What follows belongs to an exercise in optimizing a design on an open flow for small area and a short achievable clock period; a production flow would make more cautious choices.
Where RTL was checked, it was by simulation tests only, not by an equivalence proof against the original.
Some runs may be left out. An edit can pass the tests and still lose a function that they never use.
Only the layout flow was run in runs 4 to 6, 9, 11 to 14, 22 and 23; the RTL was not checked for function there.
Power and IR drop assume default switching activity.

<file path="flow/config.mk">
export PLATFORM = sky130hd
export DESIGN_NAME = RISC_TOY_SYS
export DESIGN_NICKNAME = RISC_TOY_SYS
export VERILOG_FILES = /design/flow/design.v
export SDC_FILE = /design/flow/constraint.sdc
export NUM_CORES = 8
export LEC_CHECK = 0
export CAP_MARGIN = 20
export CORE_MARGIN = 2
export CORE_UTILIZATION = 55
export CTS_BUF_LIST = sky130_fd_sc_hd__clkbuf_8
export CTS_CLUSTER_DIAMETER = 80
export CTS_CLUSTER_SIZE = 14
export SETUP_SLACK_MARGIN = 0.2
export SLEW_MARGIN = 20
</file>
<file path="flow/flow/abc.script">
&get -n
&st
&dch
&nf
&st
&syn2
&if -g -K 6
&synch2
&nf
&st
&syn2
&if -g -K 6
&synch2
&nf
&st
&syn2
&if -g -K 6
&synch2
&nf
&st
&syn2
&if -g -K 6
&synch2
&nf
&st
&syn2
&if -g -K 6
&synch2
&nf
&put
topo
stime -c
</file>
<file path="flow/flow/run.sh">
#!/bin/bash
# Own flow for RISC_TOY_SYS. Runs in the standard flow's work folder (design.v,
# config.mk, standard.sh, synth_recipe.tcl, flow/, out/).
#  1. design_gl.v: design.v with two combinational modules replaced by
#     gate-level ones (flow/gen_gl.py): the register file's read selector
#     (RFREAD, an a222oi AND-OR tree) and the EX operand selector's last
#     gate (OPMUX, a21o). They have no registers, so the registers are the
#     standard synthesis's.
#  2. Synthesis is synth_recipe.tcl with the ABC pass called through a Tcl
#     proc (same arguments; the script is flow/abc.script if present).
#  3. the standard layout (standard.sh) with small port buffers
#     (buf_2) instead of buffer_ports' default delay cells, and repair_timing
#     aimed below the clock period (the SDC is unchanged); clock tree
#     synthesis without dummy loads.
# Each tool's output goes to a log file of its own here.
set -euo pipefail
W=$(pwd)
python3 flow/gen_gl.py "$W/rfread_gl.v" > gen_gl.log 2>&1
python3 - "$W/design.v" "$W/rfread_gl.v" "$W/design_gl.v" > design_gl.log 2>&1 <<'PY'
import re, sys
src = open(sys.argv[1]).read()
gl = open(sys.argv[2]).read()
for m in ("RFREAD", "OPMUX"):
    pat = re.compile(r"\bmodule\s+" + m + r"\b.*?\bendmodule\b", re.S)
    assert len(pat.findall(src)) == 1, m + " not found exactly once"
    src = pat.sub("", src)
open(sys.argv[3], "w").write(src + "\n" + gl)
print("design_gl.v written")
PY
# ABC: ORFS's script, or flow/abc.script when there is one
if [[ -f flow/abc.script ]]; then
  ABCP="set i [lsearch \$args -script]; if {\$i >= 0} { lset args [expr {\$i+1}] $W/flow/abc.script }; "
else
  ABCP=""
fi
{
  echo 'proc synth {args} { yosys synth -nofsm -noshare {*}$args }'
  echo "proc abc {args} { ${ABCP}yosys abc {*}\$args }"
  tail -n +2 synth_recipe.tcl
} > my_synth.tcl
bash standard.sh \
  "VERILOG_FILES=$W/design_gl.v" \
  "SYNTH_SCRIPT=$W/my_synth.tcl" \
  "BUFFER_PORTS_ARGS=-buffer_cell sky130_fd_sc_hd__buf_2" \
  "SETUP_SLACK_MARGIN=8.4" \
  "CTS_ARGS=-sink_clustering_enable -repair_clock_nets -sink_clustering_size 14 -sink_clustering_max_diameter 80 -buf_list sky130_fd_sc_hd__clkbuf_8 -dont_use_dummy_load" \
  finish > standard_flow.log 2>&1
</file>
<file path="flow/constraint.sdc">
create_clock -name core_clock -period 14.0 [get_ports {CLK}]
set_input_delay 2.8000 -clock core_clock [delete_from_list [all_inputs] [get_ports {CLK}]]
set_output_delay 2.8000 -clock core_clock [all_outputs]
set_load 0.01 [all_outputs]
</file>
<file path="flow/flow/gen_gl.py">
#!/usr/bin/env python3
"""Writes gate-level (sky130hd cells) versions of two RTL modules, used by
flow/run.sh in place of the RTL ones:
  RFREAD (rtl/model.v): 33-way one-hot AND-OR, 32 bits (a222oi tree);
  OPMUX (rtl/stage_EX.v): Y = E | (S & L), 32 bits (one a21o per bit)."""
import sys
P = "sky130_fd_sc_hd__"
NT, W = 33, 32
o = ["// Generated by flow/gen_gl.py for the own flow.",
     "module RFREAD (S, D, Y);",
     f"  input [{NT-1}:0] S;",
     f"  input [{NT*W-1}:0] D;",
     f"  output [{W-1}:0] Y;"]
for b in range(W):
    o.append(f"  wire [10:0] n{b};")
    o.append(f"  wire [2:0] p{b};")
    for g in range(11):
        t = [3*g, 3*g+1, 3*g+2]
        o.append(f"  {P}a222oi_1 a{b}_{g} (.A1(S[{t[0]}]), .A2(D[{t[0]*W+b}]), .B1(S[{t[1]}]), .B2(D[{t[1]*W+b}]), .C1(S[{t[2]}]), .C2(D[{t[2]*W+b}]), .Y(n{b}[{g}]));")
    o.append(f"  {P}nand4_1 q{b}_0 (.A(n{b}[0]), .B(n{b}[1]), .C(n{b}[2]), .D(n{b}[3]), .Y(p{b}[0]));")
    o.append(f"  {P}nand4_1 q{b}_1 (.A(n{b}[4]), .B(n{b}[5]), .C(n{b}[6]), .D(n{b}[7]), .Y(p{b}[1]));")
    o.append(f"  {P}nand3_1 q{b}_2 (.A(n{b}[8]), .B(n{b}[9]), .C(n{b}[10]), .Y(p{b}[2]));")
    o.append(f"  {P}or3_1 r{b} (.A(p{b}[0]), .B(p{b}[1]), .C(p{b}[2]), .X(Y[{b}]));")
o.append("endmodule")
o += ["module OPMUX (E, S, L, Y);",
      "  input [31:0] E;", "  input S;", "  input [31:0] L;", "  output [31:0] Y;"]
for b in range(32):
    o.append(f"  {P}a21o_1 m{b} (.A1(S), .A2(L[{b}]), .B1(E[{b}]), .X(Y[{b}]));")
o.append("endmodule")
open(sys.argv[1], "w").write("\n".join(o) + "\n")
</file>
<file path="flow/design.v">
module REGFILE (
    input  wire          CLK,
    input  wire          RSTN,
    input  wire          WE,
    input  wire [4:0]    WA,
    input  wire [31:0]   DI,
    output wire [1023:0] Q,         
    output wire [31:0]   VALID,     
    output wire [31:0]   CONSIG,
    output wire [31:0]   CONSIG_D    
);
    reg [31:0] r31;
    reg [30:0] valid;
    reg [31*32-1:0] rf;
    wire [31:0] wdec = WE ? (32'd1 << WA) : 32'd0;
    integer w;
    always @(posedge CLK) begin
        for (w = 0; w < 31; w = w + 1)
            if (wdec[w]) rf[w*32 +: 32] <= DI;
    end
    always @(posedge CLK or negedge RSTN) begin
        if (!RSTN) begin
            valid <= 31'd0;
            r31   <= 32'd0;
        end else begin
            valid <= valid | wdec[30:0];
            if (wdec[31]) r31 <= DI;
        end
    end
    assign Q      = {r31, rf};
    assign VALID  = {1'b1, valid};
    assign CONSIG = r31;
    assign CONSIG_D = wdec[31] ? DI : r31;
endmodule
module RFREAD (
    input  wire [32:0]      S,
    input  wire [33*32-1:0] D,
    output reg  [31:0]      Y
);
    integer k;
    always @(*) begin
        Y = 32'd0;
        for (k = 0; k < 33; k = k + 1)
            Y = Y | ({32{S[k]}} & D[k*32 +: 32]);
    end
endmodule
module OPMUX (
    input  wire [31:0] E,
    input  wire        S,
    input  wire [31:0] L,
    output wire [31:0] Y
);
    assign Y = E | ({32{S}} & L);
endmodule
module RISC_TOY (
    input  wire        CLK,
    input  wire        RSTN,
    output wire        IREQ,
    output wire [29:0] IADDR,
    input  wire [31:0] INSTR,
    output wire        DREQ,
    output wire [1:0]  DRW,
    output wire [29:0] DADDR,
    output wire [31:0] DWDATA,
    output wire [31:0] CONSIG,
    output wire [31:0] CONSIG_D,
    input  wire [31:0] DRDATA
);
    reg [31:0] PC, PC_ID;
    reg        jump_d;               
    reg [31:0] RD1_EX, RD2_EX, IMM_EX;
    reg        RW_EX, DREQ_EX, LD_EX;                    
    reg        BAL_EX, BZ_EX, BNZ_EX, BPOS_EX, BNEG_EX;   
    reg        DRW0_EX, LDRES_EX, LINK_EX;
    reg [4:0]  RAC_EX;
    reg [3:0]  SA_EX, SB_EX;         
    reg [5:0]  SBB_EX;               
    reg        SHREG_EX;             
    reg [4:0]  SHIMM_EX;
    reg        OP_ADD, OP_SUB;
    reg [3:0]  LUT_EX;      
    reg        OP_SHL, OP_LSR, OP_ASR, OP_ROR, OP_PC;
    reg [31:0] ALU_MEM, RD2_MEM;
    reg        RW_MEM, DREQ_MEM;                         
    reg [1:0]  DRW_MEM;
    reg [4:0]  RAC_MEM;
    reg        LDRES_MEM, LINK_MEM;
    reg [31:0] WBVAL;
    reg        RW_WB;                                    
    reg [4:0]  RAC_WB;
    reg        LD_WB;
    wire [31:0] RESULT_WB = LD_WB ? DRDATA : WBVAL;
    wire [4:0] op = INSTR[31:27];
    wire [4:0] fa = INSTR[26:22];
    wire [4:0] fb = INSTR[21:17];
    wire [4:0] fc = INSTR[16:12];
    wire isADD  = op == 5'b00000;
    wire isADDI = op == 5'b00001;
    wire isSUB  = op == 5'b00010;
    wire isNEG  = op == 5'b00011;
    wire isNOT  = op == 5'b00100;
    wire isAND  = op == 5'b00101;
    wire isANDI = op == 5'b00110;
    wire isOR   = op == 5'b00111;
    wire isORI  = op == 5'b01000;
    wire isXOR  = op == 5'b01001;
    wire isLSR  = op == 5'b01010;
    wire isASR  = op == 5'b01011;
    wire isSHL  = op == 5'b01100;
    wire isROR  = op == 5'b01101;
    wire isMOVI = op == 5'b01110;
    wire isJ    = op == 5'b01111;
    wire isJL   = op == 5'b10000;
    wire isBR   = op == 5'b10001;
    wire isBRL  = op == 5'b10010;
    wire isST   = op == 5'b10011;
    wire isSTR  = op == 5'b10100;
    wire isLD   = op == 5'b10101;
    wire isLDR  = op == 5'b10110;
    wire isLDIP = op == 5'b10111;
    wire isSTIP = op == 5'b11000;
    wire regwrite = isADD | isADDI | isSUB | isNEG | isNOT | isAND | isANDI | isOR |
                    isORI | isXOR | isLSR | isASR | isSHL | isROR | isMOVI | isJL |
                    isBRL | isLD | isLDR;
    wire memreq   = isST | isSTR | isLD | isLDR | isLDIP | isSTIP;
    wire isload   = isLD | isLDR | isLDIP;                   
    wire drw0     = isLDIP | isSTIP;                         
    wire branch   = isBR | isBRL;
    wire jump     = isJ | isJL;
    wire pcrel    = isLDR | isSTR;
    wire useimm   = isADDI | isANDI | isORI | isMOVI | isJ | isJL | isST | isSTR |
                    isLD | isLDR | isLDIP | isSTIP;
    wire nn  = isNEG | isNOT;
    wire stx = isST | isSTR;
    function mA;    
        input [4:0] R;
        input nn_, str_;
        input [4:0] fb_, fc_;
        mA = ~str_ & (nn_ ? (fc_ == R) : (fb_ == R));
    endfunction
    function mB;    
        input [4:0] R;
        input nn_, stx_;
        input [4:0] fa_, fc_;
        mB = stx_ ? (fa_ == R) : (~nn_ & (fc_ == R));
    endfunction
    wire taken;
    wire flush = taken | jump_d;
    wire hz    = LD_EX & (RAC_EX != 5'd0) &
                 (mA(RAC_EX, nn, isSTR, fb, fc) | mB(RAC_EX, nn, stx, fa, fc));
    wire vld   = ~taken & ~jump_d & ~hz;     
    wire [31:0] sext17 = {{15{INSTR[16]}}, INSTR[16:0]};
    wire [31:0] zext17 = {15'd0, INSTR[16:0]};
    wire [31:0] sext22 = {{10{INSTR[21]}}, INSTR[21:0]};
    wire [31:0] zext22 = {10'd0, INSTR[21:0]};
    wire [31:0] P4_ID  = PC_ID + 32'd4;
    wire        tbase  = ~(INSTR[31] & INSTR[29]);
    wire [31:0] target = (tbase ? P4_ID : PC_ID) + sext22;
    reg [31:0] imm_ID;
    always @(*) begin
        if (jump)                      imm_ID = P4_ID;       
        else if (isBRL)                imm_ID = PC_ID;       
        else if (isST | isLD)          imm_ID = (fb == 5'b11111) ? zext17 : sext17;
        else if (isSTR | isLDR)        imm_ID = target;      
        else if (isLDIP | isSTIP)      imm_ID = zext22;
        else                           imm_ID = sext17;
    end
    wire [1023:0] rf_q;
    wire [31:0]   rf_valid;
    REGFILE u_rf (
        .CLK(CLK), .RSTN(RSTN),
        .WE(RW_WB), .WA(RAC_WB), .DI(RESULT_WB),
        .Q(rf_q), .VALID(rf_valid),
        .CONSIG(CONSIG), .CONSIG_D(CONSIG_D)
    );
    wire fwd1 = RW_WB & (RAC_WB != 5'd0) & mA(RAC_WB, nn, isSTR, fb, fc);
    wire fwd2 = RW_WB & (RAC_WB != 5'd0) & mB(RAC_WB, nn, stx, fa, fc);
    wire [31:0] decfa = 32'd1 << fa;
    wire [31:0] decfb = 32'd1 << fb;
    wire [31:0] decfc = 32'd1 << fc;
    wire [31:0] wbm   = RW_WB ? ((32'd1 << RAC_WB) & 32'hFFFFFFFE) : 32'd0;
    wire [31:0] rmask = rf_valid & ~wbm;
    wire [31:0] dec1  = (nn ? decfc : decfb) & rmask;
    wire [31:0] dec2  = (stx ? decfa : nn ? 32'd0 : decfc) & rmask;
    wire [32:0] sel1 = {fwd1, dec1};
    wire [32:0] sel2 = {fwd2, dec2};
    wire [31:0] RD1_ID, RD2_ID;
    RFREAD u_rd1 (.S(sel1), .D({RESULT_WB, rf_q}), .Y(RD1_ID));
    RFREAD u_rd2 (.S(sel2), .D({RESULT_WB, rf_q}), .Y(RD2_ID));
    wire fmA = RW_EX  & (RAC_EX  != 5'd0) & mA(RAC_EX,  nn, isSTR, fb, fc);
    wire fwA = RW_MEM & (RAC_MEM != 5'd0) & mA(RAC_MEM, nn, isSTR, fb, fc);
    wire fmB = RW_EX  & (RAC_EX  != 5'd0) & mB(RAC_EX,  nn, stx, fa, fc);
    wire fwB = RW_MEM & (RAC_MEM != 5'd0) & mB(RAC_MEM, nn, stx, fa, fc);
    wire zeroA = (fb == 5'b11111);
    wire [3:0] sa_ID = pcrel ? 4'b0000 :      
                       zeroA ? 4'b0000 :
                       fmA   ? 4'b0010 :
                       fwA   ? (LDRES_MEM ? 4'b1000 : 4'b0100) : 4'b0001;
    wire [3:0] sb_ID = fmB   ? 4'b0010 :
                       fwB   ? (LDRES_MEM ? 4'b1000 : 4'b0100) : 4'b0001;
    wire [31:0] A_EX;
    wire [31:0] PCp4 = PC + 32'd4;
    wire [31:0] pc_base = (hz & ~jump_d) ? PC : (jump & ~jump_d) ? target : PCp4;
    wire [31:0] pc_next = taken ? A_EX : pc_base;
    always @(posedge CLK or negedge RSTN) begin
        if (!RSTN) begin
            PC     <= 32'd0;
            PC_ID  <= 32'd0;
            jump_d <= 1'b0;
        end else begin
            PC     <= pc_next;
            PC_ID  <= flush ? 32'd0 : hz ? PC_ID : PC;
            jump_d <= jump & ~flush;
        end
    end
    assign IREQ  = RSTN ? 1'b1 : 1'b0;
    assign IADDR = PC[29:0];
    wire [2:0] bc = INSTR[2:0];
    always @(posedge CLK or negedge RSTN) begin
        if (!RSTN) begin
            RW_EX   <= 1'b0;
            DREQ_EX <= 1'b0;
            LD_EX   <= 1'b0;
            BAL_EX  <= 1'b0;
            BZ_EX   <= 1'b0;
            BNZ_EX  <= 1'b0;
            BPOS_EX <= 1'b0;
            BNEG_EX <= 1'b0;
        end else begin
            RW_EX   <= vld & regwrite;
            DREQ_EX <= vld & memreq;
            LD_EX   <= vld & isload;
            BAL_EX  <= vld & branch & (bc == 3'b001);
            BZ_EX   <= vld & branch & (bc == 3'b010);
            BNZ_EX  <= vld & branch & (bc == 3'b011);
            BPOS_EX <= vld & branch & (bc == 3'b100);
            BNEG_EX <= vld & branch & (bc == 3'b101);
        end
    end
    always @(posedge CLK) begin
        RD1_EX    <= RD1_ID;
        RD2_EX    <= RD2_ID;
        IMM_EX    <= imm_ID;
        RAC_EX    <= fa;
        DRW0_EX   <= drw0;
        LDRES_EX  <= isload;
        LINK_EX   <= isJL | isBRL;
        SA_EX     <= isNEG ? 4'b0000 : sa_ID;
        SB_EX     <= sb_ID;
        SBB_EX    <= isNEG ? {sa_ID[0], 1'b0, sa_ID[3:1], 1'b0} : useimm ? 6'b010000 : {2'b00, sb_ID};
        SHREG_EX  <= INSTR[5];
        SHIMM_EX  <= INSTR[4:0];
        OP_ADD    <= isADD | isADDI | isST | isSTR | isLD | isLDR;
        OP_SUB    <= isSUB | isNEG;
        LUT_EX    <= (isAND | isANDI)                     ? 4'b1000 :
                     (isOR | isORI)                       ? 4'b1110 :
                     isXOR                                ? 4'b0110 :
                     isNOT                                ? 4'b0011 :
                     (isMOVI | branch | isLDIP | isSTIP)  ? 4'b1010 : 4'b0000;
        OP_PC     <= isJL;      
        OP_SHL    <= isSHL;
        OP_LSR    <= isLSR;
        OP_ASR    <= isASR;
        OP_ROR    <= isROR;
    end
    wire [31:0] A_e  = ({32{SA_EX[0]}} & RD1_EX)  | ({32{SA_EX[1]}} & ALU_MEM) |
                       ({32{SA_EX[2]}} & WBVAL);
    wire [31:0] R2_e = ({32{SB_EX[0]}} & RD2_EX)  | ({32{SB_EX[1]}} & ALU_MEM) |
                       ({32{SB_EX[2]}} & WBVAL);
    wire [31:0] B_e  = ({32{SBB_EX[0]}} & RD2_EX)  | ({32{SBB_EX[1]}} & ALU_MEM) |
                       ({32{SBB_EX[2]}} & WBVAL)   | ({32{SBB_EX[4]}} & IMM_EX) |
                       ({32{SBB_EX[5]}} & RD1_EX);
    wire [31:0] A, R2, B;
    OPMUX u_opa (.E(A_e),  .S(SA_EX[3]),  .L(DRDATA), .Y(A));
    OPMUX u_opr (.E(R2_e), .S(SB_EX[3]),  .L(DRDATA), .Y(R2));
    OPMUX u_opb (.E(B_e),  .S(SBB_EX[3]), .L(DRDATA), .Y(B));
    assign A_EX = A;
    wire r2z = (R2 == 32'd0);
    assign taken = BAL_EX | (BZ_EX & r2z) | (BNZ_EX & ~r2z) |
                   (BPOS_EX & ~R2[31]) | (BNEG_EX & R2[31]);
    wire [31:0] Y   = B ^ {32{OP_SUB}};
    wire [31:0] SUM = A + Y + {31'd0, OP_SUB};
    wire [4:0] sh = SHREG_EX ? R2[4:0] : SHIMM_EX;
    function [31:0] rev32;
        input [31:0] v;
        integer i;
        begin
            for (i = 0; i < 32; i = i + 1) rev32[i] = v[31-i];
        end
    endfunction
    wire [31:0] SX = OP_SHL ? rev32(A) : A;
    wire [31:0] RR = (({SX, SX}) >> sh);
    wire [31:0] MK = 32'hFFFFFFFF >> sh;
    wire [31:0] T  = RR & MK;
    wire [31:0] SHR = T | ({32{OP_ASR & A[31]}} & ~MK);
    wire [31:0] alu =
        ({32{OP_ADD | OP_SUB}} & SUM) |
        ({32{LUT_EX[0]}} & ~A & ~B) |
        ({32{LUT_EX[1]}} & ~A &  B) |
        ({32{LUT_EX[2]}} &  A & ~B) |
        ({32{LUT_EX[3]}} &  A &  B) |
        ({32{OP_PC}}    & PC) |
        ({32{OP_SHL}}   & rev32(T)) |
        ({32{OP_LSR | OP_ASR}} & SHR) |
        ({32{OP_ROR}}   & RR);
    always @(posedge CLK or negedge RSTN) begin
        if (!RSTN) begin
            RW_MEM   <= 1'b0;
            DREQ_MEM <= 1'b0;
        end else begin
            RW_MEM   <= RW_EX;
            DREQ_MEM <= DREQ_EX;
        end
    end
    always @(posedge CLK) begin
        ALU_MEM   <= alu;
        RD2_MEM   <= LINK_EX ? IMM_EX : R2;    
        DRW_MEM   <= {LD_EX, DRW0_EX};
        RAC_MEM   <= RAC_EX;
        LDRES_MEM <= LDRES_EX;
        LINK_MEM  <= LINK_EX;
    end
    assign DREQ   = DREQ_MEM;
    assign DRW    = DRW_MEM;
    assign DADDR  = ALU_MEM[29:0];
    assign DWDATA = RD2_MEM;
    always @(posedge CLK or negedge RSTN) begin
        if (!RSTN) RW_WB <= 1'b0;
        else       RW_WB <= RW_MEM;
    end
    always @(posedge CLK) begin
        WBVAL  <= LINK_MEM ? RD2_MEM : ALU_MEM;
        RAC_WB <= RAC_MEM;
        LD_WB  <= LDRES_MEM;
    end
endmodule
module MAC10 (
    input  wire [9:0] acc,
    input  wire [3:0] a,
    input  wire [3:0] b,
    output wire [9:0] s
);
    wire t1 = acc[3] ^ (a[1] & b[2]);
    wire t2 = acc[3] & (a[1] & b[2]);
    wire t3 = acc[4] ^ (a[2] & b[2]) ^ ~(a[3] & b[1]);
    wire t4 = (acc[4] & (a[2] & b[2])) | (acc[4] & ~(a[3] & b[1])) | ((a[2] & b[2]) & ~(a[3] & b[1]));
    wire t5 = acc[2] ^ (a[0] & b[2]);
    wire t6 = acc[2] & (a[0] & b[2]);
    wire t7 = (a[2] & b[1]) ^ ~(a[3] & b[0]) ^ ~(a[0] & b[3]);
    wire t8 = ((a[2] & b[1]) & ~(a[3] & b[0])) | ((a[2] & b[1]) & ~(a[0] & b[3])) | (~(a[3] & b[0]) & ~(a[0] & b[3]));
    wire t9 = ~(a[1] & b[3]) ^ 1'b1 ^ t3;
    wire t10 = (~(a[1] & b[3]) & 1'b1) | (~(a[1] & b[3]) & t3) | (1'b1 & t3);
    wire t11 = acc[5] ^ ~(a[3] & b[2]) ^ ~(a[2] & b[3]);
    wire t12 = (acc[5] & ~(a[3] & b[2])) | (acc[5] & ~(a[2] & b[3])) | (~(a[3] & b[2]) & ~(a[2] & b[3]));
    wire t13 = acc[1] ^ (a[0] & b[1]);
    wire t14 = acc[1] & (a[0] & b[1]);
    wire t15 = (a[1] & b[1]) ^ (a[2] & b[0]) ^ t5;
    wire t16 = ((a[1] & b[1]) & (a[2] & b[0])) | ((a[1] & b[1]) & t5) | ((a[2] & b[0]) & t5);
    wire t17 = t1 ^ t7 ^ t6;
    wire t18 = (t1 & t7) | (t1 & t6) | (t7 & t6);
    wire t19 = t2 ^ t9 ^ t8;
    wire t20 = (t2 & t9) | (t2 & t8) | (t9 & t8);
    wire t21 = t4 ^ t11 ^ t10;
    wire t22 = (t4 & t11) | (t4 & t10) | (t11 & t10);
    wire t23 = acc[6] ^ (a[3] & b[3]) ^ t12;
    wire t24 = (acc[6] & (a[3] & b[3])) | (acc[6] & t12) | ((a[3] & b[3]) & t12);
    wire t25 = acc[7] ^ 1'b1;
    wire t26 = acc[7] & 1'b1;
    wire t27 = acc[8] ^ 1'b1;
    wire t28 = acc[8] & 1'b1;
    wire t29 = acc[9] ^ 1'b1;
    wire t30 = acc[9] & 1'b1;
    wire [9:0] x = {t29, t27, t25, t23, t21, t19, t17, t15, (a[1] & b[0]), acc[0]};
    wire [9:0] y = {t28, t26, t24, t22, t20, t18, t16, t14, t13, (a[0] & b[0])};
    wire [10:0] c;
    assign c[0] = 1'b0;
    genvar i;
    generate for (i = 0; i < 10; i = i + 1) begin : g_rc
        assign s[i] = x[i] ^ y[i] ^ c[i];
        assign c[i+1] = (x[i] & y[i]) | (x[i] & c[i]) | (y[i] & c[i]);
    end endgenerate
endmodule
module MAC10F (
    input  wire [9:0] acc,
    input  wire [3:0] a,
    input  wire [3:0] b,
    output wire [9:0] s
);
    wire t1 = acc[1] ^ (a[0] & b[1]) ^ (a[1] & b[0]);
    wire t2 = (acc[1] & (a[0] & b[1])) | (acc[1] & (a[1] & b[0])) | ((a[0] & b[1]) & (a[1] & b[0]));
    wire t3 = acc[2] ^ (a[0] & b[2]) ^ (a[1] & b[1]);
    wire t4 = (acc[2] & (a[0] & b[2])) | (acc[2] & (a[1] & b[1])) | ((a[0] & b[2]) & (a[1] & b[1]));
    wire t5 = acc[3] ^ (a[1] & b[2]) ^ (a[2] & b[1]);
    wire t6 = (acc[3] & (a[1] & b[2])) | (acc[3] & (a[2] & b[1])) | ((a[1] & b[2]) & (a[2] & b[1]));
    wire t7 = ~(a[3] & b[0]) ^ ~(a[0] & b[3]);
    wire t8 = ~(a[3] & b[0]) & ~(a[0] & b[3]);
    wire t9 = acc[4] ^ (a[2] & b[2]) ^ ~(a[3] & b[1]);
    wire t10 = (acc[4] & (a[2] & b[2])) | (acc[4] & ~(a[3] & b[1])) | ((a[2] & b[2]) & ~(a[3] & b[1]));
    wire t11 = ~(a[1] & b[3]) ^ 1'b1;
    wire t12 = ~(a[1] & b[3]) & 1'b1;
    wire t13 = acc[5] ^ ~(a[3] & b[2]) ^ ~(a[2] & b[3]);
    wire t14 = (acc[5] & ~(a[3] & b[2])) | (acc[5] & ~(a[2] & b[3])) | (~(a[3] & b[2]) & ~(a[2] & b[3]));
    wire t15 = t2 ^ t3 ^ (a[2] & b[0]);
    wire t16 = (t2 & t3) | (t2 & (a[2] & b[0])) | (t3 & (a[2] & b[0]));
    wire t17 = t4 ^ t5 ^ t7;
    wire t18 = (t4 & t5) | (t4 & t7) | (t5 & t7);
    wire t19 = t6 ^ t8 ^ t9;
    wire t20 = (t6 & t8) | (t6 & t9) | (t8 & t9);
    wire t21 = t10 ^ t12 ^ t13;
    wire t22 = (t10 & t12) | (t10 & t13) | (t12 & t13);
    wire t23 = t14 ^ acc[6] ^ (a[3] & b[3]);
    wire t24 = (t14 & acc[6]) | (t14 & (a[3] & b[3])) | (acc[6] & (a[3] & b[3]));
    wire t25 = t18 ^ t19 ^ t11;
    wire t26 = (t18 & t19) | (t18 & t11) | (t19 & t11);
    wire t27 = t24 ^ acc[7] ^ 1'b1;
    wire t28 = (t24 & acc[7]) | (t24 & 1'b1) | (acc[7] & 1'b1);
    wire t29 = t26 ^ t20 ^ t21;
    wire t30 = (t26 & t20) | (t26 & t21) | (t20 & t21);
    wire t31 = t28 ^ acc[8] ^ 1'b1;
    wire t32 = (t28 & acc[8]) | (t28 & 1'b1) | (acc[8] & 1'b1);
    wire t33 = t30 ^ t22 ^ t23;
    wire t34 = (t30 & t22) | (t30 & t23) | (t22 & t23);
    wire t35 = t32 ^ acc[9] ^ 1'b1;
    wire t36 = (t32 & acc[9]) | (t32 & 1'b1) | (acc[9] & 1'b1);
    wire [9:0] x = {t35, t31, t34, t33, t29, t25, t16, t15, t1, acc[0]};
    wire [9:0] y = {1'b0, 1'b0, t27, 1'b0, 1'b0, 1'b0, t17, 1'b0, 1'b0, (a[0] & b[0])};
    assign s = x + y;
endmodule
module CUSTOM_IP (
    input  wire        CLK,
    input  wire        RSTN,
    input  wire [31:0] IPIN,
    input  wire [31:0] CON,
    input  wire [31:0] CON_D,    
    output wire [31:0] IPOUT
);
    wire start_bit = CON[2];
    wire is_3x3    = CON[0];
    wire init_bit  = CON[1];
    reg        receiving_enable, computing_enable;
    reg [2:0]  cnt;
    reg [4:0]  exec_cnt;
    reg        clr_mac, update_ready;
    reg [1:0]  mac_enable;
    reg        last_start_bit;
    reg        zrows;
    reg [15:0] buf0, buf1, buf2, buf3, buf4, buf5, buf6, buf7;
    wire start_evt = start_bit & ~last_start_bit & ~receiving_enable & ~computing_enable;
    always @(posedge CLK or negedge RSTN) begin
        if (!RSTN) begin
            receiving_enable <= 1'b0;
            computing_enable <= 1'b0;
            cnt              <= 3'd0;
            exec_cnt         <= 5'd0;
            clr_mac          <= 1'b0;
            update_ready     <= 1'b0;
            mac_enable       <= 2'b00;
            last_start_bit   <= 1'b0;
            zrows            <= 1'b0;
        end else begin
            last_start_bit <= start_bit;
            if (init_bit) begin
                receiving_enable <= 1'b0;
                computing_enable <= 1'b0;
                cnt              <= 3'd0;
                exec_cnt         <= 5'd0;
            end
            if (start_evt) begin
                receiving_enable <= 1'b1;
                cnt              <= 3'd1;
                zrows            <= 1'b0;
            end else if (receiving_enable) begin
                if (cnt == 3'd7) begin
                    receiving_enable <= 1'b0;
                    cnt              <= 3'd0;
                    computing_enable <= 1'b1;
                    exec_cnt         <= 5'd0;
                    if (init_bit) zrows <= 1'b1;
                end else begin
                    cnt <= cnt + 3'd1;
                end
            end
            if (computing_enable && !init_bit) begin
                exec_cnt <= exec_cnt + 5'd1;
                if (exec_cnt == 5'd0) begin
                    clr_mac      <= 1'b1;
                    update_ready <= 1'b1;
                    mac_enable   <= is_3x3 ? 2'b01 : 2'b11;
                end else if (exec_cnt == 5'd1) begin
                    clr_mac <= 1'b0;
                end else if (exec_cnt > 5'd12) begin
                    computing_enable <= 1'b0;
                    update_ready     <= 1'b0;
                    mac_enable       <= 2'b00;
                    exec_cnt         <= 5'd0;
                end
            end else if (init_bit) begin
                clr_mac      <= 1'b1;
                update_ready <= 1'b1;
                mac_enable   <= is_3x3 ? 2'b01 : 2'b11;
            end else begin
                clr_mac      <= 1'b0;
                update_ready <= 1'b0;
                mac_enable   <= 2'b00;
            end
        end
    end
    wire [15:0] wdata = (is_3x3 && receiving_enable && (cnt == 3'd3 || cnt == 3'd7)) ? 16'd0 : IPIN[15:0];
    wire [7:0]  wrow  = start_evt ? 8'd1 : receiving_enable ? (8'd1 << cnt) : 8'd0;
    always @(posedge CLK) begin
        if (wrow[0]) buf0 <= wdata;
        if (wrow[1]) buf1 <= wdata;
        if (wrow[2]) buf2 <= wdata;
        if (wrow[3]) buf3 <= wdata;
        if (wrow[4]) buf4 <= wdata;
        if (wrow[5]) buf5 <= wdata;
        if (wrow[6]) buf6 <= wdata;
        if (wrow[7]) buf7 <= wdata;
    end
    wire [15:0] row [0:7];
    assign row[0] = buf0;
    assign row[1] = buf1;
    assign row[2] = buf2;
    assign row[3] = buf3;
    assign row[4] = buf4;
    assign row[5] = buf5;
    assign row[6] = buf6;
    assign row[7] = buf7;
    wire [13:0] d;
    genvar ge;
    generate
        for (ge = 0; ge < 14; ge = ge + 1) begin : g_dec
            assign d[ge] = computing_enable & (exec_cnt == ge);
        end
    endgenerate
    reg [3:0] a_in_row [0:3];
    reg [3:0] b_in_col [0:3];
    integer r, c, t;
    always @(*) begin
        for (r = 0; r < 4; r = r + 1) begin
            a_in_row[r] = 4'd0;
            for (t = 0; t < 4; t = t + 1)
                if (d[r + t + 2] && !zrows && !(is_3x3 && (r == 3 || t == 3)))
                    a_in_row[r] = a_in_row[r] | row[r][t*4 +: 4];
        end
        for (c = 0; c < 4; c = c + 1) begin
            b_in_col[c] = 4'd0;
            for (t = 0; t < 4; t = t + 1)
                if (d[c + t + 2] && !(zrows && t != 3) && !(is_3x3 && c == 3))
                    b_in_col[c] = b_in_col[c] | row[4 + t][c*4 +: 4];
        end
    end
    reg  [63:0]  a_q, b_q;
    reg  [159:0] acc_q;
    reg  [1:0]   gvalid;
    wire [63:0]  pa, pb;
    wire [15:0]  en;
    wire [159:0] acc_d;
    genvar gi, gj;
    generate
        for (gi = 0; gi < 4; gi = gi + 1) begin : g_i
            for (gj = 0; gj < 4; gj = gj + 1) begin : g_j
                localparam integer N = gi * 4 + gj;
                wire [9:0] macs;
                assign en[N] = (gi == 3 || gj == 3) ? mac_enable[1] : mac_enable[0];
                if (gj == 0) begin : g_a0
                    assign pa[N*4 +: 4] = a_in_row[gi];
                end else begin : g_a1
                    assign pa[N*4 +: 4] = a_q[(N-1)*4 +: 4];
                end
                if (gi == 0) begin : g_b0
                    assign pb[N*4 +: 4] = b_in_col[gj];
                end else begin : g_b1
                    assign pb[N*4 +: 4] = b_q[(N-4)*4 +: 4];
                end
                if (gi == 0 || gj == 0) begin : g_fast    
                    MAC10F u_mac (.acc(acc_q[N*10 +: 10]), .a(pa[N*4 +: 4]), .b(pb[N*4 +: 4]), .s(macs));
                end else begin : g_small
                    MAC10  u_mac (.acc(acc_q[N*10 +: 10]), .a(pa[N*4 +: 4]), .b(pb[N*4 +: 4]), .s(macs));
                end
                assign acc_d[N*10 +: 10] = clr_mac ? 10'd0 : macs;
            end
        end
    endgenerate
    reg  [1:0] flush;
    always @(posedge CLK or negedge RSTN) begin
        if (!RSTN)               flush <= 2'd3;
        else if (flush != 2'd0)  flush <= flush - 2'd1;
    end
    wire fl = (flush != 2'd0);
    integer m;
    always @(posedge CLK) begin
        for (m = 0; m < 16; m = m + 1)
            if (en[m] | fl) begin
                a_q[m*4 +: 4] <= pa[m*4 +: 4];
                b_q[m*4 +: 4] <= pb[m*4 +: 4];
            end
    end
    integer q;
    always @(posedge CLK) begin
        for (q = 0; q < 16; q = q + 1)
            if (en[q] & update_ready) acc_q[q*10 +: 10] <= acc_d[q*10 +: 10];
    end
    always @(posedge CLK or negedge RSTN) begin
        if (!RSTN) gvalid <= 2'b00;
        else       gvalid <= gvalid | (mac_enable & {2{update_ready & clr_mac}});
    end
    wire [1:0]  gvalid_d = gvalid | (mac_enable & {2{update_ready & clr_mac}});
    wire [3:0]  sel_d    = {CON_D[7:6], CON_D[5:4]};
    wire        selg_d   = (CON_D[7:6] == 2'd3) | (CON_D[5:4] == 2'd3);
    wire        on_d     = CON_D[8] & gvalid_d[selg_d];
    reg  [15:0] rsel;
    always @(posedge CLK or negedge RSTN) begin
        if (!RSTN) rsel <= 16'd0;
        else       rsel <= on_d ? (16'd1 << sel_d) : 16'd0;
    end
    reg [9:0] cval;
    integer s;
    always @(*) begin
        cval = 10'd0;
        for (s = 0; s < 16; s = s + 1)
            cval = cval | ({10{rsel[s]}} & acc_q[s*10 +: 10]);
    end
    assign IPOUT = {{22{cval[9]}}, cval};
endmodule
module RISC_TOY_SYS (
    input  wire          CLK,
    input  wire          RSTN,
    output wire          IREQ,
    output wire [29:0]   IADDR,
    input  wire [31:0]   INSTR,
    output wire          DREQ,
    output wire [1:0]    DRW,
    output wire [29:0]   DADDR,
    output wire [31:0]   DWDATA,
    input  wire [31:0]   DRDATA,
    output wire [31:0]   CONSIG,
    input  wire [31:0]   IPIN,
    output wire [31:0]   IPOUT
);
    wire [31:0] consig_d;    
    RISC_TOY u_core (
        .CLK    (CLK),
        .RSTN   (RSTN),
        .IREQ   (IREQ),
        .IADDR  (IADDR),
        .INSTR  (INSTR),
        .DREQ   (DREQ),
        .DRW    (DRW),
        .DADDR  (DADDR),
        .DWDATA (DWDATA),
        .CONSIG (CONSIG),
        .CONSIG_D (consig_d),
        .DRDATA (DRDATA)
    );
    CUSTOM_IP u_ip (
        .CLK    (CLK),
        .RSTN   (RSTN),
        .IPIN   (IPIN),
        .CON    (CONSIG),
        .CON_D  (consig_d),
        .IPOUT  (IPOUT)
    );
endmodule
</file>
<file path="flow/standard.sh">
#!/bin/bash
# synth_recipe.tcl (not shown) runs the flow's synth.tcl, then flattens the netlist and writes it again
# the make line also repeats each setting of config.mk as NAME=value (left out here)
make -C /OpenROAD-flow-scripts/flow DESIGN_CONFIG=/design/flow/config.mk WORK_HOME=/design/flow/orfs CLKGATE_MAP_FILE= SYNTH_SCRIPT=/design/flow/synth_recipe.tcl "${@:-finish}"
</file>
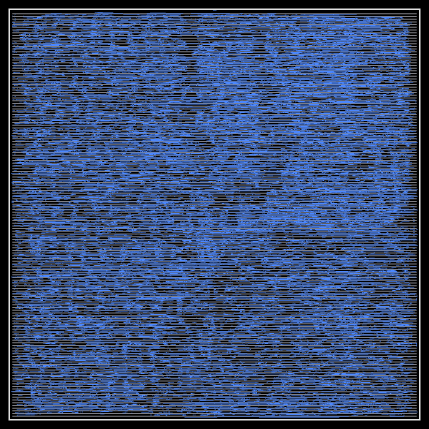
Run 1: signal wires on met1
Scale: 1 px per um. Supply wires on this layer in gray.
- wire length on this layer: 130 mm
- nets with wire on the layer: 7398
overall via count from detail_route: 71800
aggregate routed wire length: 357000 um

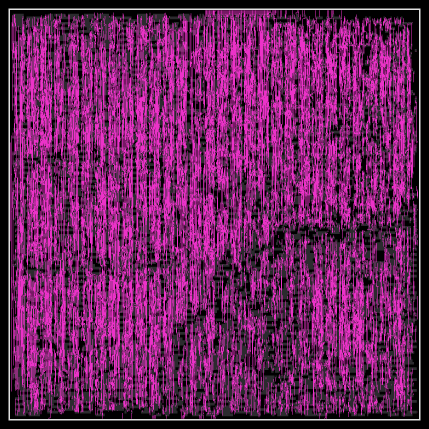
Run 1: the metal 2 layer
Scale: 1 px per um.
- nets with wire on the layer: 6950
- longest straight run: 127 um
met2 usage: 59.8%

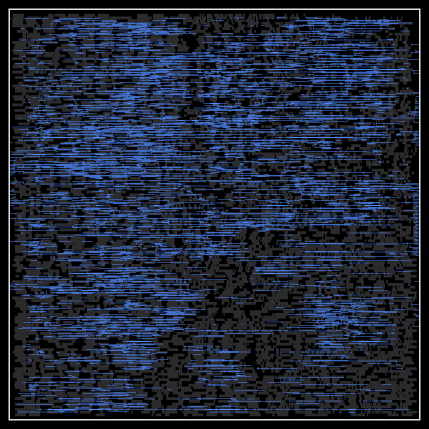
Run 1: metal 3
Scale: 1 px per um.
- nets with wire on the layer: 1450
- longest straight run: 290 um
- wire length on this layer: 50.0 mm
- main direction: horizontal
- share of all routed wire: 14%

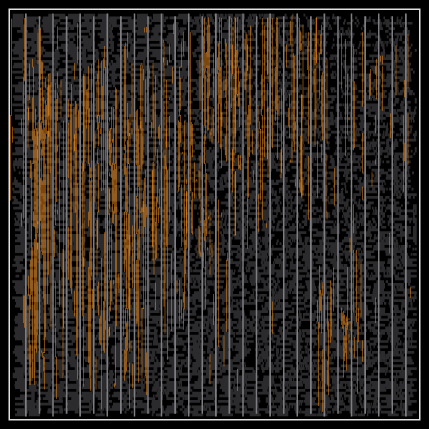
Run 1: signal wires on met4
Scale: 1 px per um. Supply wires on this layer in gray.
- wire length on this layer: 26.1 mm
- main direction: vertical
- nets with wire on the layer: 362
- share of all routed wire: 7.3%

==> impl_metrics.json, run 1 <==
{
  "timing.final.crit_period_ns": 5.86,
  "power.static_leakage_nw": 35.2,
  "setup_viol_count_final": 0,
  "criticalPathCategory": "input pin to output pin",
  "clock_latency_of_the_later_clocked_register_in_the_worst_skew_pair_ns": 0.99,
  "cpLargestDelayFamily": "buffers and inverters",
  "initial_util_pct": 55.4,
  "final.hold.worst_slack_ns": 0.308,
  "sequence_of_cells_on_the_critical_path": "buf_16 > buf_6",
  "die_width_um": 409,
  "worstHoldPathType": "flop to flop",
  "crit_path_max_fo": 2,
  "rr_worst_depth": 21,
  "cts_htree_levels": 4,
  "core_um2": 163000,
  "outcome": "finished clean",
  "clock_tree_root": "sky130_fd_sc_hd__clkbuf_8",
  "finish.cell_count_without_fillers": 9650,
  "grt_usage_pct": 41.6,
  "buffers_added_on_ports": 241,
  "grt_start_max_net_pins": 86,
  "vdd_ir_drop_max_uv": 127,
  "postSynth.topFlopCell": "sky130_fd_sc_hd__edfxtp_1",
  "cts_hold_repair.buffers": 0,
  "synthDistinctLibCells": 73,
  "critical_path.startpoint": "RSTN",
  "placedCellCount": 9414,
  "floorplan.io_pins": 258,
  "worst-slew-pin-transition_ns": 1.27,
  "yosys.area.top_type_share_pct": 45.8,
  "crit_path_start_kind": "input pin",
  "post_synth_edffs": 1376,
  "end_kind": "output pin",
  "path_buf_inv": 2,
  "preCtsSetupSlack_ns": 6.75,
  "maxCapViolCount": 0,
  "timing.max_slew.rel_slack_pct": 15.3,
  "timing.critical_path.depth": 2,
  "drt_first_pass_iters": 14,
  "mostFrequentLayoutCell": "sky130_fd_sc_hd__edfxtp_1",
  "critical-path-slowest-cell": "sky130_fd_sc_hd__buf_16",
  "synth-warning-count": 5,
  "postLayoutSetupSlackWorst_ns": 8.14,
  "num-fill-cells": 13000,
  "cts_made_buffers": 153,
  "worstSetupEndpoint": "IREQ",
  "worst_clock_skew_ns": 0.141,
  "mostFrequentLayoutCells": "sky130_fd_sc_hd__edfxtp_1 (1376), sky130_fd_sc_hd__a222oi_1 (829), sky130_fd_sc_hd__nand2_1 (490), sky130_fd_sc_hd__clkinv_1 (380), sky130_fd_sc_hd__nor2_1 (301)",
  "crit-reg2reg-launch": "u_ip.exec_cnt[0]$_DFF_PN0_",
  "critical_path.reg2reg.endpoint": "u_ip.acc_q[49]$_SDFFCE_PP0P_",
  "synth_common_cells": "sky130_fd_sc_hd__edfxtp_1 (1376), sky130_fd_sc_hd__a222oi_1 (829), sky130_fd_sc_hd__nand2_1 (502), sky130_fd_sc_hd__clkinv_1 (384), sky130_fd_sc_hd__nor2_1 (384)",
  "finalMaxSlewViolations": 0,
  "synth_area_leaders": "sky130_fd_sc_hd__edfxtp_1 (46%), sky130_fd_sc_hd__a222oi_1 (9.2%), sky130_fd_sc_hd__dfxtp_1 (5.5%)",
  "hpwl_um": 233000,
  "synth_seq_cells": 1796,
  "setup_tns_ns": 0,
  "r2r_setup_slack_ns": 8.61,
  "floorplan.rows": 148,
  "mappedNetlistArea_um2": 90200,
  "areaGrowthSynthToFinish_pct": 9.45,
  "design.die.area_um2": 167000,
  "routedWlPerCell_um": 37.0,
  "die_height_um": 409,
  "fmaxAchievable_mhz": 171,
  "asyncSetResetFlopFracSynth_pct": 9.69,
  "first_pass_grt_wire_length_um": 496000,
  "antenna_violations_before_repair": 51,
  "first_global_vias": 66400,
  "detail_route.vias_per_cell": 7.44,
  "postSynthCellCount": 6934,
  "delay_of_the_slowest_cell_on_the_worst_path_ns": 0.13,
  "drc": 0,
  "syn-mean-instance-area_um2": 13.0,
  "drive_above_1_share_pct": 11.9,
  "grt_overflow_total": 0,
  "global_placer_s_final_weighted_congestion": 1.06,
  "numClockSinks": 1796,
  "final_hold_viol_count": 0,
  "worst_ep_required_time_ns": 11.20,
  "cts.reportedPaths.clkPinSlew_ns": 0.09,
  "p_per_area_nw_per_um2": 156,
  "arrival_ns": 3.06,
  "final_antenna_net_count": 0
}
[run 1: power breakdown]
part           internal (mW)  switching (mW)  total (mW)
clock                  0.975            1.71        2.69
sequential              6.76           0.917        7.68
combinational           1.85            3.15        5.00
[run 1: worst min-delay path by stage]
stage | cells after the start | to | startpoint
final | 0 | u_core.DRW_MEM[0]$_DFF_P_ | u_core.DRW0_EX$_DFF_P_
after global routing | 0 | u_core.DRW_MEM[0]$_DFF_P_ | u_core.DRW0_EX$_DFF_P_
after CTS | 0 | u_core.DRW_MEM[0]$_DFF_P_ | u_core.DRW0_EX$_DFF_P_
after floorplan | 0 | u_core.DRW_MEM[0]$_DFF_P_ | u_core.DRW0_EX$_DFF_P_
after global placement | 0 | u_core.DRW_MEM[0]$_DFF_P_ | u_core.DRW0_EX$_DFF_P_
after detailed placement | 0 | u_core.DRW_MEM[0]$_DFF_P_ | u_core.DRW0_EX$_DFF_P_
[run 1: cells by family (layout without fill, tap and decap cells)]
| group | count (synthesis) | in the layout | share of synthesized area (%) |
|---|---|---|---|
| AOI/OAI and AO/OA | 1841 | 1841 | 16.8 |
| xor gates and xnor gates | 259 | 259 | 2.51 |
| adders and majority gates | 406 | 406 | 7.60 |
| buffers and inverters | 499 | 990 | 2.55 |
| DFF | 1796 | 1796 | 56.1 |
| muxes | 303 | 303 | 4.41 |
| other | 0 | 45 | 0 |
| and+or+nand+nor | 1830 | 1835 | 10.0 |
[run 1: area by class of cell]
cell class	instances	area, um^2	area share, %
clock buffer	153	2110	2.13
tap	2175	2720	2.76
sequential	1796	50600	51.3
antenna	45	113	0.114
multi-input combinational	4644	38700	39.2
inverter	384	1440	1.46
timing repair buffer	453	3010	3.05
[run 1: state kept, by name, summed over array words and instances (netlist names), 48 cells and up]
| register | cells |
|---|---|
| u_core.u_rf.rf | 992 |
| u_ip.a_q | 48 |
| u_ip.acc_q | 160 |
| u_ip.b_q | 48 |
[run 1: stage by stage]
| step | util [%] | cell area [um^2] |
|---|---|---|
| global route | 60.6 | 98700 |
| floorplan | - | 90400 |
| global placement | 58.7 | 95600 |
| finish | 60.7 | 98700 |
| detailed placement | 58.7 | 95600 |
| CTS | 60.3 | 98200 |
[run 1: per-layer routing]
metal  up-vias  global-route usage, %  share of wire [%]
li1      29200                      -                  -
met1     35900                   56.2                 36
met2      5666                   59.8                 42
met3      1012                   11.8                 14
met4        18                   25.3                7.3
met5         -                      0              0.033
[run 1: what timing repair did]
| item | CTS | global route |
|---|---|---|
| buffers inserted | 16 | 12 |
| gates resized for setup | 58 | 75 |
| gates cloned | 6 | 3 |
| pin swaps | 11 | 30 |
| endpoints found under the setup margin | 151 | 112 |
## Run 2: what changed since run 1
--- a/flow/flow/run.sh
+++ b/flow/flow/run.sh
@@ -12,5 +12,6 @@
 #     (buf_2) instead of buffer_ports' default delay cells, and repair_timing
 #     aimed below the clock period (the SDC is unchanged); clock tree
-#     synthesis without dummy loads.
+#     synthesis without dummy loads; RSTN and IREQ pins side by side
+#     (flow/io.tcl).
 # Each tool's output goes to a log file of its own here.
 set -euo pipefail
@@ -43,5 +44,6 @@
   "SYNTH_SCRIPT=$W/my_synth.tcl" \
   "BUFFER_PORTS_ARGS=-buffer_cell sky130_fd_sc_hd__buf_2" \
-  "SETUP_SLACK_MARGIN=8.4" \
+  "SETUP_SLACK_MARGIN=8.3" \
+  "IO_CONSTRAINTS=$W/flow/io.tcl" \
   "CTS_ARGS=-sink_clustering_enable -repair_clock_nets -sink_clustering_size 14 -sink_clustering_max_diameter 80 -buf_list sky130_fd_sc_hd__clkbuf_8 -dont_use_dummy_load" \
   finish > standard_flow.log 2>&1
==> flow/flow/io.tcl (new file) <==
# Keep RSTN and IREQ (IREQ = RSTN through the two port buffers) side by side.
set_io_pin_constraint -pin_names {RSTN IREQ} -group -order
removed: flow/flow/abc.script
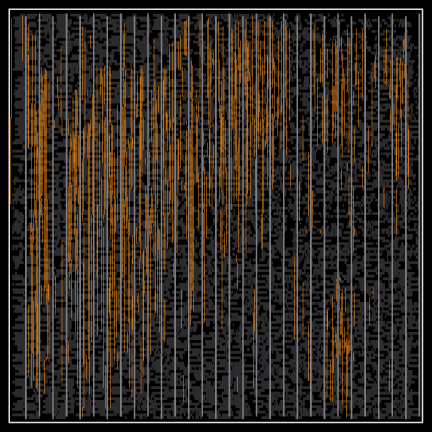
Run 2: signal wires on met4
Scale: 1 px per um. Supply wires on this layer in gray.
- share of all routed wire: 7.4%
- wire length on this layer: 26.1 mm
- longest straight run: 277 um
- nets with wire on the layer: 334

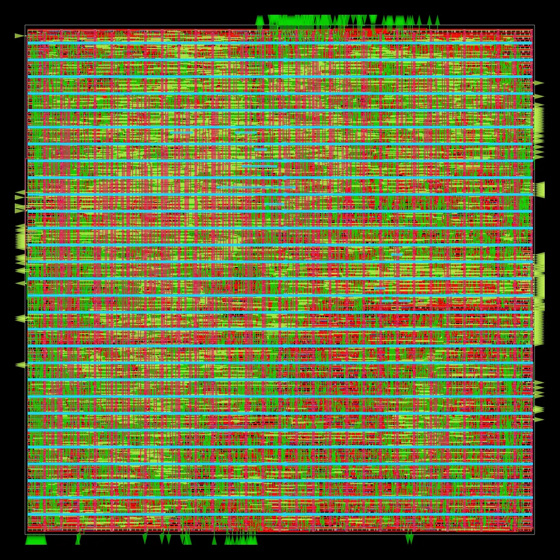
Run 2: full-chip view from the flow's report step
# IOs: 258
die extent in x: 412 um

==> run 2 against run 1 <==
Still clean. Clock skew shrank 0.028 ns. Sequential power is essentially flat. Global-route usage shrank 0.82 points. Critical path type unchanged. Critical endpoint unchanged. Highest routed layer unchanged.
==> impl_metrics.json, run 2 <==
{
  "finish.cell_count_without_fillers": 9628,
  "routedWlPerCell_um": 36.9,
  "cts_made_buffers": 152,
  "path_buf_inv": 2,
  "worst_ep_required_time_ns": 11.20,
  "yosys.area.top_type_share_pct": 45.2,
  "hpwl_um": 233000,
  "grt_setup_unrepaired": "yes",
  "drt_first_pass_iters": 14,
  "global_placer_s_final_weighted_congestion": 1.02,
  "synthDistinctLibCells": 90,
  "route.final.wire_length_um": 355000,
  "num-fill-cells": 13200,
  "detail_route.vias_per_cell": 7.42,
  "p_sw_mw": 5.77,
  "floorplan.rows": 149,
  "syn-mean-instance-area_um2": 12.7,
  "critical-path-slowest-cell": "sky130_fd_sc_hd__buf_6",
  "core_um2": 165000,
  "design.die.area_um2": 169000,
  "antenna_violations_before_repair": 43,
  "placedCellCount": 9415,
  "maxCapViolCount": 0,
  "final_antenna_net_count": 0,
  "power.clock.fraction_pct": 17.5,
  "power.internal_mw": 9.59,
  "vdd_ir_drop_max_uv": 105,
  "grt_overflow_total": 0,
  "portion_of_the_post_synthesis_area_used_by_sequential_elements_pct": 55.4,
  "cpLargestDelayFamily": "buffers and inverters",
  "synth_top_cell_by_area": "sky130_fd_sc_hd__edfxtp_1",
  "synth_area_leaders": "sky130_fd_sc_hd__edfxtp_1 (45%), sky130_fd_sc_hd__a222oi_1 (9.1%), sky130_fd_sc_hd__dfxtp_1 (5.4%)",
  "fmaxAchievable_mhz": 172,
  "clock_tree_root": "sky130_fd_sc_hd__clkbuf_8",
  "synth-warning-count": 5,
  "first_pass_grt_wire_length_um": 492000,
  "synth_seq_cells": 1796,
  "grt_start_max_net_pins": 90,
  "sequence_of_cells_on_the_critical_path": "buf_16 > buf_6",
  "synth_common_cells": "sky130_fd_sc_hd__edfxtp_1 (1376), sky130_fd_sc_hd__a222oi_1 (829), sky130_fd_sc_hd__nand2_1 (502), sky130_fd_sc_hd__inv_1 (384), sky130_fd_sc_hd__nor2_1 (384)",
  "initial_util_pct": 55.4,
  "largest_registers": "u_core.u_rf.rf (992), u_ip.acc_q (160)",
  "postSynth.topFlopCell": "sky130_fd_sc_hd__edfxtp_1",
  "mostFrequentLayoutCells": "sky130_fd_sc_hd__edfxtp_1 (1376), sky130_fd_sc_hd__a222oi_1 (829), sky130_fd_sc_hd__nand2_1 (491), sky130_fd_sc_hd__inv_1 (378), sky130_fd_sc_hd__nor2_1 (302)",
  "postSynthCellCount": 7212,
  "power.static_leakage_nw": 36.7,
  "worst_clock_skew_ns": 0.113,
  "timing.final.crit_period_ns": 5.81,
  "route.met3.wl_um": 47100,
  "delay_of_the_slowest_cell_on_the_worst_path_ns": 0.11,
  "end_kind": "output pin",
  "highest-signal-layer": "met5",
  "setup_tns_ns": 0,
  "cts_buffer_depth": 3,
  "pwr-share-seq_pct": 50.0,
  "final_hold_viol_count": 0,
  "fin_nets": 7912,
  "worstHoldPathType": "flop to flop",
  "largest_register_ffs": 992,
  "grt_usage_pct": 40.8,
  "p_per_area_nw_per_um2": 156,
  "arrival_ns": 3.01,
  "mappedNetlistArea_um2": 91400,
  "register_ranked_first_by_flip_flop_count": "u_core.u_rf.rf",
  "cts_htree_levels": 4,
  "asyncSetResetFlopFracSynth_pct": 9.69,
  "final.hold.worst_slack_ns": 0.344,
  "routed_length_on_met1_um": 130000,
  "crit_path_max_fo": 3,
  "power_frac_comb_pct": 32.5,
  "criticalPathCategory": "input pin to output pin",
  "drt_iter0_markers": 15300,
  "p_total_mw": 15.4,
  "post_synth_edffs": 1376,
  "buffers_added_on_ports": 241,
  "crit_path_start_kind": "input pin",
  "drc": 0,
  "outcome": "finished clean",
  "min_period_over_period_pct": 41.5,
  "finalMaxSlewViolations": 0,
  "switching_share_pct": 37.6,
  "drive_above_1_share_pct": 13.8,
  "worst-slew-pin-transition_ns": 1.24,
  "tritoncts_clock_tree": "done",
  "setup_viol_count_final": 0,
  "numClockSinks": 1796,
  "synth_most_common_cell": "sky130_fd_sc_hd__edfxtp_1",
  "mostFrequentLayoutCell": "sky130_fd_sc_hd__edfxtp_1",
  "areaGrowthSynthToFinish_pct": 7.70,
  "vias": 71500,
  "timing.max_slew.rel_slack_pct": 17.1,
  "wl_met2_um": 152000,
  "cts.reportedPaths.clkPinSlew_ns": 0.10,
  "clock_latency_of_the_later_clocked_register_in_the_worst_skew_pair_ns": 1.00,
  "first_global_vias": 66800
}
run 2: path summary, 6_finish.rpt:
path,startpoint,end,slack [ns],cells past startpoint
max in group asynchronous,RSTN,u_core.PC[5]$_DFFE_PN0P_,9.89,4
min reg2reg,u_core.DRW0_EX$_DFF_P_,u_core.DRW_MEM[0]$_DFF_P_,0.34,0
min in group asynchronous,RSTN,u_core.u_rf.r31[20]$_DFFE_PN0P_,1.73,1
max reg2reg,u_ip.exec_cnt[0]$_DFF_PN0_,u_ip.acc_q[39]$_SDFFCE_PP0P_,8.48,17
min,u_core.DRW0_EX$_DFF_P_,u_core.DRW_MEM[0]$_DFF_P_,0.34,0
max,RSTN,IREQ,8.19,2
run 2: logic make-up (layout without fill, tap and decap cells):
| group | after synthesis | count (layout) | synth area share [%] |
|---|---|---|---|
| flip-flops | 1796 | 1796 | 55.4 |
| buffers and inverters | 777 | 970 | 3.72 |
| multiplexers | 303 | 303 | 4.39 |
| AO/OA/AOI/OAI | 1841 | 1841 | 16.6 |
| AND/OR/NAND/NOR | 1830 | 1831 | 9.91 |
| XOR/XNOR | 259 | 259 | 2.49 |
| adder cells (fa/ha/maj) | 406 | 406 | 7.50 |
| other | 0 | 33 | 0 |
run 2: repair_timing:
action                                  in CTS  in global routing
buffers inserted                             7                 14
gates cloned                                 3                  4
hold buffers                                 0                  0
hold endpoints to repair                     0                  0
endpoints found under the setup margin     159                 84
gates resized for setup                     39                 58
pin swaps                                    6                 16
run 2: area by class of cell:
cell class	count	area, um^2	area share (%)
multi-input cells	4640	38600	39.2
clock buffers	152	2090	2.13
flip-flops and latches	1796	50600	51.4
well taps	2189	2740	2.78
repair buffers	434	2870	2.91
inverters	384	1440	1.46
diodes	33	82.6	0.0839
run 2: power groups by stage:
stage	clock [mW]	sequential, mW	combinational (mW)
after floorplan	0	7.24	3.35
after global routing	2.87	7.70	5.42
final	2.68	7.68	4.99
after detailed placement	0	7.74	4.82
after global placement	0	7.73	4.70
after CTS	2.69	7.62	4.86
run 2: metal layers:
metal / GRT usage [%] / up-vias
met1: 55.0 / 35800
met4: 25.3 / 20
met2: 59.6 / 5499
met3: 9.90 / 913
met5: 0.311 / -
li1: - / 29200
run 2: per-stage QoR:
stage	utilization [%]	setup WS [ns]	instance area, um^2
after CTS	59.4	8.19	97900
after global routing	59.6	8.19	98400
after detailed placement	57.9	6.63	95600
after floorplan	-	8.29	91700
final	59.7	8.19	98400
after global placement	57.9	6.59	95500
## Run 3: what changed since run 2
--- a/flow/flow/run.sh
+++ b/flow/flow/run.sh
@@ -44,5 +44,5 @@
   "SYNTH_SCRIPT=$W/my_synth.tcl" \
   "BUFFER_PORTS_ARGS=-buffer_cell sky130_fd_sc_hd__buf_2" \
-  "SETUP_SLACK_MARGIN=8.3" \
+  "SETUP_SLACK_MARGIN=8.4" \
   "IO_CONSTRAINTS=$W/flow/io.tcl" \
   "CTS_ARGS=-sink_clustering_enable -repair_clock_nets -sink_clustering_size 14 -sink_clustering_max_diameter 80 -buf_list sky130_fd_sc_hd__clkbuf_8 -dont_use_dummy_load" \
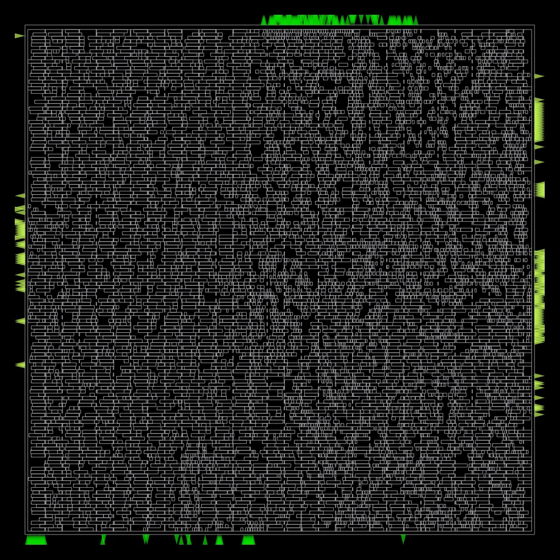
Run 3: cell outlines without signal wires
Tap Cells: 2189
core area: 165000 um^2
number of standard cells in the layout, taps in and fillers out: 9612
fraction of area in registers: 51.4%
Post-Route Utilization: 59.7%

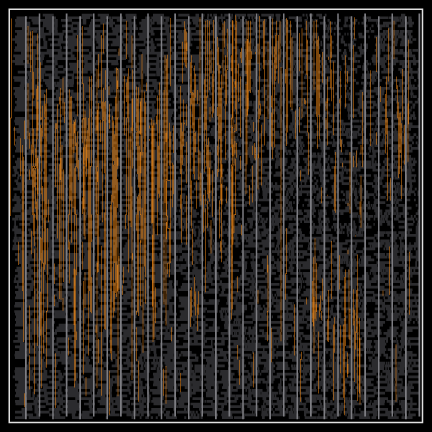
Run 3: signal wires on met4
Scale: 1 px per um. Supply wires on this layer in gray.
- share of all routed wire: 7.6%
- wire length on this layer: 27.1 mm
- main direction: vertical
aggregate routed wire length: 356000 um
overall via count from detail_route: 71500

==> run 3 against run 2 <==
Via count barely moved. Wire length rose by 0.42%. First-iteration DRC count rose by 0.70%. Sequential cell count did not move. Maximum frequency fell by 0.31%. Die area did not move. Sequential power barely moved. Clock-buffer cell count fell by 1. Clock power barely moved. Combinational power fell by 1%. Largest cell class unchanged. Largest power group unchanged.
==> impl_metrics.json, run 3 <==
{
  "synth_most_common_cell": "sky130_fd_sc_hd__edfxtp_1",
  "delay_of_the_slowest_cell_on_the_worst_path_ns": 0.12,
  "criticalPathCategory": "input pin to output pin",
  "timing.max_slew.rel_slack_pct": 14.3,
  "postLayoutSetupSlackWorst_ns": 8.17,
  "initial_util_pct": 55.4,
  "timing.critical_path.depth": 2,
  "register_ranked_first_by_flip_flop_count": "u_core.u_rf.rf",
  "path_buf_inv": 2,
  "post_synth_edffs": 1376,
  "tritoncts_clock_tree": "done",
  "drt_first_pass_iters": 17,
  "worst_hold_path.endpoint": "u_core.DRW_MEM[0]$_DFF_P_",
  "global_placer_s_final_weighted_congestion": 1.01,
  "vdd_ir_drop_max_uv": 102,
  "cpLargestDelayFamily": "buffers and inverters",
  "fmaxAchievable_mhz": 172,
  "switching_share_pct": 37.6,
  "power.internal_mw": 9.58,
  "grt_setup_unrepaired": "yes",
  "end_kind": "output pin",
  "setup_viol_count_final": 0,
  "sequence_of_cells_on_the_critical_path": "clkbuf_16 > buf_6",
  "setup_tns_ns": 0,
  "largest_registers": "u_core.u_rf.rf (992), u_ip.acc_q (160)",
  "hold_path_depth": 0,
  "synth_common_cells": "sky130_fd_sc_hd__edfxtp_1 (1376), sky130_fd_sc_hd__a222oi_1 (829), sky130_fd_sc_hd__nand2_1 (502), sky130_fd_sc_hd__inv_1 (384), sky130_fd_sc_hd__nor2_1 (384)",
  "die_height_um": 412,
  "p_sw_mw": 5.76,
  "drt_iter0_markers": 15400,
  "areaGrowthSynthToFinish_pct": 7.73,
  "drc": 0,
  "routedWlPerCell_um": 37.1,
  "crit_path_max_fo": 3,
  "crit-reg2reg-launch": "u_ip.exec_cnt[0]$_DFF_PN0_",
  "grt_start_max_net_pins": 86,
  "synth_area_leaders": "sky130_fd_sc_hd__edfxtp_1 (45%), sky130_fd_sc_hd__a222oi_1 (9.1%), sky130_fd_sc_hd__dfxtp_1 (5.4%)",
  "first_pass_grt_wire_length_um": 497000,
  "power_frac_comb_pct": 32.2,
  "mappedNetlistArea_um2": 91400,
  "fin_nets": 7902,
  "postSynthCellCount": 7212,
  "detail_route.vias_per_cell": 7.44,
  "cts.reportedPaths.clkPinSlew_ns": 0.07,
  "outcome": "finished clean",
  "buffers_added_on_ports": 241,
  "preCtsSetupSlack_ns": 6.81,
  "min_period_over_period_pct": 41.6,
  "synth_top_cell_by_area": "sky130_fd_sc_hd__edfxtp_1",
  "critical_path.reg2reg.endpoint": "u_ip.acc_q[18]$_SDFFCE_PP0P_",
  "mostFrequentLayoutCell": "sky130_fd_sc_hd__edfxtp_1",
  "cts_made_buffers": 151,
  "design.die.area_um2": 169000,
  "antenna_violations_before_repair": 45,
  "floorplan.rows": 149,
  "synthDistinctLibCells": 90,
  "synth-warning-count": 5,
  "maxCapViolCount": 0,
  "grt_overflow_total": 0,
  "postSynth.topFlopCell": "sky130_fd_sc_hd__edfxtp_1",
  "drive_above_1_share_pct": 13.9,
  "power.clock.fraction_pct": 17.5,
  "yosys.area.top_type_share_pct": 45.2,
  "worst_clock_skew_ns": 0.120,
  "p_per_area_nw_per_um2": 156,
  "crit_path_start_kind": "input pin",
  "largest_register_ffs": 992,
  "mostFrequentLayoutCells": "sky130_fd_sc_hd__edfxtp_1 (1376), sky130_fd_sc_hd__a222oi_1 (829), sky130_fd_sc_hd__nand2_1 (489), sky130_fd_sc_hd__inv_1 (378), sky130_fd_sc_hd__nor2_1 (302)",
  "hpwl_um": 232000,
  "final_antenna_net_count": 0,
  "worstHoldPathType": "flop to flop",
  "asyncSetResetFlopFracSynth_pct": 9.69,
  "first_global_vias": 67200,
  "synth_seq_cells": 1796,
  "arrival_ns": 3.03,
  "clock_tree_root": "sky130_fd_sc_hd__clkbuf_8",
  "finalMaxSlewViolations": 0,
  "portion_of_the_post_synthesis_area_used_by_sequential_elements_pct": 55.4,
  "numClockSinks": 1796,
  "pwr-share-seq_pct": 50.2,
  "critical-path-slowest-cell": "sky130_fd_sc_hd__clkbuf_16",
  "worst-slew-pin-transition_ns": 1.28,
  "floorplan.io_pins": 258,
  "r2r_setup_slack_ns": 8.63,
  "worst_ep_required_time_ns": 11.20,
  "timing.final.crit_period_ns": 5.83,
  "cts_htree_levels": 4,
  "critical_path.startpoint": "RSTN"
}
[run 3: cell count changes in the layout (fill, tap and decap cells not counted), moves of 3 or more]
cell                      change
sky130_fd_sc_hd__buf_4       -12
sky130_fd_sc_hd__dfrtp_1      -8
sky130_fd_sc_hd__dfrtp_2      +8
sky130_fd_sc_hd__diode_2      -6
sky130_fd_sc_hd__buf_12       +4
sky130_fd_sc_hd__a21oi_1      -3
sky130_fd_sc_hd__a21oi_2      +3
sky130_fd_sc_hd__xnor2_1      -3
sky130_fd_sc_hd__xnor2_2      +3
[run 3: cell type report]
class                           instances  area, um^2
Antenna cell                           27        67.6
Clock buffer                          151        2080
Fill cell                           13400       66500
Inverter                              384        1440
Multi-Input combinational cell       4640       38700
Sequential cell                      1796       50600
Tap cell                             2189        2740
Timing Repair Buffer                  425        2840
[run 3: repair_timing]
item | CTS | global route
setup buffers | 5 | 18
gates resized for setup | 58 | 58
cloned | 4 | 2
setup endpoints to repair | 129 | 79
pin swaps | 6 | 23
hold buffers | 0 | 0
[run 3: cell families after synthesis]
kind of cell | synth area share, %
muxes | 4.39
buffers and inverters | 3.72
xor gates and xnor gates | 2.49
DFF | 55.4
AOI/OAI and AO/OA | 16.6
adders and majority gates | 7.50
and+or+nand+nor | 9.91
[run 3: worst max-delay path by stage]
stage	to
after floorplan	IREQ
after global placement	u_core.IMM_EX[21]$_DFF_P_
after detailed placement	u_core.IMM_EX[17]$_DFF_P_
after CTS	IREQ
after global routing	IREQ
final	IREQ
[run 3: power by group through the flow]
stage / clock network (mW) / logic (mW) / registers, mW
after floorplan: 0 / 3.36 / 7.24
after global placement: 0 / 4.66 / 7.74
after detailed placement: 0 / 4.76 / 7.75
after CTS: 2.70 / 4.82 / 7.64
after global routing: 2.88 / 5.38 / 7.73
final: 2.69 / 4.94 / 7.71
[run 3: through the flow]
step | power [mW] | util [%] | area [um^2] | instances
after floorplan | 10.6 | - | 91800 | 7212
after global placement | 12.4 | 57.8 | 95400 | 9399
after detailed placement | 12.5 | 57.9 | 95500 | 9401
after CTS | 15.2 | 59.3 | 97900 | 9561
after global routing | 16.0 | 59.7 | 98400 | 9599
final | 15.3 | 59.7 | 98500 | 9612
[run 3: routing by layer]
metal	vias to the layer above	track usage, %	wire, um
met2	5552	59.0	150000
met4	12	26.3	27100
met1	35800	55.4	130000
met3	997	11.2	49100
met5	-	0	101
li1	29100	-	-
## Run 4: what changed since run 3
--- a/flow/design.v
+++ b/flow/design.v
@@ -291,17 +291,17 @@
     wire [31:0] SX = OP_SHL ? rev32(A) : A;
     wire [31:0] RR = (({SX, SX}) >> sh);
-    wire [31:0] MK = 32'hFFFFFFFF >> sh;
+    wire [31:0] MK = (32'hFFFFFFFF >> sh) | {32{OP_ROR}};    
     wire [31:0] T  = RR & MK;
     wire [31:0] SHR = T | ({32{OP_ASR & A[31]}} & ~MK);
+    reg [31:0] LOGIC;
+    integer li;
+    always @(*) for (li = 0; li < 32; li = li + 1) LOGIC[li] = LUT_EX[{A[li], B[li]}];
     wire [31:0] alu =
         ({32{OP_ADD | OP_SUB}} & SUM) |
-        ({32{LUT_EX[0]}} & ~A & ~B) |
-        ({32{LUT_EX[1]}} & ~A &  B) |
-        ({32{LUT_EX[2]}} &  A & ~B) |
-        ({32{LUT_EX[3]}} &  A &  B) |
+        LOGIC |
         ({32{OP_PC}}    & PC) |
         ({32{OP_SHL}}   & rev32(T)) |
-        ({32{OP_LSR | OP_ASR}} & SHR) |
-        ({32{OP_ROR}}   & RR);
+        ({32{OP_LSR | OP_ASR | OP_ROR}} & SHR) |
+        32'd0;
     always @(posedge CLK or negedge RSTN) begin
         if (!RSTN) begin
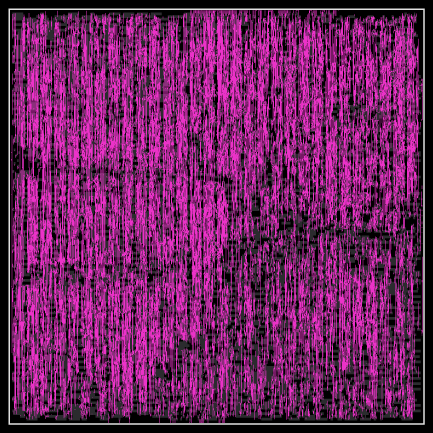
Run 4: the metal 2 layer
Scale: 1 px per um.
- nets with wire on the layer: 7050
- longest straight run: 218 um
met2 usage: 60.3%
aggregate routed wire length: 368000 um
overall via count from detail_route: 73100

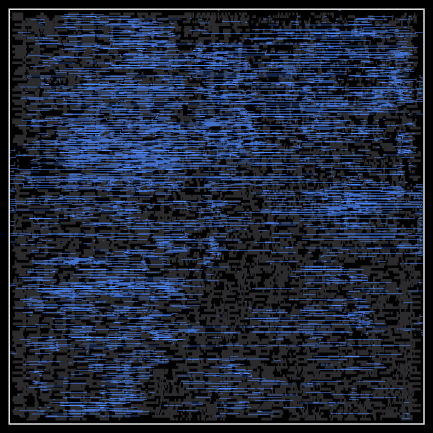
Run 4: metal 3
Scale: 1 px per um.
- longest straight run: 171 um
- share of all routed wire: 14%
- nets with wire on the layer: 1409

==> run 4 against run 3 <==
First-iteration DRC count shrank 0.21%. Highest routed layer unchanged. Largest power group unchanged. Sequential cell count is the same. Worst hold slack lost 0.0085 ns.
==> impl_metrics.json, run 4 <==
{
  "worst_ep_required_time_ns": 11.20,
  "drt_iter0_markers": 15300,
  "mostFrequentLayoutCell": "sky130_fd_sc_hd__edfxtp_1",
  "largest_registers": "u_core.u_rf.rf (992), u_ip.acc_q (160)",
  "first_pass_grt_wire_length_um": 510000,
  "min_period_over_period_pct": 41.5,
  "finalMaxSlewViolations": 0,
  "setup_viol_count_final": 0,
  "synth_most_common_cell": "sky130_fd_sc_hd__edfxtp_1",
  "synth-warning-count": 5,
  "sequence_of_cells_on_the_critical_path": "buf_16 > buf_6",
  "register_ranked_first_by_flip_flop_count": "u_core.u_rf.rf",
  "path_buf_inv": 2,
  "clock_latency_of_the_later_clocked_register_in_the_worst_skew_pair_ns": 0.98,
  "grt_start_max_net_pins": 73,
  "clock_tree_root": "sky130_fd_sc_hd__clkbuf_8",
  "die_height_um": 413,
  "routedWlPerCell_um": 37.8,
  "crit_path_max_fo": 3,
  "postSynthCellCount": 7287,
  "cts.reportedPaths.clkPinSlew_ns": 0.05,
  "core_um2": 167000,
  "initial_util_pct": 55.2,
  "synth_seq_cells": 1796,
  "drive_above_1_share_pct": 14.2,
  "post_synth_edffs": 1376,
  "fin_nets": 7958,
  "synth_top_cell_by_area": "sky130_fd_sc_hd__edfxtp_1",
  "largest_family_of_logic_cells_by_synthesized_area": "compound AO/OA/AOI/OAI gates",
  "asyncSetResetFlopFracSynth_pct": 9.69,
  "mappedNetlistArea_um2": 92100,
  "timing.max_slew.rel_slack_pct": 16.1,
  "postSynth.topFlopCell": "sky130_fd_sc_hd__edfxtp_1",
  "yosys-mux-area-fraction_pct": 4.60,
  "setup_tns_ns": 0,
  "p_per_area_nw_per_um2": 156,
  "placed_area_um2": 95800,
  "numClockSinks": 1796,
  "placedCellCount": 9459,
  "vdd_ir_drop_max_uv": 107,
  "synth_area_leaders": "sky130_fd_sc_hd__edfxtp_1 (45%), sky130_fd_sc_hd__a222oi_1 (8.9%), sky130_fd_sc_hd__dfxtp_1 (5.3%)",
  "yosys.area_share.adder_pct": 7.45,
  "arrival_ns": 3.01,
  "end_kind": "output pin",
  "design.die.area_um2": 171000,
  "outcome": "finished clean",
  "preCtsSetupSlack_ns": 6.93,
  "postLayoutSetupSlackWorst_ns": 8.19,
  "grt_setup_unrepaired": "yes"
}
==> run 4: cell types whose count changed in the layout (fill, tap and decap cells not counted), moves of 11 or more <==
cell / delta
sky130_fd_sc_hd__nand4_1: +11
sky130_fd_sc_hd__a21o_1: -17
sky130_fd_sc_hd__nor2_1: +17
sky130_fd_sc_hd__o22ai_1: +31
sky130_fd_sc_hd__nand2_1: -39
sky130_fd_sc_hd__mux2_2: -15
sky130_fd_sc_hd__diode_2: +37
sky130_fd_sc_hd__mux4_2: +24
sky130_fd_sc_hd__a31oi_1: +13
sky130_fd_sc_hd__a21oi_1: +20
sky130_fd_sc_hd__and3_1: -13
sky130_fd_sc_hd__a222oi_1: -11
sky130_fd_sc_hd__a22oi_1: +12
sky130_fd_sc_hd__or3_1: +14
==> run 4: repair_timing <==
action / in CTS / in global routing
resized for setup: 46 / 75
setup endpoints to repair: 161 / 109
hold buffers: 0 / 0
pin swaps: 10 / 16
gates cloned: 5 / 2
buffers inserted: 7 / 22
==> run 4: where the power goes <==
group / leakage, nW / total [mW] / internal (mW) / switching, mW
Sequential: 16.8 / 7.75 / 6.77 / 0.979
Clock: 1.11 / 2.70 / 0.981 / 1.72
Combinational: 18.8 / 5.05 / 1.86 / 3.19
Total: 36.7 / 15.5 / 9.61 / 5.89
==> run 4: layout make-up <==
cell class,instances,area [um^2]
Sequential cell,1796,50600
Multi-Input combinational cell,4686,39100
Fill cell,13600,67500
Timing Repair Buffer,428,2880
Inverter,388,1460
Antenna cell,64,160
Clock buffer,154,2120
Tap cell,2204,2760
==> run 4: path summary, 6_finish.rpt <==
path	cells after the start	startpoint	slack, ns	end
max	2	RSTN	8.19	IREQ
max reg2reg	19	u_ip.exec_cnt[2]$_DFF_PN0_	8.64	u_ip.acc_q[38]$_SDFFCE_PP0P_
min in group asynchronous	1	RSTN	1.79	u_core.u_rf.valid[17]$_DFF_PN0_
min reg2reg	0	u_core.DRW0_EX$_DFF_P_	0.32	u_core.DRW_MEM[0]$_DFF_P_
min	0	u_core.DRW0_EX$_DFF_P_	0.32	u_core.DRW_MEM[0]$_DFF_P_
max in group asynchronous	4	RSTN	10.14	u_core.PC_ID[11]$_DFFE_PN0P_
==> run 4: cells by family (layout without fill, tap and decap cells) <==
group,after synthesis,in the layout
adders and majority gates,406,406
and+or+nand+nor,1842,1843
other,0,64
AOI/OAI and AO/OA,1889,1891
DFF,1796,1796
xor gates and xnor gates,245,245
muxes,301,301
buffers and inverters,808,970
==> run 4: routing by layer <==
metal | vias to the layer above | GRT usage (%) | share of wire (%)
met1 | 36700 | 56.2 | 36
li1 | 29500 | - | -
met5 | - | 0 | 0.049
met2 | 5844 | 60.3 | 43
met3 | 1055 | 12.1 | 14
met4 | 24 | 27.6 | 7.5
## Run 5: what changed since run 4
--- a/flow/design.v
+++ b/flow/design.v
@@ -154,5 +154,5 @@
     wire [31:0] sext22 = {{10{INSTR[21]}}, INSTR[21:0]};
     wire [31:0] zext22 = {10'd0, INSTR[21:0]};
-    wire [31:0] P4_ID  = PC_ID + 32'd4;
+    wire [31:0] P4_ID  = inc4(PC_ID);
     wire        tbase  = ~(INSTR[31] & INSTR[29]);
     wire [31:0] target = (tbase ? P4_ID : PC_ID) + sext22;
@@ -200,5 +200,18 @@
                        fwB   ? (LDRES_MEM ? 4'b1000 : 4'b0100) : 4'b0001;
     wire [31:0] A_EX;
-    wire [31:0] PCp4 = PC + 32'd4;
+    function [31:0] inc4;
+        input [31:0] v;
+        integer ii;
+        reg c;
+        begin
+            inc4[1:0] = v[1:0];
+            c = 1'b1;
+            for (ii = 2; ii < 32; ii = ii + 1) begin
+                inc4[ii] = v[ii] ^ c;
+                c = c & v[ii];
+            end
+        end
+    endfunction
+    wire [31:0] PCp4 = inc4(PC);
     wire [31:0] pc_base = (hz & ~jump_d) ? PC : (jump & ~jump_d) ? target : PCp4;
     wire [31:0] pc_next = taken ? A_EX : pc_base;
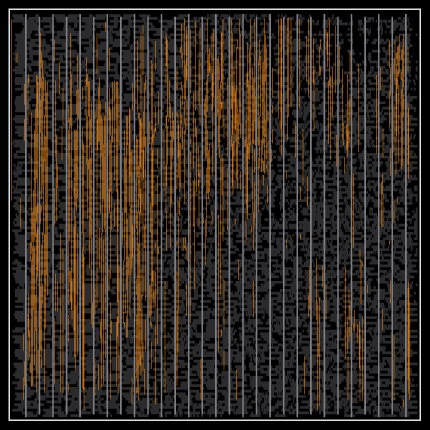
Run 5: signal wires on met4
Scale: 1 px per um. Supply wires on this layer in gray.
- share of all routed wire: 7.9%
- wire length on this layer: 27.9 mm
- main direction: vertical
- nets with wire on the layer: 341
aggregate routed wire length: 353000 um
overall via count from detail_route: 69700

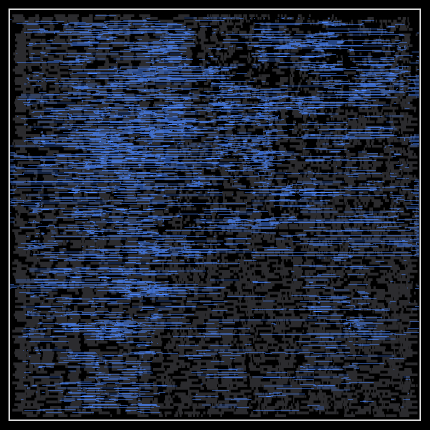
Run 5: metal 3
Scale: 1 px per um.
- longest straight run: 205 um
- main direction: horizontal
- nets with wire on the layer: 1363

==> run 5 against run 4 <==
Area after synthesis down 1.7%. Via count down 4.6%. Sequential share of layout area up 0.25 points. Total power down 0.86%. Highest routed layer unchanged. Cell count down 3.2%. Critical endpoint is now u_core.PC[31]$_DFFE_PN0P_. Clock-buffer cell count down 4. Still clean on timing, DRC and antenna. Die area down 1.7%.
==> impl_metrics.json, run 5 <==
{
  "finish.cell_count_without_fillers": 9412,
  "drt_iter0_markers": 14100,
  "tritoncts_clock_tree": "done",
  "crit_path_start_kind": "flop",
  "mostFrequentLayoutCells": "sky130_fd_sc_hd__edfxtp_1 (1376), sky130_fd_sc_hd__a222oi_1 (830), sky130_fd_sc_hd__nand2_1 (492), sky130_fd_sc_hd__inv_1 (359), sky130_fd_sc_hd__nor2_1 (259)",
  "power.static_leakage_nw": 36.6,
  "finalMaxSlewViolations": 0,
  "cts_made_buffers": 150,
  "setup_tns_ns": 0,
  "criticalPathCategory": "flop to flop",
  "grt_start_max_net_pins": 75,
  "floorplan.io_pins": 258,
  "postSynth.topFlopCell": "sky130_fd_sc_hd__edfxtp_1",
  "largest_family_of_logic_cells_by_synthesized_area": "compound AO/OA/AOI/OAI gates",
  "min_period_over_period_pct": 45.5,
  "routedWlPerCell_um": 37.5,
  "synth_most_common_cell": "sky130_fd_sc_hd__edfxtp_1",
  "fin_nets": 7772,
  "yosys-mux-area-fraction_pct": 4.53,
  "delay_of_the_slowest_cell_on_the_worst_path_ns": 0.40,
  "synth_area_leaders": "sky130_fd_sc_hd__edfxtp_1 (46%), sky130_fd_sc_hd__a222oi_1 (9.2%), sky130_fd_sc_hd__dfxtp_1 (5.4%)",
  "cts.reportedPaths.clkPinSlew_ns": 0.10,
  "synth_common_cells": "sky130_fd_sc_hd__edfxtp_1 (1376), sky130_fd_sc_hd__a222oi_1 (830), sky130_fd_sc_hd__nand2_1 (503), sky130_fd_sc_hd__inv_1 (373), sky130_fd_sc_hd__nor2_1 (308)",
  "register_ranked_first_by_flip_flop_count": "u_core.u_rf.rf",
  "clock_latency_of_the_later_clocked_register_in_the_worst_skew_pair_ns": 0.98,
  "first_pass_grt_wire_length_um": 491000,
  "drt_first_pass_iters": 15,
  "detail_route.vias_per_cell": 7.41,
  "drc": 0,
  "outcome": "finished clean",
  "areaGrowthSynthToFinish_pct": 8.98,
  "critical-path-slowest-cell": "sky130_fd_sc_hd__dfrtp_1",
  "yosys.area_share.adder_pct": 8.33,
  "worst_ep_required_time_ns": 14.78,
  "mappedNetlistArea_um2": 90500,
  "placed_area_um2": 95300,
  "die_height_um": 410,
  "clock_tree_root": "sky130_fd_sc_hd__clkbuf_8",
  "synth_top_cell_by_area": "sky130_fd_sc_hd__edfxtp_1",
  "numClockSinks": 1796,
  "core_um2": 163000,
  "antenna_violations_before_repair": 45,
  "crit_path_max_fo": 3,
  "design.die.area_um2": 168000,
  "portion_of_the_post_synthesis_area_used_by_sequential_elements_pct": 55.9,
  "synthDistinctLibCells": 81,
  "maxCapViolCount": 0,
  "worst-slew-pin-transition_ns": 1.25,
  "floorplan.rows": 148,
  "postSynthCellCount": 7002,
  "placedCellCount": 9200,
  "buffers_added_on_ports": 241
}
==> run 5: cell families after synthesis <==
family	Yosys count
xor gates and xnor gates	217
buffers and inverters	751
adders and majority gates	460
and+or+nand+nor	1695
muxes	310
AOI/OAI and AO/OA	1773
DFF	1796
==> run 5: critical path: cells and delay by family, from the launching register on <==
| kind | cells | cell delay (ns) |
|---|---|---|
| compound gates | 2 | 0.47 |
| xor+xnor | 1 | 0.18 |
| fa+ha+maj | 28 | 4.58 |
| flops | 1 | 0.40 |
| mux | 1 | 0.27 |
| simple gates | 3 | 0.34 |
==> run 5: layout make-up <==
class                           instances  area (um^2)  share of cell area [%]
Sequential cell                      1796        50600                    51.3
Antenna cell                           25         62.6                  0.0634
Inverter                              373         1400                    1.42
Multi-Input combinational cell       4457        38900                    39.4
Clock buffer                          150         2060                    2.09
Tap cell                             2175         2720                    2.76
Timing Repair Buffer                  436         2870                    2.91
==> run 5: path summary, 6_finish.rpt <==
path	from	to	slack, ns	cells after the start
setup reg to reg	u_core.PC_ID[3]$_DFFE_PN0P_	u_core.PC[31]$_DFFE_PN0P_	7.63	35
hold / removal	u_core.LDRES_EX$_DFF_P_	u_core.LDRES_MEM$_DFF_P_	0.34	0
max in group asynchronous	RSTN	u_core.PC[3]$_DFFE_PN0P_	10.50	5
min in group asynchronous	RSTN	u_core.u_rf.valid[30]$_DFF_PN0_	1.75	1
hold reg to reg	u_core.LDRES_EX$_DFF_P_	u_core.LDRES_MEM$_DFF_P_	0.34	0
setup / recovery	u_core.PC_ID[3]$_DFFE_PN0P_	u_core.PC[31]$_DFFE_PN0P_	7.63	35
==> run 5: what timing repair did <==
item / CTS / global route
pin swaps: 27 / 31
cloned: 3 / 2
setup buffers: 17 / 12
gates resized for setup: 86 / 97
endpoints found under the setup margin: 149 / 100
==> run 5: power breakdown <==
group	switching, mW	total, mW	internal, mW
Clock	1.70	2.66	0.957
Sequential	0.886	7.64	6.75
Combinational	3.10	5.07	1.97
Total	5.69	15.4	9.68
==> run 5: metal layers <==
layer  vias to the layer above  part of all wire, %  GRT usage, %  wire length (um)
li1                      28500                    -             -                 -
met1                     34900                   36          54.2            127000
met2                      5341                   43          59.2            151000
met3                      1059                   13          11.1             46500
met4                        18                  7.9          27.6             27900
met5                         -                0.034             0               119
==> run 5: through the flow <==
stage | worst slack [ns] | utilization (%)
floorplan | 7.90 | -
global placement | 6.91 | 58.4
detailed placement | 6.89 | 58.4
CTS | 7.62 | 60.1
global route | 7.53 | 60.4
finish | 7.63 | 60.4
## Run 6: what changed since run 5
--- a/flow/design.v
+++ b/flow/design.v
@@ -53,4 +53,27 @@
     assign Y = E | ({32{S}} & L);
 endmodule
+module ADD32SK (
+    input  wire [31:0] a,
+    input  wire [31:0] b,
+    input  wire        ci,
+    output wire [31:0] s
+);
+    wire [31:0] p = a ^ b;
+    wire [31:0] g0 = a & b;
+    wire [31:0] g = {g0[31:1], g0[0] | (p[0] & ci)};
+    reg  [31:0] G, P;
+    integer l, i, j;
+    always @(*) begin
+        G = g; P = p;
+        for (l = 0; l < 5; l = l + 1)
+            for (i = 0; i < 32; i = i + 1)
+                if (i[l]) begin
+                    j = ((i >> l) << l) - 1;
+                    G[i] = G[i] | (P[i] & G[j]);
+                    P[i] = P[i] & P[j];
+                end
+    end
+    assign s = p ^ {G[30:0], ci};
+endmodule
 module RISC_TOY (
     input  wire        CLK,
@@ -156,5 +179,6 @@
     wire [31:0] P4_ID  = inc4(PC_ID);
     wire        tbase  = ~(INSTR[31] & INSTR[29]);
-    wire [31:0] target = (tbase ? P4_ID : PC_ID) + sext22;
+    wire [31:0] target;
+    ADD32SK u_tadd (.a(tbase ? P4_ID : PC_ID), .b(sext22), .ci(1'b0), .s(target));
     reg [31:0] imm_ID;
     always @(*) begin
@@ -293,5 +317,6 @@
                    (BPOS_EX & ~R2[31]) | (BNEG_EX & R2[31]);
     wire [31:0] Y   = B ^ {32{OP_SUB}};
-    wire [31:0] SUM = A + Y + {31'd0, OP_SUB};
+    wire [31:0] SUM;
+    ADD32SK u_sum (.a(A), .b(Y), .ci(OP_SUB), .s(SUM));
     wire [4:0] sh = SHREG_EX ? R2[4:0] : SHIMM_EX;
     function [31:0] rev32;
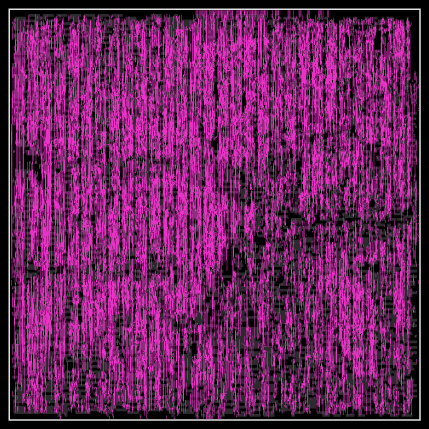
Run 6: the metal 2 layer
Scale: 1 px per um.
- share of all routed wire: 43%
- wire length on this layer: 150 mm
- longest straight run: 181 um
overall via count from detail_route: 69500
aggregate routed wire length: 349000 um

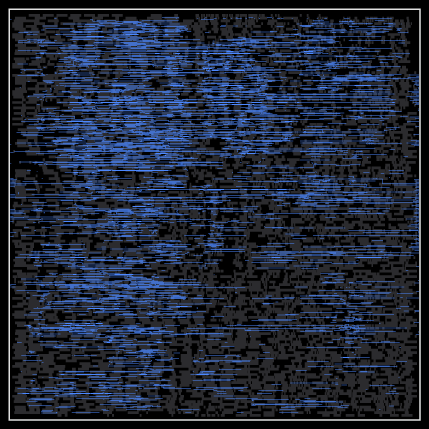
Run 6: metal 3
Scale: 1 px per um.
- main direction: horizontal
- nets with wire on the layer: 1329
- longest straight run: 213 um
- wire length on this layer: 46.7 mm
- share of all routed wire: 13%
met3 usage in global routing: 10.2%

==> run 6 against run 5 <==
Sequential cell count stayed put. Worst setup slack better by 0.059 ns. Critical path type unchanged. Cell count hardly changed. Critical path depth stayed put.
==> impl_metrics.json, run 6 <==
{
  "floorplan.rows": 148,
  "clock_latency_of_the_later_clocked_register_in_the_worst_skew_pair_ns": 0.99,
  "grt_start_max_net_pins": 77,
  "tritoncts_clock_tree": "done",
  "criticalPathCategory": "flop to flop",
  "synth_most_common_cell": "sky130_fd_sc_hd__edfxtp_1",
  "die_height_um": 409,
  "outcome": "finished clean",
  "postSynthCellCount": 6980,
  "syn-mean-instance-area_um2": 12.9,
  "first_global_vias": 65800,
  "die_width_um": 409,
  "final_hold_viol_count": 0,
  "numClockSinks": 1796,
  "setup_tns_ns": 0,
  "power.internal_mw": 11.3,
  "p_total_mw": 18.7,
  "post_synth_edffs": 1376,
  "worst_ep_required_time_ns": 14.76,
  "delay_of_the_slowest_cell_on_the_worst_path_ns": 0.43,
  "final_antenna_net_count": 0,
  "worst_clock_skew_ns": 0.107,
  "crit_path_max_fo": 3,
  "mostFrequentLayoutCell": "sky130_fd_sc_hd__edfxtp_1",
  "crit_path_start_kind": "flop",
  "maxCapViolCount": 0,
  "largest_register_ffs": 992,
  "cts_made_buffers": 153,
  "p_sw_mw": 7.35,
  "placed_area_um2": 94900,
  "final_cell_area_um2": 98300,
  "cts_buffer_depth": 3,
  "final.hold.worst_slack_ns": 0.332,
  "arrival_ns": 7.08,
  "switching_share_pct": 39.4,
  "power.clock.fraction_pct": 14.4,
  "worstHoldPathType": "flop to flop",
  "placedCellCount": 9170,
  "floorplan.io_pins": 258,
  "power.static_leakage_nw": 36.6,
  "drt_iter0_markers": 14700,
  "end_kind": "flop",
  "mostFrequentLayoutCells": "sky130_fd_sc_hd__edfxtp_1 (1376), sky130_fd_sc_hd__a222oi_1 (812), sky130_fd_sc_hd__nand2_1 (435), sky130_fd_sc_hd__inv_1 (368), sky130_fd_sc_hd__nor2_1 (278)",
  "synth_common_cells": "sky130_fd_sc_hd__edfxtp_1 (1376), sky130_fd_sc_hd__a222oi_1 (812), sky130_fd_sc_hd__nand2_1 (449), sky130_fd_sc_hd__inv_1 (384), sky130_fd_sc_hd__nor2_1 (334)"
}
[run 6: cell count changes after synthesis, moves of 15 or more]
cell	previous run	this run
sky130_fd_sc_hd__a22oi_1	68	106
sky130_fd_sc_hd__a21oi_1	220	180
sky130_fd_sc_hd__a222oi_1	830	812
sky130_fd_sc_hd__nand2_1	503	449
sky130_fd_sc_hd__o21ai_0	160	145
sky130_fd_sc_hd__nand2b_1	44	64
sky130_fd_sc_hd__nor2_1	308	334
sky130_fd_sc_hd__mux2i_1	80	106
sky130_fd_sc_hd__mux2_2	167	187
sky130_fd_sc_hd__mux4_2	63	35
sky130_fd_sc_hd__xnor2_1	109	91
[run 6: critical path, delay by kind of cell (launching register included)]
family | cells | cell delay, ns
flip-flops | 1 | 0.43
AO/OA/AOI/OAI | 2 | 0.37
adder cells (fa/ha/maj) | 28 | 4.56
AND/OR/NAND/NOR | 3 | 0.32
multiplexers | 1 | 0.27
XOR/XNOR | 1 | 0.19
[run 6: power groups by stage]
stage	sequential (mW)	combinational (mW)	clock, mW
2_1_floorplan	7.77	5.44	0
3_5_place_dp	8.40	7.36	0
5_1_grt	8.40	8.53	2.89
4_1_cts	8.29	7.50	2.71
3_3_place_gp	8.40	7.10	0
6_report	8.36	7.63	2.69
[run 6: area by class of cell]
cell class              count  area, um^2
well taps                2175        2720
clock buffers             153        2110
flip-flops and latches   1796       50600
fillers                 13000       64600
repair buffers            438        2890
diodes                     37        92.6
multi-input cells        4436       38400
inverters                 385        1450
[run 6: metrics by stage]
step           worst slack (ns)  utilization (%)
2_1_floorplan              7.90                -
6_report                   7.68             60.3
3_5_place_dp               6.73             58.3
5_1_grt                    7.53             60.3
4_1_cts                    7.70             59.9
3_3_place_gp               6.76             58.2
[run 6: final timing paths]
path / from / end / cells past startpoint / slack [ns]
max in group asynchronous: RSTN / u_core.PC[3]$_DFFE_PN0P_ / 4 / 10.08
min reg2reg: u_core.DRW0_EX$_DFF_P_ / u_core.DRW_MEM[0]$_DFF_P_ / 0 / 0.33
min: u_core.DRW0_EX$_DFF_P_ / u_core.DRW_MEM[0]$_DFF_P_ / 0 / 0.33
min in group asynchronous: RSTN / u_core.u_rf.valid[30]$_DFF_PN0_ / 1 / 1.77
max: u_core.PC_ID[2]$_DFFE_PN0P_ / u_core.IMM_EX[31]$_DFF_P_ / 35 / 7.68
max reg2reg: u_core.PC_ID[2]$_DFFE_PN0P_ / u_core.IMM_EX[31]$_DFF_P_ / 35 / 7.68
[run 6: logic make-up (layout without fill, tap and decap cells)]
family	Yosys count	in the layout	share of synthesized area, %
flip-flops	1796	1796	56.0
AO/OA/AOI/OAI	1754	1754	16.2
AND/OR/NAND/NOR	1681	1687	9.28
buffers and inverters	754	976	3.69
adder cells (fa/ha/maj)	465	465	8.47
multiplexers	331	331	4.43
XOR/XNOR	199	199	1.93
other	0	37	0
[run 6: timing repair]
action | in CTS | in global routing
gates resized for setup | 74 | 60
gates cloned | 4 | 6
hold buffers | 0 | 0
pin swaps | 41 | 31
endpoints found under the setup margin | 163 | 108
setup buffers | 25 | 24
[run 6: per-layer routing]
| metal | up-vias | GRT usage [%] | wire length, um |
|---|---|---|---|
| met5 | - | 0 | 105 |
| met4 | 18 | 26.0 | 26400 |
| met3 | 1000 | 10.2 | 46700 |
| met2 | 5405 | 58.7 | 150000 |
| met1 | 34700 | 54.3 | 126000 |
| li1 | 28400 | - | - |
## Run 7: what changed since run 6
--- a/flow/design.v
+++ b/flow/design.v
@@ -177,5 +177,5 @@
     wire [31:0] sext22 = {{10{INSTR[21]}}, INSTR[21:0]};
     wire [31:0] zext22 = {10'd0, INSTR[21:0]};
-    wire [31:0] P4_ID  = inc4(PC_ID);
+    wire [31:0] P4_ID  = PC_ID + 32'd4;
     wire        tbase  = ~(INSTR[31] & INSTR[29]);
     wire [31:0] target;
@@ -224,18 +224,5 @@
                        fwB   ? (LDRES_MEM ? 4'b1000 : 4'b0100) : 4'b0001;
     wire [31:0] A_EX;
-    function [31:0] inc4;
-        input [31:0] v;
-        integer ii;
-        reg c;
-        begin
-            inc4[1:0] = v[1:0];
-            c = 1'b1;
-            for (ii = 2; ii < 32; ii = ii + 1) begin
-                inc4[ii] = v[ii] ^ c;
-                c = c & v[ii];
-            end
-        end
-    endfunction
-    wire [31:0] PCp4 = inc4(PC);
+    wire [31:0] PCp4 = PC + 32'd4;
     wire [31:0] pc_base = (hz & ~jump_d) ? PC : (jump & ~jump_d) ? target : PCp4;
     wire [31:0] pc_next = taken ? A_EX : pc_base;
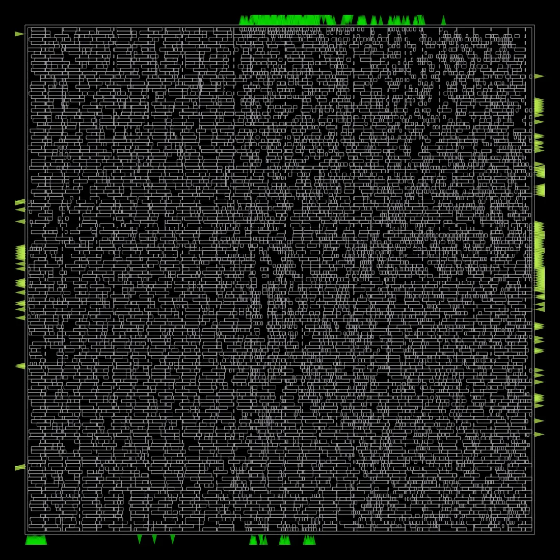
Run 7: cell outlines without signal wires
number of rows created at floorplan: 149
number of standard cells in the layout, taps in and fillers out: 9535
layout filler cell count: 13400
core area: 164000 um^2
Post-Route Utilization: 59.5%

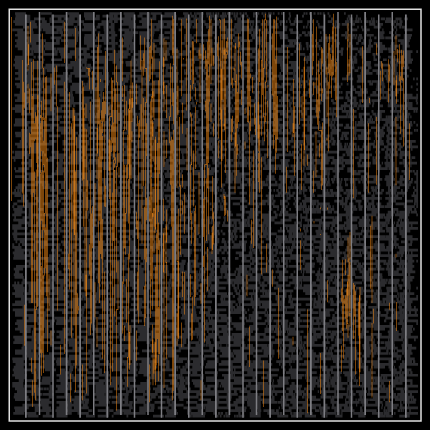
Run 7: signal wires on met4
Scale: 1 px per um. Supply wires on this layer in gray.
- main direction: vertical
- nets with wire on the layer: 350

==> run 7 against run 6 <==
Critical path depth decreased by 33. Clock-buffer cell count is 1 lower. Critical endpoint is now IREQ. Register-to-register slack better by 0.83 ns. Worst hold slack improved by 0.0096 ns. Worst setup slack better by 0.51 ns. Still clean on timing, DRC and antenna.
==> impl_metrics.json, run 7 <==
{
  "outcome": "finished clean",
  "delay_of_the_slowest_cell_on_the_worst_path_ns": 0.11,
  "cts_hold_repair.buffers": 0,
  "final.hold.worst_slack_ns": 0.341,
  "synth-warning-count": 6,
  "cts_htree_levels": 4,
  "criticalPathCategory": "input pin to output pin",
  "synth_common_cells": "sky130_fd_sc_hd__edfxtp_1 (1376), sky130_fd_sc_hd__a222oi_1 (830), sky130_fd_sc_hd__nand2_1 (466), sky130_fd_sc_hd__inv_1 (391), sky130_fd_sc_hd__nor2_1 (381)",
  "mappedNetlistArea_um2": 90700,
  "routedWlPerCell_um": 37.0,
  "min_period_over_period_pct": 41.5,
  "grt_setup_unrepaired": "yes",
  "final_antenna_net_count": 0,
  "maxCapViolCount": 0,
  "worst_ep_required_time_ns": 11.20,
  "drt_first_pass_iters": 17,
  "clock_tree_root": "sky130_fd_sc_hd__clkbuf_8",
  "fin_nets": 7796,
  "worst-slew-pin-transition_ns": 1.25,
  "clock_latency_of_the_later_clocked_register_in_the_worst_skew_pair_ns": 0.98,
  "final_hold_viol_count": 0,
  "largest_register_ffs": 992,
  "drc": 0,
  "synth_top_cell_by_area": "sky130_fd_sc_hd__edfxtp_1",
  "setup_viol_count_final": 0,
  "setup_tns_ns": 0,
  "finalMaxSlewViolations": 0,
  "path_buf_inv": 2,
  "die_width_um": 410,
  "postSynth.topFlopCell": "sky130_fd_sc_hd__edfxtp_1",
  "r2r_setup_slack_ns": 8.51,
  "crit-reg2reg-launch": "u_ip.exec_cnt[1]$_DFF_PN0_",
  "largest_registers": "u_core.u_rf.rf (992), u_ip.acc_q (160)",
  "placedCellCount": 9276,
  "cts_made_buffers": 152,
  "sequence_of_cells_on_the_critical_path": "buf_16 > buf_6",
  "critical_path.startpoint": "RSTN",
  "first_global_vias": 66300,
  "drt_iter0_markers": 14400,
  "tritoncts_clock_tree": "done",
  "grt_overflow_total": 0,
  "mostFrequentLayoutCell": "sky130_fd_sc_hd__edfxtp_1",
  "postSynthCellCount": 7089,
  "crit_path_max_fo": 3,
  "asyncSetResetFlopFracSynth_pct": 9.69,
  "floorplan.io_pins": 258,
  "timing.hold.worst.start": "u_core.LDRES_EX$_DFF_P_",
  "end_kind": "output pin",
  "crit_path_start_kind": "input pin",
  "vias": 70600,
  "arrival_ns": 3.01,
  "syn-mean-instance-area_um2": 12.8,
  "synthDistinctLibCells": 98,
  "route.final.wire_length_um": 353000,
  "portion_of_the_post_synthesis_area_used_by_sequential_elements_pct": 55.8,
  "power.static_leakage_nw": 36.4,
  "die_height_um": 410,
  "detail_route.vias_per_cell": 7.41,
  "critical-path-slowest-cell": "sky130_fd_sc_hd__buf_6",
  "global_placer_s_final_weighted_congestion": 1.01,
  "buffers_added_on_ports": 241,
  "design.die.area_um2": 168000,
  "synth_area_leaders": "sky130_fd_sc_hd__edfxtp_1 (46%), sky130_fd_sc_hd__a222oi_1 (9.2%), sky130_fd_sc_hd__dfxtp_1 (5.4%)",
  "register_ranked_first_by_flip_flop_count": "u_core.u_rf.rf",
  "timing.max_slew.rel_slack_pct": 16.7,
  "grt_usage_pct": 41.0
}
run 7: changes by cell type after synthesis, sizes merged, moves of 19 or more:
cell | before | now
a21oi | 181 | 206
a22oi | 106 | 79
and2 | 148 | 169
and3 | 20 | 48
clkbuf | 207 | 228
ha | 220 | 166
mux2 | 188 | 130
mux4 | 35 | 60
nand2b | 64 | 35
nor2 | 334 | 381
o21ai | 155 | 174
o22ai | 40 | 20
xor2 | 108 | 136
run 7: layout make-up:
cell class	instances	area (um^2)
Inverter	392	1470
Multi-Input combinational cell	4511	37900
Sequential cell	1796	50600
Antenna cell	61	153
Timing Repair Buffer	434	2870
Clock buffer	152	2090
Tap cell	2189	2740
Fill cell	13400	66500
run 7: worst paths after layout:
check | end | depth (start not counted)
setup / recovery | IREQ | 2
hold / removal | u_core.LDRES_MEM$_DFF_P_ | 0
setup reg to reg | u_ip.acc_q[89]$_SDFFCE_PP0P_ | 21
hold reg to reg | u_core.LDRES_MEM$_DFF_P_ | 0
max in group asynchronous | u_core.PC[12]$_DFFE_PN0P_ | 3
min in group asynchronous | u_core.u_rf.r31[20]$_DFFE_PN0P_ | 1
run 7: power by group:
group | leakage (nW) | internal (mW) | total [mW] | switching [mW]
clock network | 1.09 | 0.970 | 2.69 | 1.72
registers | 16.8 | 6.77 | 7.67 | 0.907
logic | 18.5 | 1.79 | 4.77 | 2.97
run 7: logic make-up (layout without fill, tap and decap cells):
logic type / Yosys count / after routing / share of synthesized area [%]
flip-flops: 1796 / 1796 / 55.8
AO/OA/AOI/OAI: 1793 / 1793 / 16.4
AND/OR/NAND/NOR: 1780 / 1781 / 9.79
buffers and inverters: 783 / 978 / 3.83
adder cells (fa/ha/maj): 411 / 411 / 7.70
multiplexers: 282 / 282 / 4.13
XOR/XNOR: 244 / 244 / 2.36
other: 0 / 61 / 0
run 7: layer usage:
| metal | GRT usage (%) | routed length (um) |
|---|---|---|
| met5 | 0 | 125 |
| met3 | 11.2 | 46600 |
| met1 | 54.4 | 128000 |
| met4 | 27.1 | 27200 |
| met2 | 59.0 | 152000 |
run 7: stage by stage:
step	util, %	area [um^2]	setup WS [ns]	power, mW
floorplan	-	91000	7.99	10.5
detailed placement	57.6	94600	6.81	12.3
finish	59.5	97900	8.19	15.1
global placement	57.5	94600	6.93	12.2
global route	59.5	97900	8.18	15.8
CTS	59.1	97100	8.19	14.9
run 7: timing repair:
action / 4_1_cts / 5_1_grt
setup endpoints to repair: 148 / 74
gates resized for setup: 49 / 93
gates cloned: 3 / 2
setup buffers: 18 / 22
pin swaps: 14 / 42
## Run 8: what changed since run 7
--- a/flow/flow/run.sh
+++ b/flow/flow/run.sh
@@ -10,5 +10,5 @@
 #     proc (same arguments; the script is flow/abc.script if present).
 #  3. the standard layout (standard.sh) with small port buffers
-#     (buf_2) instead of buffer_ports' default delay cells, and repair_timing
+#     (buf_1) instead of buffer_ports' default delay cells, and repair_timing
 #     aimed below the clock period (the SDC is unchanged); clock tree
 #     synthesis without dummy loads; RSTN and IREQ pins side by side
@@ -43,5 +43,5 @@
   "VERILOG_FILES=$W/design_gl.v" \
   "SYNTH_SCRIPT=$W/my_synth.tcl" \
-  "BUFFER_PORTS_ARGS=-buffer_cell sky130_fd_sc_hd__buf_2" \
+  "BUFFER_PORTS_ARGS=-buffer_cell sky130_fd_sc_hd__buf_1" \
   "SETUP_SLACK_MARGIN=8.4" \
   "IO_CONSTRAINTS=$W/flow/io.tcl" \
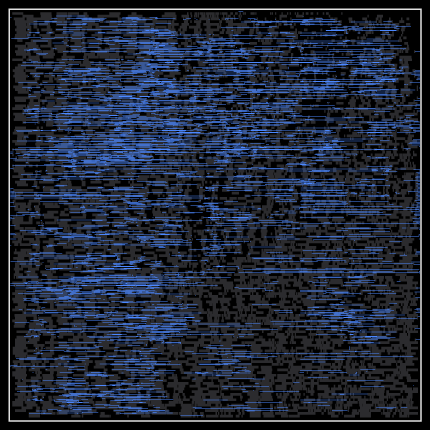
Run 8: metal 3
Scale: 1 px per um.
- longest straight run: 214 um
- main direction: horizontal
overall via count from detail_route: 70800
aggregate routed wire length: 356000 um
met3 usage in global routing: 9.64%

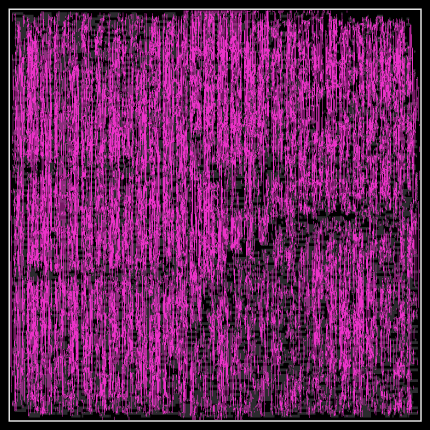
Run 8: the metal 2 layer
Scale: 1 px per um.
- longest straight run: 165 um
- wire length on this layer: 154 mm
- share of all routed wire: 43%
- main direction: vertical

==> run 8 against run 7 <==
Still clean on timing, DRC and antenna. Largest cell class unchanged. Highest routed layer unchanged. Critical path depth unchanged. Worst setup slack got worse by 0.020 ns. Critical endpoint unchanged. Wire length increased by 0.78%.
==> impl_metrics.json, run 8 <==
{
  "outcome": "finished clean",
  "postSynth.topFlopCell": "sky130_fd_sc_hd__edfxtp_1",
  "largest_registers": "u_core.u_rf.rf (992), u_ip.acc_q (160)",
  "highest-signal-layer": "met5",
  "floorplan.rows": 149,
  "antenna_violations_before_repair": 55,
  "die_height_um": 410,
  "finalMaxSlewViolations": 0,
  "criticalPathCategory": "input pin to output pin",
  "cts_buffer_depth": 3,
  "grt_overflow_total": 0,
  "areaGrowthSynthToFinish_pct": 8.17,
  "routedWlPerCell_um": 37.2,
  "worst_clock_skew_ns": 0.124,
  "crit_path_start_kind": "input pin",
  "mostFrequentLayoutCell": "sky130_fd_sc_hd__edfxtp_1",
  "worstHoldPathType": "flop to flop",
  "maxCapViolCount": 0,
  "initial_util_pct": 55.2,
  "postSynthCellCount": 7089,
  "synth_common_cells": "sky130_fd_sc_hd__edfxtp_1 (1376), sky130_fd_sc_hd__a222oi_1 (830), sky130_fd_sc_hd__nand2_1 (466), sky130_fd_sc_hd__inv_1 (391), sky130_fd_sc_hd__nor2_1 (381)",
  "delay_of_the_slowest_cell_on_the_worst_path_ns": 0.12,
  "design.die.area_um2": 168000,
  "mostFrequentLayoutCells": "sky130_fd_sc_hd__edfxtp_1 (1376), sky130_fd_sc_hd__a222oi_1 (830), sky130_fd_sc_hd__nand2_1 (456), sky130_fd_sc_hd__inv_1 (374), sky130_fd_sc_hd__nor2_1 (307)",
  "cts_made_buffers": 157,
  "p_per_area_nw_per_um2": 155,
  "path_buf_inv": 2,
  "drive_above_1_share_pct": 11.7,
  "asyncSetResetFlopFracSynth_pct": 9.69,
  "setup_viol_count_final": 0,
  "hpwl_um": 231000,
  "end_kind": "output pin",
  "drt_iter0_markers": 15200,
  "syn-mean-instance-area_um2": 12.8,
  "power.static_leakage_nw": 35.9,
  "clock_tree_root": "sky130_fd_sc_hd__clkbuf_8",
  "cts_hold_repair.buffers": 0,
  "die_width_um": 410,
  "numClockSinks": 1796,
  "cts.reportedPaths.clkPinSlew_ns": 0.09,
  "mappedNetlistArea_um2": 90700,
  "portion_of_the_post_synthesis_area_used_by_sequential_elements_pct": 55.8,
  "core_um2": 164000,
  "buffers_added_on_ports": 241,
  "final_hold_viol_count": 0,
  "synth_seq_cells": 1796,
  "synth_area_leaders": "sky130_fd_sc_hd__edfxtp_1 (46%), sky130_fd_sc_hd__a222oi_1 (9.2%), sky130_fd_sc_hd__dfxtp_1 (5.4%)",
  "worst-slew-pin-transition_ns": 1.24,
  "fin_nets": 7836,
  "r2r_setup_slack_ns": 8.59,
  "detail_route.vias_per_cell": 7.40,
  "tritoncts_clock_tree": "done",
  "grt_setup_unrepaired": "yes",
  "wl_met2_um": 154000,
  "placedCellCount": 9290,
  "vdd_ir_drop_max_uv": 113,
  "final_antenna_net_count": 0,
  "fmaxAchievable_mhz": 172,
  "crit_path_max_fo": 2,
  "routed_length_on_met1_um": 129000,
  "route.met3.wl_um": 46700,
  "synthDistinctLibCells": 98,
  "synth-warning-count": 6,
  "critical-path-slowest-cell": "sky130_fd_sc_hd__clkbuf_16",
  "timing.max_slew.rel_slack_pct": 16.9,
  "min_period_over_period_pct": 41.6,
  "cpLargestDelayFamily": "buffers and inverters",
  "sequence_of_cells_on_the_critical_path": "clkbuf_16 > buf_6",
  "synth_top_cell_by_area": "sky130_fd_sc_hd__edfxtp_1",
  "grt_start_max_net_pins": 86,
  "clock_latency_of_the_later_clocked_register_in_the_worst_skew_pair_ns": 0.98,
  "synth_most_common_cell": "sky130_fd_sc_hd__edfxtp_1",
  "num-fill-cells": 13500,
  "arrival_ns": 3.03,
  "drc": 0
}
[run 8: changes by cell type in the layout (fill, tap and decap cells not counted), moves of 5 or more]
cell	delta
sky130_fd_sc_hd__buf_1	+234
sky130_fd_sc_hd__buf_2	-234
sky130_fd_sc_hd__buf_4	+20
sky130_fd_sc_hd__clkbuf_8	+6
sky130_fd_sc_hd__dfrtp_1	+6
sky130_fd_sc_hd__dfrtp_2	-6
sky130_fd_sc_hd__and2_4	+5
sky130_fd_sc_hd__buf_12	+5
sky130_fd_sc_hd__diode_2	-5
[run 8: worst paths after layout]
path | endpoint | cells past startpoint | start
worst max-delay path | IREQ | 2 | RSTN
worst min-delay path | u_core.LDRES_MEM$_DFF_P_ | 0 | u_core.LDRES_EX$_DFF_P_
worst max register to register | u_ip.acc_q[128]$_SDFFCE_PP0P_ | 16 | u_core.u_rf.r31[0]$_DFFE_PN0P_
worst min register to register | u_core.LDRES_MEM$_DFF_P_ | 0 | u_core.LDRES_EX$_DFF_P_
max in group asynchronous | u_core.PC_ID[11]$_DFFE_PN0P_ | 5 | RSTN
min in group asynchronous | u_core.u_rf.r31[29]$_DFFE_PN0P_ | 1 | RSTN
[run 8: power by group]
part / switching, mW / internal (mW) / leakage, nW / total, mW
Sequential: 0.946 / 6.76 / 16.8 / 7.71
Combinational: 2.95 / 1.78 / 18.0 / 4.72
Clock: 1.73 / 1.00 / 1.13 / 2.73
Total: 5.63 / 9.54 / 35.9 / 15.2
[run 8: what timing repair did]
| item | 4_1_cts | 5_1_grt |
|---|---|---|
| buffers inserted | 20 | 37 |
| pin swaps | 13 | 37 |
| endpoints found under the setup margin | 188 | 115 |
| gates cloned | 3 | 4 |
| resized for setup | 50 | 102 |
[run 8: kinds of logic after synthesis]
group	Yosys count	share of synthesized area, %
flip-flops	1796	55.8
AO/OA/AOI/OAI	1793	16.4
AND/OR/NAND/NOR	1780	9.79
buffers and inverters	783	3.83
adder cells (fa/ha/maj)	411	7.70
multiplexers	282	4.13
XOR/XNOR	244	2.36
[run 8: layout make-up]
cell class | count | area [um^2] | share of cell area (%)
tap | 2189 | 2740 | 2.79
inverter | 392 | 1470 | 1.50
timing repair buffer | 468 | 2990 | 3.05
sequential | 1796 | 50600 | 51.6
antenna | 56 | 140 | 0.143
clock buffer | 157 | 2160 | 2.20
multi-input combinational | 4512 | 38000 | 38.7
[run 8: metrics by stage]
| step | utilization [%] | hold slack (ns) | setup WS, ns | instance area, um^2 | total power [mW] |
|---|---|---|---|---|---|
| CTS | 59.1 | 0.343 | 8.17 | 97100 | 15.0 |
| finish | 59.7 | 0.340 | 8.17 | 98100 | 15.2 |
| detailed placement | 57.5 | 0.316 | 6.94 | 94500 | 12.3 |
| floorplan | - | 0.310 | 7.99 | 91000 | 10.5 |
| global route | 59.7 | 0.352 | 8.16 | 98100 | 15.8 |
| global placement | 57.4 | 0.312 | 6.68 | 94400 | 12.2 |
[run 8: layer usage]
metal	GRT usage, %	vias to the layer above
met4	25.4	12
met5	0	-
met1	55.7	35700
li1	-	28800
met2	60.3	5305
met3	9.64	961
## Run 9: what changed since run 8
--- a/flow/design.v
+++ b/flow/design.v
@@ -300,7 +300,8 @@
     OPMUX u_opb (.E(B_e),  .S(SBB_EX[3]), .L(DRDATA), .Y(B));
     assign A_EX = A;
-    wire r2z = (R2 == 32'd0);
+    wire r2z = (R2_e == 32'd0) & (~SB_EX[3] | (DRDATA == 32'd0));
+    wire r2s = R2_e[31] | (SB_EX[3] & DRDATA[31]);
     assign taken = BAL_EX | (BZ_EX & r2z) | (BNZ_EX & ~r2z) |
-                   (BPOS_EX & ~R2[31]) | (BNEG_EX & R2[31]);
+                   (BPOS_EX & ~r2s) | (BNEG_EX & r2s);
     wire [31:0] Y   = B ^ {32{OP_SUB}};
     wire [31:0] SUM;
--- a/flow/flow/run.sh
+++ b/flow/flow/run.sh
@@ -10,5 +10,5 @@
 #     proc (same arguments; the script is flow/abc.script if present).
 #  3. the standard layout (standard.sh) with small port buffers
-#     (buf_1) instead of buffer_ports' default delay cells, and repair_timing
+#     (buf_2) instead of buffer_ports' default delay cells, and repair_timing
 #     aimed below the clock period (the SDC is unchanged); clock tree
 #     synthesis without dummy loads; RSTN and IREQ pins side by side
@@ -43,5 +43,5 @@
   "VERILOG_FILES=$W/design_gl.v" \
   "SYNTH_SCRIPT=$W/my_synth.tcl" \
-  "BUFFER_PORTS_ARGS=-buffer_cell sky130_fd_sc_hd__buf_1" \
+  "BUFFER_PORTS_ARGS=-buffer_cell sky130_fd_sc_hd__buf_2" \
   "SETUP_SLACK_MARGIN=8.4" \
   "IO_CONSTRAINTS=$W/flow/io.tcl" \
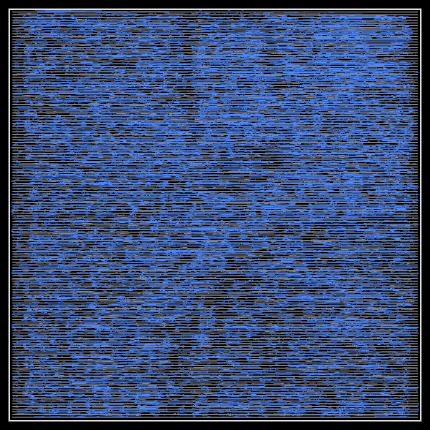
Run 9: signal wires on met1
Scale: 1 px per um. Supply wires on this layer in gray.
- nets with wire on the layer: 7328
- share of all routed wire: 36%
- longest straight run: 173 um
grt met1 use: 54.5%
aggregate routed wire length: 354000 um
overall via count from detail_route: 70200

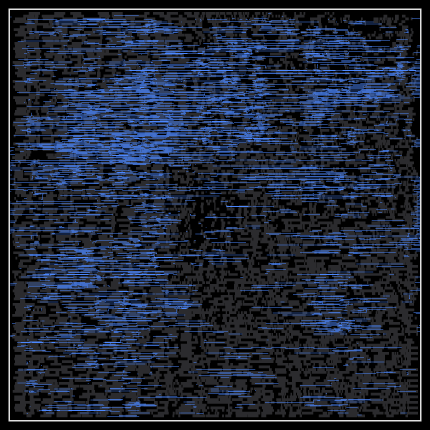
Run 9: metal 3
Scale: 1 px per um.
- main direction: horizontal
- wire length on this layer: 46.2 mm
- nets with wire on the layer: 1326

==> run 9 against run 8 <==
Clock-buffer cell count fell by 7. Clock power fell by 3%. Synthesized cell count fell by 0.11%. First-iteration DRC count fell by 1.5%.
==> impl_metrics.json, run 9 <==
{
  "power.internal_mw": 9.48,
  "p_per_area_nw_per_um2": 154,
  "end_kind": "flop",
  "synth_seq_cells": 1796,
  "syn-mean-instance-area_um2": 12.8,
  "drive_above_1_share_pct": 14.0,
  "core_um2": 164000,
  "grt_overflow_total": 0,
  "asyncSetResetFlopFracSynth_pct": 9.69,
  "cts.reportedPaths.clkPinSlew_ns": 0.09,
  "power.clock.fraction_pct": 17.7,
  "cts_hold_repair.buffers": 0,
  "postLayoutSetupSlackWorst_ns": 8.15,
  "power.static_leakage_nw": 36.3,
  "global_placer_s_final_weighted_congestion": 1.01,
  "routedWlPerCell_um": 37.3,
  "setup_tns_ns": 0,
  "setup_viol_count_final": 0,
  "synth_area_leaders": "sky130_fd_sc_hd__edfxtp_1 (46%), sky130_fd_sc_hd__a222oi_1 (9.0%), sky130_fd_sc_hd__dfxtp_1 (5.4%)",
  "mappedNetlistArea_um2": 90700,
  "hpwl_um": 231000,
  "wl_met2_um": 154000,
  "route.met3.wl_um": 46200,
  "tritoncts_clock_tree": "done",
  "grt_usage_pct": 41.0,
  "postSynth.topFlopCell": "sky130_fd_sc_hd__edfxtp_1",
  "finalMaxSlewViolations": 0,
  "worst-slew-pin-transition_ns": 1.27,
  "cts_made_buffers": 150,
  "num-fill-cells": 13500,
  "first_global_vias": 66100,
  "floorplan.io_pins": 258,
  "fmaxAchievable_mhz": 171,
  "grt_start_max_net_pins": 85,
  "area_used_by_sequential_logic_in_the_layout_um2": 50600,
  "drt_first_pass_iters": 20,
  "grt_setup_unrepaired": "yes",
  "areaGrowthSynthToFinish_pct": 7.57,
  "final_cell_area_um2": 97500,
  "power_frac_comb_pct": 31.3,
  "preCtsSetupSlack_ns": 6.77,
  "first_pass_grt_wire_length_um": 490000,
  "worst_clock_skew_ns": 0.115,
  "synth_most_common_cell": "sky130_fd_sc_hd__edfxtp_1",
  "postSynthCellCount": 7081,
  "detail_route.vias_per_cell": 7.39,
  "design.die.area_um2": 168000,
  "floorplan.rows": 149,
  "mostFrequentLayoutCells": "sky130_fd_sc_hd__edfxtp_1 (1376), sky130_fd_sc_hd__a222oi_1 (814), sky130_fd_sc_hd__nand2_1 (453), sky130_fd_sc_hd__inv_1 (377), sky130_fd_sc_hd__nor2_1 (289)",
  "highest-signal-layer": "met5",
  "routed_length_on_met1_um": 129000,
  "criticalPathCategory": "input pin to flop",
  "buffers_added_on_ports": 241,
  "crit_path_max_fo": 38,
  "antenna_violations_before_repair": 44,
  "yosys.area.top_type_share_pct": 45.6,
  "fin_nets": 7784,
  "switching_share_pct": 37.0,
  "timing.final.crit_period_ns": 5.85,
  "worst_ep_required_time_ns": 14.81,
  "post_synth_edffs": 1376,
  "multiInputGateArea_um2": 37700,
  "final_hold_viol_count": 0,
  "clock_tree_root": "sky130_fd_sc_hd__clkbuf_8",
  "maxCapViolCount": 0,
  "initial_util_pct": 55.1,
  "synth_top_cell_by_area": "sky130_fd_sc_hd__edfxtp_1",
  "min_period_over_period_pct": 41.8,
  "largest_registers": "u_core.u_rf.rf (992), u_ip.acc_q (160)",
  "timing.max_slew.rel_slack_pct": 15.2,
  "placed_area_um2": 94700,
  "final_antenna_net_count": 0,
  "largest_register_ffs": 992,
  "mostFrequentLayoutCell": "sky130_fd_sc_hd__edfxtp_1",
  "cts_buffer_depth": 3,
  "crit_path_start_kind": "input pin",
  "die_width_um": 410,
  "cts_htree_levels": 4,
  "drc": 0,
  "portion_of_the_post_synthesis_area_used_by_sequential_elements_pct": 55.8,
  "synth-warning-count": 6,
  "arrival_ns": 6.67,
  "vdd_ir_drop_max_uv": 119,
  "die_height_um": 410,
  "worstHoldPathType": "flop to flop",
  "outcome": "finished clean",
  "synthDistinctLibCells": 86,
  "p_sw_mw": 5.57,
  "pwr-share-seq_pct": 51.1,
  "drt_iter0_markers": 15000,
  "numClockSinks": 1796,
  "synth_common_cells": "sky130_fd_sc_hd__edfxtp_1 (1376), sky130_fd_sc_hd__a222oi_1 (814), sky130_fd_sc_hd__nand2_1 (463), sky130_fd_sc_hd__inv_1 (396), sky130_fd_sc_hd__nor2_1 (333)",
  "clock_latency_of_the_later_clocked_register_in_the_worst_skew_pair_ns": 0.98,
  "register_ranked_first_by_flip_flop_count": "u_core.u_rf.rf"
}
==> run 9: changes by cell type in the layout (fill, tap and decap cells not counted), moves of 13 or more <==
| cell | delta |
|---|---|
| sky130_fd_sc_hd__a222oi_1 | -16 |
| sky130_fd_sc_hd__a21oi_4 | +18 |
| sky130_fd_sc_hd__nand4_1 | +15 |
| sky130_fd_sc_hd__nand3_1 | +46 |
| sky130_fd_sc_hd__buf_2 | +234 |
| sky130_fd_sc_hd__nor2_1 | -18 |
| sky130_fd_sc_hd__o21ai_1 | -20 |
| sky130_fd_sc_hd__diode_2 | -19 |
| sky130_fd_sc_hd__xor2_1 | -21 |
| sky130_fd_sc_hd__nand2b_1 | +13 |
| sky130_fd_sc_hd__nor2_4 | -32 |
| sky130_fd_sc_hd__a31oi_1 | -13 |
| sky130_fd_sc_hd__buf_1 | -234 |
==> run 9: power by group through the flow <==
| stage | Sequential [mW] | Combinational, mW | Clock, mW |
|---|---|---|---|
| floorplan | 7.21 | 3.21 | 0 |
| global placement | 7.72 | 4.42 | 0 |
| detailed placement | 7.73 | 4.53 | 0 |
| CTS | 7.62 | 4.58 | 2.68 |
| global route | 7.70 | 5.11 | 2.84 |
| finish | 7.68 | 4.71 | 2.66 |
==> run 9: layout make-up <==
cell class,count,area share (%)
multi-input combinational,4494,38.7
clock buffer,150,2.12
inverter,398,1.53
sequential,1796,51.9
tap,2189,2.81
antenna,37,0.0949
timing repair buffer,435,2.86
==> run 9: cell families after synthesis <==
kind of cell,share of synthesized area (%)
xor gates and xnor gates,2.26
and+or+nand+nor,9.89
AOI/OAI and AO/OA,16.2
adders and majority gates,7.70
buffers and inverters,3.83
DFF,55.8
muxes,4.27
==> run 9: timing repair <==
action	4_1_cts	5_1_grt
pin swaps	7	28
resized for setup	41	57
buffers inserted	10	17
setup endpoints to repair	132	92
cloned	3	0
==> run 9: worst max-delay path, cell delays in order <==
cell and delay [ns]:
sky130_fd_sc_hd__buf_6 0.22, sky130_fd_sc_hd__or3b_4 0.47, sky130_fd_sc_hd__a21oi_4 0.17, sky130_fd_sc_hd__nand2b_1 0.07
sky130_fd_sc_hd__buf_4 0.26, sky130_fd_sc_hd__nand3_1 0.18, sky130_fd_sc_hd__a21oi_4 0.07, sky130_fd_sc_hd__buf_4 0.31
sky130_fd_sc_hd__a222oi_1 0.46, sky130_fd_sc_hd__nand4_1 0.83, sky130_fd_sc_hd__or3_4 0.72
==> run 9: metrics by stage <==
| step | hold WS (ns) | cells | utilization [%] | total power [mW] |
|---|---|---|---|---|
| floorplan | 0.310 | 7081 | - | 10.4 |
| global placement | 0.316 | 9282 | 57.6 | 12.1 |
| detailed placement | 0.315 | 9282 | 57.6 | 12.3 |
| CTS | 0.302 | 9445 | 59.1 | 14.9 |
| global route | 0.313 | 9484 | 59.3 | 15.7 |
| finish | 0.305 | 9499 | 59.3 | 15.0 |
==> run 9: metal layers <==
layer	GRT usage, %	vias up
met5	0.230	-
met4	24.7	22
met3	10.9	953
met2	60.3	5304
met1	54.5	35300
li1	-	28700
==> run 9: path summary, 6_finish.rpt <==
kind / from / slack [ns] / end / cells after the start
min in group asynchronous: RSTN / 1.78 / u_core.u_rf.valid[29]$_DFF_PN0_ / 1
min: u_core.DRW0_EX$_DFF_P_ / 0.31 / u_core.DRW_MEM[0]$_DFF_P_ / 0
max: INSTR[29] / 8.15 / u_core.RD1_EX[1]$_DFF_P_ / 11
min reg2reg: u_core.DRW0_EX$_DFF_P_ / 0.31 / u_core.DRW_MEM[0]$_DFF_P_ / 0
max in group asynchronous: RSTN / 10.13 / u_core.PC_ID[14]$_DFFE_PN0P_ / 4
max reg2reg: u_ip.exec_cnt[0]$_DFF_PN0_ / 8.58 / u_ip.acc_q[128]$_SDFFCE_PP0P_ / 22
## Run 10: what changed since run 9
--- a/flow/design.v
+++ b/flow/design.v
@@ -300,8 +300,7 @@
     OPMUX u_opb (.E(B_e),  .S(SBB_EX[3]), .L(DRDATA), .Y(B));
     assign A_EX = A;
-    wire r2z = (R2_e == 32'd0) & (~SB_EX[3] | (DRDATA == 32'd0));
-    wire r2s = R2_e[31] | (SB_EX[3] & DRDATA[31]);
+    wire r2z = (R2 == 32'd0);
     assign taken = BAL_EX | (BZ_EX & r2z) | (BNZ_EX & ~r2z) |
-                   (BPOS_EX & ~r2s) | (BNEG_EX & r2s);
+                   (BPOS_EX & ~R2[31]) | (BNEG_EX & R2[31]);
     wire [31:0] Y   = B ^ {32{OP_SUB}};
     wire [31:0] SUM;
--- a/flow/flow/run.sh
+++ b/flow/flow/run.sh
@@ -46,4 +46,4 @@
   "SETUP_SLACK_MARGIN=8.4" \
   "IO_CONSTRAINTS=$W/flow/io.tcl" \
-  "CTS_ARGS=-sink_clustering_enable -repair_clock_nets -sink_clustering_size 14 -sink_clustering_max_diameter 80 -buf_list sky130_fd_sc_hd__clkbuf_8 -dont_use_dummy_load" \
+  "CTS_ARGS=-sink_clustering_enable -repair_clock_nets -sink_clustering_size 18 -sink_clustering_max_diameter 60 -buf_list sky130_fd_sc_hd__clkbuf_8 -dont_use_dummy_load" \
   finish > standard_flow.log 2>&1
--- a/flow/config.mk
+++ b/flow/config.mk
@@ -10,6 +10,6 @@
 export CORE_UTILIZATION = 55
 export CTS_BUF_LIST = sky130_fd_sc_hd__clkbuf_8
-export CTS_CLUSTER_DIAMETER = 80
-export CTS_CLUSTER_SIZE = 14
+export CTS_CLUSTER_DIAMETER = 60
+export CTS_CLUSTER_SIZE = 18
 export SETUP_SLACK_MARGIN = 0.2
 export SLEW_MARGIN = 20
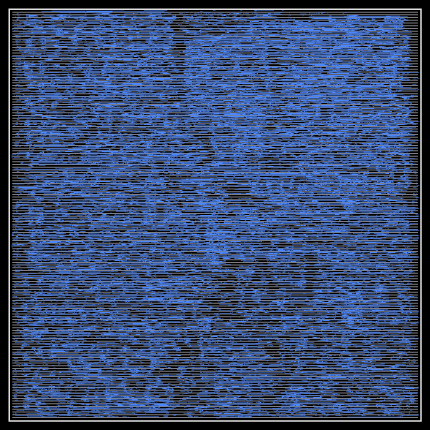
Run 10: signal wires on met1
Scale: 1 px per um. Supply wires on this layer in gray.
- share of all routed wire: 36%
- longest straight run: 127 um
- wire length on this layer: 127 mm
- nets with wire on the layer: 7335
aggregate routed wire length: 354000 um
grt met1 use: 54.2%
overall via count from detail_route: 70500

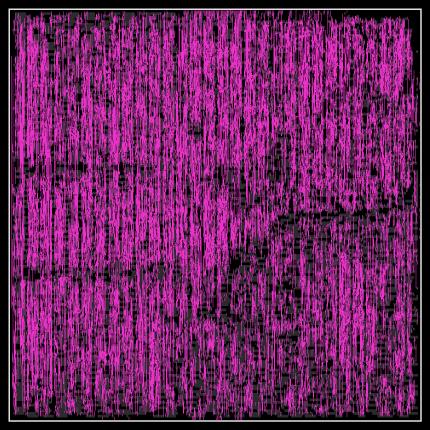
Run 10: the metal 2 layer
Scale: 1 px per um.
- nets with wire on the layer: 6857
- main direction: vertical
- share of all routed wire: 43%
- longest straight run: 252 um
met2 usage: 58.6%

==> run 10 against run 9 <==
Still clean. Sequential share of layout area down 0.18 points. Maximum frequency up 0.10%. Sequential cell count unchanged. Worst hold slack better by 0.037 ns.
==> impl_metrics.json, run 10 <==
{
  "fin_nets": 7795,
  "power.static_leakage_nw": 36.4,
  "mostFrequentLayoutCell": "sky130_fd_sc_hd__edfxtp_1",
  "grt_start_max_net_pins": 82,
  "power_frac_comb_pct": 31.6,
  "synth-xor-area-share_pct": 2.36,
  "outcome": "finished clean",
  "p_total_mw": 15.1,
  "buffers_added_on_ports": 241,
  "vdd_ir_drop_max_uv": 114,
  "asyncSetResetFlopFracSynth_pct": 9.69,
  "clock_tree_root": "sky130_fd_sc_hd__clkbuf_8",
  "worst_ep_required_time_ns": 14.91,
  "post_synth_and_or_nand_nor_area_fraction_pct": 9.79,
  "synth_area_leaders": "sky130_fd_sc_hd__edfxtp_1 (46%), sky130_fd_sc_hd__a222oi_1 (9.2%), sky130_fd_sc_hd__dfxtp_1 (5.4%)",
  "worst_clock_skew_ns": 0.116,
  "design.die.area_um2": 168000,
  "timing.final.crit_period_ns": 5.85,
  "die_width_um": 410,
  "synth_seq_cells": 1796,
  "postSynthCellCount": 7089,
  "detail_route.vias_per_cell": 7.40,
  "crit-reg2reg-launch": "u_ip.computing_enable$_DFF_PN0_",
  "largest_family_of_logic_cells_by_synthesized_area": "compound AO/OA/AOI/OAI gates",
  "delay_of_the_slowest_cell_on_the_worst_path_ns": 1.11,
  "floorplan.io_pins": 258,
  "crit_path_max_fo": 22,
  "crit_path_start_kind": "input pin",
  "drt_iter0_markers": 14700,
  "yosys.area.top_type_share_pct": 45.5,
  "final_hold_viol_count": 0,
  "first_global_vias": 66300,
  "core_um2": 164000,
  "clock_latency_of_the_later_clocked_register_in_the_worst_skew_pair_ns": 0.99,
  "mostFrequentLayoutCells": "sky130_fd_sc_hd__edfxtp_1 (1376), sky130_fd_sc_hd__a222oi_1 (830), sky130_fd_sc_hd__nand2_1 (457), sky130_fd_sc_hd__inv_1 (375), sky130_fd_sc_hd__nor2_1 (306)",
  "final_antenna_net_count": 0,
  "critical_path.most_common_cell": "sky130_fd_sc_hd__nand3_1",
  "worst-slew-pin-transition_ns": 1.45,
  "sequence_of_cells_on_the_critical_path": "buf_2 > or3b_4 > a21oi_4 > buf_4 > nand3_1 > nor2b_1 > a22oi_1 > nor2_2 > a222oi_1 > nand3_1 > or3_1",
  "power.clock.fraction_pct": 17.6,
  "synth_common_cells": "sky130_fd_sc_hd__edfxtp_1 (1376), sky130_fd_sc_hd__a222oi_1 (830), sky130_fd_sc_hd__nand2_1 (466), sky130_fd_sc_hd__inv_1 (391), sky130_fd_sc_hd__nor2_1 (381)",
  "numClockSinks": 1796,
  "die_height_um": 410,
  "register_ranked_first_by_flip_flop_count": "u_core.u_rf.rf",
  "pwr-share-seq_pct": 50.9,
  "critical_path.reg2reg.endpoint": "u_ip.acc_q[49]$_SDFFCE_PP0P_",
  "routedWlPerCell_um": 37.1,
  "maxCapViolCount": 0,
  "cts_htree_levels": 4,
  "finalMaxSlewViolations": 0,
  "timing.hold.worst.start": "u_core.DRW0_EX$_DFF_P_",
  "timing.max_slew.rel_slack_pct": 2.38,
  "switching_share_pct": 37.0,
  "tritoncts_clock_tree": "done",
  "end_kind": "flop",
  "p_per_area_nw_per_um2": 154,
  "cts.reportedPaths.clkPinSlew_ns": 0.10,
  "postSynth.topFlopCell": "sky130_fd_sc_hd__edfxtp_1",
  "drive_above_1_share_pct": 14.3,
  "floorplan.rows": 149,
  "power.internal_mw": 9.50,
  "synth_compound_area_share_pct": 16.4,
  "syn-mean-instance-area_um2": 12.8,
  "first_pass_grt_wire_length_um": 488000,
  "yosys.area_share.adder_pct": 7.70,
  "placedCellCount": 9276,
  "criticalPathCategory": "input pin to flop",
  "hold_path_depth": 0,
  "synthDistinctLibCells": 98,
  "synth-warning-count": 6,
  "largest_registers": "u_core.u_rf.rf (992), u_ip.acc_q (160)",
  "grt_setup_unrepaired": "yes",
  "r2r_setup_slack_ns": 8.59,
  "worstHoldPathType": "flop to flop",
  "global_placer_s_final_weighted_congestion": 1.01,
  "setup_tns_ns": 0,
  "cts_made_buffers": 149,
  "grt_usage_pct": 40.7,
  "largest_register_ffs": 992,
  "rr_worst_depth": 18,
  "finish.cell_count_without_fillers": 9526,
  "yosys-mux-area-fraction_pct": 4.13,
  "initial_util_pct": 55.2,
  "cts_buffer_depth": 3,
  "areaGrowthSynthToFinish_pct": 7.89,
  "grt_overflow_total": 0,
  "synth_top_cell_by_area": "sky130_fd_sc_hd__edfxtp_1",
  "post_synth_edffs": 1376,
  "fmaxAchievable_mhz": 171,
  "critical-path-slowest-cell": "sky130_fd_sc_hd__nor2_2"
}
run 10: timing repair:
action,4_1_cts,5_1_grt
pin swaps,14,40
cloned,3,6
gates resized for setup,43,105
endpoints found under the setup margin,151,98
hold endpoints to repair,0,0
buffers inserted,14,24
run 10: power groups by stage:
stage / registers [mW] / clock network (mW) / logic, mW
2_1_floorplan: 7.23 / 0 / 3.23
3_3_place_gp: 7.71 / 0 / 4.47
3_5_place_dp: 7.72 / 0 / 4.58
4_1_cts: 7.61 / 2.66 / 4.62
5_1_grt: 7.69 / 2.83 / 5.18
6_report: 7.68 / 2.65 / 4.76
run 10: layer usage:
metal / GRT usage [%] / routed length [um]
met1: 54.2 / 127000
met5: 0 / 161
met3: 11.1 / 48000
met2: 58.6 / 151000
met4: 27.1 / 27400
run 10: final cells by class:
cell class	instances	area, um^2
inverters	392	1470
multi-input cells	4515	38000
clock buffers	149	2050
repair buffers	432	2850
flip-flops and latches	1796	50600
diodes	53	133
well taps	2189	2740
fillers	13400	66500
run 10: how the worst max path moves through the flow:
stage	startpoint	end	slack (ns)
2_1_floorplan	DRDATA[0]	u_core.ALU_MEM[17]$_DFF_P_	7.99
3_3_place_gp	INSTR[29]	u_core.RD2_EX[11]$_DFF_P_	6.93
3_5_place_dp	INSTR[29]	u_core.RD2_EX[30]$_DFF_P_	6.81
4_1_cts	RSTN	IREQ	8.19
5_1_grt	RSTN	IREQ	8.18
6_report	INSTR[28]	u_core.RD2_EX[10]$_DFF_P_	8.15
run 10: kinds of logic after synthesis:
group / after synthesis
mux: 282
xor+xnor: 244
fa+ha+maj: 411
buf+inv: 783
compound gates: 1793
flops: 1796
simple gates: 1780
run 10: metrics by stage:
stage,util [%],instance area [um^2],worst slack [ns],hold slack (ns)
floorplan,-,91000,7.99,0.310
global placement,57.5,94600,6.93,0.312
detailed placement,57.6,94600,6.81,0.317
CTS,59.0,97100,8.19,0.343
global route,59.5,97900,8.18,0.355
finish,59.5,97900,8.15,0.342
run 10: worst max-delay path, delay by kind of cell:
kind                   cells  cell delay, ns
AOI/OAI and AO/OA          3            0.92
buffers and inverters      2            0.39
and+or+nand+nor            6            2.61
## Run 11: what changed since run 10
--- a/flow/design.v
+++ b/flow/design.v
@@ -76,4 +76,17 @@
     assign s = p ^ {G[30:0], ci};
 endmodule
+module ROT32 (
+    input  wire [31:0] X,
+    input  wire        REV,
+    input  wire [4:0]  S,
+    output wire [31:0] Y
+);
+    reg [31:0] SX;
+    integer i;
+    always @(*)
+        for (i = 0; i < 32; i = i + 1) SX[i] = REV ? X[31-i] : X[i];
+    wire [63:0] SS = {SX, SX} >> S;
+    assign Y = SS[31:0];
+endmodule
 module RISC_TOY (
     input  wire        CLK,
@@ -314,6 +327,6 @@
         end
     endfunction
-    wire [31:0] SX = OP_SHL ? rev32(A) : A;
-    wire [31:0] RR = (({SX, SX}) >> sh);
+    wire [31:0] RR;
+    ROT32 u_rot (.X(A), .REV(OP_SHL), .S(sh), .Y(RR));    
     wire [31:0] MK = (32'hFFFFFFFF >> sh) | {32{OP_ROR}};    
     wire [31:0] T  = RR & MK;
--- a/flow/flow/run.sh
+++ b/flow/flow/run.sh
@@ -2,9 +2,9 @@
 # Own flow for RISC_TOY_SYS. Runs in the standard flow's work folder (design.v,
 # config.mk, standard.sh, synth_recipe.tcl, flow/, out/).
-#  1. design_gl.v: design.v with two combinational modules replaced by
+#  1. design_gl.v: design.v with three combinational modules replaced by
 #     gate-level ones (flow/gen_gl.py): the register file's read selector
-#     (RFREAD, an a222oi AND-OR tree) and the EX operand selector's last
-#     gate (OPMUX, a21o). They have no registers, so the registers are the
-#     standard synthesis's.
+#     (RFREAD, an a222oi AND-OR tree), the EX operand selector's last gate
+#     (OPMUX, a21o) and the shifter's rotator (ROT32, mux2i). They have no
+#     registers, so the registers are the standard synthesis's.
 #  2. Synthesis is synth_recipe.tcl with the ABC pass called through a Tcl
 #     proc (same arguments; the script is flow/abc.script if present).
@@ -22,5 +22,5 @@
 src = open(sys.argv[1]).read()
 gl = open(sys.argv[2]).read()
-for m in ("RFREAD", "OPMUX"):
+for m in ("RFREAD", "OPMUX", "ROT32"):
     pat = re.compile(r"\bmodule\s+" + m + r"\b.*?\bendmodule\b", re.S)
     assert len(pat.findall(src)) == 1, m + " not found exactly once"
@@ -46,4 +46,4 @@
   "SETUP_SLACK_MARGIN=8.4" \
   "IO_CONSTRAINTS=$W/flow/io.tcl" \
-  "CTS_ARGS=-sink_clustering_enable -repair_clock_nets -sink_clustering_size 18 -sink_clustering_max_diameter 60 -buf_list sky130_fd_sc_hd__clkbuf_8 -dont_use_dummy_load" \
+  "CTS_ARGS=-sink_clustering_enable -repair_clock_nets -sink_clustering_size 14 -sink_clustering_max_diameter 80 -buf_list sky130_fd_sc_hd__clkbuf_8 -dont_use_dummy_load" \
   finish > standard_flow.log 2>&1
--- a/flow/flow/gen_gl.py
+++ b/flow/flow/gen_gl.py
@@ -3,5 +3,7 @@
 flow/run.sh in place of the RTL ones:
   RFREAD (rtl/model.v): 33-way one-hot AND-OR, 32 bits (a222oi tree);
-  OPMUX (rtl/stage_EX.v): Y = E | (S & L), 32 bits (one a21o per bit)."""
+  OPMUX (rtl/stage_EX.v): Y = E | (S & L), 32 bits (one a21o per bit);
+  ROT32 (rtl/stage_EX.v): Y = ROR(REV ? reverse(X) : X, S), six levels of
+  inverting 2:1 muxes (mux2i)."""
 import sys
 P = "sky130_fd_sc_hd__"
@@ -28,3 +30,19 @@
     o.append(f"  {P}a21o_1 m{b} (.A1(S), .A2(L[{b}]), .B1(E[{b}]), .X(Y[{b}]));")
 o.append("endmodule")
+o += ["module ROT32 (X, REV, S, Y);",
+      "  input [31:0] X;", "  input REV;", "  input [4:0] S;", "  output [31:0] Y;"]
+# stage 0: reversal (inverting mux), stages 1..5: rotate right by 1, 2, 4, 8,
+# 16 (inverting muxes); six inversions in all
+o.append("  wire [31:0] n0, n1, n2, n3, n4, n5;")
+for i in range(32):
+    o.append(f"  {P}mux2i_1 v{i} (.A0(X[{i}]), .A1(X[{31-i}]), .S(REV), .Y(n0[{i}]));")
+src = "n0"
+for k in range(5):
+    dst = f"n{k+1}" if k < 4 else "Y"
+    if k == 4:
+        pass
+    for i in range(32):
+        o.append(f"  {P}mux2i_1 r{k}_{i} (.A0({src}[{i}]), .A1({src}[{(i + (1 << k)) % 32}]), .S(S[{k}]), .Y({dst}[{i}]));")
+    src = dst
+o.append("endmodule")
 open(sys.argv[1], "w").write("\n".join(o) + "\n")
--- a/flow/config.mk
+++ b/flow/config.mk
@@ -10,6 +10,6 @@
 export CORE_UTILIZATION = 55
 export CTS_BUF_LIST = sky130_fd_sc_hd__clkbuf_8
-export CTS_CLUSTER_DIAMETER = 60
-export CTS_CLUSTER_SIZE = 18
+export CTS_CLUSTER_DIAMETER = 80
+export CTS_CLUSTER_SIZE = 14
 export SETUP_SLACK_MARGIN = 0.2
 export SLEW_MARGIN = 20
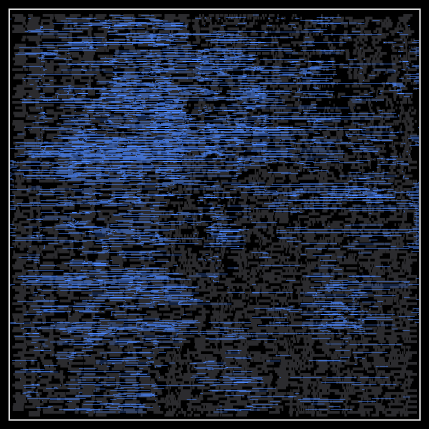
Run 11: metal 3
Scale: 1 px per um.
- wire length on this layer: 44.9 mm
- share of all routed wire: 13%
- nets with wire on the layer: 1276
- main direction: horizontal
aggregate routed wire length: 348000 um
overall via count from detail_route: 69100

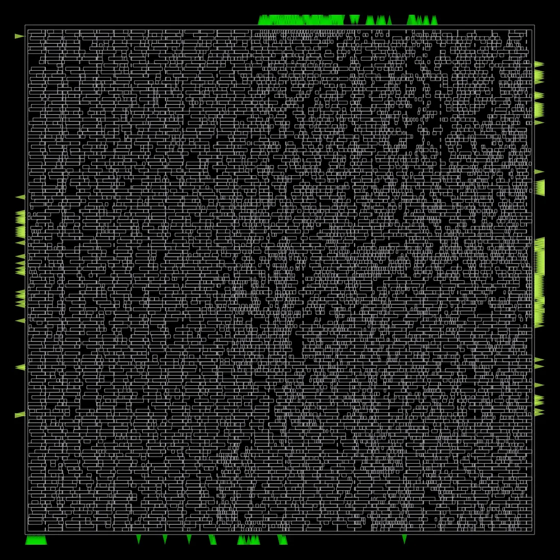
Run 11: cell outlines without signal wires
layout filler cell count: 13200
number of standard cells in the layout, taps in and fillers out: 9456
number of rows created at floorplan: 148
number of flip-flops and latches: 1796
Tap Cells: 2175

==> run 11 against run 10 <==
Wire length is 1.6% lower. Sequential power about the same. Die area down 0.45%. Total power is essentially flat. Sequential cell count unchanged. Combinational power fell by 0.8%. Sequential share of layout area grew 0.092 points. Worst setup slack gained 0.039 ns. First-iteration DRC count fell by 1.5%. Critical path depth decreased by 9. Clock power grew 2%. Clock-buffer cell count up 5. Critical path type is now input pin to output pin. Highest routed layer unchanged.
==> impl_metrics.json, run 11 <==
{
  "floorplan.io_pins": 258,
  "synth_area_leaders": "sky130_fd_sc_hd__edfxtp_1 (46%), sky130_fd_sc_hd__a222oi_1 (9.2%), sky130_fd_sc_hd__dfxtp_1 (5.5%)",
  "finalMaxSlewViolations": 0,
  "outcome": "finished clean",
  "global_placer_s_final_weighted_congestion": 1.11,
  "antenna_violations_before_repair": 41,
  "sequence_of_cells_on_the_critical_path": "buf_16 > buf_6",
  "crit_path_start_kind": "input pin",
  "clock_tree_root": "sky130_fd_sc_hd__clkbuf_8",
  "largest_register_ffs": 992,
  "postSynth.topFlopCell": "sky130_fd_sc_hd__edfxtp_1",
  "delay_of_the_slowest_cell_on_the_worst_path_ns": 0.11,
  "worst_ep_required_time_ns": 11.20,
  "worstHoldPathType": "flop to flop",
  "buffers_added_on_ports": 241,
  "r2r_setup_slack_ns": 8.55,
  "cts_hold_repair.buffers": 0,
  "arrival_ns": 3.01,
  "initial_util_pct": 55.4,
  "yosys.area.top_type_share_pct": 45.8,
  "worst-slew-pin-transition_ns": 1.29,
  "grt_start_max_net_pins": 89,
  "synthDistinctLibCells": 78,
  "fin_nets": 7758,
  "first_pass_grt_wire_length_um": 484000,
  "syn-mean-instance-area_um2": 12.9,
  "drt_iter0_markers": 14500,
  "design.die.area_um2": 167000,
  "cts_htree_levels": 4,
  "numClockSinks": 1796,
  "clock_latency_of_the_later_clocked_register_in_the_worst_skew_pair_ns": 0.97,
  "drc": 0,
  "timing.max_slew.rel_slack_pct": 13.9,
  "setup_viol_count_final": 0,
  "synth_top_cell_by_area": "sky130_fd_sc_hd__edfxtp_1",
  "areaGrowthSynthToFinish_pct": 8.17,
  "portion_of_the_post_synthesis_area_used_by_sequential_elements_pct": 56.0,
  "grt_overflow_total": 0,
  "grt_usage_pct": 40.5,
  "worst_clock_skew_ns": 0.117,
  "die_height_um": 409,
  "placedCellCount": 9201,
  "synth_most_common_cell": "sky130_fd_sc_hd__edfxtp_1",
  "die_width_um": 409
}
-- run 11: what timing repair did --
item / 4_1_cts / 5_1_grt
buffers inserted: 18 / 36
setup endpoints to repair: 144 / 100
resized for setup: 58 / 63
pin swaps: 17 / 40
cloned: 6 / 3
-- run 11: kinds of logic (layout without fill, tap and decap cells) --
logic type               Yosys count  in the layout  synth area share, %
adder cells (fa/ha/maj)          412            412                 7.74
XOR/XNOR                         251            251                 2.43
buffers and inverters            766           1005                 3.68
AO/OA/AOI/OAI                   1636           1637                 15.4
multiplexers                     404            404                 5.09
other                              0             35                    0
flip-flops                      1796           1796                 56.0
AND/OR/NAND/NOR                 1739           1741                 9.64
-- run 11: per-layer routing --
layer	part of all wire [%]	vias to the layer above	track usage [%]
li1	-	28300	-
met1	36	34700	53.5
met2	43	5089	59.1
met5	0.036	-	0
met4	7.7	20	26.7
met3	13	961	10.7
-- run 11: final cells by class --
cell class | count | area, um^2
timing repair buffer | 445 | 3050
tap | 2175 | 2720
multi-input combinational | 4445 | 37500
antenna | 35 | 87.6
fill | 13200 | 65300
clock buffer | 154 | 2120
sequential | 1796 | 50600
timing repair inverter | 2 | 15.0
inverter | 404 | 1530
-- run 11: power by group --
part | internal [mW] | leakage [nW] | switching (mW)
Clock | 0.982 | 1.11 | 1.72
Combinational | 1.78 | 18.7 | 2.93
Sequential | 6.76 | 16.8 | 0.892
Total | 9.53 | 36.6 | 5.54
-- run 11: through the flow --
stage          hold slack, ns  utilization [%]  area [um^2]  power (mW)
6_report                0.347             59.9        97700        15.1
4_1_cts                 0.349             59.5        96900        14.9
3_5_place_dp            0.320             57.9        94300        12.2
2_1_floorplan           0.310                -        90600        10.4
3_3_place_gp            0.312             57.9        94300        12.1
5_1_grt                 0.357             59.9        97700        15.7
-- run 11: worst reg2reg max path, stage by stage (launching register included) --
cell and delay (ns):
sky130_fd_sc_hd__dfrtp_2 0.46, sky130_fd_sc_hd__ha_1 0.23, sky130_fd_sc_hd__and2_2 0.23, sky130_fd_sc_hd__nor2b_4 0.16
sky130_fd_sc_hd__buf_6 0.18, sky130_fd_sc_hd__a222oi_1 0.55, sky130_fd_sc_hd__nand2_1 0.19, sky130_fd_sc_hd__and2_4 0.21
sky130_fd_sc_hd__fa_1 0.51, sky130_fd_sc_hd__fa_1 0.43, sky130_fd_sc_hd__fa_1 0.43, sky130_fd_sc_hd__fa_1 0.44
sky130_fd_sc_hd__inv_1 0.09, sky130_fd_sc_hd__fa_1 0.43, sky130_fd_sc_hd__and3b_1 0.23, sky130_fd_sc_hd__a21oi_1 0.17
sky130_fd_sc_hd__xnor2_1 0.14, sky130_fd_sc_hd__nor2_1 0.05
-- run 11: worst paths after layout --
kind / startpoint / depth (start not counted) / endpoint
worst min-delay path: u_core.DRW0_EX$_DFF_P_ / 0 / u_core.DRW_MEM[0]$_DFF_P_
worst max register to register: u_ip.exec_cnt[0]$_DFF_PN0_ / 17 / u_ip.acc_q[48]$_SDFFCE_PP0P_
max in group asynchronous: RSTN / 4 / u_core.PC_ID[5]$_DFFE_PN0P_
worst max-delay path: RSTN / 2 / IREQ
min in group asynchronous: RSTN / 1 / u_core.u_rf.valid[15]$_DFF_PN0_
worst min register to register: u_core.DRW0_EX$_DFF_P_ / 0 / u_core.DRW_MEM[0]$_DFF_P_
## Run 12: what changed since run 11
--- a/flow/design.v
+++ b/flow/design.v
@@ -76,8 +76,10 @@
     assign s = p ^ {G[30:0], ci};
 endmodule
-module ROT32 (
+module SHIFT32 (
     input  wire [31:0] X,
     input  wire        REV,
     input  wire [4:0]  S,
+    input  wire [31:0] MK,
+    input  wire        FILL,
     output wire [31:0] Y
 );
@@ -87,5 +89,5 @@
         for (i = 0; i < 32; i = i + 1) SX[i] = REV ? X[31-i] : X[i];
     wire [63:0] SS = {SX, SX} >> S;
-    assign Y = SS[31:0];
+    assign Y = (SS[31:0] & MK) | ({32{FILL}} & ~MK);
 endmodule
 module RISC_TOY (
@@ -327,9 +329,7 @@
         end
     endfunction
-    wire [31:0] RR;
-    ROT32 u_rot (.X(A), .REV(OP_SHL), .S(sh), .Y(RR));    
     wire [31:0] MK = (32'hFFFFFFFF >> sh) | {32{OP_ROR}};    
-    wire [31:0] T  = RR & MK;
-    wire [31:0] SHR = T | ({32{OP_ASR & A[31]}} & ~MK);
+    wire [31:0] SHR;
+    SHIFT32 u_shf (.X(A), .REV(OP_SHL), .S(sh), .MK(MK), .FILL(OP_ASR & A[31]), .Y(SHR));
     reg [31:0] LOGIC;
     integer li;
@@ -339,5 +339,5 @@
         LOGIC |
         ({32{OP_PC}}    & PC) |
-        ({32{OP_SHL}}   & rev32(T)) |
+        ({32{OP_SHL}}   & rev32(SHR)) |
         ({32{OP_LSR | OP_ASR | OP_ROR}} & SHR) |
         32'd0;
--- a/flow/flow/run.sh
+++ b/flow/flow/run.sh
@@ -5,5 +5,5 @@
 #     gate-level ones (flow/gen_gl.py): the register file's read selector
 #     (RFREAD, an a222oi AND-OR tree), the EX operand selector's last gate
-#     (OPMUX, a21o) and the shifter's rotator (ROT32, mux2i). They have no
+#     (OPMUX, a21o) and the shifter (SHIFT32, mux2/mux2i). They have no
 #     registers, so the registers are the standard synthesis's.
 #  2. Synthesis is synth_recipe.tcl with the ABC pass called through a Tcl
@@ -22,5 +22,5 @@
 src = open(sys.argv[1]).read()
 gl = open(sys.argv[2]).read()
-for m in ("RFREAD", "OPMUX", "ROT32"):
+for m in ("RFREAD", "OPMUX", "SHIFT32"):
     pat = re.compile(r"\bmodule\s+" + m + r"\b.*?\bendmodule\b", re.S)
     assert len(pat.findall(src)) == 1, m + " not found exactly once"
--- a/flow/flow/gen_gl.py
+++ b/flow/flow/gen_gl.py
@@ -4,6 +4,6 @@
   RFREAD (rtl/model.v): 33-way one-hot AND-OR, 32 bits (a222oi tree);
   OPMUX (rtl/stage_EX.v): Y = E | (S & L), 32 bits (one a21o per bit);
-  ROT32 (rtl/stage_EX.v): Y = ROR(REV ? reverse(X) : X, S), six levels of
-  inverting 2:1 muxes (mux2i)."""
+  SHIFT32 (rtl/stage_EX.v): the shifter, Y = MK ? ROR(REV ? reverse(X) : X,
+  S) : FILL, as 2:1 muxes (mux2 for the reversal, mux2i for the rest)."""
 import sys
 P = "sky130_fd_sc_hd__"
@@ -30,19 +30,21 @@
     o.append(f"  {P}a21o_1 m{b} (.A1(S), .A2(L[{b}]), .B1(E[{b}]), .X(Y[{b}]));")
 o.append("endmodule")
-o += ["module ROT32 (X, REV, S, Y);",
-      "  input [31:0] X;", "  input REV;", "  input [4:0] S;", "  output [31:0] Y;"]
-# stage 0: reversal (inverting mux), stages 1..5: rotate right by 1, 2, 4, 8,
-# 16 (inverting muxes); six inversions in all
+o += ["module SHIFT32 (X, REV, S, MK, FILL, Y);",
+      "  input [31:0] X;", "  input REV;", "  input [4:0] S;", "  input [31:0] MK;",
+      "  input FILL;", "  output [31:0] Y;"]
+# reversal (mux2), five rotate-right stages by 1, 2, 4, 8, 16 (inverting
+# mux2i: the rotation comes out inverted), then the mask stage (mux2i of the
+# inverted rotation and the inverted fill)
 o.append("  wire [31:0] n0, n1, n2, n3, n4, n5;")
+o.append("  wire fn;")
+o.append(f"  {P}inv_1 fi (.A(FILL), .Y(fn));")
 for i in range(32):
-    o.append(f"  {P}mux2i_1 v{i} (.A0(X[{i}]), .A1(X[{31-i}]), .S(REV), .Y(n0[{i}]));")
-src = "n0"
+    o.append(f"  {P}mux2_1 v{i} (.A0(X[{i}]), .A1(X[{31-i}]), .S(REV), .X(n0[{i}]));")
 for k in range(5):
-    dst = f"n{k+1}" if k < 4 else "Y"
-    if k == 4:
-        pass
+    src, dst = f"n{k}", f"n{k+1}"
     for i in range(32):
         o.append(f"  {P}mux2i_1 r{k}_{i} (.A0({src}[{i}]), .A1({src}[{(i + (1 << k)) % 32}]), .S(S[{k}]), .Y({dst}[{i}]));")
-    src = dst
+for i in range(32):
+    o.append(f"  {P}mux2i_1 m{i} (.A0(fn), .A1(n5[{i}]), .S(MK[{i}]), .Y(Y[{i}]));")
 o.append("endmodule")
 open(sys.argv[1], "w").write("\n".join(o) + "\n")
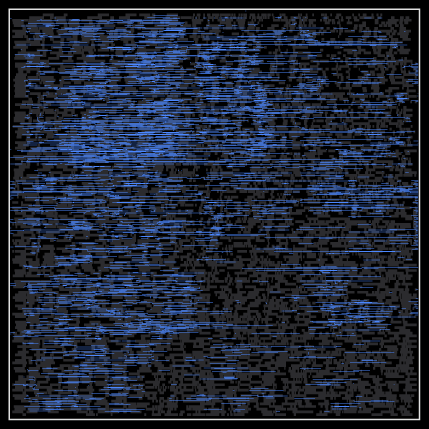
Run 12: metal 3
Scale: 1 px per um.
- main direction: horizontal
- wire length on this layer: 44.1 mm
- longest straight run: 225 um
met3 usage in global routing: 10.2%
aggregate routed wire length: 347000 um
overall via count from detail_route: 68800

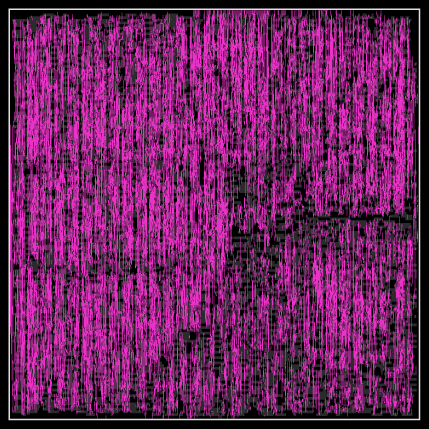
Run 12: the metal 2 layer
Scale: 1 px per um.
- longest straight run: 202 um
- wire length on this layer: 151 mm

==> run 12 against run 11 <==
The layout now fails its checks (max-capacitance violations, max-slew violations). Area after synthesis decreased by 0.23%. Utilization decreased by 0.17 points. Via count decreased by 0.34%. Sequential power about the same. Non-clock buffer count decreased by 8. Worst setup slack got worse by 0.19 ns. Wire length decreased by 0.27%. Clock skew increased by 0.0093 ns. Design area decreased by 0.40%. Register-to-register slack improved by 0.02 ns. Worst hold slack improved by 0.0014 ns. Critical endpoint is now u_core.RD2_EX[6]$_DFF_P_. Highest routed layer unchanged.
==> impl_metrics.json, run 12 <==
{
  "synth_most_common_cell": "sky130_fd_sc_hd__edfxtp_1",
  "final_hold_viol_count": 0,
  "worst_clock_skew_ns": 0.126,
  "drc": 0,
  "crit_path_max_fo": 23,
  "synthDistinctLibCells": 89,
  "numClockSinks": 1796,
  "arrival_ns": 6.90,
  "critical-path-slowest-cell": "sky130_fd_sc_hd__nor2_2",
  "register_ranked_first_by_flip_flop_count": "u_core.u_rf.rf",
  "worst_ep_required_time_ns": 14.90,
  "post_synth_edffs": 1376,
  "yosys.area.top_type_share_pct": 45.9,
  "core_um2": 163000,
  "vdd_ir_drop_max_uv": 145,
  "fmaxAchievable_mhz": 167,
  "violations": "max-capacitance violations, max-slew violations",
  "asyncSetResetFlopFracSynth_pct": 9.69,
  "finalMaxSlewViolations": 4,
  "cts_made_buffers": 151,
  "mostFrequentLayoutCell": "sky130_fd_sc_hd__edfxtp_1",
  "setup_tns_ns": 0,
  "end_kind": "flop",
  "synth_common_cells": "sky130_fd_sc_hd__edfxtp_1 (1376), sky130_fd_sc_hd__a222oi_1 (836), sky130_fd_sc_hd__nand2_1 (448), sky130_fd_sc_hd__inv_1 (398), sky130_fd_sc_hd__nor2_1 (283)",
  "grt_start_max_net_pins": 87,
  "outcome": "finished with violations",
  "setup_viol_count_final": 0,
  "fin_nets": 7692,
  "die_width_um": 409,
  "largest_registers": "u_core.u_rf.rf (992), u_ip.acc_q (160)",
  "synth_area_leaders": "sky130_fd_sc_hd__edfxtp_1 (46%), sky130_fd_sc_hd__a222oi_1 (9.3%), sky130_fd_sc_hd__dfxtp_1 (5.5%)",
  "p_per_area_nw_per_um2": 154,
  "drt_first_pass_iters": 12,
  "grt_usage_pct": 40.3,
  "first_global_vias": 65200,
  "tritoncts_clock_tree": "done",
  "worstHoldPathType": "flop to flop",
  "delay_of_the_slowest_cell_on_the_worst_path_ns": 1.07,
  "antenna_violations_before_repair": 43,
  "grt_setup_unrepaired": "yes",
  "buffers_added_on_ports": 241,
  "mappedNetlistArea_um2": 90100,
  "maxCapViolCount": 1,
  "postSynthCellCount": 6938
}
run 12: stage by stage:
| stage | hold slack, ns | setup WS, ns | total power [mW] |
|---|---|---|---|
| 2_1_floorplan | 0.310 | 8.22 | 10.4 |
| 3_3_place_gp | 0.313 | 6.96 | 12.1 |
| 3_5_place_dp | 0.318 | 6.93 | 12.2 |
| 4_1_cts | 0.345 | 8.19 | 14.8 |
| 5_1_grt | 0.358 | 8.19 | 15.6 |
| 6_report | 0.349 | 8.00 | 15.0 |
run 12: worst paths after layout:
kind | start | endpoint | cells past startpoint
max reg2reg | u_ip.exec_cnt[1]$_DFF_PN0_ | u_ip.acc_q[129]$_SDFFCE_PP0P_ | 20
min in group asynchronous | RSTN | u_core.u_rf.r31[11]$_DFFE_PN0P_ | 1
max | INSTR[28] | u_core.RD2_EX[6]$_DFF_P_ | 10
min | u_core.DRW0_EX$_DFF_P_ | u_core.DRW_MEM[0]$_DFF_P_ | 0
min reg2reg | u_core.DRW0_EX$_DFF_P_ | u_core.DRW_MEM[0]$_DFF_P_ | 0
max in group asynchronous | RSTN | u_core.PC_ID[10]$_DFFE_PN0P_ | 4
run 12: kinds of logic (layout without fill, tap and decap cells):
family	count (synthesis)	count (layout)	synth area share (%)
DFF	1796	1796	56.2
AOI/OAI and AO/OA	1685	1685	15.8
and+or+nand+nor	1668	1673	9.39
buffers and inverters	749	987	3.62
adders and majority gates	411	411	7.75
muxes	403	403	5.13
xor gates and xnor gates	225	225	2.19
other	1	41	0.00416
run 12: report_power, final:
part | switching [mW] | internal (mW) | leakage, nW
clock | 1.71 | 0.963 | 1.09
sequential | 0.906 | 6.76 | 16.8
combinational | 2.86 | 1.77 | 18.5
run 12: what timing repair did:
action                                  4_1_cts  5_1_grt
setup buffers                                16       17
endpoints found under the setup margin      134       79
gates cloned                                  4        4
pin swaps                                     6       21
hold buffers                                  0        0
gates resized for setup                      29       55
run 12: metal layers:
| metal | part of all wire [%] | GRT usage (%) | wire, um |
|---|---|---|---|
| met1 | 36 | 53.7 | 126000 |
| met2 | 43 | 59.4 | 151000 |
| met3 | 13 | 10.2 | 44100 |
| met4 | 7.5 | 25.2 | 26100 |
| met5 | 0.037 | 0.287 | 128 |
run 12: area by class of cell:
cell class	instances	area, um^2	share of cell area [%]
sequential	1796	50600	52.0
antenna	40	100	0.103
multi-input combinational	4398	37500	38.5
inverter	398	1500	1.54
clock buffer	151	2080	2.14
tap	2175	2720	2.80
timing repair buffer	437	2810	2.89
timing repair inverter	1	7.51	0.00772
## Run 13: what changed since run 12
--- a/flow/config.mk
+++ b/flow/config.mk
@@ -6,5 +6,5 @@
 export NUM_CORES = 8
 export LEC_CHECK = 0
-export CAP_MARGIN = 20
+export CAP_MARGIN = 25
 export CORE_MARGIN = 2
 export CORE_UTILIZATION = 55
@@ -13,3 +13,3 @@
 export CTS_CLUSTER_SIZE = 14
 export SETUP_SLACK_MARGIN = 0.2
-export SLEW_MARGIN = 20
+export SLEW_MARGIN = 25
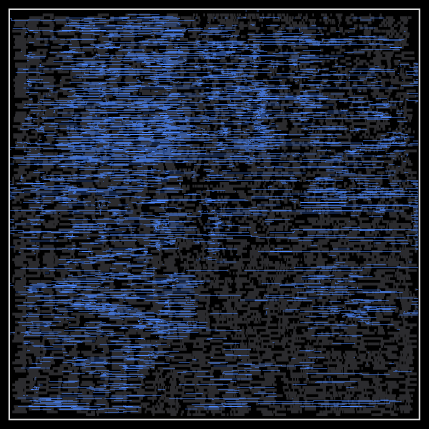
Run 13: metal 3
Scale: 1 px per um.
- wire length on this layer: 43.3 mm
- nets with wire on the layer: 1329
aggregate routed wire length: 346000 um
overall via count from detail_route: 69100
met3 usage in global routing: 10.2%

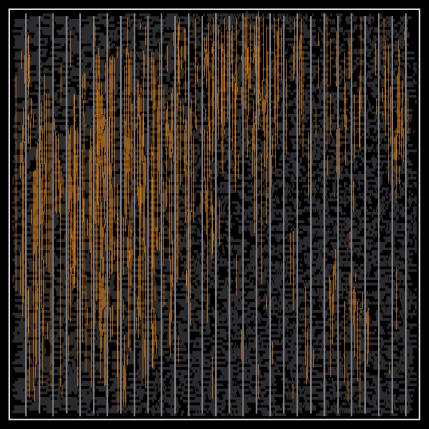
Run 13: signal wires on met4
Scale: 1 px per um. Supply wires on this layer in gray.
- wire length on this layer: 26.1 mm
- longest straight run: 264 um
- share of all routed wire: 7.5%
- nets with wire on the layer: 325
- main direction: vertical

==> run 13 against run 12 <==
Now clean on timing, DRC and antenna. Clock-buffer cell count rose by 2. Wire length is 0.33% lower. Sequential cell count unchanged. Via count increased by 0.44%. Synthesized cell count did not move. Clock power about the same. Area after synthesis is the same. Critical endpoint is now IREQ. Largest cell class unchanged.
==> impl_metrics.json, run 13 <==
{
  "mostFrequentLayoutCells": "sky130_fd_sc_hd__edfxtp_1 (1376), sky130_fd_sc_hd__a222oi_1 (836), sky130_fd_sc_hd__nand2_1 (440), sky130_fd_sc_hd__inv_1 (380), sky130_fd_sc_hd__fa_1 (243)",
  "routedWlPerCell_um": 36.8,
  "numClockSinks": 1796,
  "maxCapViolCount": 0,
  "critical-path-slowest-cell": "sky130_fd_sc_hd__buf_16",
  "die_height_um": 409,
  "worstHoldPathType": "flop to flop",
  "largest_register_ffs": 992,
  "final_antenna_net_count": 0,
  "cts.reportedPaths.clkPinSlew_ns": 0.09,
  "synth_most_common_cell": "sky130_fd_sc_hd__edfxtp_1",
  "areaGrowthSynthToFinish_pct": 8.20,
  "yosys-mux-area-fraction_pct": 5.13,
  "clock_tree_root": "sky130_fd_sc_hd__clkbuf_8",
  "largest_family_of_logic_cells_by_synthesized_area": "compound AO/OA/AOI/OAI gates",
  "setup_viol_count_final": 0,
  "power.static_leakage_nw": 36.5,
  "initial_util_pct": 55.4,
  "synth_area_leaders": "sky130_fd_sc_hd__edfxtp_1 (46%), sky130_fd_sc_hd__a222oi_1 (9.3%), sky130_fd_sc_hd__dfxtp_1 (5.5%)",
  "setup_tns_ns": 0,
  "drt_first_pass_iters": 14,
  "register_ranked_first_by_flip_flop_count": "u_core.u_rf.rf",
  "core_um2": 163000,
  "grt_start_max_net_pins": 87,
  "yosys.area.top_type_share_pct": 45.9,
  "hpwl_um": 224000,
  "r2r_setup_slack_ns": 8.67,
  "largest_registers": "u_core.u_rf.rf (992), u_ip.acc_q (160)",
  "synth_top_cell_by_area": "sky130_fd_sc_hd__edfxtp_1",
  "outcome": "finished clean",
  "portion_of_the_post_synthesis_area_used_by_sequential_elements_pct": 56.2,
  "sequence_of_cells_on_the_critical_path": "buf_16 > buf_6",
  "power.internal_mw": 9.49,
  "worst_clock_skew_ns": 0.112,
  "crit_path_max_fo": 3,
  "grt_overflow_total": 0,
  "power_frac_comb_pct": 30.7,
  "syn-mean-instance-area_um2": 13.0,
  "synth_compound_area_share_pct": 15.8,
  "timing.hold.worst.start": "u_core.DRW0_EX$_DFF_P_",
  "cpLargestDelayFamily": "buffers and inverters",
  "synth_seq_cells": 1796,
  "synth-warning-count": 6,
  "delay_of_the_slowest_cell_on_the_worst_path_ns": 0.11,
  "yosys.area_share.adder_pct": 7.75,
  "arrival_ns": 3.02,
  "drive_above_1_share_pct": 13.6,
  "synth_common_cells": "sky130_fd_sc_hd__edfxtp_1 (1376), sky130_fd_sc_hd__a222oi_1 (836), sky130_fd_sc_hd__nand2_1 (448), sky130_fd_sc_hd__inv_1 (398), sky130_fd_sc_hd__nor2_1 (283)",
  "cts_buffer_depth": 3,
  "fin_nets": 7689,
  "p_total_mw": 15.0,
  "timing.max_slew.rel_slack_pct": 4.85,
  "worst_ep_required_time_ns": 11.20,
  "postSynth.topFlopCell": "sky130_fd_sc_hd__edfxtp_1",
  "power.clock.fraction_pct": 18.0,
  "asyncSetResetFlopFracSynth_pct": 9.69,
  "mostFrequentLayoutCell": "sky130_fd_sc_hd__edfxtp_1",
  "die_width_um": 409,
  "grt_usage_pct": 40.3,
  "clock_latency_of_the_later_clocked_register_in_the_worst_skew_pair_ns": 1.00,
  "criticalPathCategory": "input pin to output pin",
  "tritoncts_clock_tree": "done",
  "post_synth_edffs": 1376,
  "critical_path.startpoint": "RSTN",
  "finalMaxSlewViolations": 0,
  "switching_share_pct": 36.6,
  "num-fill-cells": 12900,
  "end_kind": "output pin",
  "fmaxAchievable_mhz": 172,
  "crit-reg2reg-launch": "u_core.u_rf.r31[0]$_DFFE_PN0P_",
  "cts_made_buffers": 153,
  "vdd_ir_drop_max_uv": 142,
  "buffers_added_on_ports": 241,
  "post_synth_and_or_nand_nor_area_fraction_pct": 9.39,
  "min_period_over_period_pct": 41.5,
  "antenna_violations_before_repair": 40,
  "crit_path_start_kind": "input pin",
  "synthDistinctLibCells": 89,
  "postSynthCellCount": 6938,
  "first_global_vias": 65400,
  "global_placer_s_final_weighted_congestion": 1.01,
  "drt_iter0_markers": 14700,
  "drc": 0
}
==> run 13: cell types whose count changed in the layout (fill, tap and decap cells not counted), moves of 4 or more <==
cell,delta
sky130_fd_sc_hd__buf_4,-16
sky130_fd_sc_hd__dfrtp_2,+7
sky130_fd_sc_hd__inv_2,-4
sky130_fd_sc_hd__buf_6,+6
sky130_fd_sc_hd__dfrtp_1,-7
sky130_fd_sc_hd__inv_4,+6
sky130_fd_sc_hd__diode_2,+10
sky130_fd_sc_hd__buf_16,+4
sky130_fd_sc_hd__nor2_2,-4
==> run 13: layer usage <==
layer	share of wire, %	track usage (%)	vias to the layer above
li1	-	-	28200
met1	37	53.2	34600
met2	43	59.0	5335
met3	13	10.2	948
met4	7.5	26.4	10
met5	0.070	0.833	-
==> run 13: path summary, 6_finish.rpt <==
path | to
hold / removal | u_core.DRW_MEM[0]$_DFF_P_
setup reg to reg | u_ip.acc_q[128]$_SDFFCE_PP0P_
min in group asynchronous | u_core.u_rf.r31[16]$_DFFE_PN0P_
hold reg to reg | u_core.DRW_MEM[0]$_DFF_P_
max in group asynchronous | u_core.PC_ID[10]$_DFFE_PN0P_
setup / recovery | IREQ
==> run 13: what timing repair did <==
item | CTS | global route
gates resized for setup | 33 | 66
endpoints found under the setup margin | 117 | 115
hold buffers | 0 | 0
cloned | 3 | 2
pin swaps | 8 | 21
setup buffers | 15 | 11
==> run 13: cell type report <==
type / instances / area [um^2] / share of cell area [%]
inverters: 398 / 1510 / 1.55
multi-input cells: 4395 / 37400 / 38.4
flip-flops and latches: 1796 / 50600 / 51.9
well taps: 2175 / 2720 / 2.79
repair inverters: 1 / 7.51 / 0.00770
repair buffers: 435 / 2950 / 3.02
clock buffers: 153 / 2110 / 2.16
diodes: 50 / 125 / 0.128
==> run 13: cells by family after synthesis <==
logic type | after synthesis
flops | 1796
compound gates | 1685
simple gates | 1668
buf+inv | 749
fa+ha+maj | 411
mux | 403
xor+xnor | 225
other cells | 1
==> run 13: through the flow <==
step / cell area [um^2] / cells / hold slack [ns] / setup WS (ns)
finish: 97500 / 9403 / 0.290 / 8.18
global route: 97400 / 9376 / 0.286 / 8.18
CTS: 96900 / 9337 / 0.280 / 8.02
detailed placement: 94500 / 9166 / 0.318 / 6.95
global placement: 94300 / 9162 / 0.313 / 6.96
floorplan: 90300 / 6938 / 0.310 / 8.22
==> run 13: power by group through the flow <==
stage | Sequential [mW] | Combinational, mW | Clock (mW)
5_1_grt | 7.68 | 5.01 | 2.89
2_1_floorplan | 7.23 | 3.15 | 0
3_5_place_dp | 7.71 | 4.44 | 0
3_3_place_gp | 7.71 | 4.34 | 0
4_1_cts | 7.60 | 4.49 | 2.72
6_report | 7.66 | 4.59 | 2.70
## Run 14: what changed since run 13
--- a/flow/flow/run.sh
+++ b/flow/flow/run.sh
@@ -44,5 +44,5 @@
   "SYNTH_SCRIPT=$W/my_synth.tcl" \
   "BUFFER_PORTS_ARGS=-buffer_cell sky130_fd_sc_hd__buf_2" \
-  "SETUP_SLACK_MARGIN=8.4" \
+  "SETUP_SLACK_MARGIN=8.5" \
   "IO_CONSTRAINTS=$W/flow/io.tcl" \
   "CTS_ARGS=-sink_clustering_enable -repair_clock_nets -sink_clustering_size 14 -sink_clustering_max_diameter 80 -buf_list sky130_fd_sc_hd__clkbuf_8 -dont_use_dummy_load" \
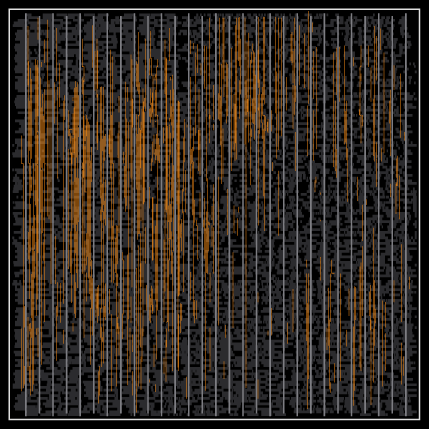
Run 14: signal wires on met4
Scale: 1 px per um. Supply wires on this layer in gray.
- share of all routed wire: 7.6%
- nets with wire on the layer: 355
- longest straight run: 269 um
- main direction: vertical
- wire length on this layer: 26.8 mm

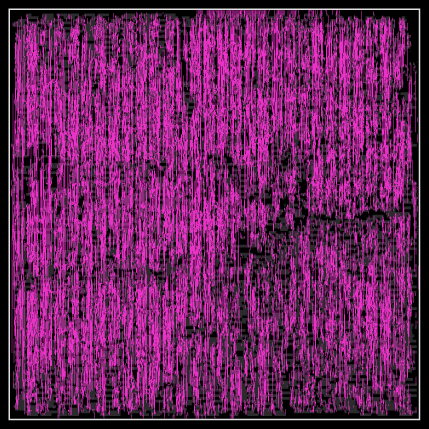
Run 14: the metal 2 layer
Scale: 1 px per um.
- main direction: vertical
- longest straight run: 139 um
aggregate routed wire length: 351000 um
met2 usage: 60.1%
overall via count from detail_route: 69700

==> run 14 against run 13 <==
Still clean. Clock-buffer cell count is 2 lower. Synthesized cell count stayed put. Sequential cell count stayed put. Sequential share of layout area is 0.30 points lower. Area after synthesis stayed put. Global-route usage is 0.53 points higher. Maximum frequency hardly changed. Critical path depth stayed put. Die area stayed put. Critical endpoint unchanged. Largest power group unchanged.
==> impl_metrics.json, run 14 <==
{
  "timing.max_slew.rel_slack_pct": 4.30,
  "path_buf_inv": 2,
  "cpLargestDelayFamily": "buffers and inverters",
  "switching_share_pct": 36.7,
  "grt_usage_pct": 40.8,
  "clock_tree_root": "sky130_fd_sc_hd__clkbuf_8",
  "end_kind": "output pin",
  "p_total_mw": 15.0,
  "r2r_setup_slack_ns": 8.63,
  "fmaxAchievable_mhz": 172,
  "drt_iter0_markers": 14200,
  "maxCapViolCount": 0,
  "grt_setup_unrepaired": "yes",
  "postSynthCellCount": 6938,
  "syn-mean-instance-area_um2": 13.0,
  "route.met3.wl_um": 45200,
  "worst-slew-pin-transition_ns": 1.42,
  "setup_viol_count_final": 0,
  "drc": 0,
  "pwr-share-seq_pct": 51.1,
  "grt_overflow_total": 0,
  "crit-reg2reg-launch": "u_ip.exec_cnt[0]$_DFF_PN0_",
  "clock_latency_of_the_later_clocked_register_in_the_worst_skew_pair_ns": 0.98,
  "highest-signal-layer": "met5",
  "power.internal_mw": 9.50,
  "synth_seq_cells": 1796,
  "cts_buffer_depth": 3,
  "power_frac_comb_pct": 31.1,
  "mappedNetlistArea_um2": 90100,
  "register_ranked_first_by_flip_flop_count": "u_core.u_rf.rf",
  "areaGrowthSynthToFinish_pct": 8.87,
  "routed_length_on_met1_um": 127000,
  "arrival_ns": 3.01,
  "drive_above_1_share_pct": 14.5,
  "cts.reportedPaths.clkPinSlew_ns": 0.07,
  "hold_path_depth": 0,
  "fin_nets": 7711,
  "final_antenna_net_count": 0,
  "sequence_of_cells_on_the_critical_path": "buf_16 > buf_6",
  "die_height_um": 409,
  "critical-path-slowest-cell": "sky130_fd_sc_hd__buf_6",
  "cts_made_buffers": 151,
  "vdd_ir_drop_max_uv": 138,
  "worstHoldPathType": "flop to flop",
  "numClockSinks": 1796,
  "mostFrequentLayoutCell": "sky130_fd_sc_hd__edfxtp_1",
  "worst_clock_skew_ns": 0.118,
  "mostFrequentLayoutCells": "sky130_fd_sc_hd__edfxtp_1 (1376), sky130_fd_sc_hd__a222oi_1 (836), sky130_fd_sc_hd__nand2_1 (434), sky130_fd_sc_hd__inv_1 (380), sky130_fd_sc_hd__fa_1 (240)",
  "worst_hold_path.endpoint": "u_core.DRW_MEM[0]$_DFF_P_",
  "post_synth_edffs": 1376,
  "setup_tns_ns": 0,
  "die_width_um": 409,
  "hpwl_um": 227000,
  "num-fill-cells": 13000,
  "floorplan.io_pins": 258,
  "asyncSetResetFlopFracSynth_pct": 9.69,
  "outcome": "finished clean",
  "timing.hold.worst.start": "u_core.DRW0_EX$_DFF_P_"
}
run 14: changes by cell type in the layout (fill, tap and decap cells not counted), sizes merged:
cell / delta
buf: +20
diode: +12
clkinv: -8
inv: +8
a21o: +1
bufbuf: +1
clkbuf: -1
nor2: +1
run 14: cell families (layout without fill, tap and decap cells):
family,after synthesis,after routing,synth area share (%)
adders and majority gates,411,411,7.75
buffers and inverters,749,1007,3.62
AOI/OAI and AO/OA,1685,1686,15.8
muxes,403,403,5.13
DFF,1796,1796,56.2
xor gates and xnor gates,225,225,2.19
and+or+nand+nor,1668,1671,9.39
other,1,63,0.00416
run 14: timing repair:
| action | CTS | global route |
|---|---|---|
| pin swaps | 10 | 45 |
| cloned | 4 | 6 |
| resized for setup | 41 | 118 |
| endpoints found under the setup margin | 145 | 127 |
| setup buffers | 12 | 34 |
run 14: area by class of cell:
cell class / instances / area (um^2) / area share [%]
flip-flops and latches: 1796 / 50600 / 51.6
multi-input cells: 4397 / 37600 / 38.3
repair buffers: 457 / 3380 / 3.44
well taps: 2175 / 2720 / 2.77
clock buffers: 151 / 2080 / 2.12
inverters: 398 / 1510 / 1.54
diodes: 62 / 155 / 0.158
repair inverters: 1 / 7.51 / 0.00765
run 14: power by group through the flow:
stage / Sequential [mW] / Combinational, mW / Clock (mW)
after global placement: 7.72 / 4.37 / 0
final: 7.67 / 4.67 / 2.68
after floorplan: 7.23 / 3.16 / 0
after detailed placement: 7.72 / 4.48 / 0
after CTS: 7.61 / 4.53 / 2.68
after global routing: 7.69 / 5.09 / 2.87
run 14: per-layer routing:
| layer | global-route usage (%) | up-vias |
|---|---|---|
| met5 | 0.0575 | - |
| met4 | 26.9 | 14 |
| met3 | 10.8 | 1042 |
| met2 | 60.1 | 5397 |
| met1 | 53.3 | 35000 |
| li1 | - | 28300 |
run 14: how the worst max path moves through the flow:
stage,startpoint,to
after detailed placement,DRDATA[0],u_core.ALU_MEM[18]$_DFF_P_
after global placement,DRDATA[0],u_core.ALU_MEM[18]$_DFF_P_
final,RSTN,IREQ
after floorplan,INSTR[31],u_core.PC[17]$_DFFE_PN0P_
after CTS,RSTN,IREQ
after global routing,RSTN,IREQ
run 14: stage by stage:
stage	area [um^2]	hold slack [ns]	util, %	std cells
CTS	97000	0.328	59.6	9329
global placement	94300	0.311	57.9	9153
floorplan	90400	0.310	-	6938
finish	98100	0.329	60.3	9437
detailed placement	94500	0.312	58.1	9162
global route	98000	0.346	60.2	9416
## Run 15: what changed since run 14
--- a/flow/design.v
+++ b/flow/design.v
@@ -315,7 +315,8 @@
     OPMUX u_opb (.E(B_e),  .S(SBB_EX[3]), .L(DRDATA), .Y(B));
     assign A_EX = A;
-    wire r2z = (R2 == 32'd0);
+    wire r2z = (R2_e == 32'd0) & (~SB_EX[3] | (DRDATA == 32'd0));
+    wire r2s = R2_e[31] | (SB_EX[3] & DRDATA[31]);
     assign taken = BAL_EX | (BZ_EX & r2z) | (BNZ_EX & ~r2z) |
-                   (BPOS_EX & ~R2[31]) | (BNEG_EX & R2[31]);
+                   (BPOS_EX & ~r2s) | (BNEG_EX & r2s);
     wire [31:0] Y   = B ^ {32{OP_SUB}};
     wire [31:0] SUM;
@@ -411,58 +412,10 @@
     wire [9:0] x = {t29, t27, t25, t23, t21, t19, t17, t15, (a[1] & b[0]), acc[0]};
     wire [9:0] y = {t28, t26, t24, t22, t20, t18, t16, t14, t13, (a[0] & b[0])};
-    wire [10:0] c;
-    assign c[0] = 1'b0;
-    genvar i;
-    generate for (i = 0; i < 10; i = i + 1) begin : g_rc
+    wire [10:0] c; assign c[0] = 1'b0;
+    genvar i; generate for (i = 0; i < 10; i = i + 1) begin : g
         assign s[i] = x[i] ^ y[i] ^ c[i];
         assign c[i+1] = (x[i] & y[i]) | (x[i] & c[i]) | (y[i] & c[i]);
     end endgenerate
 endmodule
-module MAC10F (
-    input  wire [9:0] acc,
-    input  wire [3:0] a,
-    input  wire [3:0] b,
-    output wire [9:0] s
-);
-    wire t1 = acc[1] ^ (a[0] & b[1]) ^ (a[1] & b[0]);
-    wire t2 = (acc[1] & (a[0] & b[1])) | (acc[1] & (a[1] & b[0])) | ((a[0] & b[1]) & (a[1] & b[0]));
-    wire t3 = acc[2] ^ (a[0] & b[2]) ^ (a[1] & b[1]);
-    wire t4 = (acc[2] & (a[0] & b[2])) | (acc[2] & (a[1] & b[1])) | ((a[0] & b[2]) & (a[1] & b[1]));
-    wire t5 = acc[3] ^ (a[1] & b[2]) ^ (a[2] & b[1]);
-    wire t6 = (acc[3] & (a[1] & b[2])) | (acc[3] & (a[2] & b[1])) | ((a[1] & b[2]) & (a[2] & b[1]));
-    wire t7 = ~(a[3] & b[0]) ^ ~(a[0] & b[3]);
-    wire t8 = ~(a[3] & b[0]) & ~(a[0] & b[3]);
-    wire t9 = acc[4] ^ (a[2] & b[2]) ^ ~(a[3] & b[1]);
-    wire t10 = (acc[4] & (a[2] & b[2])) | (acc[4] & ~(a[3] & b[1])) | ((a[2] & b[2]) & ~(a[3] & b[1]));
-    wire t11 = ~(a[1] & b[3]) ^ 1'b1;
-    wire t12 = ~(a[1] & b[3]) & 1'b1;
-    wire t13 = acc[5] ^ ~(a[3] & b[2]) ^ ~(a[2] & b[3]);
-    wire t14 = (acc[5] & ~(a[3] & b[2])) | (acc[5] & ~(a[2] & b[3])) | (~(a[3] & b[2]) & ~(a[2] & b[3]));
-    wire t15 = t2 ^ t3 ^ (a[2] & b[0]);
-    wire t16 = (t2 & t3) | (t2 & (a[2] & b[0])) | (t3 & (a[2] & b[0]));
-    wire t17 = t4 ^ t5 ^ t7;
-    wire t18 = (t4 & t5) | (t4 & t7) | (t5 & t7);
-    wire t19 = t6 ^ t8 ^ t9;
-    wire t20 = (t6 & t8) | (t6 & t9) | (t8 & t9);
-    wire t21 = t10 ^ t12 ^ t13;
-    wire t22 = (t10 & t12) | (t10 & t13) | (t12 & t13);
-    wire t23 = t14 ^ acc[6] ^ (a[3] & b[3]);
-    wire t24 = (t14 & acc[6]) | (t14 & (a[3] & b[3])) | (acc[6] & (a[3] & b[3]));
-    wire t25 = t18 ^ t19 ^ t11;
-    wire t26 = (t18 & t19) | (t18 & t11) | (t19 & t11);
-    wire t27 = t24 ^ acc[7] ^ 1'b1;
-    wire t28 = (t24 & acc[7]) | (t24 & 1'b1) | (acc[7] & 1'b1);
-    wire t29 = t26 ^ t20 ^ t21;
-    wire t30 = (t26 & t20) | (t26 & t21) | (t20 & t21);
-    wire t31 = t28 ^ acc[8] ^ 1'b1;
-    wire t32 = (t28 & acc[8]) | (t28 & 1'b1) | (acc[8] & 1'b1);
-    wire t33 = t30 ^ t22 ^ t23;
-    wire t34 = (t30 & t22) | (t30 & t23) | (t22 & t23);
-    wire t35 = t32 ^ acc[9] ^ 1'b1;
-    wire t36 = (t32 & acc[9]) | (t32 & 1'b1) | (acc[9] & 1'b1);
-    wire [9:0] x = {t35, t31, t34, t33, t29, t25, t16, t15, t1, acc[0]};
-    wire [9:0] y = {1'b0, 1'b0, t27, 1'b0, 1'b0, 1'b0, t17, 1'b0, 1'b0, (a[0] & b[0])};
-    assign s = x + y;
-endmodule
 module CUSTOM_IP (
     input  wire        CLK,
@@ -478,5 +431,5 @@
     reg        receiving_enable, computing_enable;
     reg [2:0]  cnt;
-    reg [4:0]  exec_cnt;
+    reg [13:0] exec_oh;       
     reg        clr_mac, update_ready;
     reg [1:0]  mac_enable;
@@ -490,5 +443,5 @@
             computing_enable <= 1'b0;
             cnt              <= 3'd0;
-            exec_cnt         <= 5'd0;
+            exec_oh          <= 14'd1;
             clr_mac          <= 1'b0;
             update_ready     <= 1'b0;
@@ -502,5 +455,5 @@
                 computing_enable <= 1'b0;
                 cnt              <= 3'd0;
-                exec_cnt         <= 5'd0;
+                exec_oh          <= 14'd1;
             end
             if (start_evt) begin
@@ -513,5 +466,5 @@
                     cnt              <= 3'd0;
                     computing_enable <= 1'b1;
-                    exec_cnt         <= 5'd0;
+                    exec_oh          <= 14'd1;
                     if (init_bit) zrows <= 1'b1;
                 end else begin
@@ -520,16 +473,16 @@
             end
             if (computing_enable && !init_bit) begin
-                exec_cnt <= exec_cnt + 5'd1;
-                if (exec_cnt == 5'd0) begin
+                exec_oh <= {exec_oh[12:0], 1'b0};
+                if (exec_oh[0]) begin
                     clr_mac      <= 1'b1;
                     update_ready <= 1'b1;
                     mac_enable   <= is_3x3 ? 2'b01 : 2'b11;
-                end else if (exec_cnt == 5'd1) begin
+                end else if (exec_oh[1]) begin
                     clr_mac <= 1'b0;
-                end else if (exec_cnt > 5'd12) begin
+                end else if (exec_oh[13]) begin
                     computing_enable <= 1'b0;
                     update_ready     <= 1'b0;
                     mac_enable       <= 2'b00;
-                    exec_cnt         <= 5'd0;
+                    exec_oh          <= 14'd1;
                 end
             end else if (init_bit) begin
@@ -565,11 +518,5 @@
     assign row[6] = buf6;
     assign row[7] = buf7;
-    wire [13:0] d;
-    genvar ge;
-    generate
-        for (ge = 0; ge < 14; ge = ge + 1) begin : g_dec
-            assign d[ge] = computing_enable & (exec_cnt == ge);
-        end
-    endgenerate
+    wire [13:0] d = exec_oh;
     reg [3:0] a_in_row [0:3];
     reg [3:0] b_in_col [0:3];
@@ -612,9 +559,5 @@
                     assign pb[N*4 +: 4] = b_q[(N-4)*4 +: 4];
                 end
-                if (gi == 0 || gj == 0) begin : g_fast    
-                    MAC10F u_mac (.acc(acc_q[N*10 +: 10]), .a(pa[N*4 +: 4]), .b(pb[N*4 +: 4]), .s(macs));
-                end else begin : g_small
-                    MAC10  u_mac (.acc(acc_q[N*10 +: 10]), .a(pa[N*4 +: 4]), .b(pb[N*4 +: 4]), .s(macs));
-                end
+                MAC10 u_mac (.acc(acc_q[N*10 +: 10]), .a(pa[N*4 +: 4]), .b(pb[N*4 +: 4]), .s(macs));
                 assign acc_d[N*10 +: 10] = clr_mac ? 10'd0 : macs;
             end
--- a/flow/flow/run.sh
+++ b/flow/flow/run.sh
@@ -44,5 +44,5 @@
   "SYNTH_SCRIPT=$W/my_synth.tcl" \
   "BUFFER_PORTS_ARGS=-buffer_cell sky130_fd_sc_hd__buf_2" \
-  "SETUP_SLACK_MARGIN=8.5" \
+  "SETUP_SLACK_MARGIN=8.4" \
   "IO_CONSTRAINTS=$W/flow/io.tcl" \
   "CTS_ARGS=-sink_clustering_enable -repair_clock_nets -sink_clustering_size 14 -sink_clustering_max_diameter 80 -buf_list sky130_fd_sc_hd__clkbuf_8 -dont_use_dummy_load" \
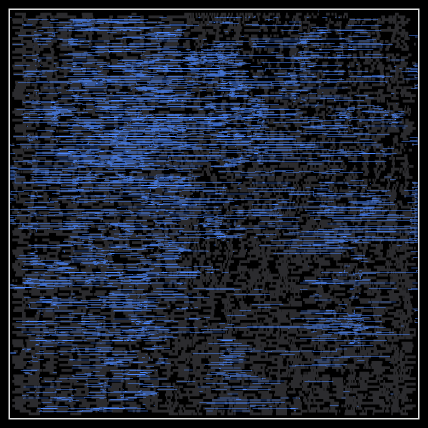
Run 15: metal 3
Scale: 1 px per um.
- wire length on this layer: 42.9 mm
- nets with wire on the layer: 1293
- main direction: horizontal
- longest straight run: 218 um
- share of all routed wire: 12%

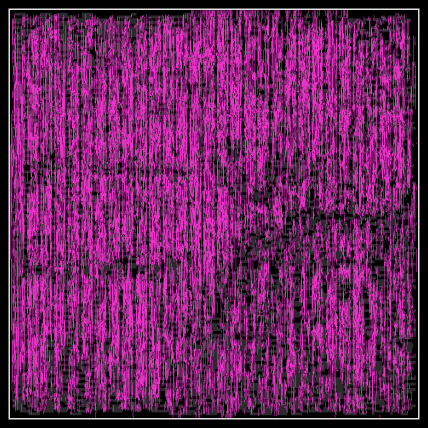
Run 15: the metal 2 layer
Scale: 1 px per um.
- longest straight run: 268 um
- wire length on this layer: 152 mm
- main direction: vertical
overall via count from detail_route: 68400
met2 usage: 60.3%

==> run 15 against run 14 <==
Sequential cell count grew 9. Worst setup slack is essentially flat. Still clean. Global-route usage shrank 0.26 points. Maximum frequency is essentially flat. Total power grew 4.2%. Utilization is essentially flat. Clock-buffer cell count grew 1.
==> impl_metrics.json, run 15 <==
{
  "outcome": "finished clean",
  "hpwl_um": 226000,
  "power_frac_comb_pct": 32.8,
  "timing.hold.worst.start": "u_core.LDRES_EX$_DFF_P_",
  "asyncSetResetFlopFracSynth_pct": 10.1,
  "finish.cell_count_without_fillers": 9308,
  "tritoncts_clock_tree": "done",
  "final_cell_area_um2": 97800,
  "maxCapViolCount": 0,
  "vdd_ir_drop_max_uv": 111,
  "mostFrequentLayoutCell": "sky130_fd_sc_hd__edfxtp_1",
  "crit_path_start_kind": "input pin",
  "timing.critical_path.depth": 2,
  "end_kind": "output pin",
  "clock_latency_of_the_later_clocked_register_in_the_worst_skew_pair_ns": 1.00,
  "finalMaxSlewViolations": 0,
  "route.final.wire_length_um": 348000,
  "die_height_um": 408,
  "first_pass_grt_wire_length_um": 483000,
  "setup_tns_ns": 0,
  "cts_htree_levels": 4,
  "arrival_ns": 3.01,
  "switching_share_pct": 37.2,
  "drc": 0,
  "power.clock.fraction_pct": 17.3,
  "register_ranked_first_by_flip_flop_count": "u_core.u_rf.rf",
  "clock_tree_root": "sky130_fd_sc_hd__clkbuf_8",
  "grt_overflow_total": 0,
  "worst_ep_required_time_ns": 11.20,
  "detail_route.vias_per_cell": 7.35,
  "numClockSinks": 1805,
  "largest_registers": "u_core.u_rf.rf (992), u_ip.acc_q (160)",
  "synth-warning-count": 6,
  "mappedNetlistArea_um2": 89800,
  "criticalPathCategory": "input pin to output pin",
  "timing.final.crit_period_ns": 5.81,
  "hold_path_depth": 0,
  "p_per_area_nw_per_um2": 160,
  "cts_buffer_depth": 3,
  "syn-mean-instance-area_um2": 13.2
}
-- run 15: logic make-up after synthesis --
kind of cell / Yosys count / share of synthesized area, %
multiplexers: 400 / 5.11
AND/OR/NAND/NOR: 1584 / 9.02
AO/OA/AOI/OAI: 1687 / 15.9
flip-flops: 1805 / 56.6
adder cells (fa/ha/maj): 414 / 7.99
XOR/XNOR: 187 / 1.82
buffers and inverters: 737 / 3.58
other: 1 / 0.00418
-- run 15: worst max path at each step --
stage                     startpoint                         end
final                           RSTN                        IREQ
after global placement     INSTR[29]    u_core.RD2_EX[5]$_DFF_P_
after CTS                       RSTN                        IREQ
after global routing            RSTN                        IREQ
after floorplan                 RSTN                        IREQ
after detailed placement   DRDATA[0]  u_core.ALU_MEM[14]$_DFF_P_
-- run 15: timing repair --
action,in CTS,in global routing
endpoints found under the hold margin,0,0
pin swaps,9,59
resized for setup,66,108
setup buffers,17,43
endpoints found under the setup margin,170,92
gates cloned,4,3
hold buffers,0,0
-- run 15: power by group through the flow --
stage	clock, mW	sequential (mW)	combinational (mW)
finish	2.70	7.81	5.12
global route	2.89	7.83	5.60
CTS	2.72	7.77	4.98
detailed placement	0	7.89	4.90
global placement	0	7.87	4.78
floorplan	0	7.33	3.47
-- run 15: worst register-to-register path: stages (launching register included) --
cell and delay (ns):
sky130_fd_sc_hd__dfrtp_2 0.49, sky130_fd_sc_hd__buf_4 0.16, sky130_fd_sc_hd__a222oi_1 0.71, sky130_fd_sc_hd__o21ai_2 0.22
sky130_fd_sc_hd__and2_4 0.19, sky130_fd_sc_hd__fa_1 0.48, sky130_fd_sc_hd__inv_1 0.05, sky130_fd_sc_hd__fa_1 0.45
sky130_fd_sc_hd__inv_2 0.08, sky130_fd_sc_hd__fa_2 0.19, sky130_fd_sc_hd__inv_2 0.05, sky130_fd_sc_hd__fa_2 0.36
sky130_fd_sc_hd__fa_2 0.38, sky130_fd_sc_hd__fa_2 0.46, sky130_fd_sc_hd__fa_2 0.40, sky130_fd_sc_hd__inv_2 0.06
sky130_fd_sc_hd__fa_2 0.19, sky130_fd_sc_hd__xor2_1 0.18, sky130_fd_sc_hd__xnor2_1 0.14, sky130_fd_sc_hd__nor2_1 0.06
-- run 15: final cells by class --
cell class                 count  area (um^2)
inverter                     373         1420
timing repair buffer         485         3590
tap                         2175         2720
multi-input combinational   4274        37000
fill                       13200        64600
clock buffer                 152         2090
antenna                       43          108
timing repair inverter         1         7.51
sequential                  1805        50900
-- run 15: per-layer routing --
metal  vias up  global-route usage (%)  wire length [um]
met5         -                       0               120
met4        20                    25.4             25000
met3       933                    10.2             42900
met2      4968                    60.3            152000
met1     34600                    53.4            127000
li1      27900                       -                 -
-- run 15: stage by stage --
| step | hold WS [ns] | utilization, % | setup slack, ns |
|---|---|---|---|
| after floorplan | 0.310 | - | 8.30 |
| after global placement | 0.312 | 57.9 | 6.68 |
| after detailed placement | 0.324 | 58.0 | 6.83 |
| after CTS | 0.349 | 59.6 | 8.19 |
| after global routing | 0.359 | 60.2 | 8.18 |
| final | 0.348 | 60.2 | 8.19 |
## Run 16: what changed since run 15
--- a/flow/flow/run.sh
+++ b/flow/flow/run.sh
@@ -44,5 +44,5 @@
   "SYNTH_SCRIPT=$W/my_synth.tcl" \
   "BUFFER_PORTS_ARGS=-buffer_cell sky130_fd_sc_hd__buf_2" \
-  "SETUP_SLACK_MARGIN=8.4" \
+  "SETUP_SLACK_MARGIN=8.45" \
   "IO_CONSTRAINTS=$W/flow/io.tcl" \
   "CTS_ARGS=-sink_clustering_enable -repair_clock_nets -sink_clustering_size 14 -sink_clustering_max_diameter 80 -buf_list sky130_fd_sc_hd__clkbuf_8 -dont_use_dummy_load" \
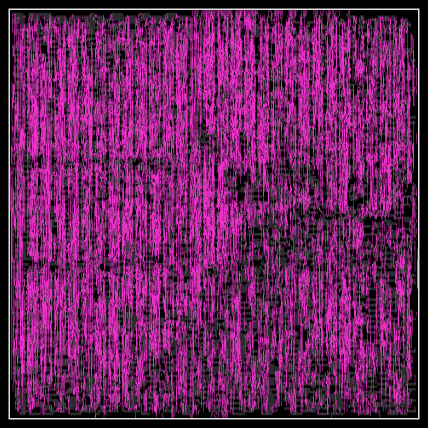
Run 16: the metal 2 layer
Scale: 1 px per um.
- longest straight run: 228 um
- wire length on this layer: 150 mm
- nets with wire on the layer: 6737
- main direction: vertical
- share of all routed wire: 43%
overall via count from detail_route: 68400
met2 usage: 59.3%

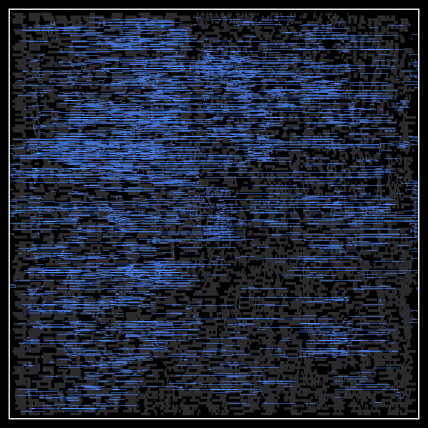
Run 16: metal 3
Scale: 1 px per um.
- wire length on this layer: 45.6 mm
- share of all routed wire: 13%
- main direction: horizontal
met3 usage in global routing: 11.1%
aggregate routed wire length: 345000 um

==> run 16 against run 15 <==
Global-route usage down 0.13 points. Die area unchanged. Sequential power about the same. Design area up 0.23%. Worst setup slack about the same. Largest cell class unchanged.
==> impl_metrics.json, run 16 <==
{
  "portion_of_the_post_synthesis_area_used_by_sequential_elements_pct": 56.6,
  "preCtsSetupSlack_ns": 6.78,
  "grt_setup_unrepaired": "yes",
  "cts_made_buffers": 153,
  "grt_start_max_net_pins": 77,
  "worst_clock_skew_ns": 0.130,
  "timing.critical_path.depth": 2,
  "cpLargestDelayFamily": "buffers and inverters",
  "mappedNetlistArea_um2": 89800,
  "power.static_leakage_nw": 36.4,
  "floorplan.io_pins": 258,
  "mostFrequentLayoutCells": "sky130_fd_sc_hd__edfxtp_1 (1376), sky130_fd_sc_hd__a222oi_1 (831), sky130_fd_sc_hd__inv_1 (350), sky130_fd_sc_hd__nand2_1 (346), sky130_fd_sc_hd__dfxtp_1 (242)",
  "crit_path_start_kind": "input pin",
  "worstHoldPathType": "flop to flop",
  "post_synth_edffs": 1376,
  "criticalPathCategory": "input pin to output pin",
  "worst_ep_required_time_ns": 11.20,
  "final_cell_area_um2": 98000,
  "mostFrequentLayoutCell": "sky130_fd_sc_hd__edfxtp_1",
  "clock_latency_of_the_later_clocked_register_in_the_worst_skew_pair_ns": 1.00,
  "maxCapViolCount": 0,
  "design.die.area_um2": 166000,
  "cts.reportedPaths.clkPinSlew_ns": 0.10,
  "antenna_violations_before_repair": 38,
  "critical-path-slowest-cell": "sky130_fd_sc_hd__buf_6",
  "tritoncts_clock_tree": "done",
  "synth_area_leaders": "sky130_fd_sc_hd__edfxtp_1 (46%), sky130_fd_sc_hd__a222oi_1 (9.3%), sky130_fd_sc_hd__fa_1 (5.9%)",
  "drt_first_pass_iters": 15,
  "final_hold_viol_count": 0,
  "die_width_um": 408,
  "outcome": "finished clean",
  "cts_buffer_depth": 3,
  "path_buf_inv": 2,
  "first_global_vias": 65400,
  "synth_common_cells": "sky130_fd_sc_hd__edfxtp_1 (1376), sky130_fd_sc_hd__a222oi_1 (831), sky130_fd_sc_hd__inv_1 (371), sky130_fd_sc_hd__nand2_1 (352), sky130_fd_sc_hd__nor2_1 (316)",
  "delay_of_the_slowest_cell_on_the_worst_path_ns": 0.11,
  "synth_top_cell_by_area": "sky130_fd_sc_hd__edfxtp_1",
  "fmaxAchievable_mhz": 172,
  "buffers_added_on_ports": 241,
  "detail_route.vias_per_cell": 7.36,
  "end_kind": "output pin",
  "fin_nets": 7604,
  "worst-slew-pin-transition_ns": 1.15,
  "drc": 0,
  "crit_path_max_fo": 4,
  "cts_hold_repair.buffers": 0,
  "initial_util_pct": 55.3,
  "placedCellCount": 9034,
  "postSynth.topFlopCell": "sky130_fd_sc_hd__edfxtp_1",
  "largest_registers": "u_core.u_rf.rf (992), u_ip.acc_q (160)",
  "asyncSetResetFlopFracSynth_pct": 10.1,
  "hpwl_um": 222000,
  "drt_iter0_markers": 14200,
  "grt_overflow_total": 0,
  "synth_most_common_cell": "sky130_fd_sc_hd__edfxtp_1",
  "arrival_ns": 3.01,
  "min_period_over_period_pct": 41.5,
  "clock_tree_root": "sky130_fd_sc_hd__clkbuf_8",
  "floorplan.rows": 148,
  "first_pass_grt_wire_length_um": 481000,
  "synth_seq_cells": 1805,
  "postSynthCellCount": 6815,
  "grt_usage_pct": 40.4,
  "register_ranked_first_by_flip_flop_count": "u_core.u_rf.rf",
  "finish.cell_count_without_fillers": 9297,
  "yosys.area.top_type_share_pct": 46.0,
  "cts_htree_levels": 4,
  "timing.final.crit_period_ns": 5.81,
  "largest_register_ffs": 992,
  "r2r_setup_slack_ns": 8.58,
  "die_height_um": 408,
  "postLayoutSetupSlackWorst_ns": 8.19,
  "sequence_of_cells_on_the_critical_path": "buf_16 > buf_6",
  "drive_above_1_share_pct": 15.7,
  "setup_viol_count_final": 0
}
==> run 16: routing by layer <==
| metal | wire length [um] | up-vias | global-route usage [%] | part of all wire [%] |
|---|---|---|---|---|
| li1 | - | 27900 | - | - |
| met4 | 25200 | 14 | 26.1 | 7.3 |
| met5 | 66 | - | 0 | 0.019 |
| met2 | 150000 | 5227 | 59.3 | 43 |
| met3 | 45600 | 983 | 11.1 | 13 |
| met1 | 125000 | 34300 | 53.0 | 36 |
==> run 16: worst paths after layout <==
kind,from,to
hold reg to reg,u_core.LDRES_EX$_DFF_P_,u_core.LDRES_MEM$_DFF_P_
min in group asynchronous,RSTN,u_core.u_rf.r31[21]$_DFFE_PN0P_
max in group asynchronous,RSTN,u_core.PC[21]$_DFFE_PN0P_
setup reg to reg,u_ip.zrows$_DFFE_PN0P_,u_ip.acc_q[9]$_SDFFCE_PP0P_
hold / removal,u_core.LDRES_EX$_DFF_P_,u_core.LDRES_MEM$_DFF_P_
setup / recovery,RSTN,IREQ
==> run 16: timing repair <==
item / CTS / global route
pin swaps: 12 / 70
resized for setup: 86 / 125
cloned: 5 / 5
endpoints found under the setup margin: 195 / 85
buffers inserted: 27 / 37
==> run 16: cell families (layout without fill, tap and decap cells) <==
kind of cell               after synthesis  after routing  share of synthesized area (%)
DFF                                   1805           1805                           56.6
AOI/OAI and AO/OA                     1687           1687                           15.9
and+or+nand+nor                       1584           1585                           9.02
buffers and inverters                  737           1011                           3.58
adders and majority gates              414            414                           7.99
muxes                                  400            400                           5.11
xor gates and xnor gates               187            187                           1.82
other                                    1             33                        0.00418
==> run 16: area by class of cell <==
type	instances	area, um^2
fillers	12900	64400
flip-flops and latches	1805	50900
multi-input cells	4274	37200
repair buffers	484	3630
well taps	2175	2720
clock buffers	153	2110
inverters	373	1430
diodes	32	80.1
repair inverters	1	7.51
==> run 16: power by group <==
| group | switching [mW] | internal (mW) | total, mW |
|---|---|---|---|
| logic | 3.13 | 2.02 | 5.14 |
| clock network | 1.73 | 0.976 | 2.70 |
| registers | 0.953 | 6.86 | 7.81 |
| total | 5.81 | 9.85 | 15.7 |
==> run 16: through the flow <==
stage,power [mW],util [%]
after floorplan,10.8,-
after global routing,16.4,60.3
after detailed placement,12.8,58.0
after global placement,12.6,57.9
after CTS,15.5,59.7
final,15.7,60.4
## Run 17: what changed since run 16
--- a/flow/flow/run.sh
+++ b/flow/flow/run.sh
@@ -12,5 +12,6 @@
 #     (buf_2) instead of buffer_ports' default delay cells, and repair_timing
 #     aimed below the clock period (the SDC is unchanged); clock tree
-#     synthesis without dummy loads; RSTN and IREQ pins side by side
+#     synthesis without dummy loads; the floorplan step only removes
+#     synthesis buffers (no timing repair before placement); RSTN and IREQ pins side by side
 #     (flow/io.tcl).
 # Each tool's output goes to a log file of its own here.
@@ -44,5 +45,6 @@
   "SYNTH_SCRIPT=$W/my_synth.tcl" \
   "BUFFER_PORTS_ARGS=-buffer_cell sky130_fd_sc_hd__buf_2" \
-  "SETUP_SLACK_MARGIN=8.45" \
+  "SETUP_SLACK_MARGIN=8.4" \
+  "REMOVE_ABC_BUFFERS=1" \
   "IO_CONSTRAINTS=$W/flow/io.tcl" \
   "CTS_ARGS=-sink_clustering_enable -repair_clock_nets -sink_clustering_size 14 -sink_clustering_max_diameter 80 -buf_list sky130_fd_sc_hd__clkbuf_8 -dont_use_dummy_load" \
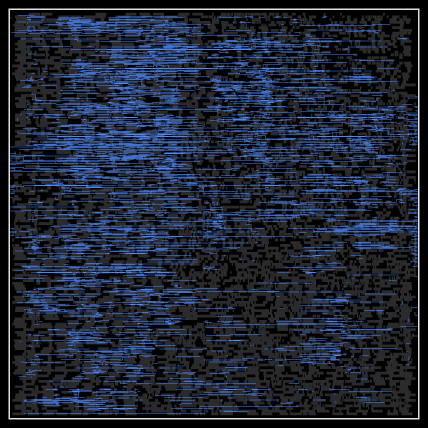
Run 17: metal 3
Scale: 1 px per um.
- nets with wire on the layer: 1315
- longest straight run: 181 um
- main direction: horizontal
- wire length on this layer: 43.8 mm

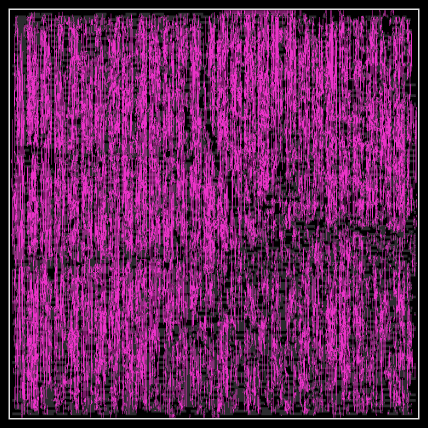
Run 17: the metal 2 layer
Scale: 1 px per um.
- main direction: vertical
- share of all routed wire: 43%
overall via count from detail_route: 68600
aggregate routed wire length: 346000 um
met2 usage: 59.7%

==> run 17 against run 16 <==
Still clean. Worst hold slack worse by 0.017 ns. Register-to-register slack worse by 0.07 ns. Synthesized cell count stayed put. Clock-buffer cell count shrank 2. Die area did not move. Design area fell by 0.41%. Combinational power is essentially flat. Cell count about the same. Sequential power about the same. Critical path type unchanged. Largest power group unchanged.
==> impl_metrics.json, run 17 <==
{
  "outcome": "finished clean",
  "grt_overflow_total": 0,
  "detail_route.vias_per_cell": 7.37,
  "drt_first_pass_iters": 15,
  "timing.critical_path.depth": 2,
  "first_pass_grt_wire_length_um": 481000,
  "postSynth.topFlopCell": "sky130_fd_sc_hd__edfxtp_1",
  "synthDistinctLibCells": 81,
  "mappedNetlistArea_um2": 89800,
  "critical-path-slowest-cell": "sky130_fd_sc_hd__buf_6",
  "drt_iter0_markers": 14100,
  "cts_htree_levels": 4,
  "post_synth_edffs": 1376,
  "timing.final.crit_period_ns": 5.81,
  "p_per_area_nw_per_um2": 160,
  "register_ranked_first_by_flip_flop_count": "u_core.u_rf.rf",
  "core_um2": 162000,
  "finalMaxSlewViolations": 0,
  "rr_worst_depth": 20,
  "worstHoldPathType": "flop to flop",
  "syn-mean-instance-area_um2": 13.2,
  "path_buf_inv": 2,
  "grt_setup_unrepaired": "yes",
  "vdd_ir_drop_max_uv": 163,
  "die_width_um": 408,
  "placedCellCount": 9055,
  "num-fill-cells": 13000,
  "routedWlPerCell_um": 37.2,
  "sequence_of_cells_on_the_critical_path": "buf_16 > buf_6",
  "cts.reportedPaths.clkPinSlew_ns": 0.09,
  "mostFrequentLayoutCell": "sky130_fd_sc_hd__edfxtp_1",
  "arrival_ns": 3.01,
  "cts_made_buffers": 151,
  "grt_usage_pct": 40.5,
  "final_hold_viol_count": 0,
  "synth-warning-count": 6,
  "crit_path_start_kind": "input pin",
  "mostFrequentLayoutCells": "sky130_fd_sc_hd__edfxtp_1 (1376), sky130_fd_sc_hd__a222oi_1 (831), sky130_fd_sc_hd__inv_1 (355), sky130_fd_sc_hd__nand2_1 (352), sky130_fd_sc_hd__dfxtp_1 (242)",
  "design.die.area_um2": 166000,
  "antenna_violations_before_repair": 33,
  "initial_util_pct": 55.3,
  "preCtsSetupSlack_ns": 6.24
}
==> run 17: cell counts after synthesis <==
Identical to the previous run, type by type.
==> run 17: stage by stage <==
stage	util, %	hold slack, ns	area, um^2
2_1_floorplan	-	0.310	88000
3_3_place_gp	57.9	0.319	94000
3_5_place_dp	58.0	0.328	94200
4_1_cts	59.5	0.332	96700
5_1_grt	60.1	0.344	97600
6_report	60.1	0.328	97600
==> run 17: cell type report <==
type / count / area [um^2] / share of cell area [%]
sequential: 1805 / 50900 / 52.1
tap: 2175 / 2720 / 2.79
timing repair buffer: 481 / 3430 / 3.51
multi-input combinational: 4274 / 37000 / 37.9
clock buffer: 151 / 2080 / 2.13
inverter: 373 / 1410 / 1.45
antenna: 40 / 100 / 0.103
==> run 17: metal layers <==
metal  global-route usage (%)  vias to the layer above  part of all wire [%]
li1                         -                    27900                     -
met1                     53.4                    34600                    37
met2                     59.7                     5148                    43
met3                     10.5                      955                    13
met4                     25.7                       16                   7.5
met5                        0                        -                 0.028
==> run 17: worst paths after layout <==
kind	start	end
worst max-delay path	RSTN	IREQ
worst min-delay path	u_core.DREQ_EX$_DFF_PN0_	u_core.DREQ_MEM$_DFF_PN0_
worst max register to register	u_ip.exec_oh[4]$_DFF_PN0_	u_ip.acc_q[89]$_SDFFCE_PP0P_
worst min register to register	u_core.DREQ_EX$_DFF_PN0_	u_core.DREQ_MEM$_DFF_PN0_
max in group asynchronous	RSTN	u_core.PC_ID[19]$_DFFE_PN0P_
min in group asynchronous	RSTN	u_core.u_rf.r31[23]$_DFFE_PN0P_
==> run 17: cells by family after synthesis <==
| family | Yosys count | share of synthesized area, % |
|---|---|---|
| flops | 1805 | 56.6 |
| compound gates | 1687 | 15.9 |
| simple gates | 1584 | 9.02 |
| buf+inv | 737 | 3.58 |
| fa+ha+maj | 414 | 7.99 |
| mux | 400 | 5.11 |
| xor+xnor | 187 | 1.82 |
| other cells | 1 | 0.00418 |
==> run 17: report_power, final <==
| group | internal [mW] | total [mW] | switching [mW] |
|---|---|---|---|
| clock network | 0.964 | 2.70 | 1.74 |
| registers | 6.86 | 7.81 | 0.956 |
| logic | 2.00 | 5.13 | 3.13 |
==> run 17: repair_timing <==
item	4_1_cts	5_1_grt
gates resized for setup	72	127
setup endpoints to repair	138	112
pin swaps	14	74
gates cloned	3	4
buffers inserted	12	33
## Run 18: what changed since run 17
--- a/flow/flow/run.sh
+++ b/flow/flow/run.sh
@@ -12,6 +12,6 @@
 #     (buf_2) instead of buffer_ports' default delay cells, and repair_timing
 #     aimed below the clock period (the SDC is unchanged); clock tree
-#     synthesis without dummy loads; the floorplan step only removes
-#     synthesis buffers (no timing repair before placement); RSTN and IREQ pins side by side
+#     synthesis without dummy loads; timing repaired after global routing
+#     only (not after clock tree synthesis); RSTN and IREQ pins side by side
 #     (flow/io.tcl).
 # Each tool's output goes to a log file of its own here.
@@ -46,5 +46,5 @@
   "BUFFER_PORTS_ARGS=-buffer_cell sky130_fd_sc_hd__buf_2" \
   "SETUP_SLACK_MARGIN=8.4" \
-  "REMOVE_ABC_BUFFERS=1" \
+  "SKIP_CTS_REPAIR_TIMING=1" \
   "IO_CONSTRAINTS=$W/flow/io.tcl" \
   "CTS_ARGS=-sink_clustering_enable -repair_clock_nets -sink_clustering_size 14 -sink_clustering_max_diameter 80 -buf_list sky130_fd_sc_hd__clkbuf_8 -dont_use_dummy_load" \
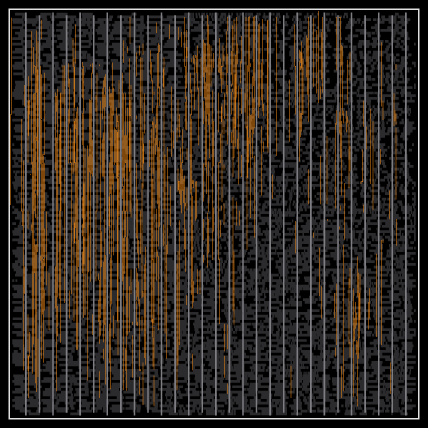
Run 18: signal wires on met4
Scale: 1 px per um. Supply wires on this layer in gray.
- wire length on this layer: 26.0 mm
- share of all routed wire: 7.5%
- main direction: vertical
- longest straight run: 254 um
- nets with wire on the layer: 339

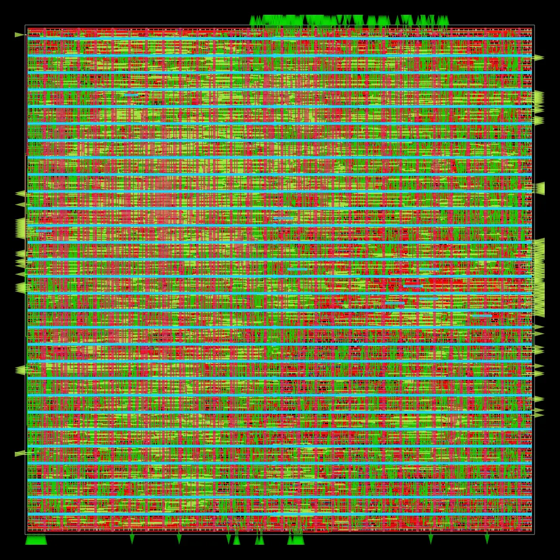
Run 18: full-chip view from the flow's report step
number of standard cells in the layout, taps in and fillers out: 9298
Die Footprint: 166000 um^2
Post-Route Utilization: 60.2%
die extent in x: 408 um

==> run 18 against run 17 <==
Maximum frequency is essentially flat. Still clean on timing, DRC and antenna. Worst setup slack better by 0.0015 ns. Critical path depth is the same. Cell count barely moved. Largest power group unchanged.
==> impl_metrics.json, run 18 <==
{
  "outcome": "finished clean",
  "p_sw_mw": 5.81,
  "first_pass_grt_wire_length_um": 480000,
  "placedCellCount": 9041,
  "mostFrequentLayoutCells": "sky130_fd_sc_hd__edfxtp_1 (1376), sky130_fd_sc_hd__a222oi_1 (831), sky130_fd_sc_hd__inv_1 (358), sky130_fd_sc_hd__nand2_1 (351), sky130_fd_sc_hd__fa_1 (242)",
  "arrival_ns": 3.01,
  "finalMaxSlewViolations": 0,
  "grt_setup_unrepaired": "yes",
  "final_cell_area_um2": 97700,
  "setup_tns_ns": 0,
  "antenna_violations_before_repair": 41,
  "tritoncts_clock_tree": "done",
  "power_frac_comb_pct": 32.8,
  "p_per_area_nw_per_um2": 160,
  "p_total_mw": 15.6,
  "drt_iter0_markers": 14400,
  "worst-slew-pin-transition_ns": 1.17,
  "delay_of_the_slowest_cell_on_the_worst_path_ns": 0.11,
  "hpwl_um": 226000,
  "worstHoldPathType": "flop to flop",
  "register_ranked_first_by_flip_flop_count": "u_core.u_rf.rf",
  "placed_area_um2": 94200,
  "mappedNetlistArea_um2": 89800,
  "min_period_over_period_pct": 41.5,
  "crit_path_max_fo": 3,
  "vias": 68600,
  "post_synth_edffs": 1376,
  "post_synth_and_or_nand_nor_area_fraction_pct": 9.02,
  "timing.max_slew.rel_slack_pct": 22.2,
  "synth_common_cells": "sky130_fd_sc_hd__edfxtp_1 (1376), sky130_fd_sc_hd__a222oi_1 (831), sky130_fd_sc_hd__inv_1 (371), sky130_fd_sc_hd__nand2_1 (352), sky130_fd_sc_hd__nor2_1 (316)",
  "cts_htree_levels": 4,
  "synth_compound_area_share_pct": 15.9,
  "first_global_vias": 65300,
  "buffers_added_on_ports": 241,
  "worst_ep_required_time_ns": 11.20,
  "cpLargestDelayFamily": "buffers and inverters",
  "portion_of_the_post_synthesis_area_used_by_sequential_elements_pct": 56.6,
  "synth_seq_cells": 1805,
  "floorplan.rows": 148,
  "synth-xor-area-share_pct": 1.82
}
[run 18: cell counts after synthesis]
No cell type changed its count.
[run 18: worst paths after layout]
| path | from | end | slack (ns) | cells past startpoint |
|---|---|---|---|---|
| setup / recovery | RSTN | IREQ | 8.19 | 2 |
| hold / removal | u_core.LDRES_EX$_DFF_P_ | u_core.LDRES_MEM$_DFF_P_ | 0.35 | 0 |
| setup reg to reg | u_ip.zrows$_DFFE_PN0P_ | u_ip.acc_q[9]$_SDFFCE_PP0P_ | 8.50 | 20 |
| hold reg to reg | u_core.LDRES_EX$_DFF_P_ | u_core.LDRES_MEM$_DFF_P_ | 0.35 | 0 |
| max in group asynchronous | RSTN | u_core.PC_ID[26]$_DFFE_PN0P_ | 9.86 | 4 |
| min in group asynchronous | RSTN | u_core.u_rf.valid[30]$_DFF_PN0_ | 1.66 | 1 |
[run 18: logic make-up after synthesis]
kind of cell | Yosys count
other | 1
muxes | 400
xor gates and xnor gates | 187
adders and majority gates | 414
AOI/OAI and AO/OA | 1687
and+or+nand+nor | 1584
buffers and inverters | 737
DFF | 1805
[run 18: per-layer routing]
layer	up-vias	wire [um]	global-route usage [%]
li1	27900	-	-
met5	-	115	0
met2	5068	151000	59.7
met1	34700	126000	52.9
met4	18	26000	25.8
met3	971	43700	10.3
[run 18: layout make-up]
class,instances,area (um^2)
inverters,373,1420
well taps,2175,2720
clock buffers,152,2090
repair inverters,1,7.51
fillers,13200,64700
flip-flops and latches,1805,50900
multi-input cells,4274,37000
repair buffers,479,3540
diodes,39,97.6
[run 18: power by group through the flow]
stage / Sequential (mW) / Combinational, mW / Clock (mW)
2_1_floorplan: 7.33 / 3.47 / 0
3_3_place_gp: 7.87 / 4.78 / 0
3_5_place_dp: 7.89 / 4.90 / 0
4_1_cts: 7.77 / 4.93 / 2.72
5_1_grt: 7.83 / 5.60 / 2.89
6_report: 7.81 / 5.12 / 2.70
## Run 19: what changed since run 18
--- a/flow/config.mk
+++ b/flow/config.mk
@@ -6,5 +6,5 @@
 export NUM_CORES = 8
 export LEC_CHECK = 0
-export CAP_MARGIN = 25
+export CAP_MARGIN = 20
 export CORE_MARGIN = 2
 export CORE_UTILIZATION = 55
@@ -13,3 +13,3 @@
 export CTS_CLUSTER_SIZE = 14
 export SETUP_SLACK_MARGIN = 0.2
-export SLEW_MARGIN = 25
+export SLEW_MARGIN = 20
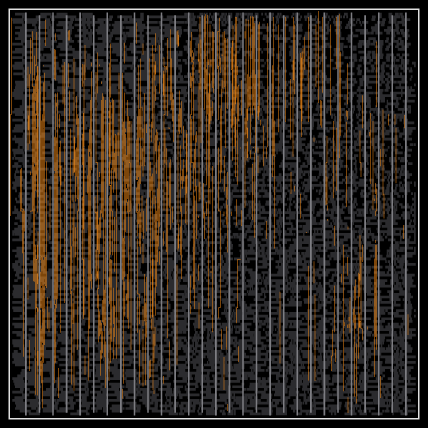
Run 19: signal wires on met4
Scale: 1 px per um. Supply wires on this layer in gray.
- nets with wire on the layer: 343
- longest straight run: 241 um
- wire length on this layer: 27.5 mm
- share of all routed wire: 7.9%

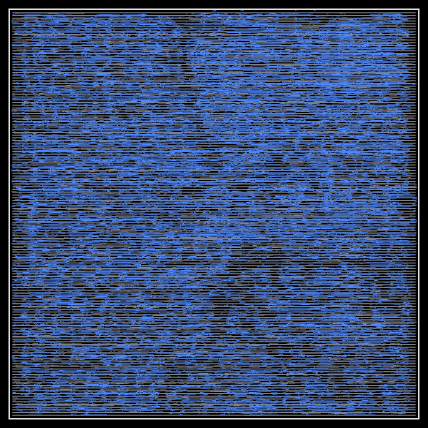
Run 19: signal wires on met1
Scale: 1 px per um. Supply wires on this layer in gray.
- longest straight run: 121 um
- nets with wire on the layer: 7139
overall via count from detail_route: 68800
grt met1 use: 53.2%
aggregate routed wire length: 348000 um

==> run 19 against run 18 <==
Worst setup slack about the same. Area after synthesis unchanged. Non-clock buffer count down 8. Total power about the same. Synthesized cell count unchanged. Largest power group unchanged. Highest routed layer unchanged.
==> impl_metrics.json, run 19 <==
{
  "outcome": "finished clean",
  "timing.hold.worst.start": "u_core.LDRES_EX$_DFF_P_",
  "synth_seq_cells": 1805,
  "fin_nets": 7592,
  "drc": 0,
  "fmaxAchievable_mhz": 172,
  "detail_route.vias_per_cell": 7.39,
  "cts_htree_levels": 4,
  "maxCapViolCount": 0,
  "antenna_violations_before_repair": 40,
  "first_global_vias": 65300,
  "post_synth_edffs": 1376,
  "placed_area_um2": 94000,
  "grt_start_max_net_pins": 88,
  "largest_registers": "u_core.u_rf.rf (992), u_ip.acc_q (160)",
  "p_per_area_nw_per_um2": 160,
  "buffers_added_on_ports": 241,
  "first_pass_grt_wire_length_um": 481000,
  "hold_path_depth": 0,
  "crit_path_max_fo": 3,
  "final_cell_area_um2": 97600,
  "timing.max_slew.rel_slack_pct": 18.1,
  "hpwl_um": 224000,
  "timing.final.crit_period_ns": 5.81,
  "die_width_um": 408,
  "p_total_mw": 15.6,
  "synth_common_cells": "sky130_fd_sc_hd__edfxtp_1 (1376), sky130_fd_sc_hd__a222oi_1 (831), sky130_fd_sc_hd__inv_1 (371), sky130_fd_sc_hd__nand2_1 (352), sky130_fd_sc_hd__nor2_1 (316)",
  "tritoncts_clock_tree": "done",
  "setup_viol_count_final": 0,
  "asyncSetResetFlopFracSynth_pct": 10.1,
  "timing.critical_path.depth": 2,
  "drt_iter0_markers": 13700,
  "rr_worst_depth": 19,
  "areaGrowthSynthToFinish_pct": 8.65,
  "floorplan.io_pins": 258,
  "initial_util_pct": 55.3,
  "worst-slew-pin-transition_ns": 1.23,
  "path_buf_inv": 2,
  "die_height_um": 408,
  "portion_of_the_post_synthesis_area_used_by_sequential_elements_pct": 56.6,
  "r2r_setup_slack_ns": 8.44,
  "power.static_leakage_nw": 36.3,
  "register_ranked_first_by_flip_flop_count": "u_core.u_rf.rf",
  "cts.reportedPaths.clkPinSlew_ns": 0.09,
  "floorplan.rows": 148,
  "synth_most_common_cell": "sky130_fd_sc_hd__edfxtp_1",
  "grt_setup_unrepaired": "yes",
  "largest_register_ffs": 992,
  "grt_usage_pct": 40.4,
  "global_placer_s_final_weighted_congestion": 1.00
}
## run 19: cell counts after synthesis
Identical to the previous run, type by type.
## run 19: stage by stage
stage                     instances  setup slack (ns)  hold WS (ns)
after floorplan                6815              8.30         0.310
after global placement         9030              6.68         0.312
after detailed placement       9032              6.75         0.321
after CTS                      9185              7.55         0.352
after global routing           9280              8.19         0.368
final                          9300              8.19         0.354
## run 19: how the worst max path moves through the flow
| stage | startpoint | end | slack, ns |
|---|---|---|---|
| 2_1_floorplan | RSTN | IREQ | 8.30 |
| 3_5_place_dp | INSTR[29] | u_core.RD2_EX[13]$_DFF_P_ | 6.75 |
| 3_3_place_gp | INSTR[29] | u_core.RD2_EX[5]$_DFF_P_ | 6.68 |
| 4_1_cts | u_core.u_rf.r31[0]$_DFFE_PN0P_ | u_ip.acc_q[9]$_SDFFCE_PP0P_ | 7.55 |
| 6_report | RSTN | IREQ | 8.19 |
| 5_1_grt | RSTN | IREQ | 8.19 |
## run 19: cells by family (layout without fill, tap and decap cells)
| family | Yosys count | after routing | share of synthesized area [%] |
|---|---|---|---|
| DFF | 1805 | 1805 | 56.6 |
| xor gates and xnor gates | 187 | 187 | 1.82 |
| buffers and inverters | 737 | 998 | 3.58 |
| AOI/OAI and AO/OA | 1687 | 1687 | 15.9 |
| other | 1 | 48 | 0.00418 |
| muxes | 400 | 400 | 5.11 |
| and+or+nand+nor | 1584 | 1586 | 9.02 |
| adders and majority gates | 414 | 414 | 7.99 |
## run 19: where the power goes
part | switching, mW | internal, mW | total (mW)
clock | 1.73 | 0.975 | 2.70
combinational | 3.11 | 1.98 | 5.10
sequential | 0.969 | 6.86 | 7.83
total | 5.81 | 9.82 | 15.6
## run 19: layout make-up
class,instances,area share [%]
clock buffer,153,2.16
sequential,1805,52.1
tap,2175,2.79
multi-input combinational,4275,37.9
inverter,373,1.46
timing repair buffer,471,3.40
antenna,47,0.121
timing repair inverter,1,0.00770
## run 19: routing by layer
layer	GRT usage, %	wire, um	vias up
li1	-	-	27900
met1	53.2	126000	34700
met2	59.5	149000	5135
met3	10.7	45400	1053
met4	25.9	27500	24
met5	0	126	-
## Run 20: what changed since run 19
--- a/flow/flow/run.sh
+++ b/flow/flow/run.sh
@@ -45,5 +45,5 @@
   "SYNTH_SCRIPT=$W/my_synth.tcl" \
   "BUFFER_PORTS_ARGS=-buffer_cell sky130_fd_sc_hd__buf_2" \
-  "SETUP_SLACK_MARGIN=8.4" \
+  "SETUP_SLACK_MARGIN=8.45" \
   "SKIP_CTS_REPAIR_TIMING=1" \
   "IO_CONSTRAINTS=$W/flow/io.tcl" \
--- a/flow/config.mk
+++ b/flow/config.mk
@@ -6,5 +6,5 @@
 export NUM_CORES = 8
 export LEC_CHECK = 0
-export CAP_MARGIN = 20
+export CAP_MARGIN = 25
 export CORE_MARGIN = 2
 export CORE_UTILIZATION = 55
@@ -13,3 +13,3 @@
 export CTS_CLUSTER_SIZE = 14
 export SETUP_SLACK_MARGIN = 0.2
-export SLEW_MARGIN = 20
+export SLEW_MARGIN = 25
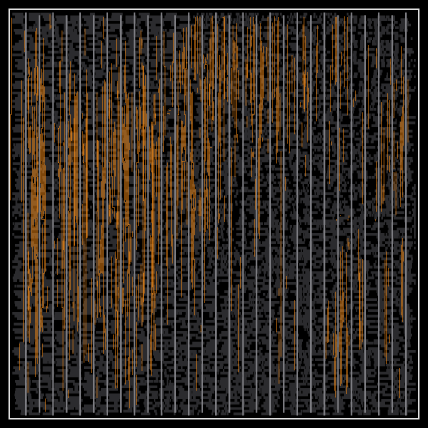
Run 20: signal wires on met4
Scale: 1 px per um. Supply wires on this layer in gray.
- longest straight run: 256 um
- main direction: vertical
aggregate routed wire length: 346000 um
overall via count from detail_route: 68500

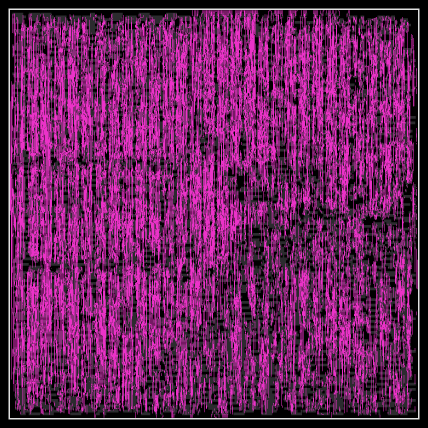
Run 20: the metal 2 layer
Scale: 1 px per um.
- longest straight run: 170 um
- main direction: vertical

==> run 20 against run 19 <==
Cell count barely moved. Combinational power rose by 1%. Clock-buffer cell count did not move.
==> impl_metrics.json, run 20 <==
{
  "arrival_ns": 3.01,
  "setup_viol_count_final": 0,
  "synth_compound_area_share_pct": 15.9,
  "synth_common_cells": "sky130_fd_sc_hd__edfxtp_1 (1376), sky130_fd_sc_hd__a222oi_1 (831), sky130_fd_sc_hd__inv_1 (371), sky130_fd_sc_hd__nand2_1 (352), sky130_fd_sc_hd__nor2_1 (316)",
  "power.static_leakage_nw": 36.3,
  "p_sw_mw": 5.81,
  "buffers_added_on_ports": 241,
  "first_pass_grt_wire_length_um": 478000,
  "setup_tns_ns": 0,
  "areaGrowthSynthToFinish_pct": 9.02,
  "drc": 0,
  "switching_share_pct": 37.1,
  "die_width_um": 408,
  "largest_family_of_logic_cells_by_synthesized_area": "compound AO/OA/AOI/OAI gates",
  "delay_of_the_slowest_cell_on_the_worst_path_ns": 0.11,
  "cts_htree_levels": 4,
  "postSynth.topFlopCell": "sky130_fd_sc_hd__edfxtp_1",
  "yosys-mux-area-fraction_pct": 5.11,
  "post_synth_and_or_nand_nor_area_fraction_pct": 9.02,
  "portion_of_the_post_synthesis_area_used_by_sequential_elements_pct": 56.6,
  "fmaxAchievable_mhz": 172,
  "p_per_area_nw_per_um2": 160,
  "grt_setup_unrepaired": "yes",
  "floorplan.rows": 148,
  "register_ranked_first_by_flip_flop_count": "u_core.u_rf.rf",
  "design.die.area_um2": 166000,
  "grt_usage_pct": 40.2,
  "pwr-share-seq_pct": 49.9,
  "path_buf_inv": 2,
  "yosys.area_share.adder_pct": 7.99,
  "grt_overflow_total": 0,
  "finalMaxSlewViolations": 0,
  "vdd_ir_drop_max_uv": 114,
  "synth_area_leaders": "sky130_fd_sc_hd__edfxtp_1 (46%), sky130_fd_sc_hd__a222oi_1 (9.3%), sky130_fd_sc_hd__fa_1 (5.9%)",
  "routedWlPerCell_um": 37.2,
  "synthDistinctLibCells": 81,
  "worst_ep_required_time_ns": 11.20,
  "tritoncts_clock_tree": "done",
  "postSynthCellCount": 6815,
  "clock_latency_of_the_later_clocked_register_in_the_worst_skew_pair_ns": 1.00,
  "outcome": "finished clean",
  "syn-mean-instance-area_um2": 13.2,
  "asyncSetResetFlopFracSynth_pct": 10.1,
  "global_placer_s_final_weighted_congestion": 1.02,
  "die_height_um": 408,
  "power_frac_comb_pct": 32.9,
  "core_um2": 162000,
  "cts_buffer_depth": 3,
  "hpwl_um": 222000,
  "critical-path-slowest-cell": "sky130_fd_sc_hd__buf_6",
  "drive_above_1_share_pct": 15.6,
  "final_antenna_net_count": 0,
  "synth-warning-count": 6,
  "crit_path_start_kind": "input pin",
  "post_synth_edffs": 1376,
  "power.clock.fraction_pct": 17.3,
  "cts.reportedPaths.clkPinSlew_ns": 0.11,
  "placedCellCount": 9034,
  "timing.max_slew.rel_slack_pct": 18.7,
  "min_period_over_period_pct": 41.5,
  "initial_util_pct": 55.3,
  "synth_seq_cells": 1805,
  "sequence_of_cells_on_the_critical_path": "buf_16 > buf_6",
  "synth_most_common_cell": "sky130_fd_sc_hd__edfxtp_1",
  "maxCapViolCount": 0,
  "mostFrequentLayoutCells": "sky130_fd_sc_hd__edfxtp_1 (1376), sky130_fd_sc_hd__a222oi_1 (831), sky130_fd_sc_hd__inv_1 (353), sky130_fd_sc_hd__nand2_1 (348), sky130_fd_sc_hd__dfxtp_1 (242)",
  "end_kind": "output pin",
  "floorplan.io_pins": 258,
  "finish.cell_count_without_fillers": 9292,
  "post_route_utilization_pct": 60.3,
  "synth_top_cell_by_area": "sky130_fd_sc_hd__edfxtp_1",
  "worst-slew-pin-transition_ns": 1.22,
  "crit_path_max_fo": 4,
  "worst_clock_skew_ns": 0.132,
  "mostFrequentLayoutCell": "sky130_fd_sc_hd__edfxtp_1",
  "grt_start_max_net_pins": 80,
  "largest_registers": "u_core.u_rf.rf (992), u_ip.acc_q (160)",
  "largest_register_ffs": 992,
  "detail_route.vias_per_cell": 7.38,
  "worstHoldPathType": "flop to flop",
  "power.internal_mw": 9.85,
  "clock_tree_root": "sky130_fd_sc_hd__clkbuf_8",
  "first_global_vias": 65000,
  "drt_iter0_markers": 14400,
  "criticalPathCategory": "input pin to output pin",
  "yosys.area.top_type_share_pct": 46.0,
  "drt_first_pass_iters": 17,
  "final.hold.worst_slack_ns": 0.349,
  "antenna_violations_before_repair": 41,
  "fin_nets": 7597,
  "synth-xor-area-share_pct": 1.82,
  "numClockSinks": 1805,
  "timing.final.crit_period_ns": 5.81,
  "cts_made_buffers": 153,
  "cpLargestDelayFamily": "buffers and inverters",
  "final_hold_viol_count": 0,
  "p_total_mw": 15.7,
  "mappedNetlistArea_um2": 89800
}
## run 20: cell counts after synthesis
Identical to the previous run, type by type.
## run 20: metrics by stage
stage | worst slack (ns) | area (um^2)
after floorplan | 8.30 | 90100
after global placement | 6.81 | 94000
after detailed placement | 6.78 | 94200
after CTS | 7.53 | 96300
after global routing | 8.19 | 97800
final | 8.19 | 97900
## run 20: path summary, 6_finish.rpt
check                                                from                              end  slack (ns)  cells past startpoint
worst max-delay path                                 RSTN                             IREQ        8.19                      2
worst min-delay path              u_core.LDRES_EX$_DFF_P_         u_core.LDRES_MEM$_DFF_P_        0.35                      0
worst max register to register  u_ip.exec_oh[5]$_DFF_PN0_     u_ip.acc_q[89]$_SDFFCE_PP0P_        8.45                     18
worst min register to register    u_core.LDRES_EX$_DFF_P_         u_core.LDRES_MEM$_DFF_P_        0.35                      0
max in group asynchronous                            RSTN        u_core.PC[21]$_DFFE_PN0P_       10.31                      4
min in group asynchronous                            RSTN  u_core.u_rf.r31[21]$_DFFE_PN0P_        1.66                      1
## run 20: cell type report
class / count / area (um^2)
Timing Repair inverter: 1 / 7.51
Timing Repair Buffer: 477 / 3480
Tap cell: 2175 / 2720
Antenna cell: 34 / 85.1
Inverter: 373 / 1430
Sequential cell: 1805 / 50900
Clock buffer: 153 / 2110
Fill cell: 12900 / 64500
Multi-Input combinational cell: 4274 / 37200
## run 20: layer usage
layer	GRT usage, %	wire, um
met1	53.2	125000
met2	58.9	150000
met3	10.4	45300
met4	25.8	25700
met5	0	64
## run 20: cells by family after synthesis
kind of cell             after synthesis
buffers and inverters                737
adder cells (fa/ha/maj)              414
XOR/XNOR                             187
flip-flops                          1805
AND/OR/NAND/NOR                     1584
other                                  1
multiplexers                         400
AO/OA/AOI/OAI                       1687
## run 20: power groups by stage
stage / clock, mW / sequential, mW / combinational, mW
6_report: 2.70 / 7.81 / 5.15
3_5_place_dp: 0 / 7.86 / 4.92
5_1_grt: 2.91 / 7.83 / 5.66
2_1_floorplan: 0 / 7.33 / 3.47
4_1_cts: 2.72 / 7.75 / 4.95
3_3_place_gp: 0 / 7.86 / 4.77
## run 20: worst register-to-register path, cell delays in order (launching register included)
cell	delay [ns]
sky130_fd_sc_hd__dfrtp_4	0.54
sky130_fd_sc_hd__buf_12	0.16
sky130_fd_sc_hd__a222oi_1	0.38
sky130_fd_sc_hd__o21ai_2	0.21
sky130_fd_sc_hd__and2_1	0.23
sky130_fd_sc_hd__fa_1	0.54
sky130_fd_sc_hd__inv_1	0.04
sky130_fd_sc_hd__ha_1	0.26
sky130_fd_sc_hd__inv_1	0.05
sky130_fd_sc_hd__fa_1	0.48
sky130_fd_sc_hd__fa_1	0.46
sky130_fd_sc_hd__fa_1	0.39
sky130_fd_sc_hd__fa_2	0.41
sky130_fd_sc_hd__fa_1	0.40
sky130_fd_sc_hd__inv_1	0.09
sky130_fd_sc_hd__fa_1	0.18
sky130_fd_sc_hd__xor2_1	0.18
sky130_fd_sc_hd__xnor2_1	0.14
sky130_fd_sc_hd__nor2_1	0.06
## Run 21: what changed since run 20
--- a/flow/flow/run.sh
+++ b/flow/flow/run.sh
@@ -13,5 +13,6 @@
 #     aimed below the clock period (the SDC is unchanged); clock tree
 #     synthesis without dummy loads; timing repaired after global routing
-#     only (not after clock tree synthesis); RSTN and IREQ pins side by side
+#     only (not after clock tree synthesis, nor before placement, where
+#     synthesis buffers are just removed); RSTN and IREQ pins side by side
 #     (flow/io.tcl).
 # Each tool's output goes to a log file of its own here.
@@ -45,6 +46,7 @@
   "SYNTH_SCRIPT=$W/my_synth.tcl" \
   "BUFFER_PORTS_ARGS=-buffer_cell sky130_fd_sc_hd__buf_2" \
-  "SETUP_SLACK_MARGIN=8.45" \
+  "SETUP_SLACK_MARGIN=8.4" \
   "SKIP_CTS_REPAIR_TIMING=1" \
+  "REMOVE_ABC_BUFFERS=1" \
   "IO_CONSTRAINTS=$W/flow/io.tcl" \
   "CTS_ARGS=-sink_clustering_enable -repair_clock_nets -sink_clustering_size 14 -sink_clustering_max_diameter 80 -buf_list sky130_fd_sc_hd__clkbuf_8 -dont_use_dummy_load" \
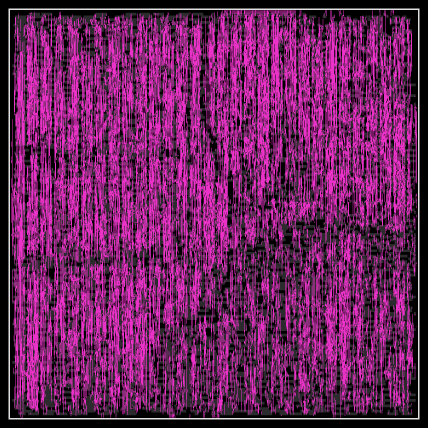
Run 21: the metal 2 layer
Scale: 1 px per um.
- main direction: vertical
- nets with wire on the layer: 6770
- longest straight run: 136 um

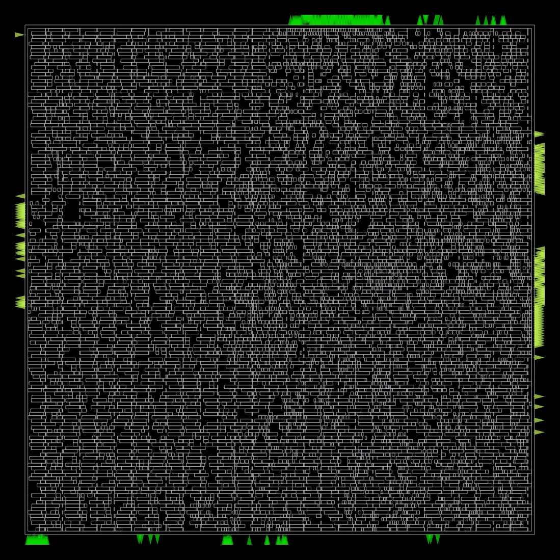
Run 21: cell outlines without signal wires
layout filler cell count: 13000
core area: 162000 um^2

==> run 21 against run 20 <==
Critical path depth unchanged. Design area about the same. Die area unchanged. Worst setup slack worse by 0.00068 ns. Still clean. Area after synthesis unchanged. Maximum frequency about the same.
==> impl_metrics.json, run 21 <==
{
  "floorplan.rows": 148,
  "final.hold.worst_slack_ns": 0.326,
  "grt_usage_pct": 40.3,
  "register_ranked_first_by_flip_flop_count": "u_core.u_rf.rf",
  "worstSetupEndpoint": "IREQ",
  "largest_registers": "u_core.u_rf.rf (992), u_ip.acc_q (160)",
  "setup_tns_ns": 0,
  "worst-slew-pin-transition_ns": 1.23,
  "critical_path.reg2reg.endpoint": "u_ip.acc_q[49]$_SDFFCE_PP0P_",
  "clock_tree_root": "sky130_fd_sc_hd__clkbuf_8",
  "vias": 68600,
  "yosys.area.top_type_share_pct": 46.0,
  "placedCellCount": 9055,
  "vdd_ir_drop_max_uv": 162,
  "critical_path.startpoint": "RSTN",
  "timing.final.crit_period_ns": 5.81,
  "cts.reportedPaths.clkPinSlew_ns": 0.09,
  "areaGrowthSynthToFinish_pct": 9.05,
  "drc": 0,
  "synthDistinctLibCells": 81,
  "crit-reg2reg-launch": "u_ip.exec_oh[3]$_DFF_PN0_",
  "p_total_mw": 15.7,
  "cts_buffer_depth": 3,
  "timing.hold.worst.start": "u_core.DREQ_EX$_DFF_PN0_",
  "cts_htree_levels": 4,
  "drive_above_1_share_pct": 15.2,
  "grt_start_max_net_pins": 96,
  "sequence_of_cells_on_the_critical_path": "buf_16 > buf_6",
  "power.clock.fraction_pct": 17.2,
  "initial_util_pct": 55.3,
  "criticalPathCategory": "input pin to output pin",
  "end_kind": "output pin",
  "crit_path_max_fo": 3,
  "drt_iter0_markers": 14000,
  "postSynthCellCount": 6815,
  "asyncSetResetFlopFracSynth_pct": 10.1,
  "grt_setup_unrepaired": "yes",
  "fin_nets": 7624,
  "p_sw_mw": 5.83,
  "worst_ep_required_time_ns": 11.20,
  "buffers_added_on_ports": 241,
  "outcome": "finished clean",
  "first_pass_grt_wire_length_um": 479000,
  "post_synth_edffs": 1376,
  "routedWlPerCell_um": 37.4,
  "worst_clock_skew_ns": 0.119,
  "detail_route.vias_per_cell": 7.36,
  "synth_top_cell_by_area": "sky130_fd_sc_hd__edfxtp_1",
  "timing.critical_path.depth": 2,
  "finalMaxSlewViolations": 0,
  "mappedNetlistArea_um2": 89800,
  "die_width_um": 408,
  "global_placer_s_final_weighted_congestion": 0.978,
  "mostFrequentLayoutCells": "sky130_fd_sc_hd__edfxtp_1 (1376), sky130_fd_sc_hd__a222oi_1 (831), sky130_fd_sc_hd__inv_1 (356), sky130_fd_sc_hd__nand2_1 (352), sky130_fd_sc_hd__fa_1 (243)",
  "mostFrequentLayoutCell": "sky130_fd_sc_hd__edfxtp_1",
  "min_period_over_period_pct": 41.5,
  "cts_made_buffers": 151,
  "power.static_leakage_nw": 36.4,
  "finish.cell_count_without_fillers": 9323,
  "largest_register_ffs": 992,
  "syn-mean-instance-area_um2": 13.2,
  "crit_path_start_kind": "input pin",
  "synth_most_common_cell": "sky130_fd_sc_hd__edfxtp_1",
  "delay_of_the_slowest_cell_on_the_worst_path_ns": 0.11,
  "portion_of_the_post_synthesis_area_used_by_sequential_elements_pct": 56.6,
  "clock_latency_of_the_later_clocked_register_in_the_worst_skew_pair_ns": 0.99,
  "synth-warning-count": 6,
  "switching_share_pct": 37.2,
  "post_route_utilization_pct": 60.3,
  "synth_seq_cells": 1805,
  "antenna_violations_before_repair": 35,
  "setup_viol_count_final": 0,
  "postSynth.topFlopCell": "sky130_fd_sc_hd__edfxtp_1",
  "cpLargestDelayFamily": "buffers and inverters",
  "rr_worst_depth": 19,
  "arrival_ns": 3.01,
  "worstHoldPathType": "flop to flop",
  "floorplan.io_pins": 258,
  "first_global_vias": 64900,
  "path_buf_inv": 2,
  "tritoncts_clock_tree": "done",
  "hpwl_um": 224000,
  "drt_first_pass_iters": 14,
  "design.die.area_um2": 166000,
  "final_hold_viol_count": 0,
  "grt_overflow_total": 0,
  "synth_common_cells": "sky130_fd_sc_hd__edfxtp_1 (1376), sky130_fd_sc_hd__a222oi_1 (831), sky130_fd_sc_hd__inv_1 (371), sky130_fd_sc_hd__nand2_1 (352), sky130_fd_sc_hd__nor2_1 (316)",
  "maxCapViolCount": 0,
  "final_antenna_net_count": 0,
  "route.final.wire_length_um": 348000,
  "die_height_um": 408,
  "numClockSinks": 1805,
  "critical-path-slowest-cell": "sky130_fd_sc_hd__buf_6",
  "timing.max_slew.rel_slack_pct": 17.3,
  "r2r_setup_slack_ns": 8.53,
  "synth_area_leaders": "sky130_fd_sc_hd__edfxtp_1 (46%), sky130_fd_sc_hd__a222oi_1 (9.3%), sky130_fd_sc_hd__fa_1 (5.9%)",
  "power_frac_comb_pct": 32.9,
  "power.internal_mw": 9.83
}
[run 21: cell counts after synthesis]
No cell type changed its count.
[run 21: area by class of cell]
type	count	area, um^2
Tap cell	2175	2720
Fill cell	13000	64500
Inverter	373	1410
Multi-Input combinational cell	4274	37000
Sequential cell	1805	50900
Clock buffer	151	2080
Timing Repair Buffer	507	3760
Antenna cell	38	95.1
[run 21: power by group through the flow]
| stage | sequential (mW) | clock [mW] | combinational [mW] |
|---|---|---|---|
| 6_report | 7.81 | 2.70 | 5.15 |
| 2_1_floorplan | 7.47 | 0 | 3.13 |
| 3_5_place_dp | 7.86 | 0 | 4.91 |
| 4_1_cts | 7.75 | 2.71 | 4.95 |
| 5_1_grt | 7.84 | 2.88 | 5.63 |
| 3_3_place_gp | 7.85 | 0 | 4.78 |
[run 21: cell families after synthesis]
logic type | Yosys count | synth area share, %
buffers and inverters | 737 | 3.58
and+or+nand+nor | 1584 | 9.02
xor gates and xnor gates | 187 | 1.82
AOI/OAI and AO/OA | 1687 | 15.9
muxes | 400 | 5.11
other | 1 | 0.00418
adders and majority gates | 414 | 7.99
DFF | 1805 | 56.6
[run 21: through the flow]
step / cell area, um^2 / worst slack, ns
final: 97900 / 8.19
after CTS: 96300 / 7.25
after global placement: 94000 / 6.30
after floorplan: 88000 / 4.60
after detailed placement: 94200 / 6.24
after global routing: 97900 / 8.18
[run 21: worst min-delay path by stage]
stage,to,slack (ns),cells after the start
2_1_floorplan,u_core.DRW_MEM[0]$_DFF_P_,0.31,0
3_3_place_gp,u_core.LDRES_MEM$_DFF_P_,0.32,0
3_5_place_dp,u_core.LDRES_MEM$_DFF_P_,0.33,0
4_1_cts,u_core.DREQ_MEM$_DFF_PN0_,0.33,0
5_1_grt,u_core.DREQ_MEM$_DFF_PN0_,0.34,0
6_report,u_core.DREQ_MEM$_DFF_PN0_,0.33,0
[run 21: metal layers]
layer  track usage (%)  vias up  routed length (um)
met5             0.891        -                 274
met4              26.1       14               26000
met3              10.3      944               44700
met2              59.1     5235              151000
met1              53.2    34600              127000
li1                  -    27900                   -
## Run 22: what changed since run 21
--- a/flow/design.v
+++ b/flow/design.v
@@ -76,19 +76,4 @@
     assign s = p ^ {G[30:0], ci};
 endmodule
-module SHIFT32 (
-    input  wire [31:0] X,
-    input  wire        REV,
-    input  wire [4:0]  S,
-    input  wire [31:0] MK,
-    input  wire        FILL,
-    output wire [31:0] Y
-);
-    reg [31:0] SX;
-    integer i;
-    always @(*)
-        for (i = 0; i < 32; i = i + 1) SX[i] = REV ? X[31-i] : X[i];
-    wire [63:0] SS = {SX, SX} >> S;
-    assign Y = (SS[31:0] & MK) | ({32{FILL}} & ~MK);
-endmodule
 module RISC_TOY (
     input  wire        CLK,
@@ -315,8 +300,7 @@
     OPMUX u_opb (.E(B_e),  .S(SBB_EX[3]), .L(DRDATA), .Y(B));
     assign A_EX = A;
-    wire r2z = (R2_e == 32'd0) & (~SB_EX[3] | (DRDATA == 32'd0));
-    wire r2s = R2_e[31] | (SB_EX[3] & DRDATA[31]);
+    wire r2z = (R2 == 32'd0);
     assign taken = BAL_EX | (BZ_EX & r2z) | (BNZ_EX & ~r2z) |
-                   (BPOS_EX & ~r2s) | (BNEG_EX & r2s);
+                   (BPOS_EX & ~R2[31]) | (BNEG_EX & R2[31]);
     wire [31:0] Y   = B ^ {32{OP_SUB}};
     wire [31:0] SUM;
@@ -330,7 +314,9 @@
         end
     endfunction
+    wire [31:0] SX = OP_SHL ? rev32(A) : A;
+    wire [31:0] RR = (({SX, SX}) >> sh);
     wire [31:0] MK = (32'hFFFFFFFF >> sh) | {32{OP_ROR}};    
-    wire [31:0] SHR;
-    SHIFT32 u_shf (.X(A), .REV(OP_SHL), .S(sh), .MK(MK), .FILL(OP_ASR & A[31]), .Y(SHR));
+    wire [31:0] T  = RR & MK;
+    wire [31:0] SHR = T | ({32{OP_ASR & A[31]}} & ~MK);
     reg [31:0] LOGIC;
     integer li;
@@ -340,5 +326,5 @@
         LOGIC |
         ({32{OP_PC}}    & PC) |
-        ({32{OP_SHL}}   & rev32(SHR)) |
+        ({32{OP_SHL}}   & rev32(T)) |
         ({32{OP_LSR | OP_ASR | OP_ROR}} & SHR) |
         32'd0;
--- a/flow/flow/run.sh
+++ b/flow/flow/run.sh
@@ -2,9 +2,9 @@
 # Own flow for RISC_TOY_SYS. Runs in the standard flow's work folder (design.v,
 # config.mk, standard.sh, synth_recipe.tcl, flow/, out/).
-#  1. design_gl.v: design.v with three combinational modules replaced by
+#  1. design_gl.v: design.v with two combinational modules replaced by
 #     gate-level ones (flow/gen_gl.py): the register file's read selector
-#     (RFREAD, an a222oi AND-OR tree), the EX operand selector's last gate
-#     (OPMUX, a21o) and the shifter (SHIFT32, mux2/mux2i). They have no
-#     registers, so the registers are the standard synthesis's.
+#     (RFREAD, an a222oi AND-OR tree) and the EX operand selector's last
+#     gate (OPMUX, a21o). They have no registers, so the registers are the
+#     standard synthesis's.
 #  2. Synthesis is synth_recipe.tcl with the ABC pass called through a Tcl
 #     proc (same arguments; the script is flow/abc.script if present).
@@ -12,7 +12,5 @@
 #     (buf_2) instead of buffer_ports' default delay cells, and repair_timing
 #     aimed below the clock period (the SDC is unchanged); clock tree
-#     synthesis without dummy loads; timing repaired after global routing
-#     only (not after clock tree synthesis, nor before placement, where
-#     synthesis buffers are just removed); RSTN and IREQ pins side by side
+#     synthesis without dummy loads; RSTN and IREQ pins side by side
 #     (flow/io.tcl).
 # Each tool's output goes to a log file of its own here.
@@ -24,5 +22,5 @@
 src = open(sys.argv[1]).read()
 gl = open(sys.argv[2]).read()
-for m in ("RFREAD", "OPMUX", "SHIFT32"):
+for m in ("RFREAD", "OPMUX"):
     pat = re.compile(r"\bmodule\s+" + m + r"\b.*?\bendmodule\b", re.S)
     assert len(pat.findall(src)) == 1, m + " not found exactly once"
@@ -47,6 +45,4 @@
   "BUFFER_PORTS_ARGS=-buffer_cell sky130_fd_sc_hd__buf_2" \
   "SETUP_SLACK_MARGIN=8.4" \
-  "SKIP_CTS_REPAIR_TIMING=1" \
-  "REMOVE_ABC_BUFFERS=1" \
   "IO_CONSTRAINTS=$W/flow/io.tcl" \
   "CTS_ARGS=-sink_clustering_enable -repair_clock_nets -sink_clustering_size 14 -sink_clustering_max_diameter 80 -buf_list sky130_fd_sc_hd__clkbuf_8 -dont_use_dummy_load" \
==> flow/flow/gen_gl.py (replaced) <==
#!/usr/bin/env python3
"""Writes gate-level (sky130hd cells) versions of two RTL modules, used by
flow/run.sh in place of the RTL ones:
  RFREAD (rtl/model.v): 33-way one-hot AND-OR, 32 bits (a222oi tree);
  OPMUX (rtl/stage_EX.v): Y = E | (S & L), 32 bits (one a21o per bit)."""
import sys
P = "sky130_fd_sc_hd__"
NT, W = 33, 32
o = ["// Generated by flow/gen_gl.py for the own flow.",
     "module RFREAD (S, D, Y);",
     f"  input [{NT-1}:0] S;",
     f"  input [{NT*W-1}:0] D;",
     f"  output [{W-1}:0] Y;"]
for b in range(W):
    o.append(f"  wire [10:0] n{b};")
    o.append(f"  wire [2:0] p{b};")
    for g in range(11):
        t = [3*g, 3*g+1, 3*g+2]
        o.append(f"  {P}a222oi_1 a{b}_{g} (.A1(S[{t[0]}]), .A2(D[{t[0]*W+b}]), .B1(S[{t[1]}]), .B2(D[{t[1]*W+b}]), .C1(S[{t[2]}]), .C2(D[{t[2]*W+b}]), .Y(n{b}[{g}]));")
    o.append(f"  {P}nand4_1 q{b}_0 (.A(n{b}[0]), .B(n{b}[1]), .C(n{b}[2]), .D(n{b}[3]), .Y(p{b}[0]));")
    o.append(f"  {P}nand4_1 q{b}_1 (.A(n{b}[4]), .B(n{b}[5]), .C(n{b}[6]), .D(n{b}[7]), .Y(p{b}[1]));")
    o.append(f"  {P}nand3_1 q{b}_2 (.A(n{b}[8]), .B(n{b}[9]), .C(n{b}[10]), .Y(p{b}[2]));")
    o.append(f"  {P}or3_1 r{b} (.A(p{b}[0]), .B(p{b}[1]), .C(p{b}[2]), .X(Y[{b}]));")
o.append("endmodule")
o += ["module OPMUX (E, S, L, Y);",
      "  input [31:0] E;", "  input S;", "  input [31:0] L;", "  output [31:0] Y;"]
for b in range(32):
    o.append(f"  {P}a21o_1 m{b} (.A1(S), .A2(L[{b}]), .B1(E[{b}]), .X(Y[{b}]));")
o.append("endmodule")
open(sys.argv[1], "w").write("\n".join(o) + "\n")
--- a/flow/config.mk
+++ b/flow/config.mk
@@ -6,5 +6,5 @@
 export NUM_CORES = 8
 export LEC_CHECK = 0
-export CAP_MARGIN = 25
+export CAP_MARGIN = 20
 export CORE_MARGIN = 2
 export CORE_UTILIZATION = 55
@@ -13,3 +13,3 @@
 export CTS_CLUSTER_SIZE = 14
 export SETUP_SLACK_MARGIN = 0.2
-export SLEW_MARGIN = 25
+export SLEW_MARGIN = 20
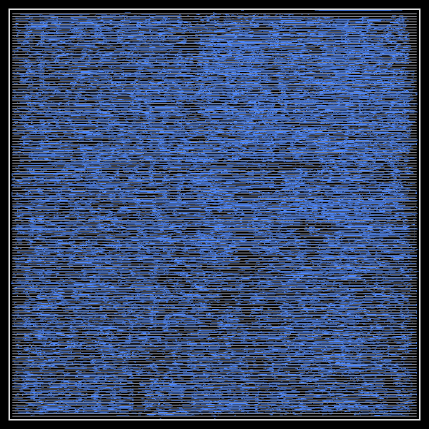
Run 22: signal wires on met1
Scale: 1 px per um. Supply wires on this layer in gray.
- nets with wire on the layer: 7231
- share of all routed wire: 36%
- longest straight run: 120 um

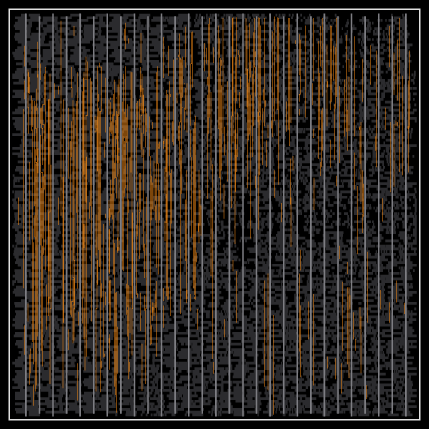
Run 22: signal wires on met4
Scale: 1 px per um. Supply wires on this layer in gray.
- share of all routed wire: 7.3%
- longest straight run: 280 um
- main direction: vertical
aggregate routed wire length: 352000 um
overall via count from detail_route: 69700

==> run 22 against run 21 <==
Wire length grew 0.94%. Critical path depth is the same. Utilization shrank 0.26 points. Critical endpoint unchanged.
==> impl_metrics.json, run 22 <==
{
  "synth_area_leaders": "sky130_fd_sc_hd__edfxtp_1 (46%), sky130_fd_sc_hd__a222oi_1 (9.2%), sky130_fd_sc_hd__fa_1 (5.9%)",
  "cts_made_buffers": 153,
  "first_pass_grt_wire_length_um": 486000,
  "p_per_area_nw_per_um2": 161,
  "power_frac_comb_pct": 33.0,
  "outcome": "finished clean",
  "die_width_um": 409,
  "timing.max_slew.rel_slack_pct": 13.9,
  "worst-slew-pin-transition_ns": 1.28,
  "worst_clock_skew_ns": 0.143,
  "postSynthCellCount": 6976,
  "grt_usage_pct": 40.7,
  "cts.reportedPaths.clkPinSlew_ns": 0.09,
  "maxCapViolCount": 0,
  "syn-mean-instance-area_um2": 12.9,
  "vdd_ir_drop_max_uv": 127,
  "critical_path.startpoint": "RSTN",
  "design.die.area_um2": 167000,
  "clock_latency_of_the_later_clocked_register_in_the_worst_skew_pair_ns": 1.01,
  "critical-path-slowest-cell": "sky130_fd_sc_hd__buf_6",
  "mappedNetlistArea_um2": 90200,
  "postSynth.topFlopCell": "sky130_fd_sc_hd__edfxtp_1",
  "mostFrequentLayoutCell": "sky130_fd_sc_hd__edfxtp_1",
  "die_height_um": 409,
  "fin_nets": 7705,
  "timing.hold.worst.start": "u_core.LDRES_EX$_DFF_P_",
  "crit_path_max_fo": 4,
  "largest_register_ffs": 992,
  "mostFrequentLayoutCells": "sky130_fd_sc_hd__edfxtp_1 (1376), sky130_fd_sc_hd__a222oi_1 (826), sky130_fd_sc_hd__nand2_1 (374), sky130_fd_sc_hd__inv_1 (364), sky130_fd_sc_hd__nor2_1 (332)",
  "cpLargestDelayFamily": "buffers and inverters",
  "routedWlPerCell_um": 37.4,
  "yosys.area.top_type_share_pct": 45.8,
  "finalMaxSlewViolations": 0,
  "hpwl_um": 227000,
  "setup_viol_count_final": 0,
  "initial_util_pct": 55.4,
  "buffers_added_on_ports": 241,
  "crit_path_start_kind": "input pin",
  "cts_htree_levels": 4,
  "worstHoldPathType": "flop to flop",
  "drc": 0,
  "largest_registers": "u_core.u_rf.rf (992), u_ip.acc_q (160)",
  "numClockSinks": 1805
}
[run 22: area by class of cell]
class	instances	area, um^2	area share (%)
Antenna cell	41	103	0.105
Sequential cell	1805	50900	52.1
Tap cell	2175	2720	2.79
Multi-Input combinational cell	4406	37400	38.2
Clock buffer	153	2110	2.16
Timing Repair Buffer	453	3150	3.22
Inverter	374	1410	1.44
[run 22: routing by layer]
| layer | wire length (um) | part of all wire [%] | track usage, % |
|---|---|---|---|
| met5 | 75 | 0.021 | 0 |
| met4 | 25600 | 7.3 | 25.4 |
| met3 | 46100 | 13 | 9.98 |
| met2 | 152000 | 43 | 59.7 |
| met1 | 128000 | 36 | 54.6 |
[run 22: power by group through the flow]
stage	registers, mW	logic (mW)	clock network, mW
floorplan	7.39	3.53	0
global placement	7.92	4.87	0
detailed placement	7.93	5.01	0
CTS	7.82	5.06	2.71
global route	7.90	5.71	2.89
finish	7.88	5.20	2.69
[run 22: logic make-up after synthesis]
logic type / count (synthesis) / synth area share [%]
xor+xnor: 209 / 2.03
simple gates: 1716 / 9.49
mux: 306 / 4.17
flops: 1805 / 56.4
fa+ha+maj: 414 / 7.96
buf+inv: 771 / 3.77
compound gates: 1755 / 16.2
[run 22: final timing paths]
path / to / slack, ns / cells past startpoint
setup reg to reg: u_ip.acc_q[49]$_SDFFCE_PP0P_ / 8.41 / 18
max in group asynchronous: u_core.PC[0]$_DFFE_PN0P_ / 9.91 / 4
min in group asynchronous: u_core.u_rf.r31[15]$_DFFE_PN0P_ / 1.74 / 1
setup / recovery: IREQ / 8.19 / 2
hold / removal: u_core.LDRES_MEM$_DFF_P_ / 0.34 / 0
hold reg to reg: u_core.LDRES_MEM$_DFF_P_ / 0.34 / 0
[run 22: repair_timing]
| action | in CTS | in global routing |
|---|---|---|
| gates cloned | 3 | 8 |
| hold endpoints to repair | 0 | 0 |
| setup endpoints to repair | 124 | 101 |
| resized for setup | 69 | 116 |
| buffers inserted | 5 | 35 |
| hold buffers | 0 | 0 |
| pin swaps | 11 | 53 |
[run 22: metrics by stage]
step	cell area, um^2	worst slack, ns	hold WS, ns	total power, mW	utilization, %
global placement	94200	6.90	0.311	12.8	57.9
global route	97700	8.18	0.352	16.5	60.0
detailed placement	94300	6.89	0.314	12.9	57.9
finish	97700	8.19	0.338	15.8	60.0
floorplan	90600	8.30	0.310	10.9	-
CTS	96800	8.19	0.340	15.6	59.4
## Run 23: what changed since run 22
--- a/flow/design.v
+++ b/flow/design.v
@@ -300,7 +300,8 @@
     OPMUX u_opb (.E(B_e),  .S(SBB_EX[3]), .L(DRDATA), .Y(B));
     assign A_EX = A;
-    wire r2z = (R2 == 32'd0);
+    wire r2z = (R2_e == 32'd0) & (~SB_EX[3] | (DRDATA == 32'd0));
+    wire r2s = R2_e[31] | (SB_EX[3] & DRDATA[31]);
     assign taken = BAL_EX | (BZ_EX & r2z) | (BNZ_EX & ~r2z) |
-                   (BPOS_EX & ~R2[31]) | (BNEG_EX & R2[31]);
+                   (BPOS_EX & ~r2s) | (BNEG_EX & r2s);
     wire [31:0] Y   = B ^ {32{OP_SUB}};
     wire [31:0] SUM;
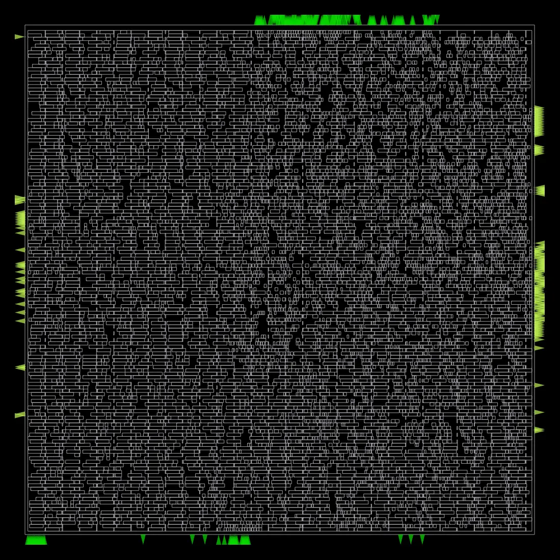
Run 23: cell outlines without signal wires
number of standard cells in the layout, taps in and fillers out: 9452
number of flip-flops and latches: 1805
layout filler cell count: 13200
Post-Route Utilization: 59.9%

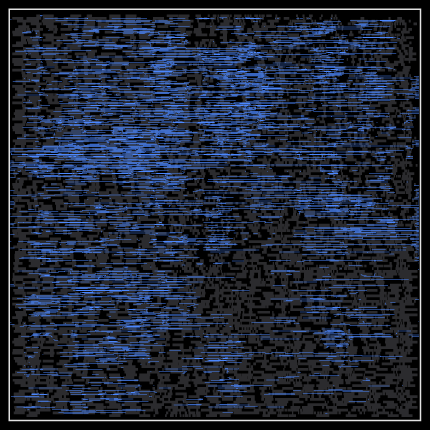
Run 23: metal 3
Scale: 1 px per um.
- wire length on this layer: 46.2 mm
- longest straight run: 199 um
- main direction: horizontal
overall via count from detail_route: 70300
aggregate routed wire length: 355000 um
met3 usage in global routing: 10.4%

==> run 23 against run 22 <==
Still clean. Clock power about the same. Cell count is 0.48% higher. Critical path depth unchanged. Maximum frequency about the same. Clock-buffer cell count is 1 lower. First-iteration DRC count grew 2.5%. Sequential share of layout area about the same. Critical endpoint unchanged.
==> impl_metrics.json, run 23 <==
{
  "wl_met2_um": 154000,
  "worstHoldPathType": "flop to flop",
  "numClockSinks": 1805,
  "crit_path_max_fo": 3,
  "mostFrequentLayoutCell": "sky130_fd_sc_hd__edfxtp_1",
  "tritoncts_clock_tree": "done",
  "arrival_ns": 3.01,
  "fmaxAchievable_mhz": 172,
  "grt_usage_pct": 41.2,
  "power.clock.fraction_pct": 17.3,
  "post_synth_edffs": 1376,
  "postSynth.topFlopCell": "sky130_fd_sc_hd__edfxtp_1",
  "maxCapViolCount": 0,
  "floorplan.rows": 148,
  "floorplan.io_pins": 258,
  "outcome": "finished clean",
  "highest-signal-layer": "met5",
  "die_width_um": 410,
  "delay_of_the_slowest_cell_on_the_worst_path_ns": 0.11,
  "drt_first_pass_iters": 15,
  "timing.max_slew.rel_slack_pct": 16.2,
  "vdd_ir_drop_max_uv": 131,
  "drc": 0,
  "synth_most_common_cell": "sky130_fd_sc_hd__edfxtp_1",
  "hpwl_um": 229000,
  "drt_iter0_markers": 15300,
  "synthDistinctLibCells": 83,
  "end_kind": "output pin",
  "criticalPathCategory": "input pin to output pin",
  "cts_buffer_depth": 3,
  "crit_path_start_kind": "input pin",
  "setup_tns_ns": 0,
  "placedCellCount": 9211,
  "worst_ep_required_time_ns": 11.20,
  "min_period_over_period_pct": 41.5,
  "route.met3.wl_um": 46200,
  "grt_start_max_net_pins": 83,
  "routedWlPerCell_um": 37.5,
  "largest_register_ffs": 992,
  "p_sw_mw": 5.84,
  "synth_seq_cells": 1805,
  "power.static_leakage_nw": 36.4,
  "first_global_vias": 66400,
  "synth_common_cells": "sky130_fd_sc_hd__edfxtp_1 (1376), sky130_fd_sc_hd__a222oi_1 (824), sky130_fd_sc_hd__nand2_1 (434), sky130_fd_sc_hd__inv_1 (395), sky130_fd_sc_hd__nor2_1 (334)",
  "drive_above_1_share_pct": 14.7,
  "buffers_added_on_ports": 241,
  "yosys.area.top_type_share_pct": 45.6,
  "syn-mean-instance-area_um2": 12.9,
  "cts_made_buffers": 152,
  "antenna_violations_before_repair": 49,
  "register_ranked_first_by_flip_flop_count": "u_core.u_rf.rf",
  "asyncSetResetFlopFracSynth_pct": 10.1,
  "largest_registers": "u_core.u_rf.rf (992), u_ip.acc_q (160)",
  "die_height_um": 410,
  "core_um2": 163000,
  "clock_tree_root": "sky130_fd_sc_hd__clkbuf_8",
  "portion_of_the_post_synthesis_area_used_by_sequential_elements_pct": 56.2,
  "fin_nets": 7752,
  "initial_util_pct": 55.5,
  "finalMaxSlewViolations": 0,
  "synth_top_cell_by_area": "sky130_fd_sc_hd__edfxtp_1",
  "postSynthCellCount": 7024,
  "mostFrequentLayoutCells": "sky130_fd_sc_hd__edfxtp_1 (1376), sky130_fd_sc_hd__a222oi_1 (824), sky130_fd_sc_hd__nand2_1 (432), sky130_fd_sc_hd__inv_1 (375), sky130_fd_sc_hd__nor2_1 (280)",
  "r2r_setup_slack_ns": 8.59,
  "first_pass_grt_wire_length_um": 493000,
  "sequence_of_cells_on_the_critical_path": "buf_16 > buf_6",
  "routed_length_on_met1_um": 129000,
  "areaGrowthSynthToFinish_pct": 8.03,
  "grt_overflow_total": 0,
  "synth-warning-count": 6,
  "cts.reportedPaths.clkPinSlew_ns": 0.09,
  "power_frac_comb_pct": 32.4,
  "design.die.area_um2": 168000,
  "pwr-share-seq_pct": 50.3,
  "setup_viol_count_final": 0,
  "final_hold_viol_count": 0,
  "timing.final.crit_period_ns": 5.81,
  "worst_clock_skew_ns": 0.122,
  "grt_setup_unrepaired": "yes",
  "worst-slew-pin-transition_ns": 1.26,
  "global_placer_s_final_weighted_congestion": 1.06,
  "path_buf_inv": 2,
  "critical-path-slowest-cell": "sky130_fd_sc_hd__buf_6",
  "synth_area_leaders": "sky130_fd_sc_hd__edfxtp_1 (46%), sky130_fd_sc_hd__a222oi_1 (9.1%), sky130_fd_sc_hd__fa_1 (5.9%)",
  "power.internal_mw": 9.72,
  "cts_hold_repair.buffers": 0,
  "cts_htree_levels": 4,
  "final_antenna_net_count": 0,
  "clock_latency_of_the_later_clocked_register_in_the_worst_skew_pair_ns": 1.00,
  "detail_route.vias_per_cell": 7.44,
  "p_per_area_nw_per_um2": 159,
  "cpLargestDelayFamily": "buffers and inverters"
}
[run 23: cell types whose count changed after synthesis, sizes merged, moves of 9 or more]
| cell | change |
|---|---|
| a21oi | +30 |
| a221oi | -15 |
| inv | +21 |
| mux2i | +17 |
| nand2 | +57 |
| nand2b | -9 |
| nand3 | +37 |
| nand4 | +14 |
| nor2 | -79 |
| nor3 | -24 |
| nor4 | -13 |
| or2 | -10 |
| xnor2 | -15 |
[run 23: power by group through the flow]
stage / Sequential [mW] / Clock [mW] / Combinational [mW]
after floorplan: 7.32 / 0 / 3.38
after global placement: 7.88 / 0 / 4.71
after detailed placement: 7.88 / 0 / 4.85
after CTS: 7.76 / 2.71 / 4.91
after global routing: 7.85 / 2.89 / 5.50
final: 7.83 / 2.69 / 5.03
[run 23: final cells by class]
cell class	instances	area (um^2)	area share, %
Antenna cell	40	100	0.102
Clock buffer	152	2090	2.14
Inverter	396	1500	1.53
Multi-Input combinational cell	4428	37500	38.3
Sequential cell	1805	50900	52.0
Tap cell	2175	2720	2.78
Timing Repair Buffer	456	3040	3.11
[run 23: path summary, 6_finish.rpt]
check,endpoint,start,depth (start not counted)
hold / removal,u_core.LDRES_MEM$_DFF_P_,u_core.LDRES_EX$_DFF_P_,0
max in group asynchronous,u_core.PC[14]$_DFFE_PN0P_,RSTN,3
hold reg to reg,u_core.LDRES_MEM$_DFF_P_,u_core.LDRES_EX$_DFF_P_,0
min in group asynchronous,u_ip.cnt[0]$_DFFE_PN0P_,RSTN,1
setup reg to reg,u_ip.acc_q[29]$_SDFFCE_PP0P_,u_ip.exec_oh[4]$_DFF_PN0_,20
setup / recovery,IREQ,RSTN,2
[run 23: cells by family (layout without fill, tap and decap cells)]
family	count (synthesis)	in the layout	share of synthesized area, %
AOI/OAI and AO/OA	1786	1786	16.3
DFF	1805	1805	56.2
xor gates and xnor gates	195	195	1.90
and+or+nand+nor	1702	1704	9.41
muxes	328	328	4.47
adders and majority gates	415	415	7.94
other	0	40	0
buffers and inverters	793	1004	3.83
[run 23: layer usage]
metal | GRT usage (%) | up-vias
li1 | - | 28500
met1 | 55.2 | 35400
met2 | 60.3 | 5492
met3 | 10.4 | 973
met4 | 25.6 | 12
met5 | 0.862 | -
[run 23: what timing repair did]
action	in CTS	in global routing
pin swaps	9	27
gates resized for setup	61	63
hold endpoints to repair	0	0
gates cloned	4	0
endpoints found under the setup margin	154	134
setup buffers	22	21
[run 23: through the flow]
stage / setup WS [ns] / hold slack [ns] / instance area [um^2] / total power, mW
after floorplan: 8.26 / 0.310 / 91000 / 10.7
after detailed placement: 6.94 / 0.315 / 94600 / 12.7
after global placement: 6.86 / 0.316 / 94600 / 12.6
final: 8.19 / 0.348 / 97800 / 15.6
after CTS: 8.19 / 0.351 / 97200 / 15.4
after global routing: 8.18 / 0.365 / 97700 / 16.2

what the ideal ports hide:
The flow's constraints put no driver on any port. The routed layouts listed below were extracted and timed again, unchanged, in two steps. Step 1 assumes that a clkbuf_16 drives the clock port and a buf_2 every other input. Step 2 times the ports against the registers' clock, not the clock port: input delays grow and output delays shrink by t, the midpoint of the rising clock arrivals with the driver on. Slacks: ideal ports / drivers / drivers and shift; pairs: ideal ports / drivers.
run	t (ns)	setup WS [ns]	worst setup path after step 2	latest minus earliest clock arrival (ns)	slew at the worst register clock pin (ns)
run 1	1.012	8.138 / 7.873 / 7.183	input to register	0.141 / 0.141	0.11 / 0.11
run 2	1.023	8.187 / 7.942 / 7.204	input to register	0.118 / 0.118	0.10 / 0.10
run 3	1.052	8.170 / 7.917 / 7.250	input to register	0.121 / 0.121	0.10 / 0.10
run 4	1.009	8.188 / 7.941 / 7.184	input to register	0.124 / 0.124	0.11 / 0.11
run 5	1.005	7.626 / 7.626 / 7.152	input to register	0.131 / 0.132	0.11 / 0.11
run 6	1.027	7.685 / 7.685 / 7.170	input to register	0.119 / 0.118	0.11 / 0.11
run 7	1.021	8.191 / 7.933 / 7.292	input to register	0.097 / 0.098	0.11 / 0.11
run 8	1.015	8.171 / 8.063 / 7.335	input to register	0.124 / 0.124	0.11 / 0.11
run 9	1.015	8.145 / 7.945 / 7.128	input to register	0.128 / 0.128	0.11 / 0.11
run 10	1.021	8.151 / 7.931 / 7.118	input to register	0.122 / 0.122	0.12 / 0.12
run 11	1.003	8.190 / 7.936 / 7.216	input to register	0.132 / 0.132	0.11 / 0.11
run 12	0.997	7.999 / 7.941 / 6.957	input to register	0.130 / 0.131	0.11 / 0.11
run 13	1.030	8.185 / 7.873 / 7.283	input to register	0.122 / 0.121	0.10 / 0.10
run 14	1.008	8.188 / 7.938 / 7.302	input to register	0.120 / 0.121	0.11 / 0.11
run 15	1.026	8.189 / 7.921 / 7.290	input to register	0.139 / 0.139	0.11 / 0.11
run 16	1.018	8.189 / 7.917 / 7.297	input to register	0.131 / 0.131	0.11 / 0.11
run 17	1.022	8.189 / 7.971 / 7.240	input to register	0.124 / 0.123	0.11 / 0.11
run 18	1.017	8.190 / 7.874 / 7.302	input to register	0.139 / 0.138	0.11 / 0.11
run 19	1.020	8.190 / 7.883 / 7.261	input to register	0.151 / 0.151	0.10 / 0.10
run 20	1.022	8.189 / 7.718 / 7.256	input to register	0.134 / 0.133	0.11 / 0.11
run 21	1.015	8.189 / 7.844 / 7.229	input to register	0.120 / 0.120	0.11 / 0.11
run 22	1.041	8.187 / 7.932 / 7.259	input to register	0.146 / 0.146	0.10 / 0.10
run 23	1.034	8.189 / 7.889 / 7.226	input to register	0.122 / 0.122	0.11 / 0.11
For run 12, which loses most, drivers alone change the setup slack by -0.058 ns; drivers and shift together by -1.042 ns.
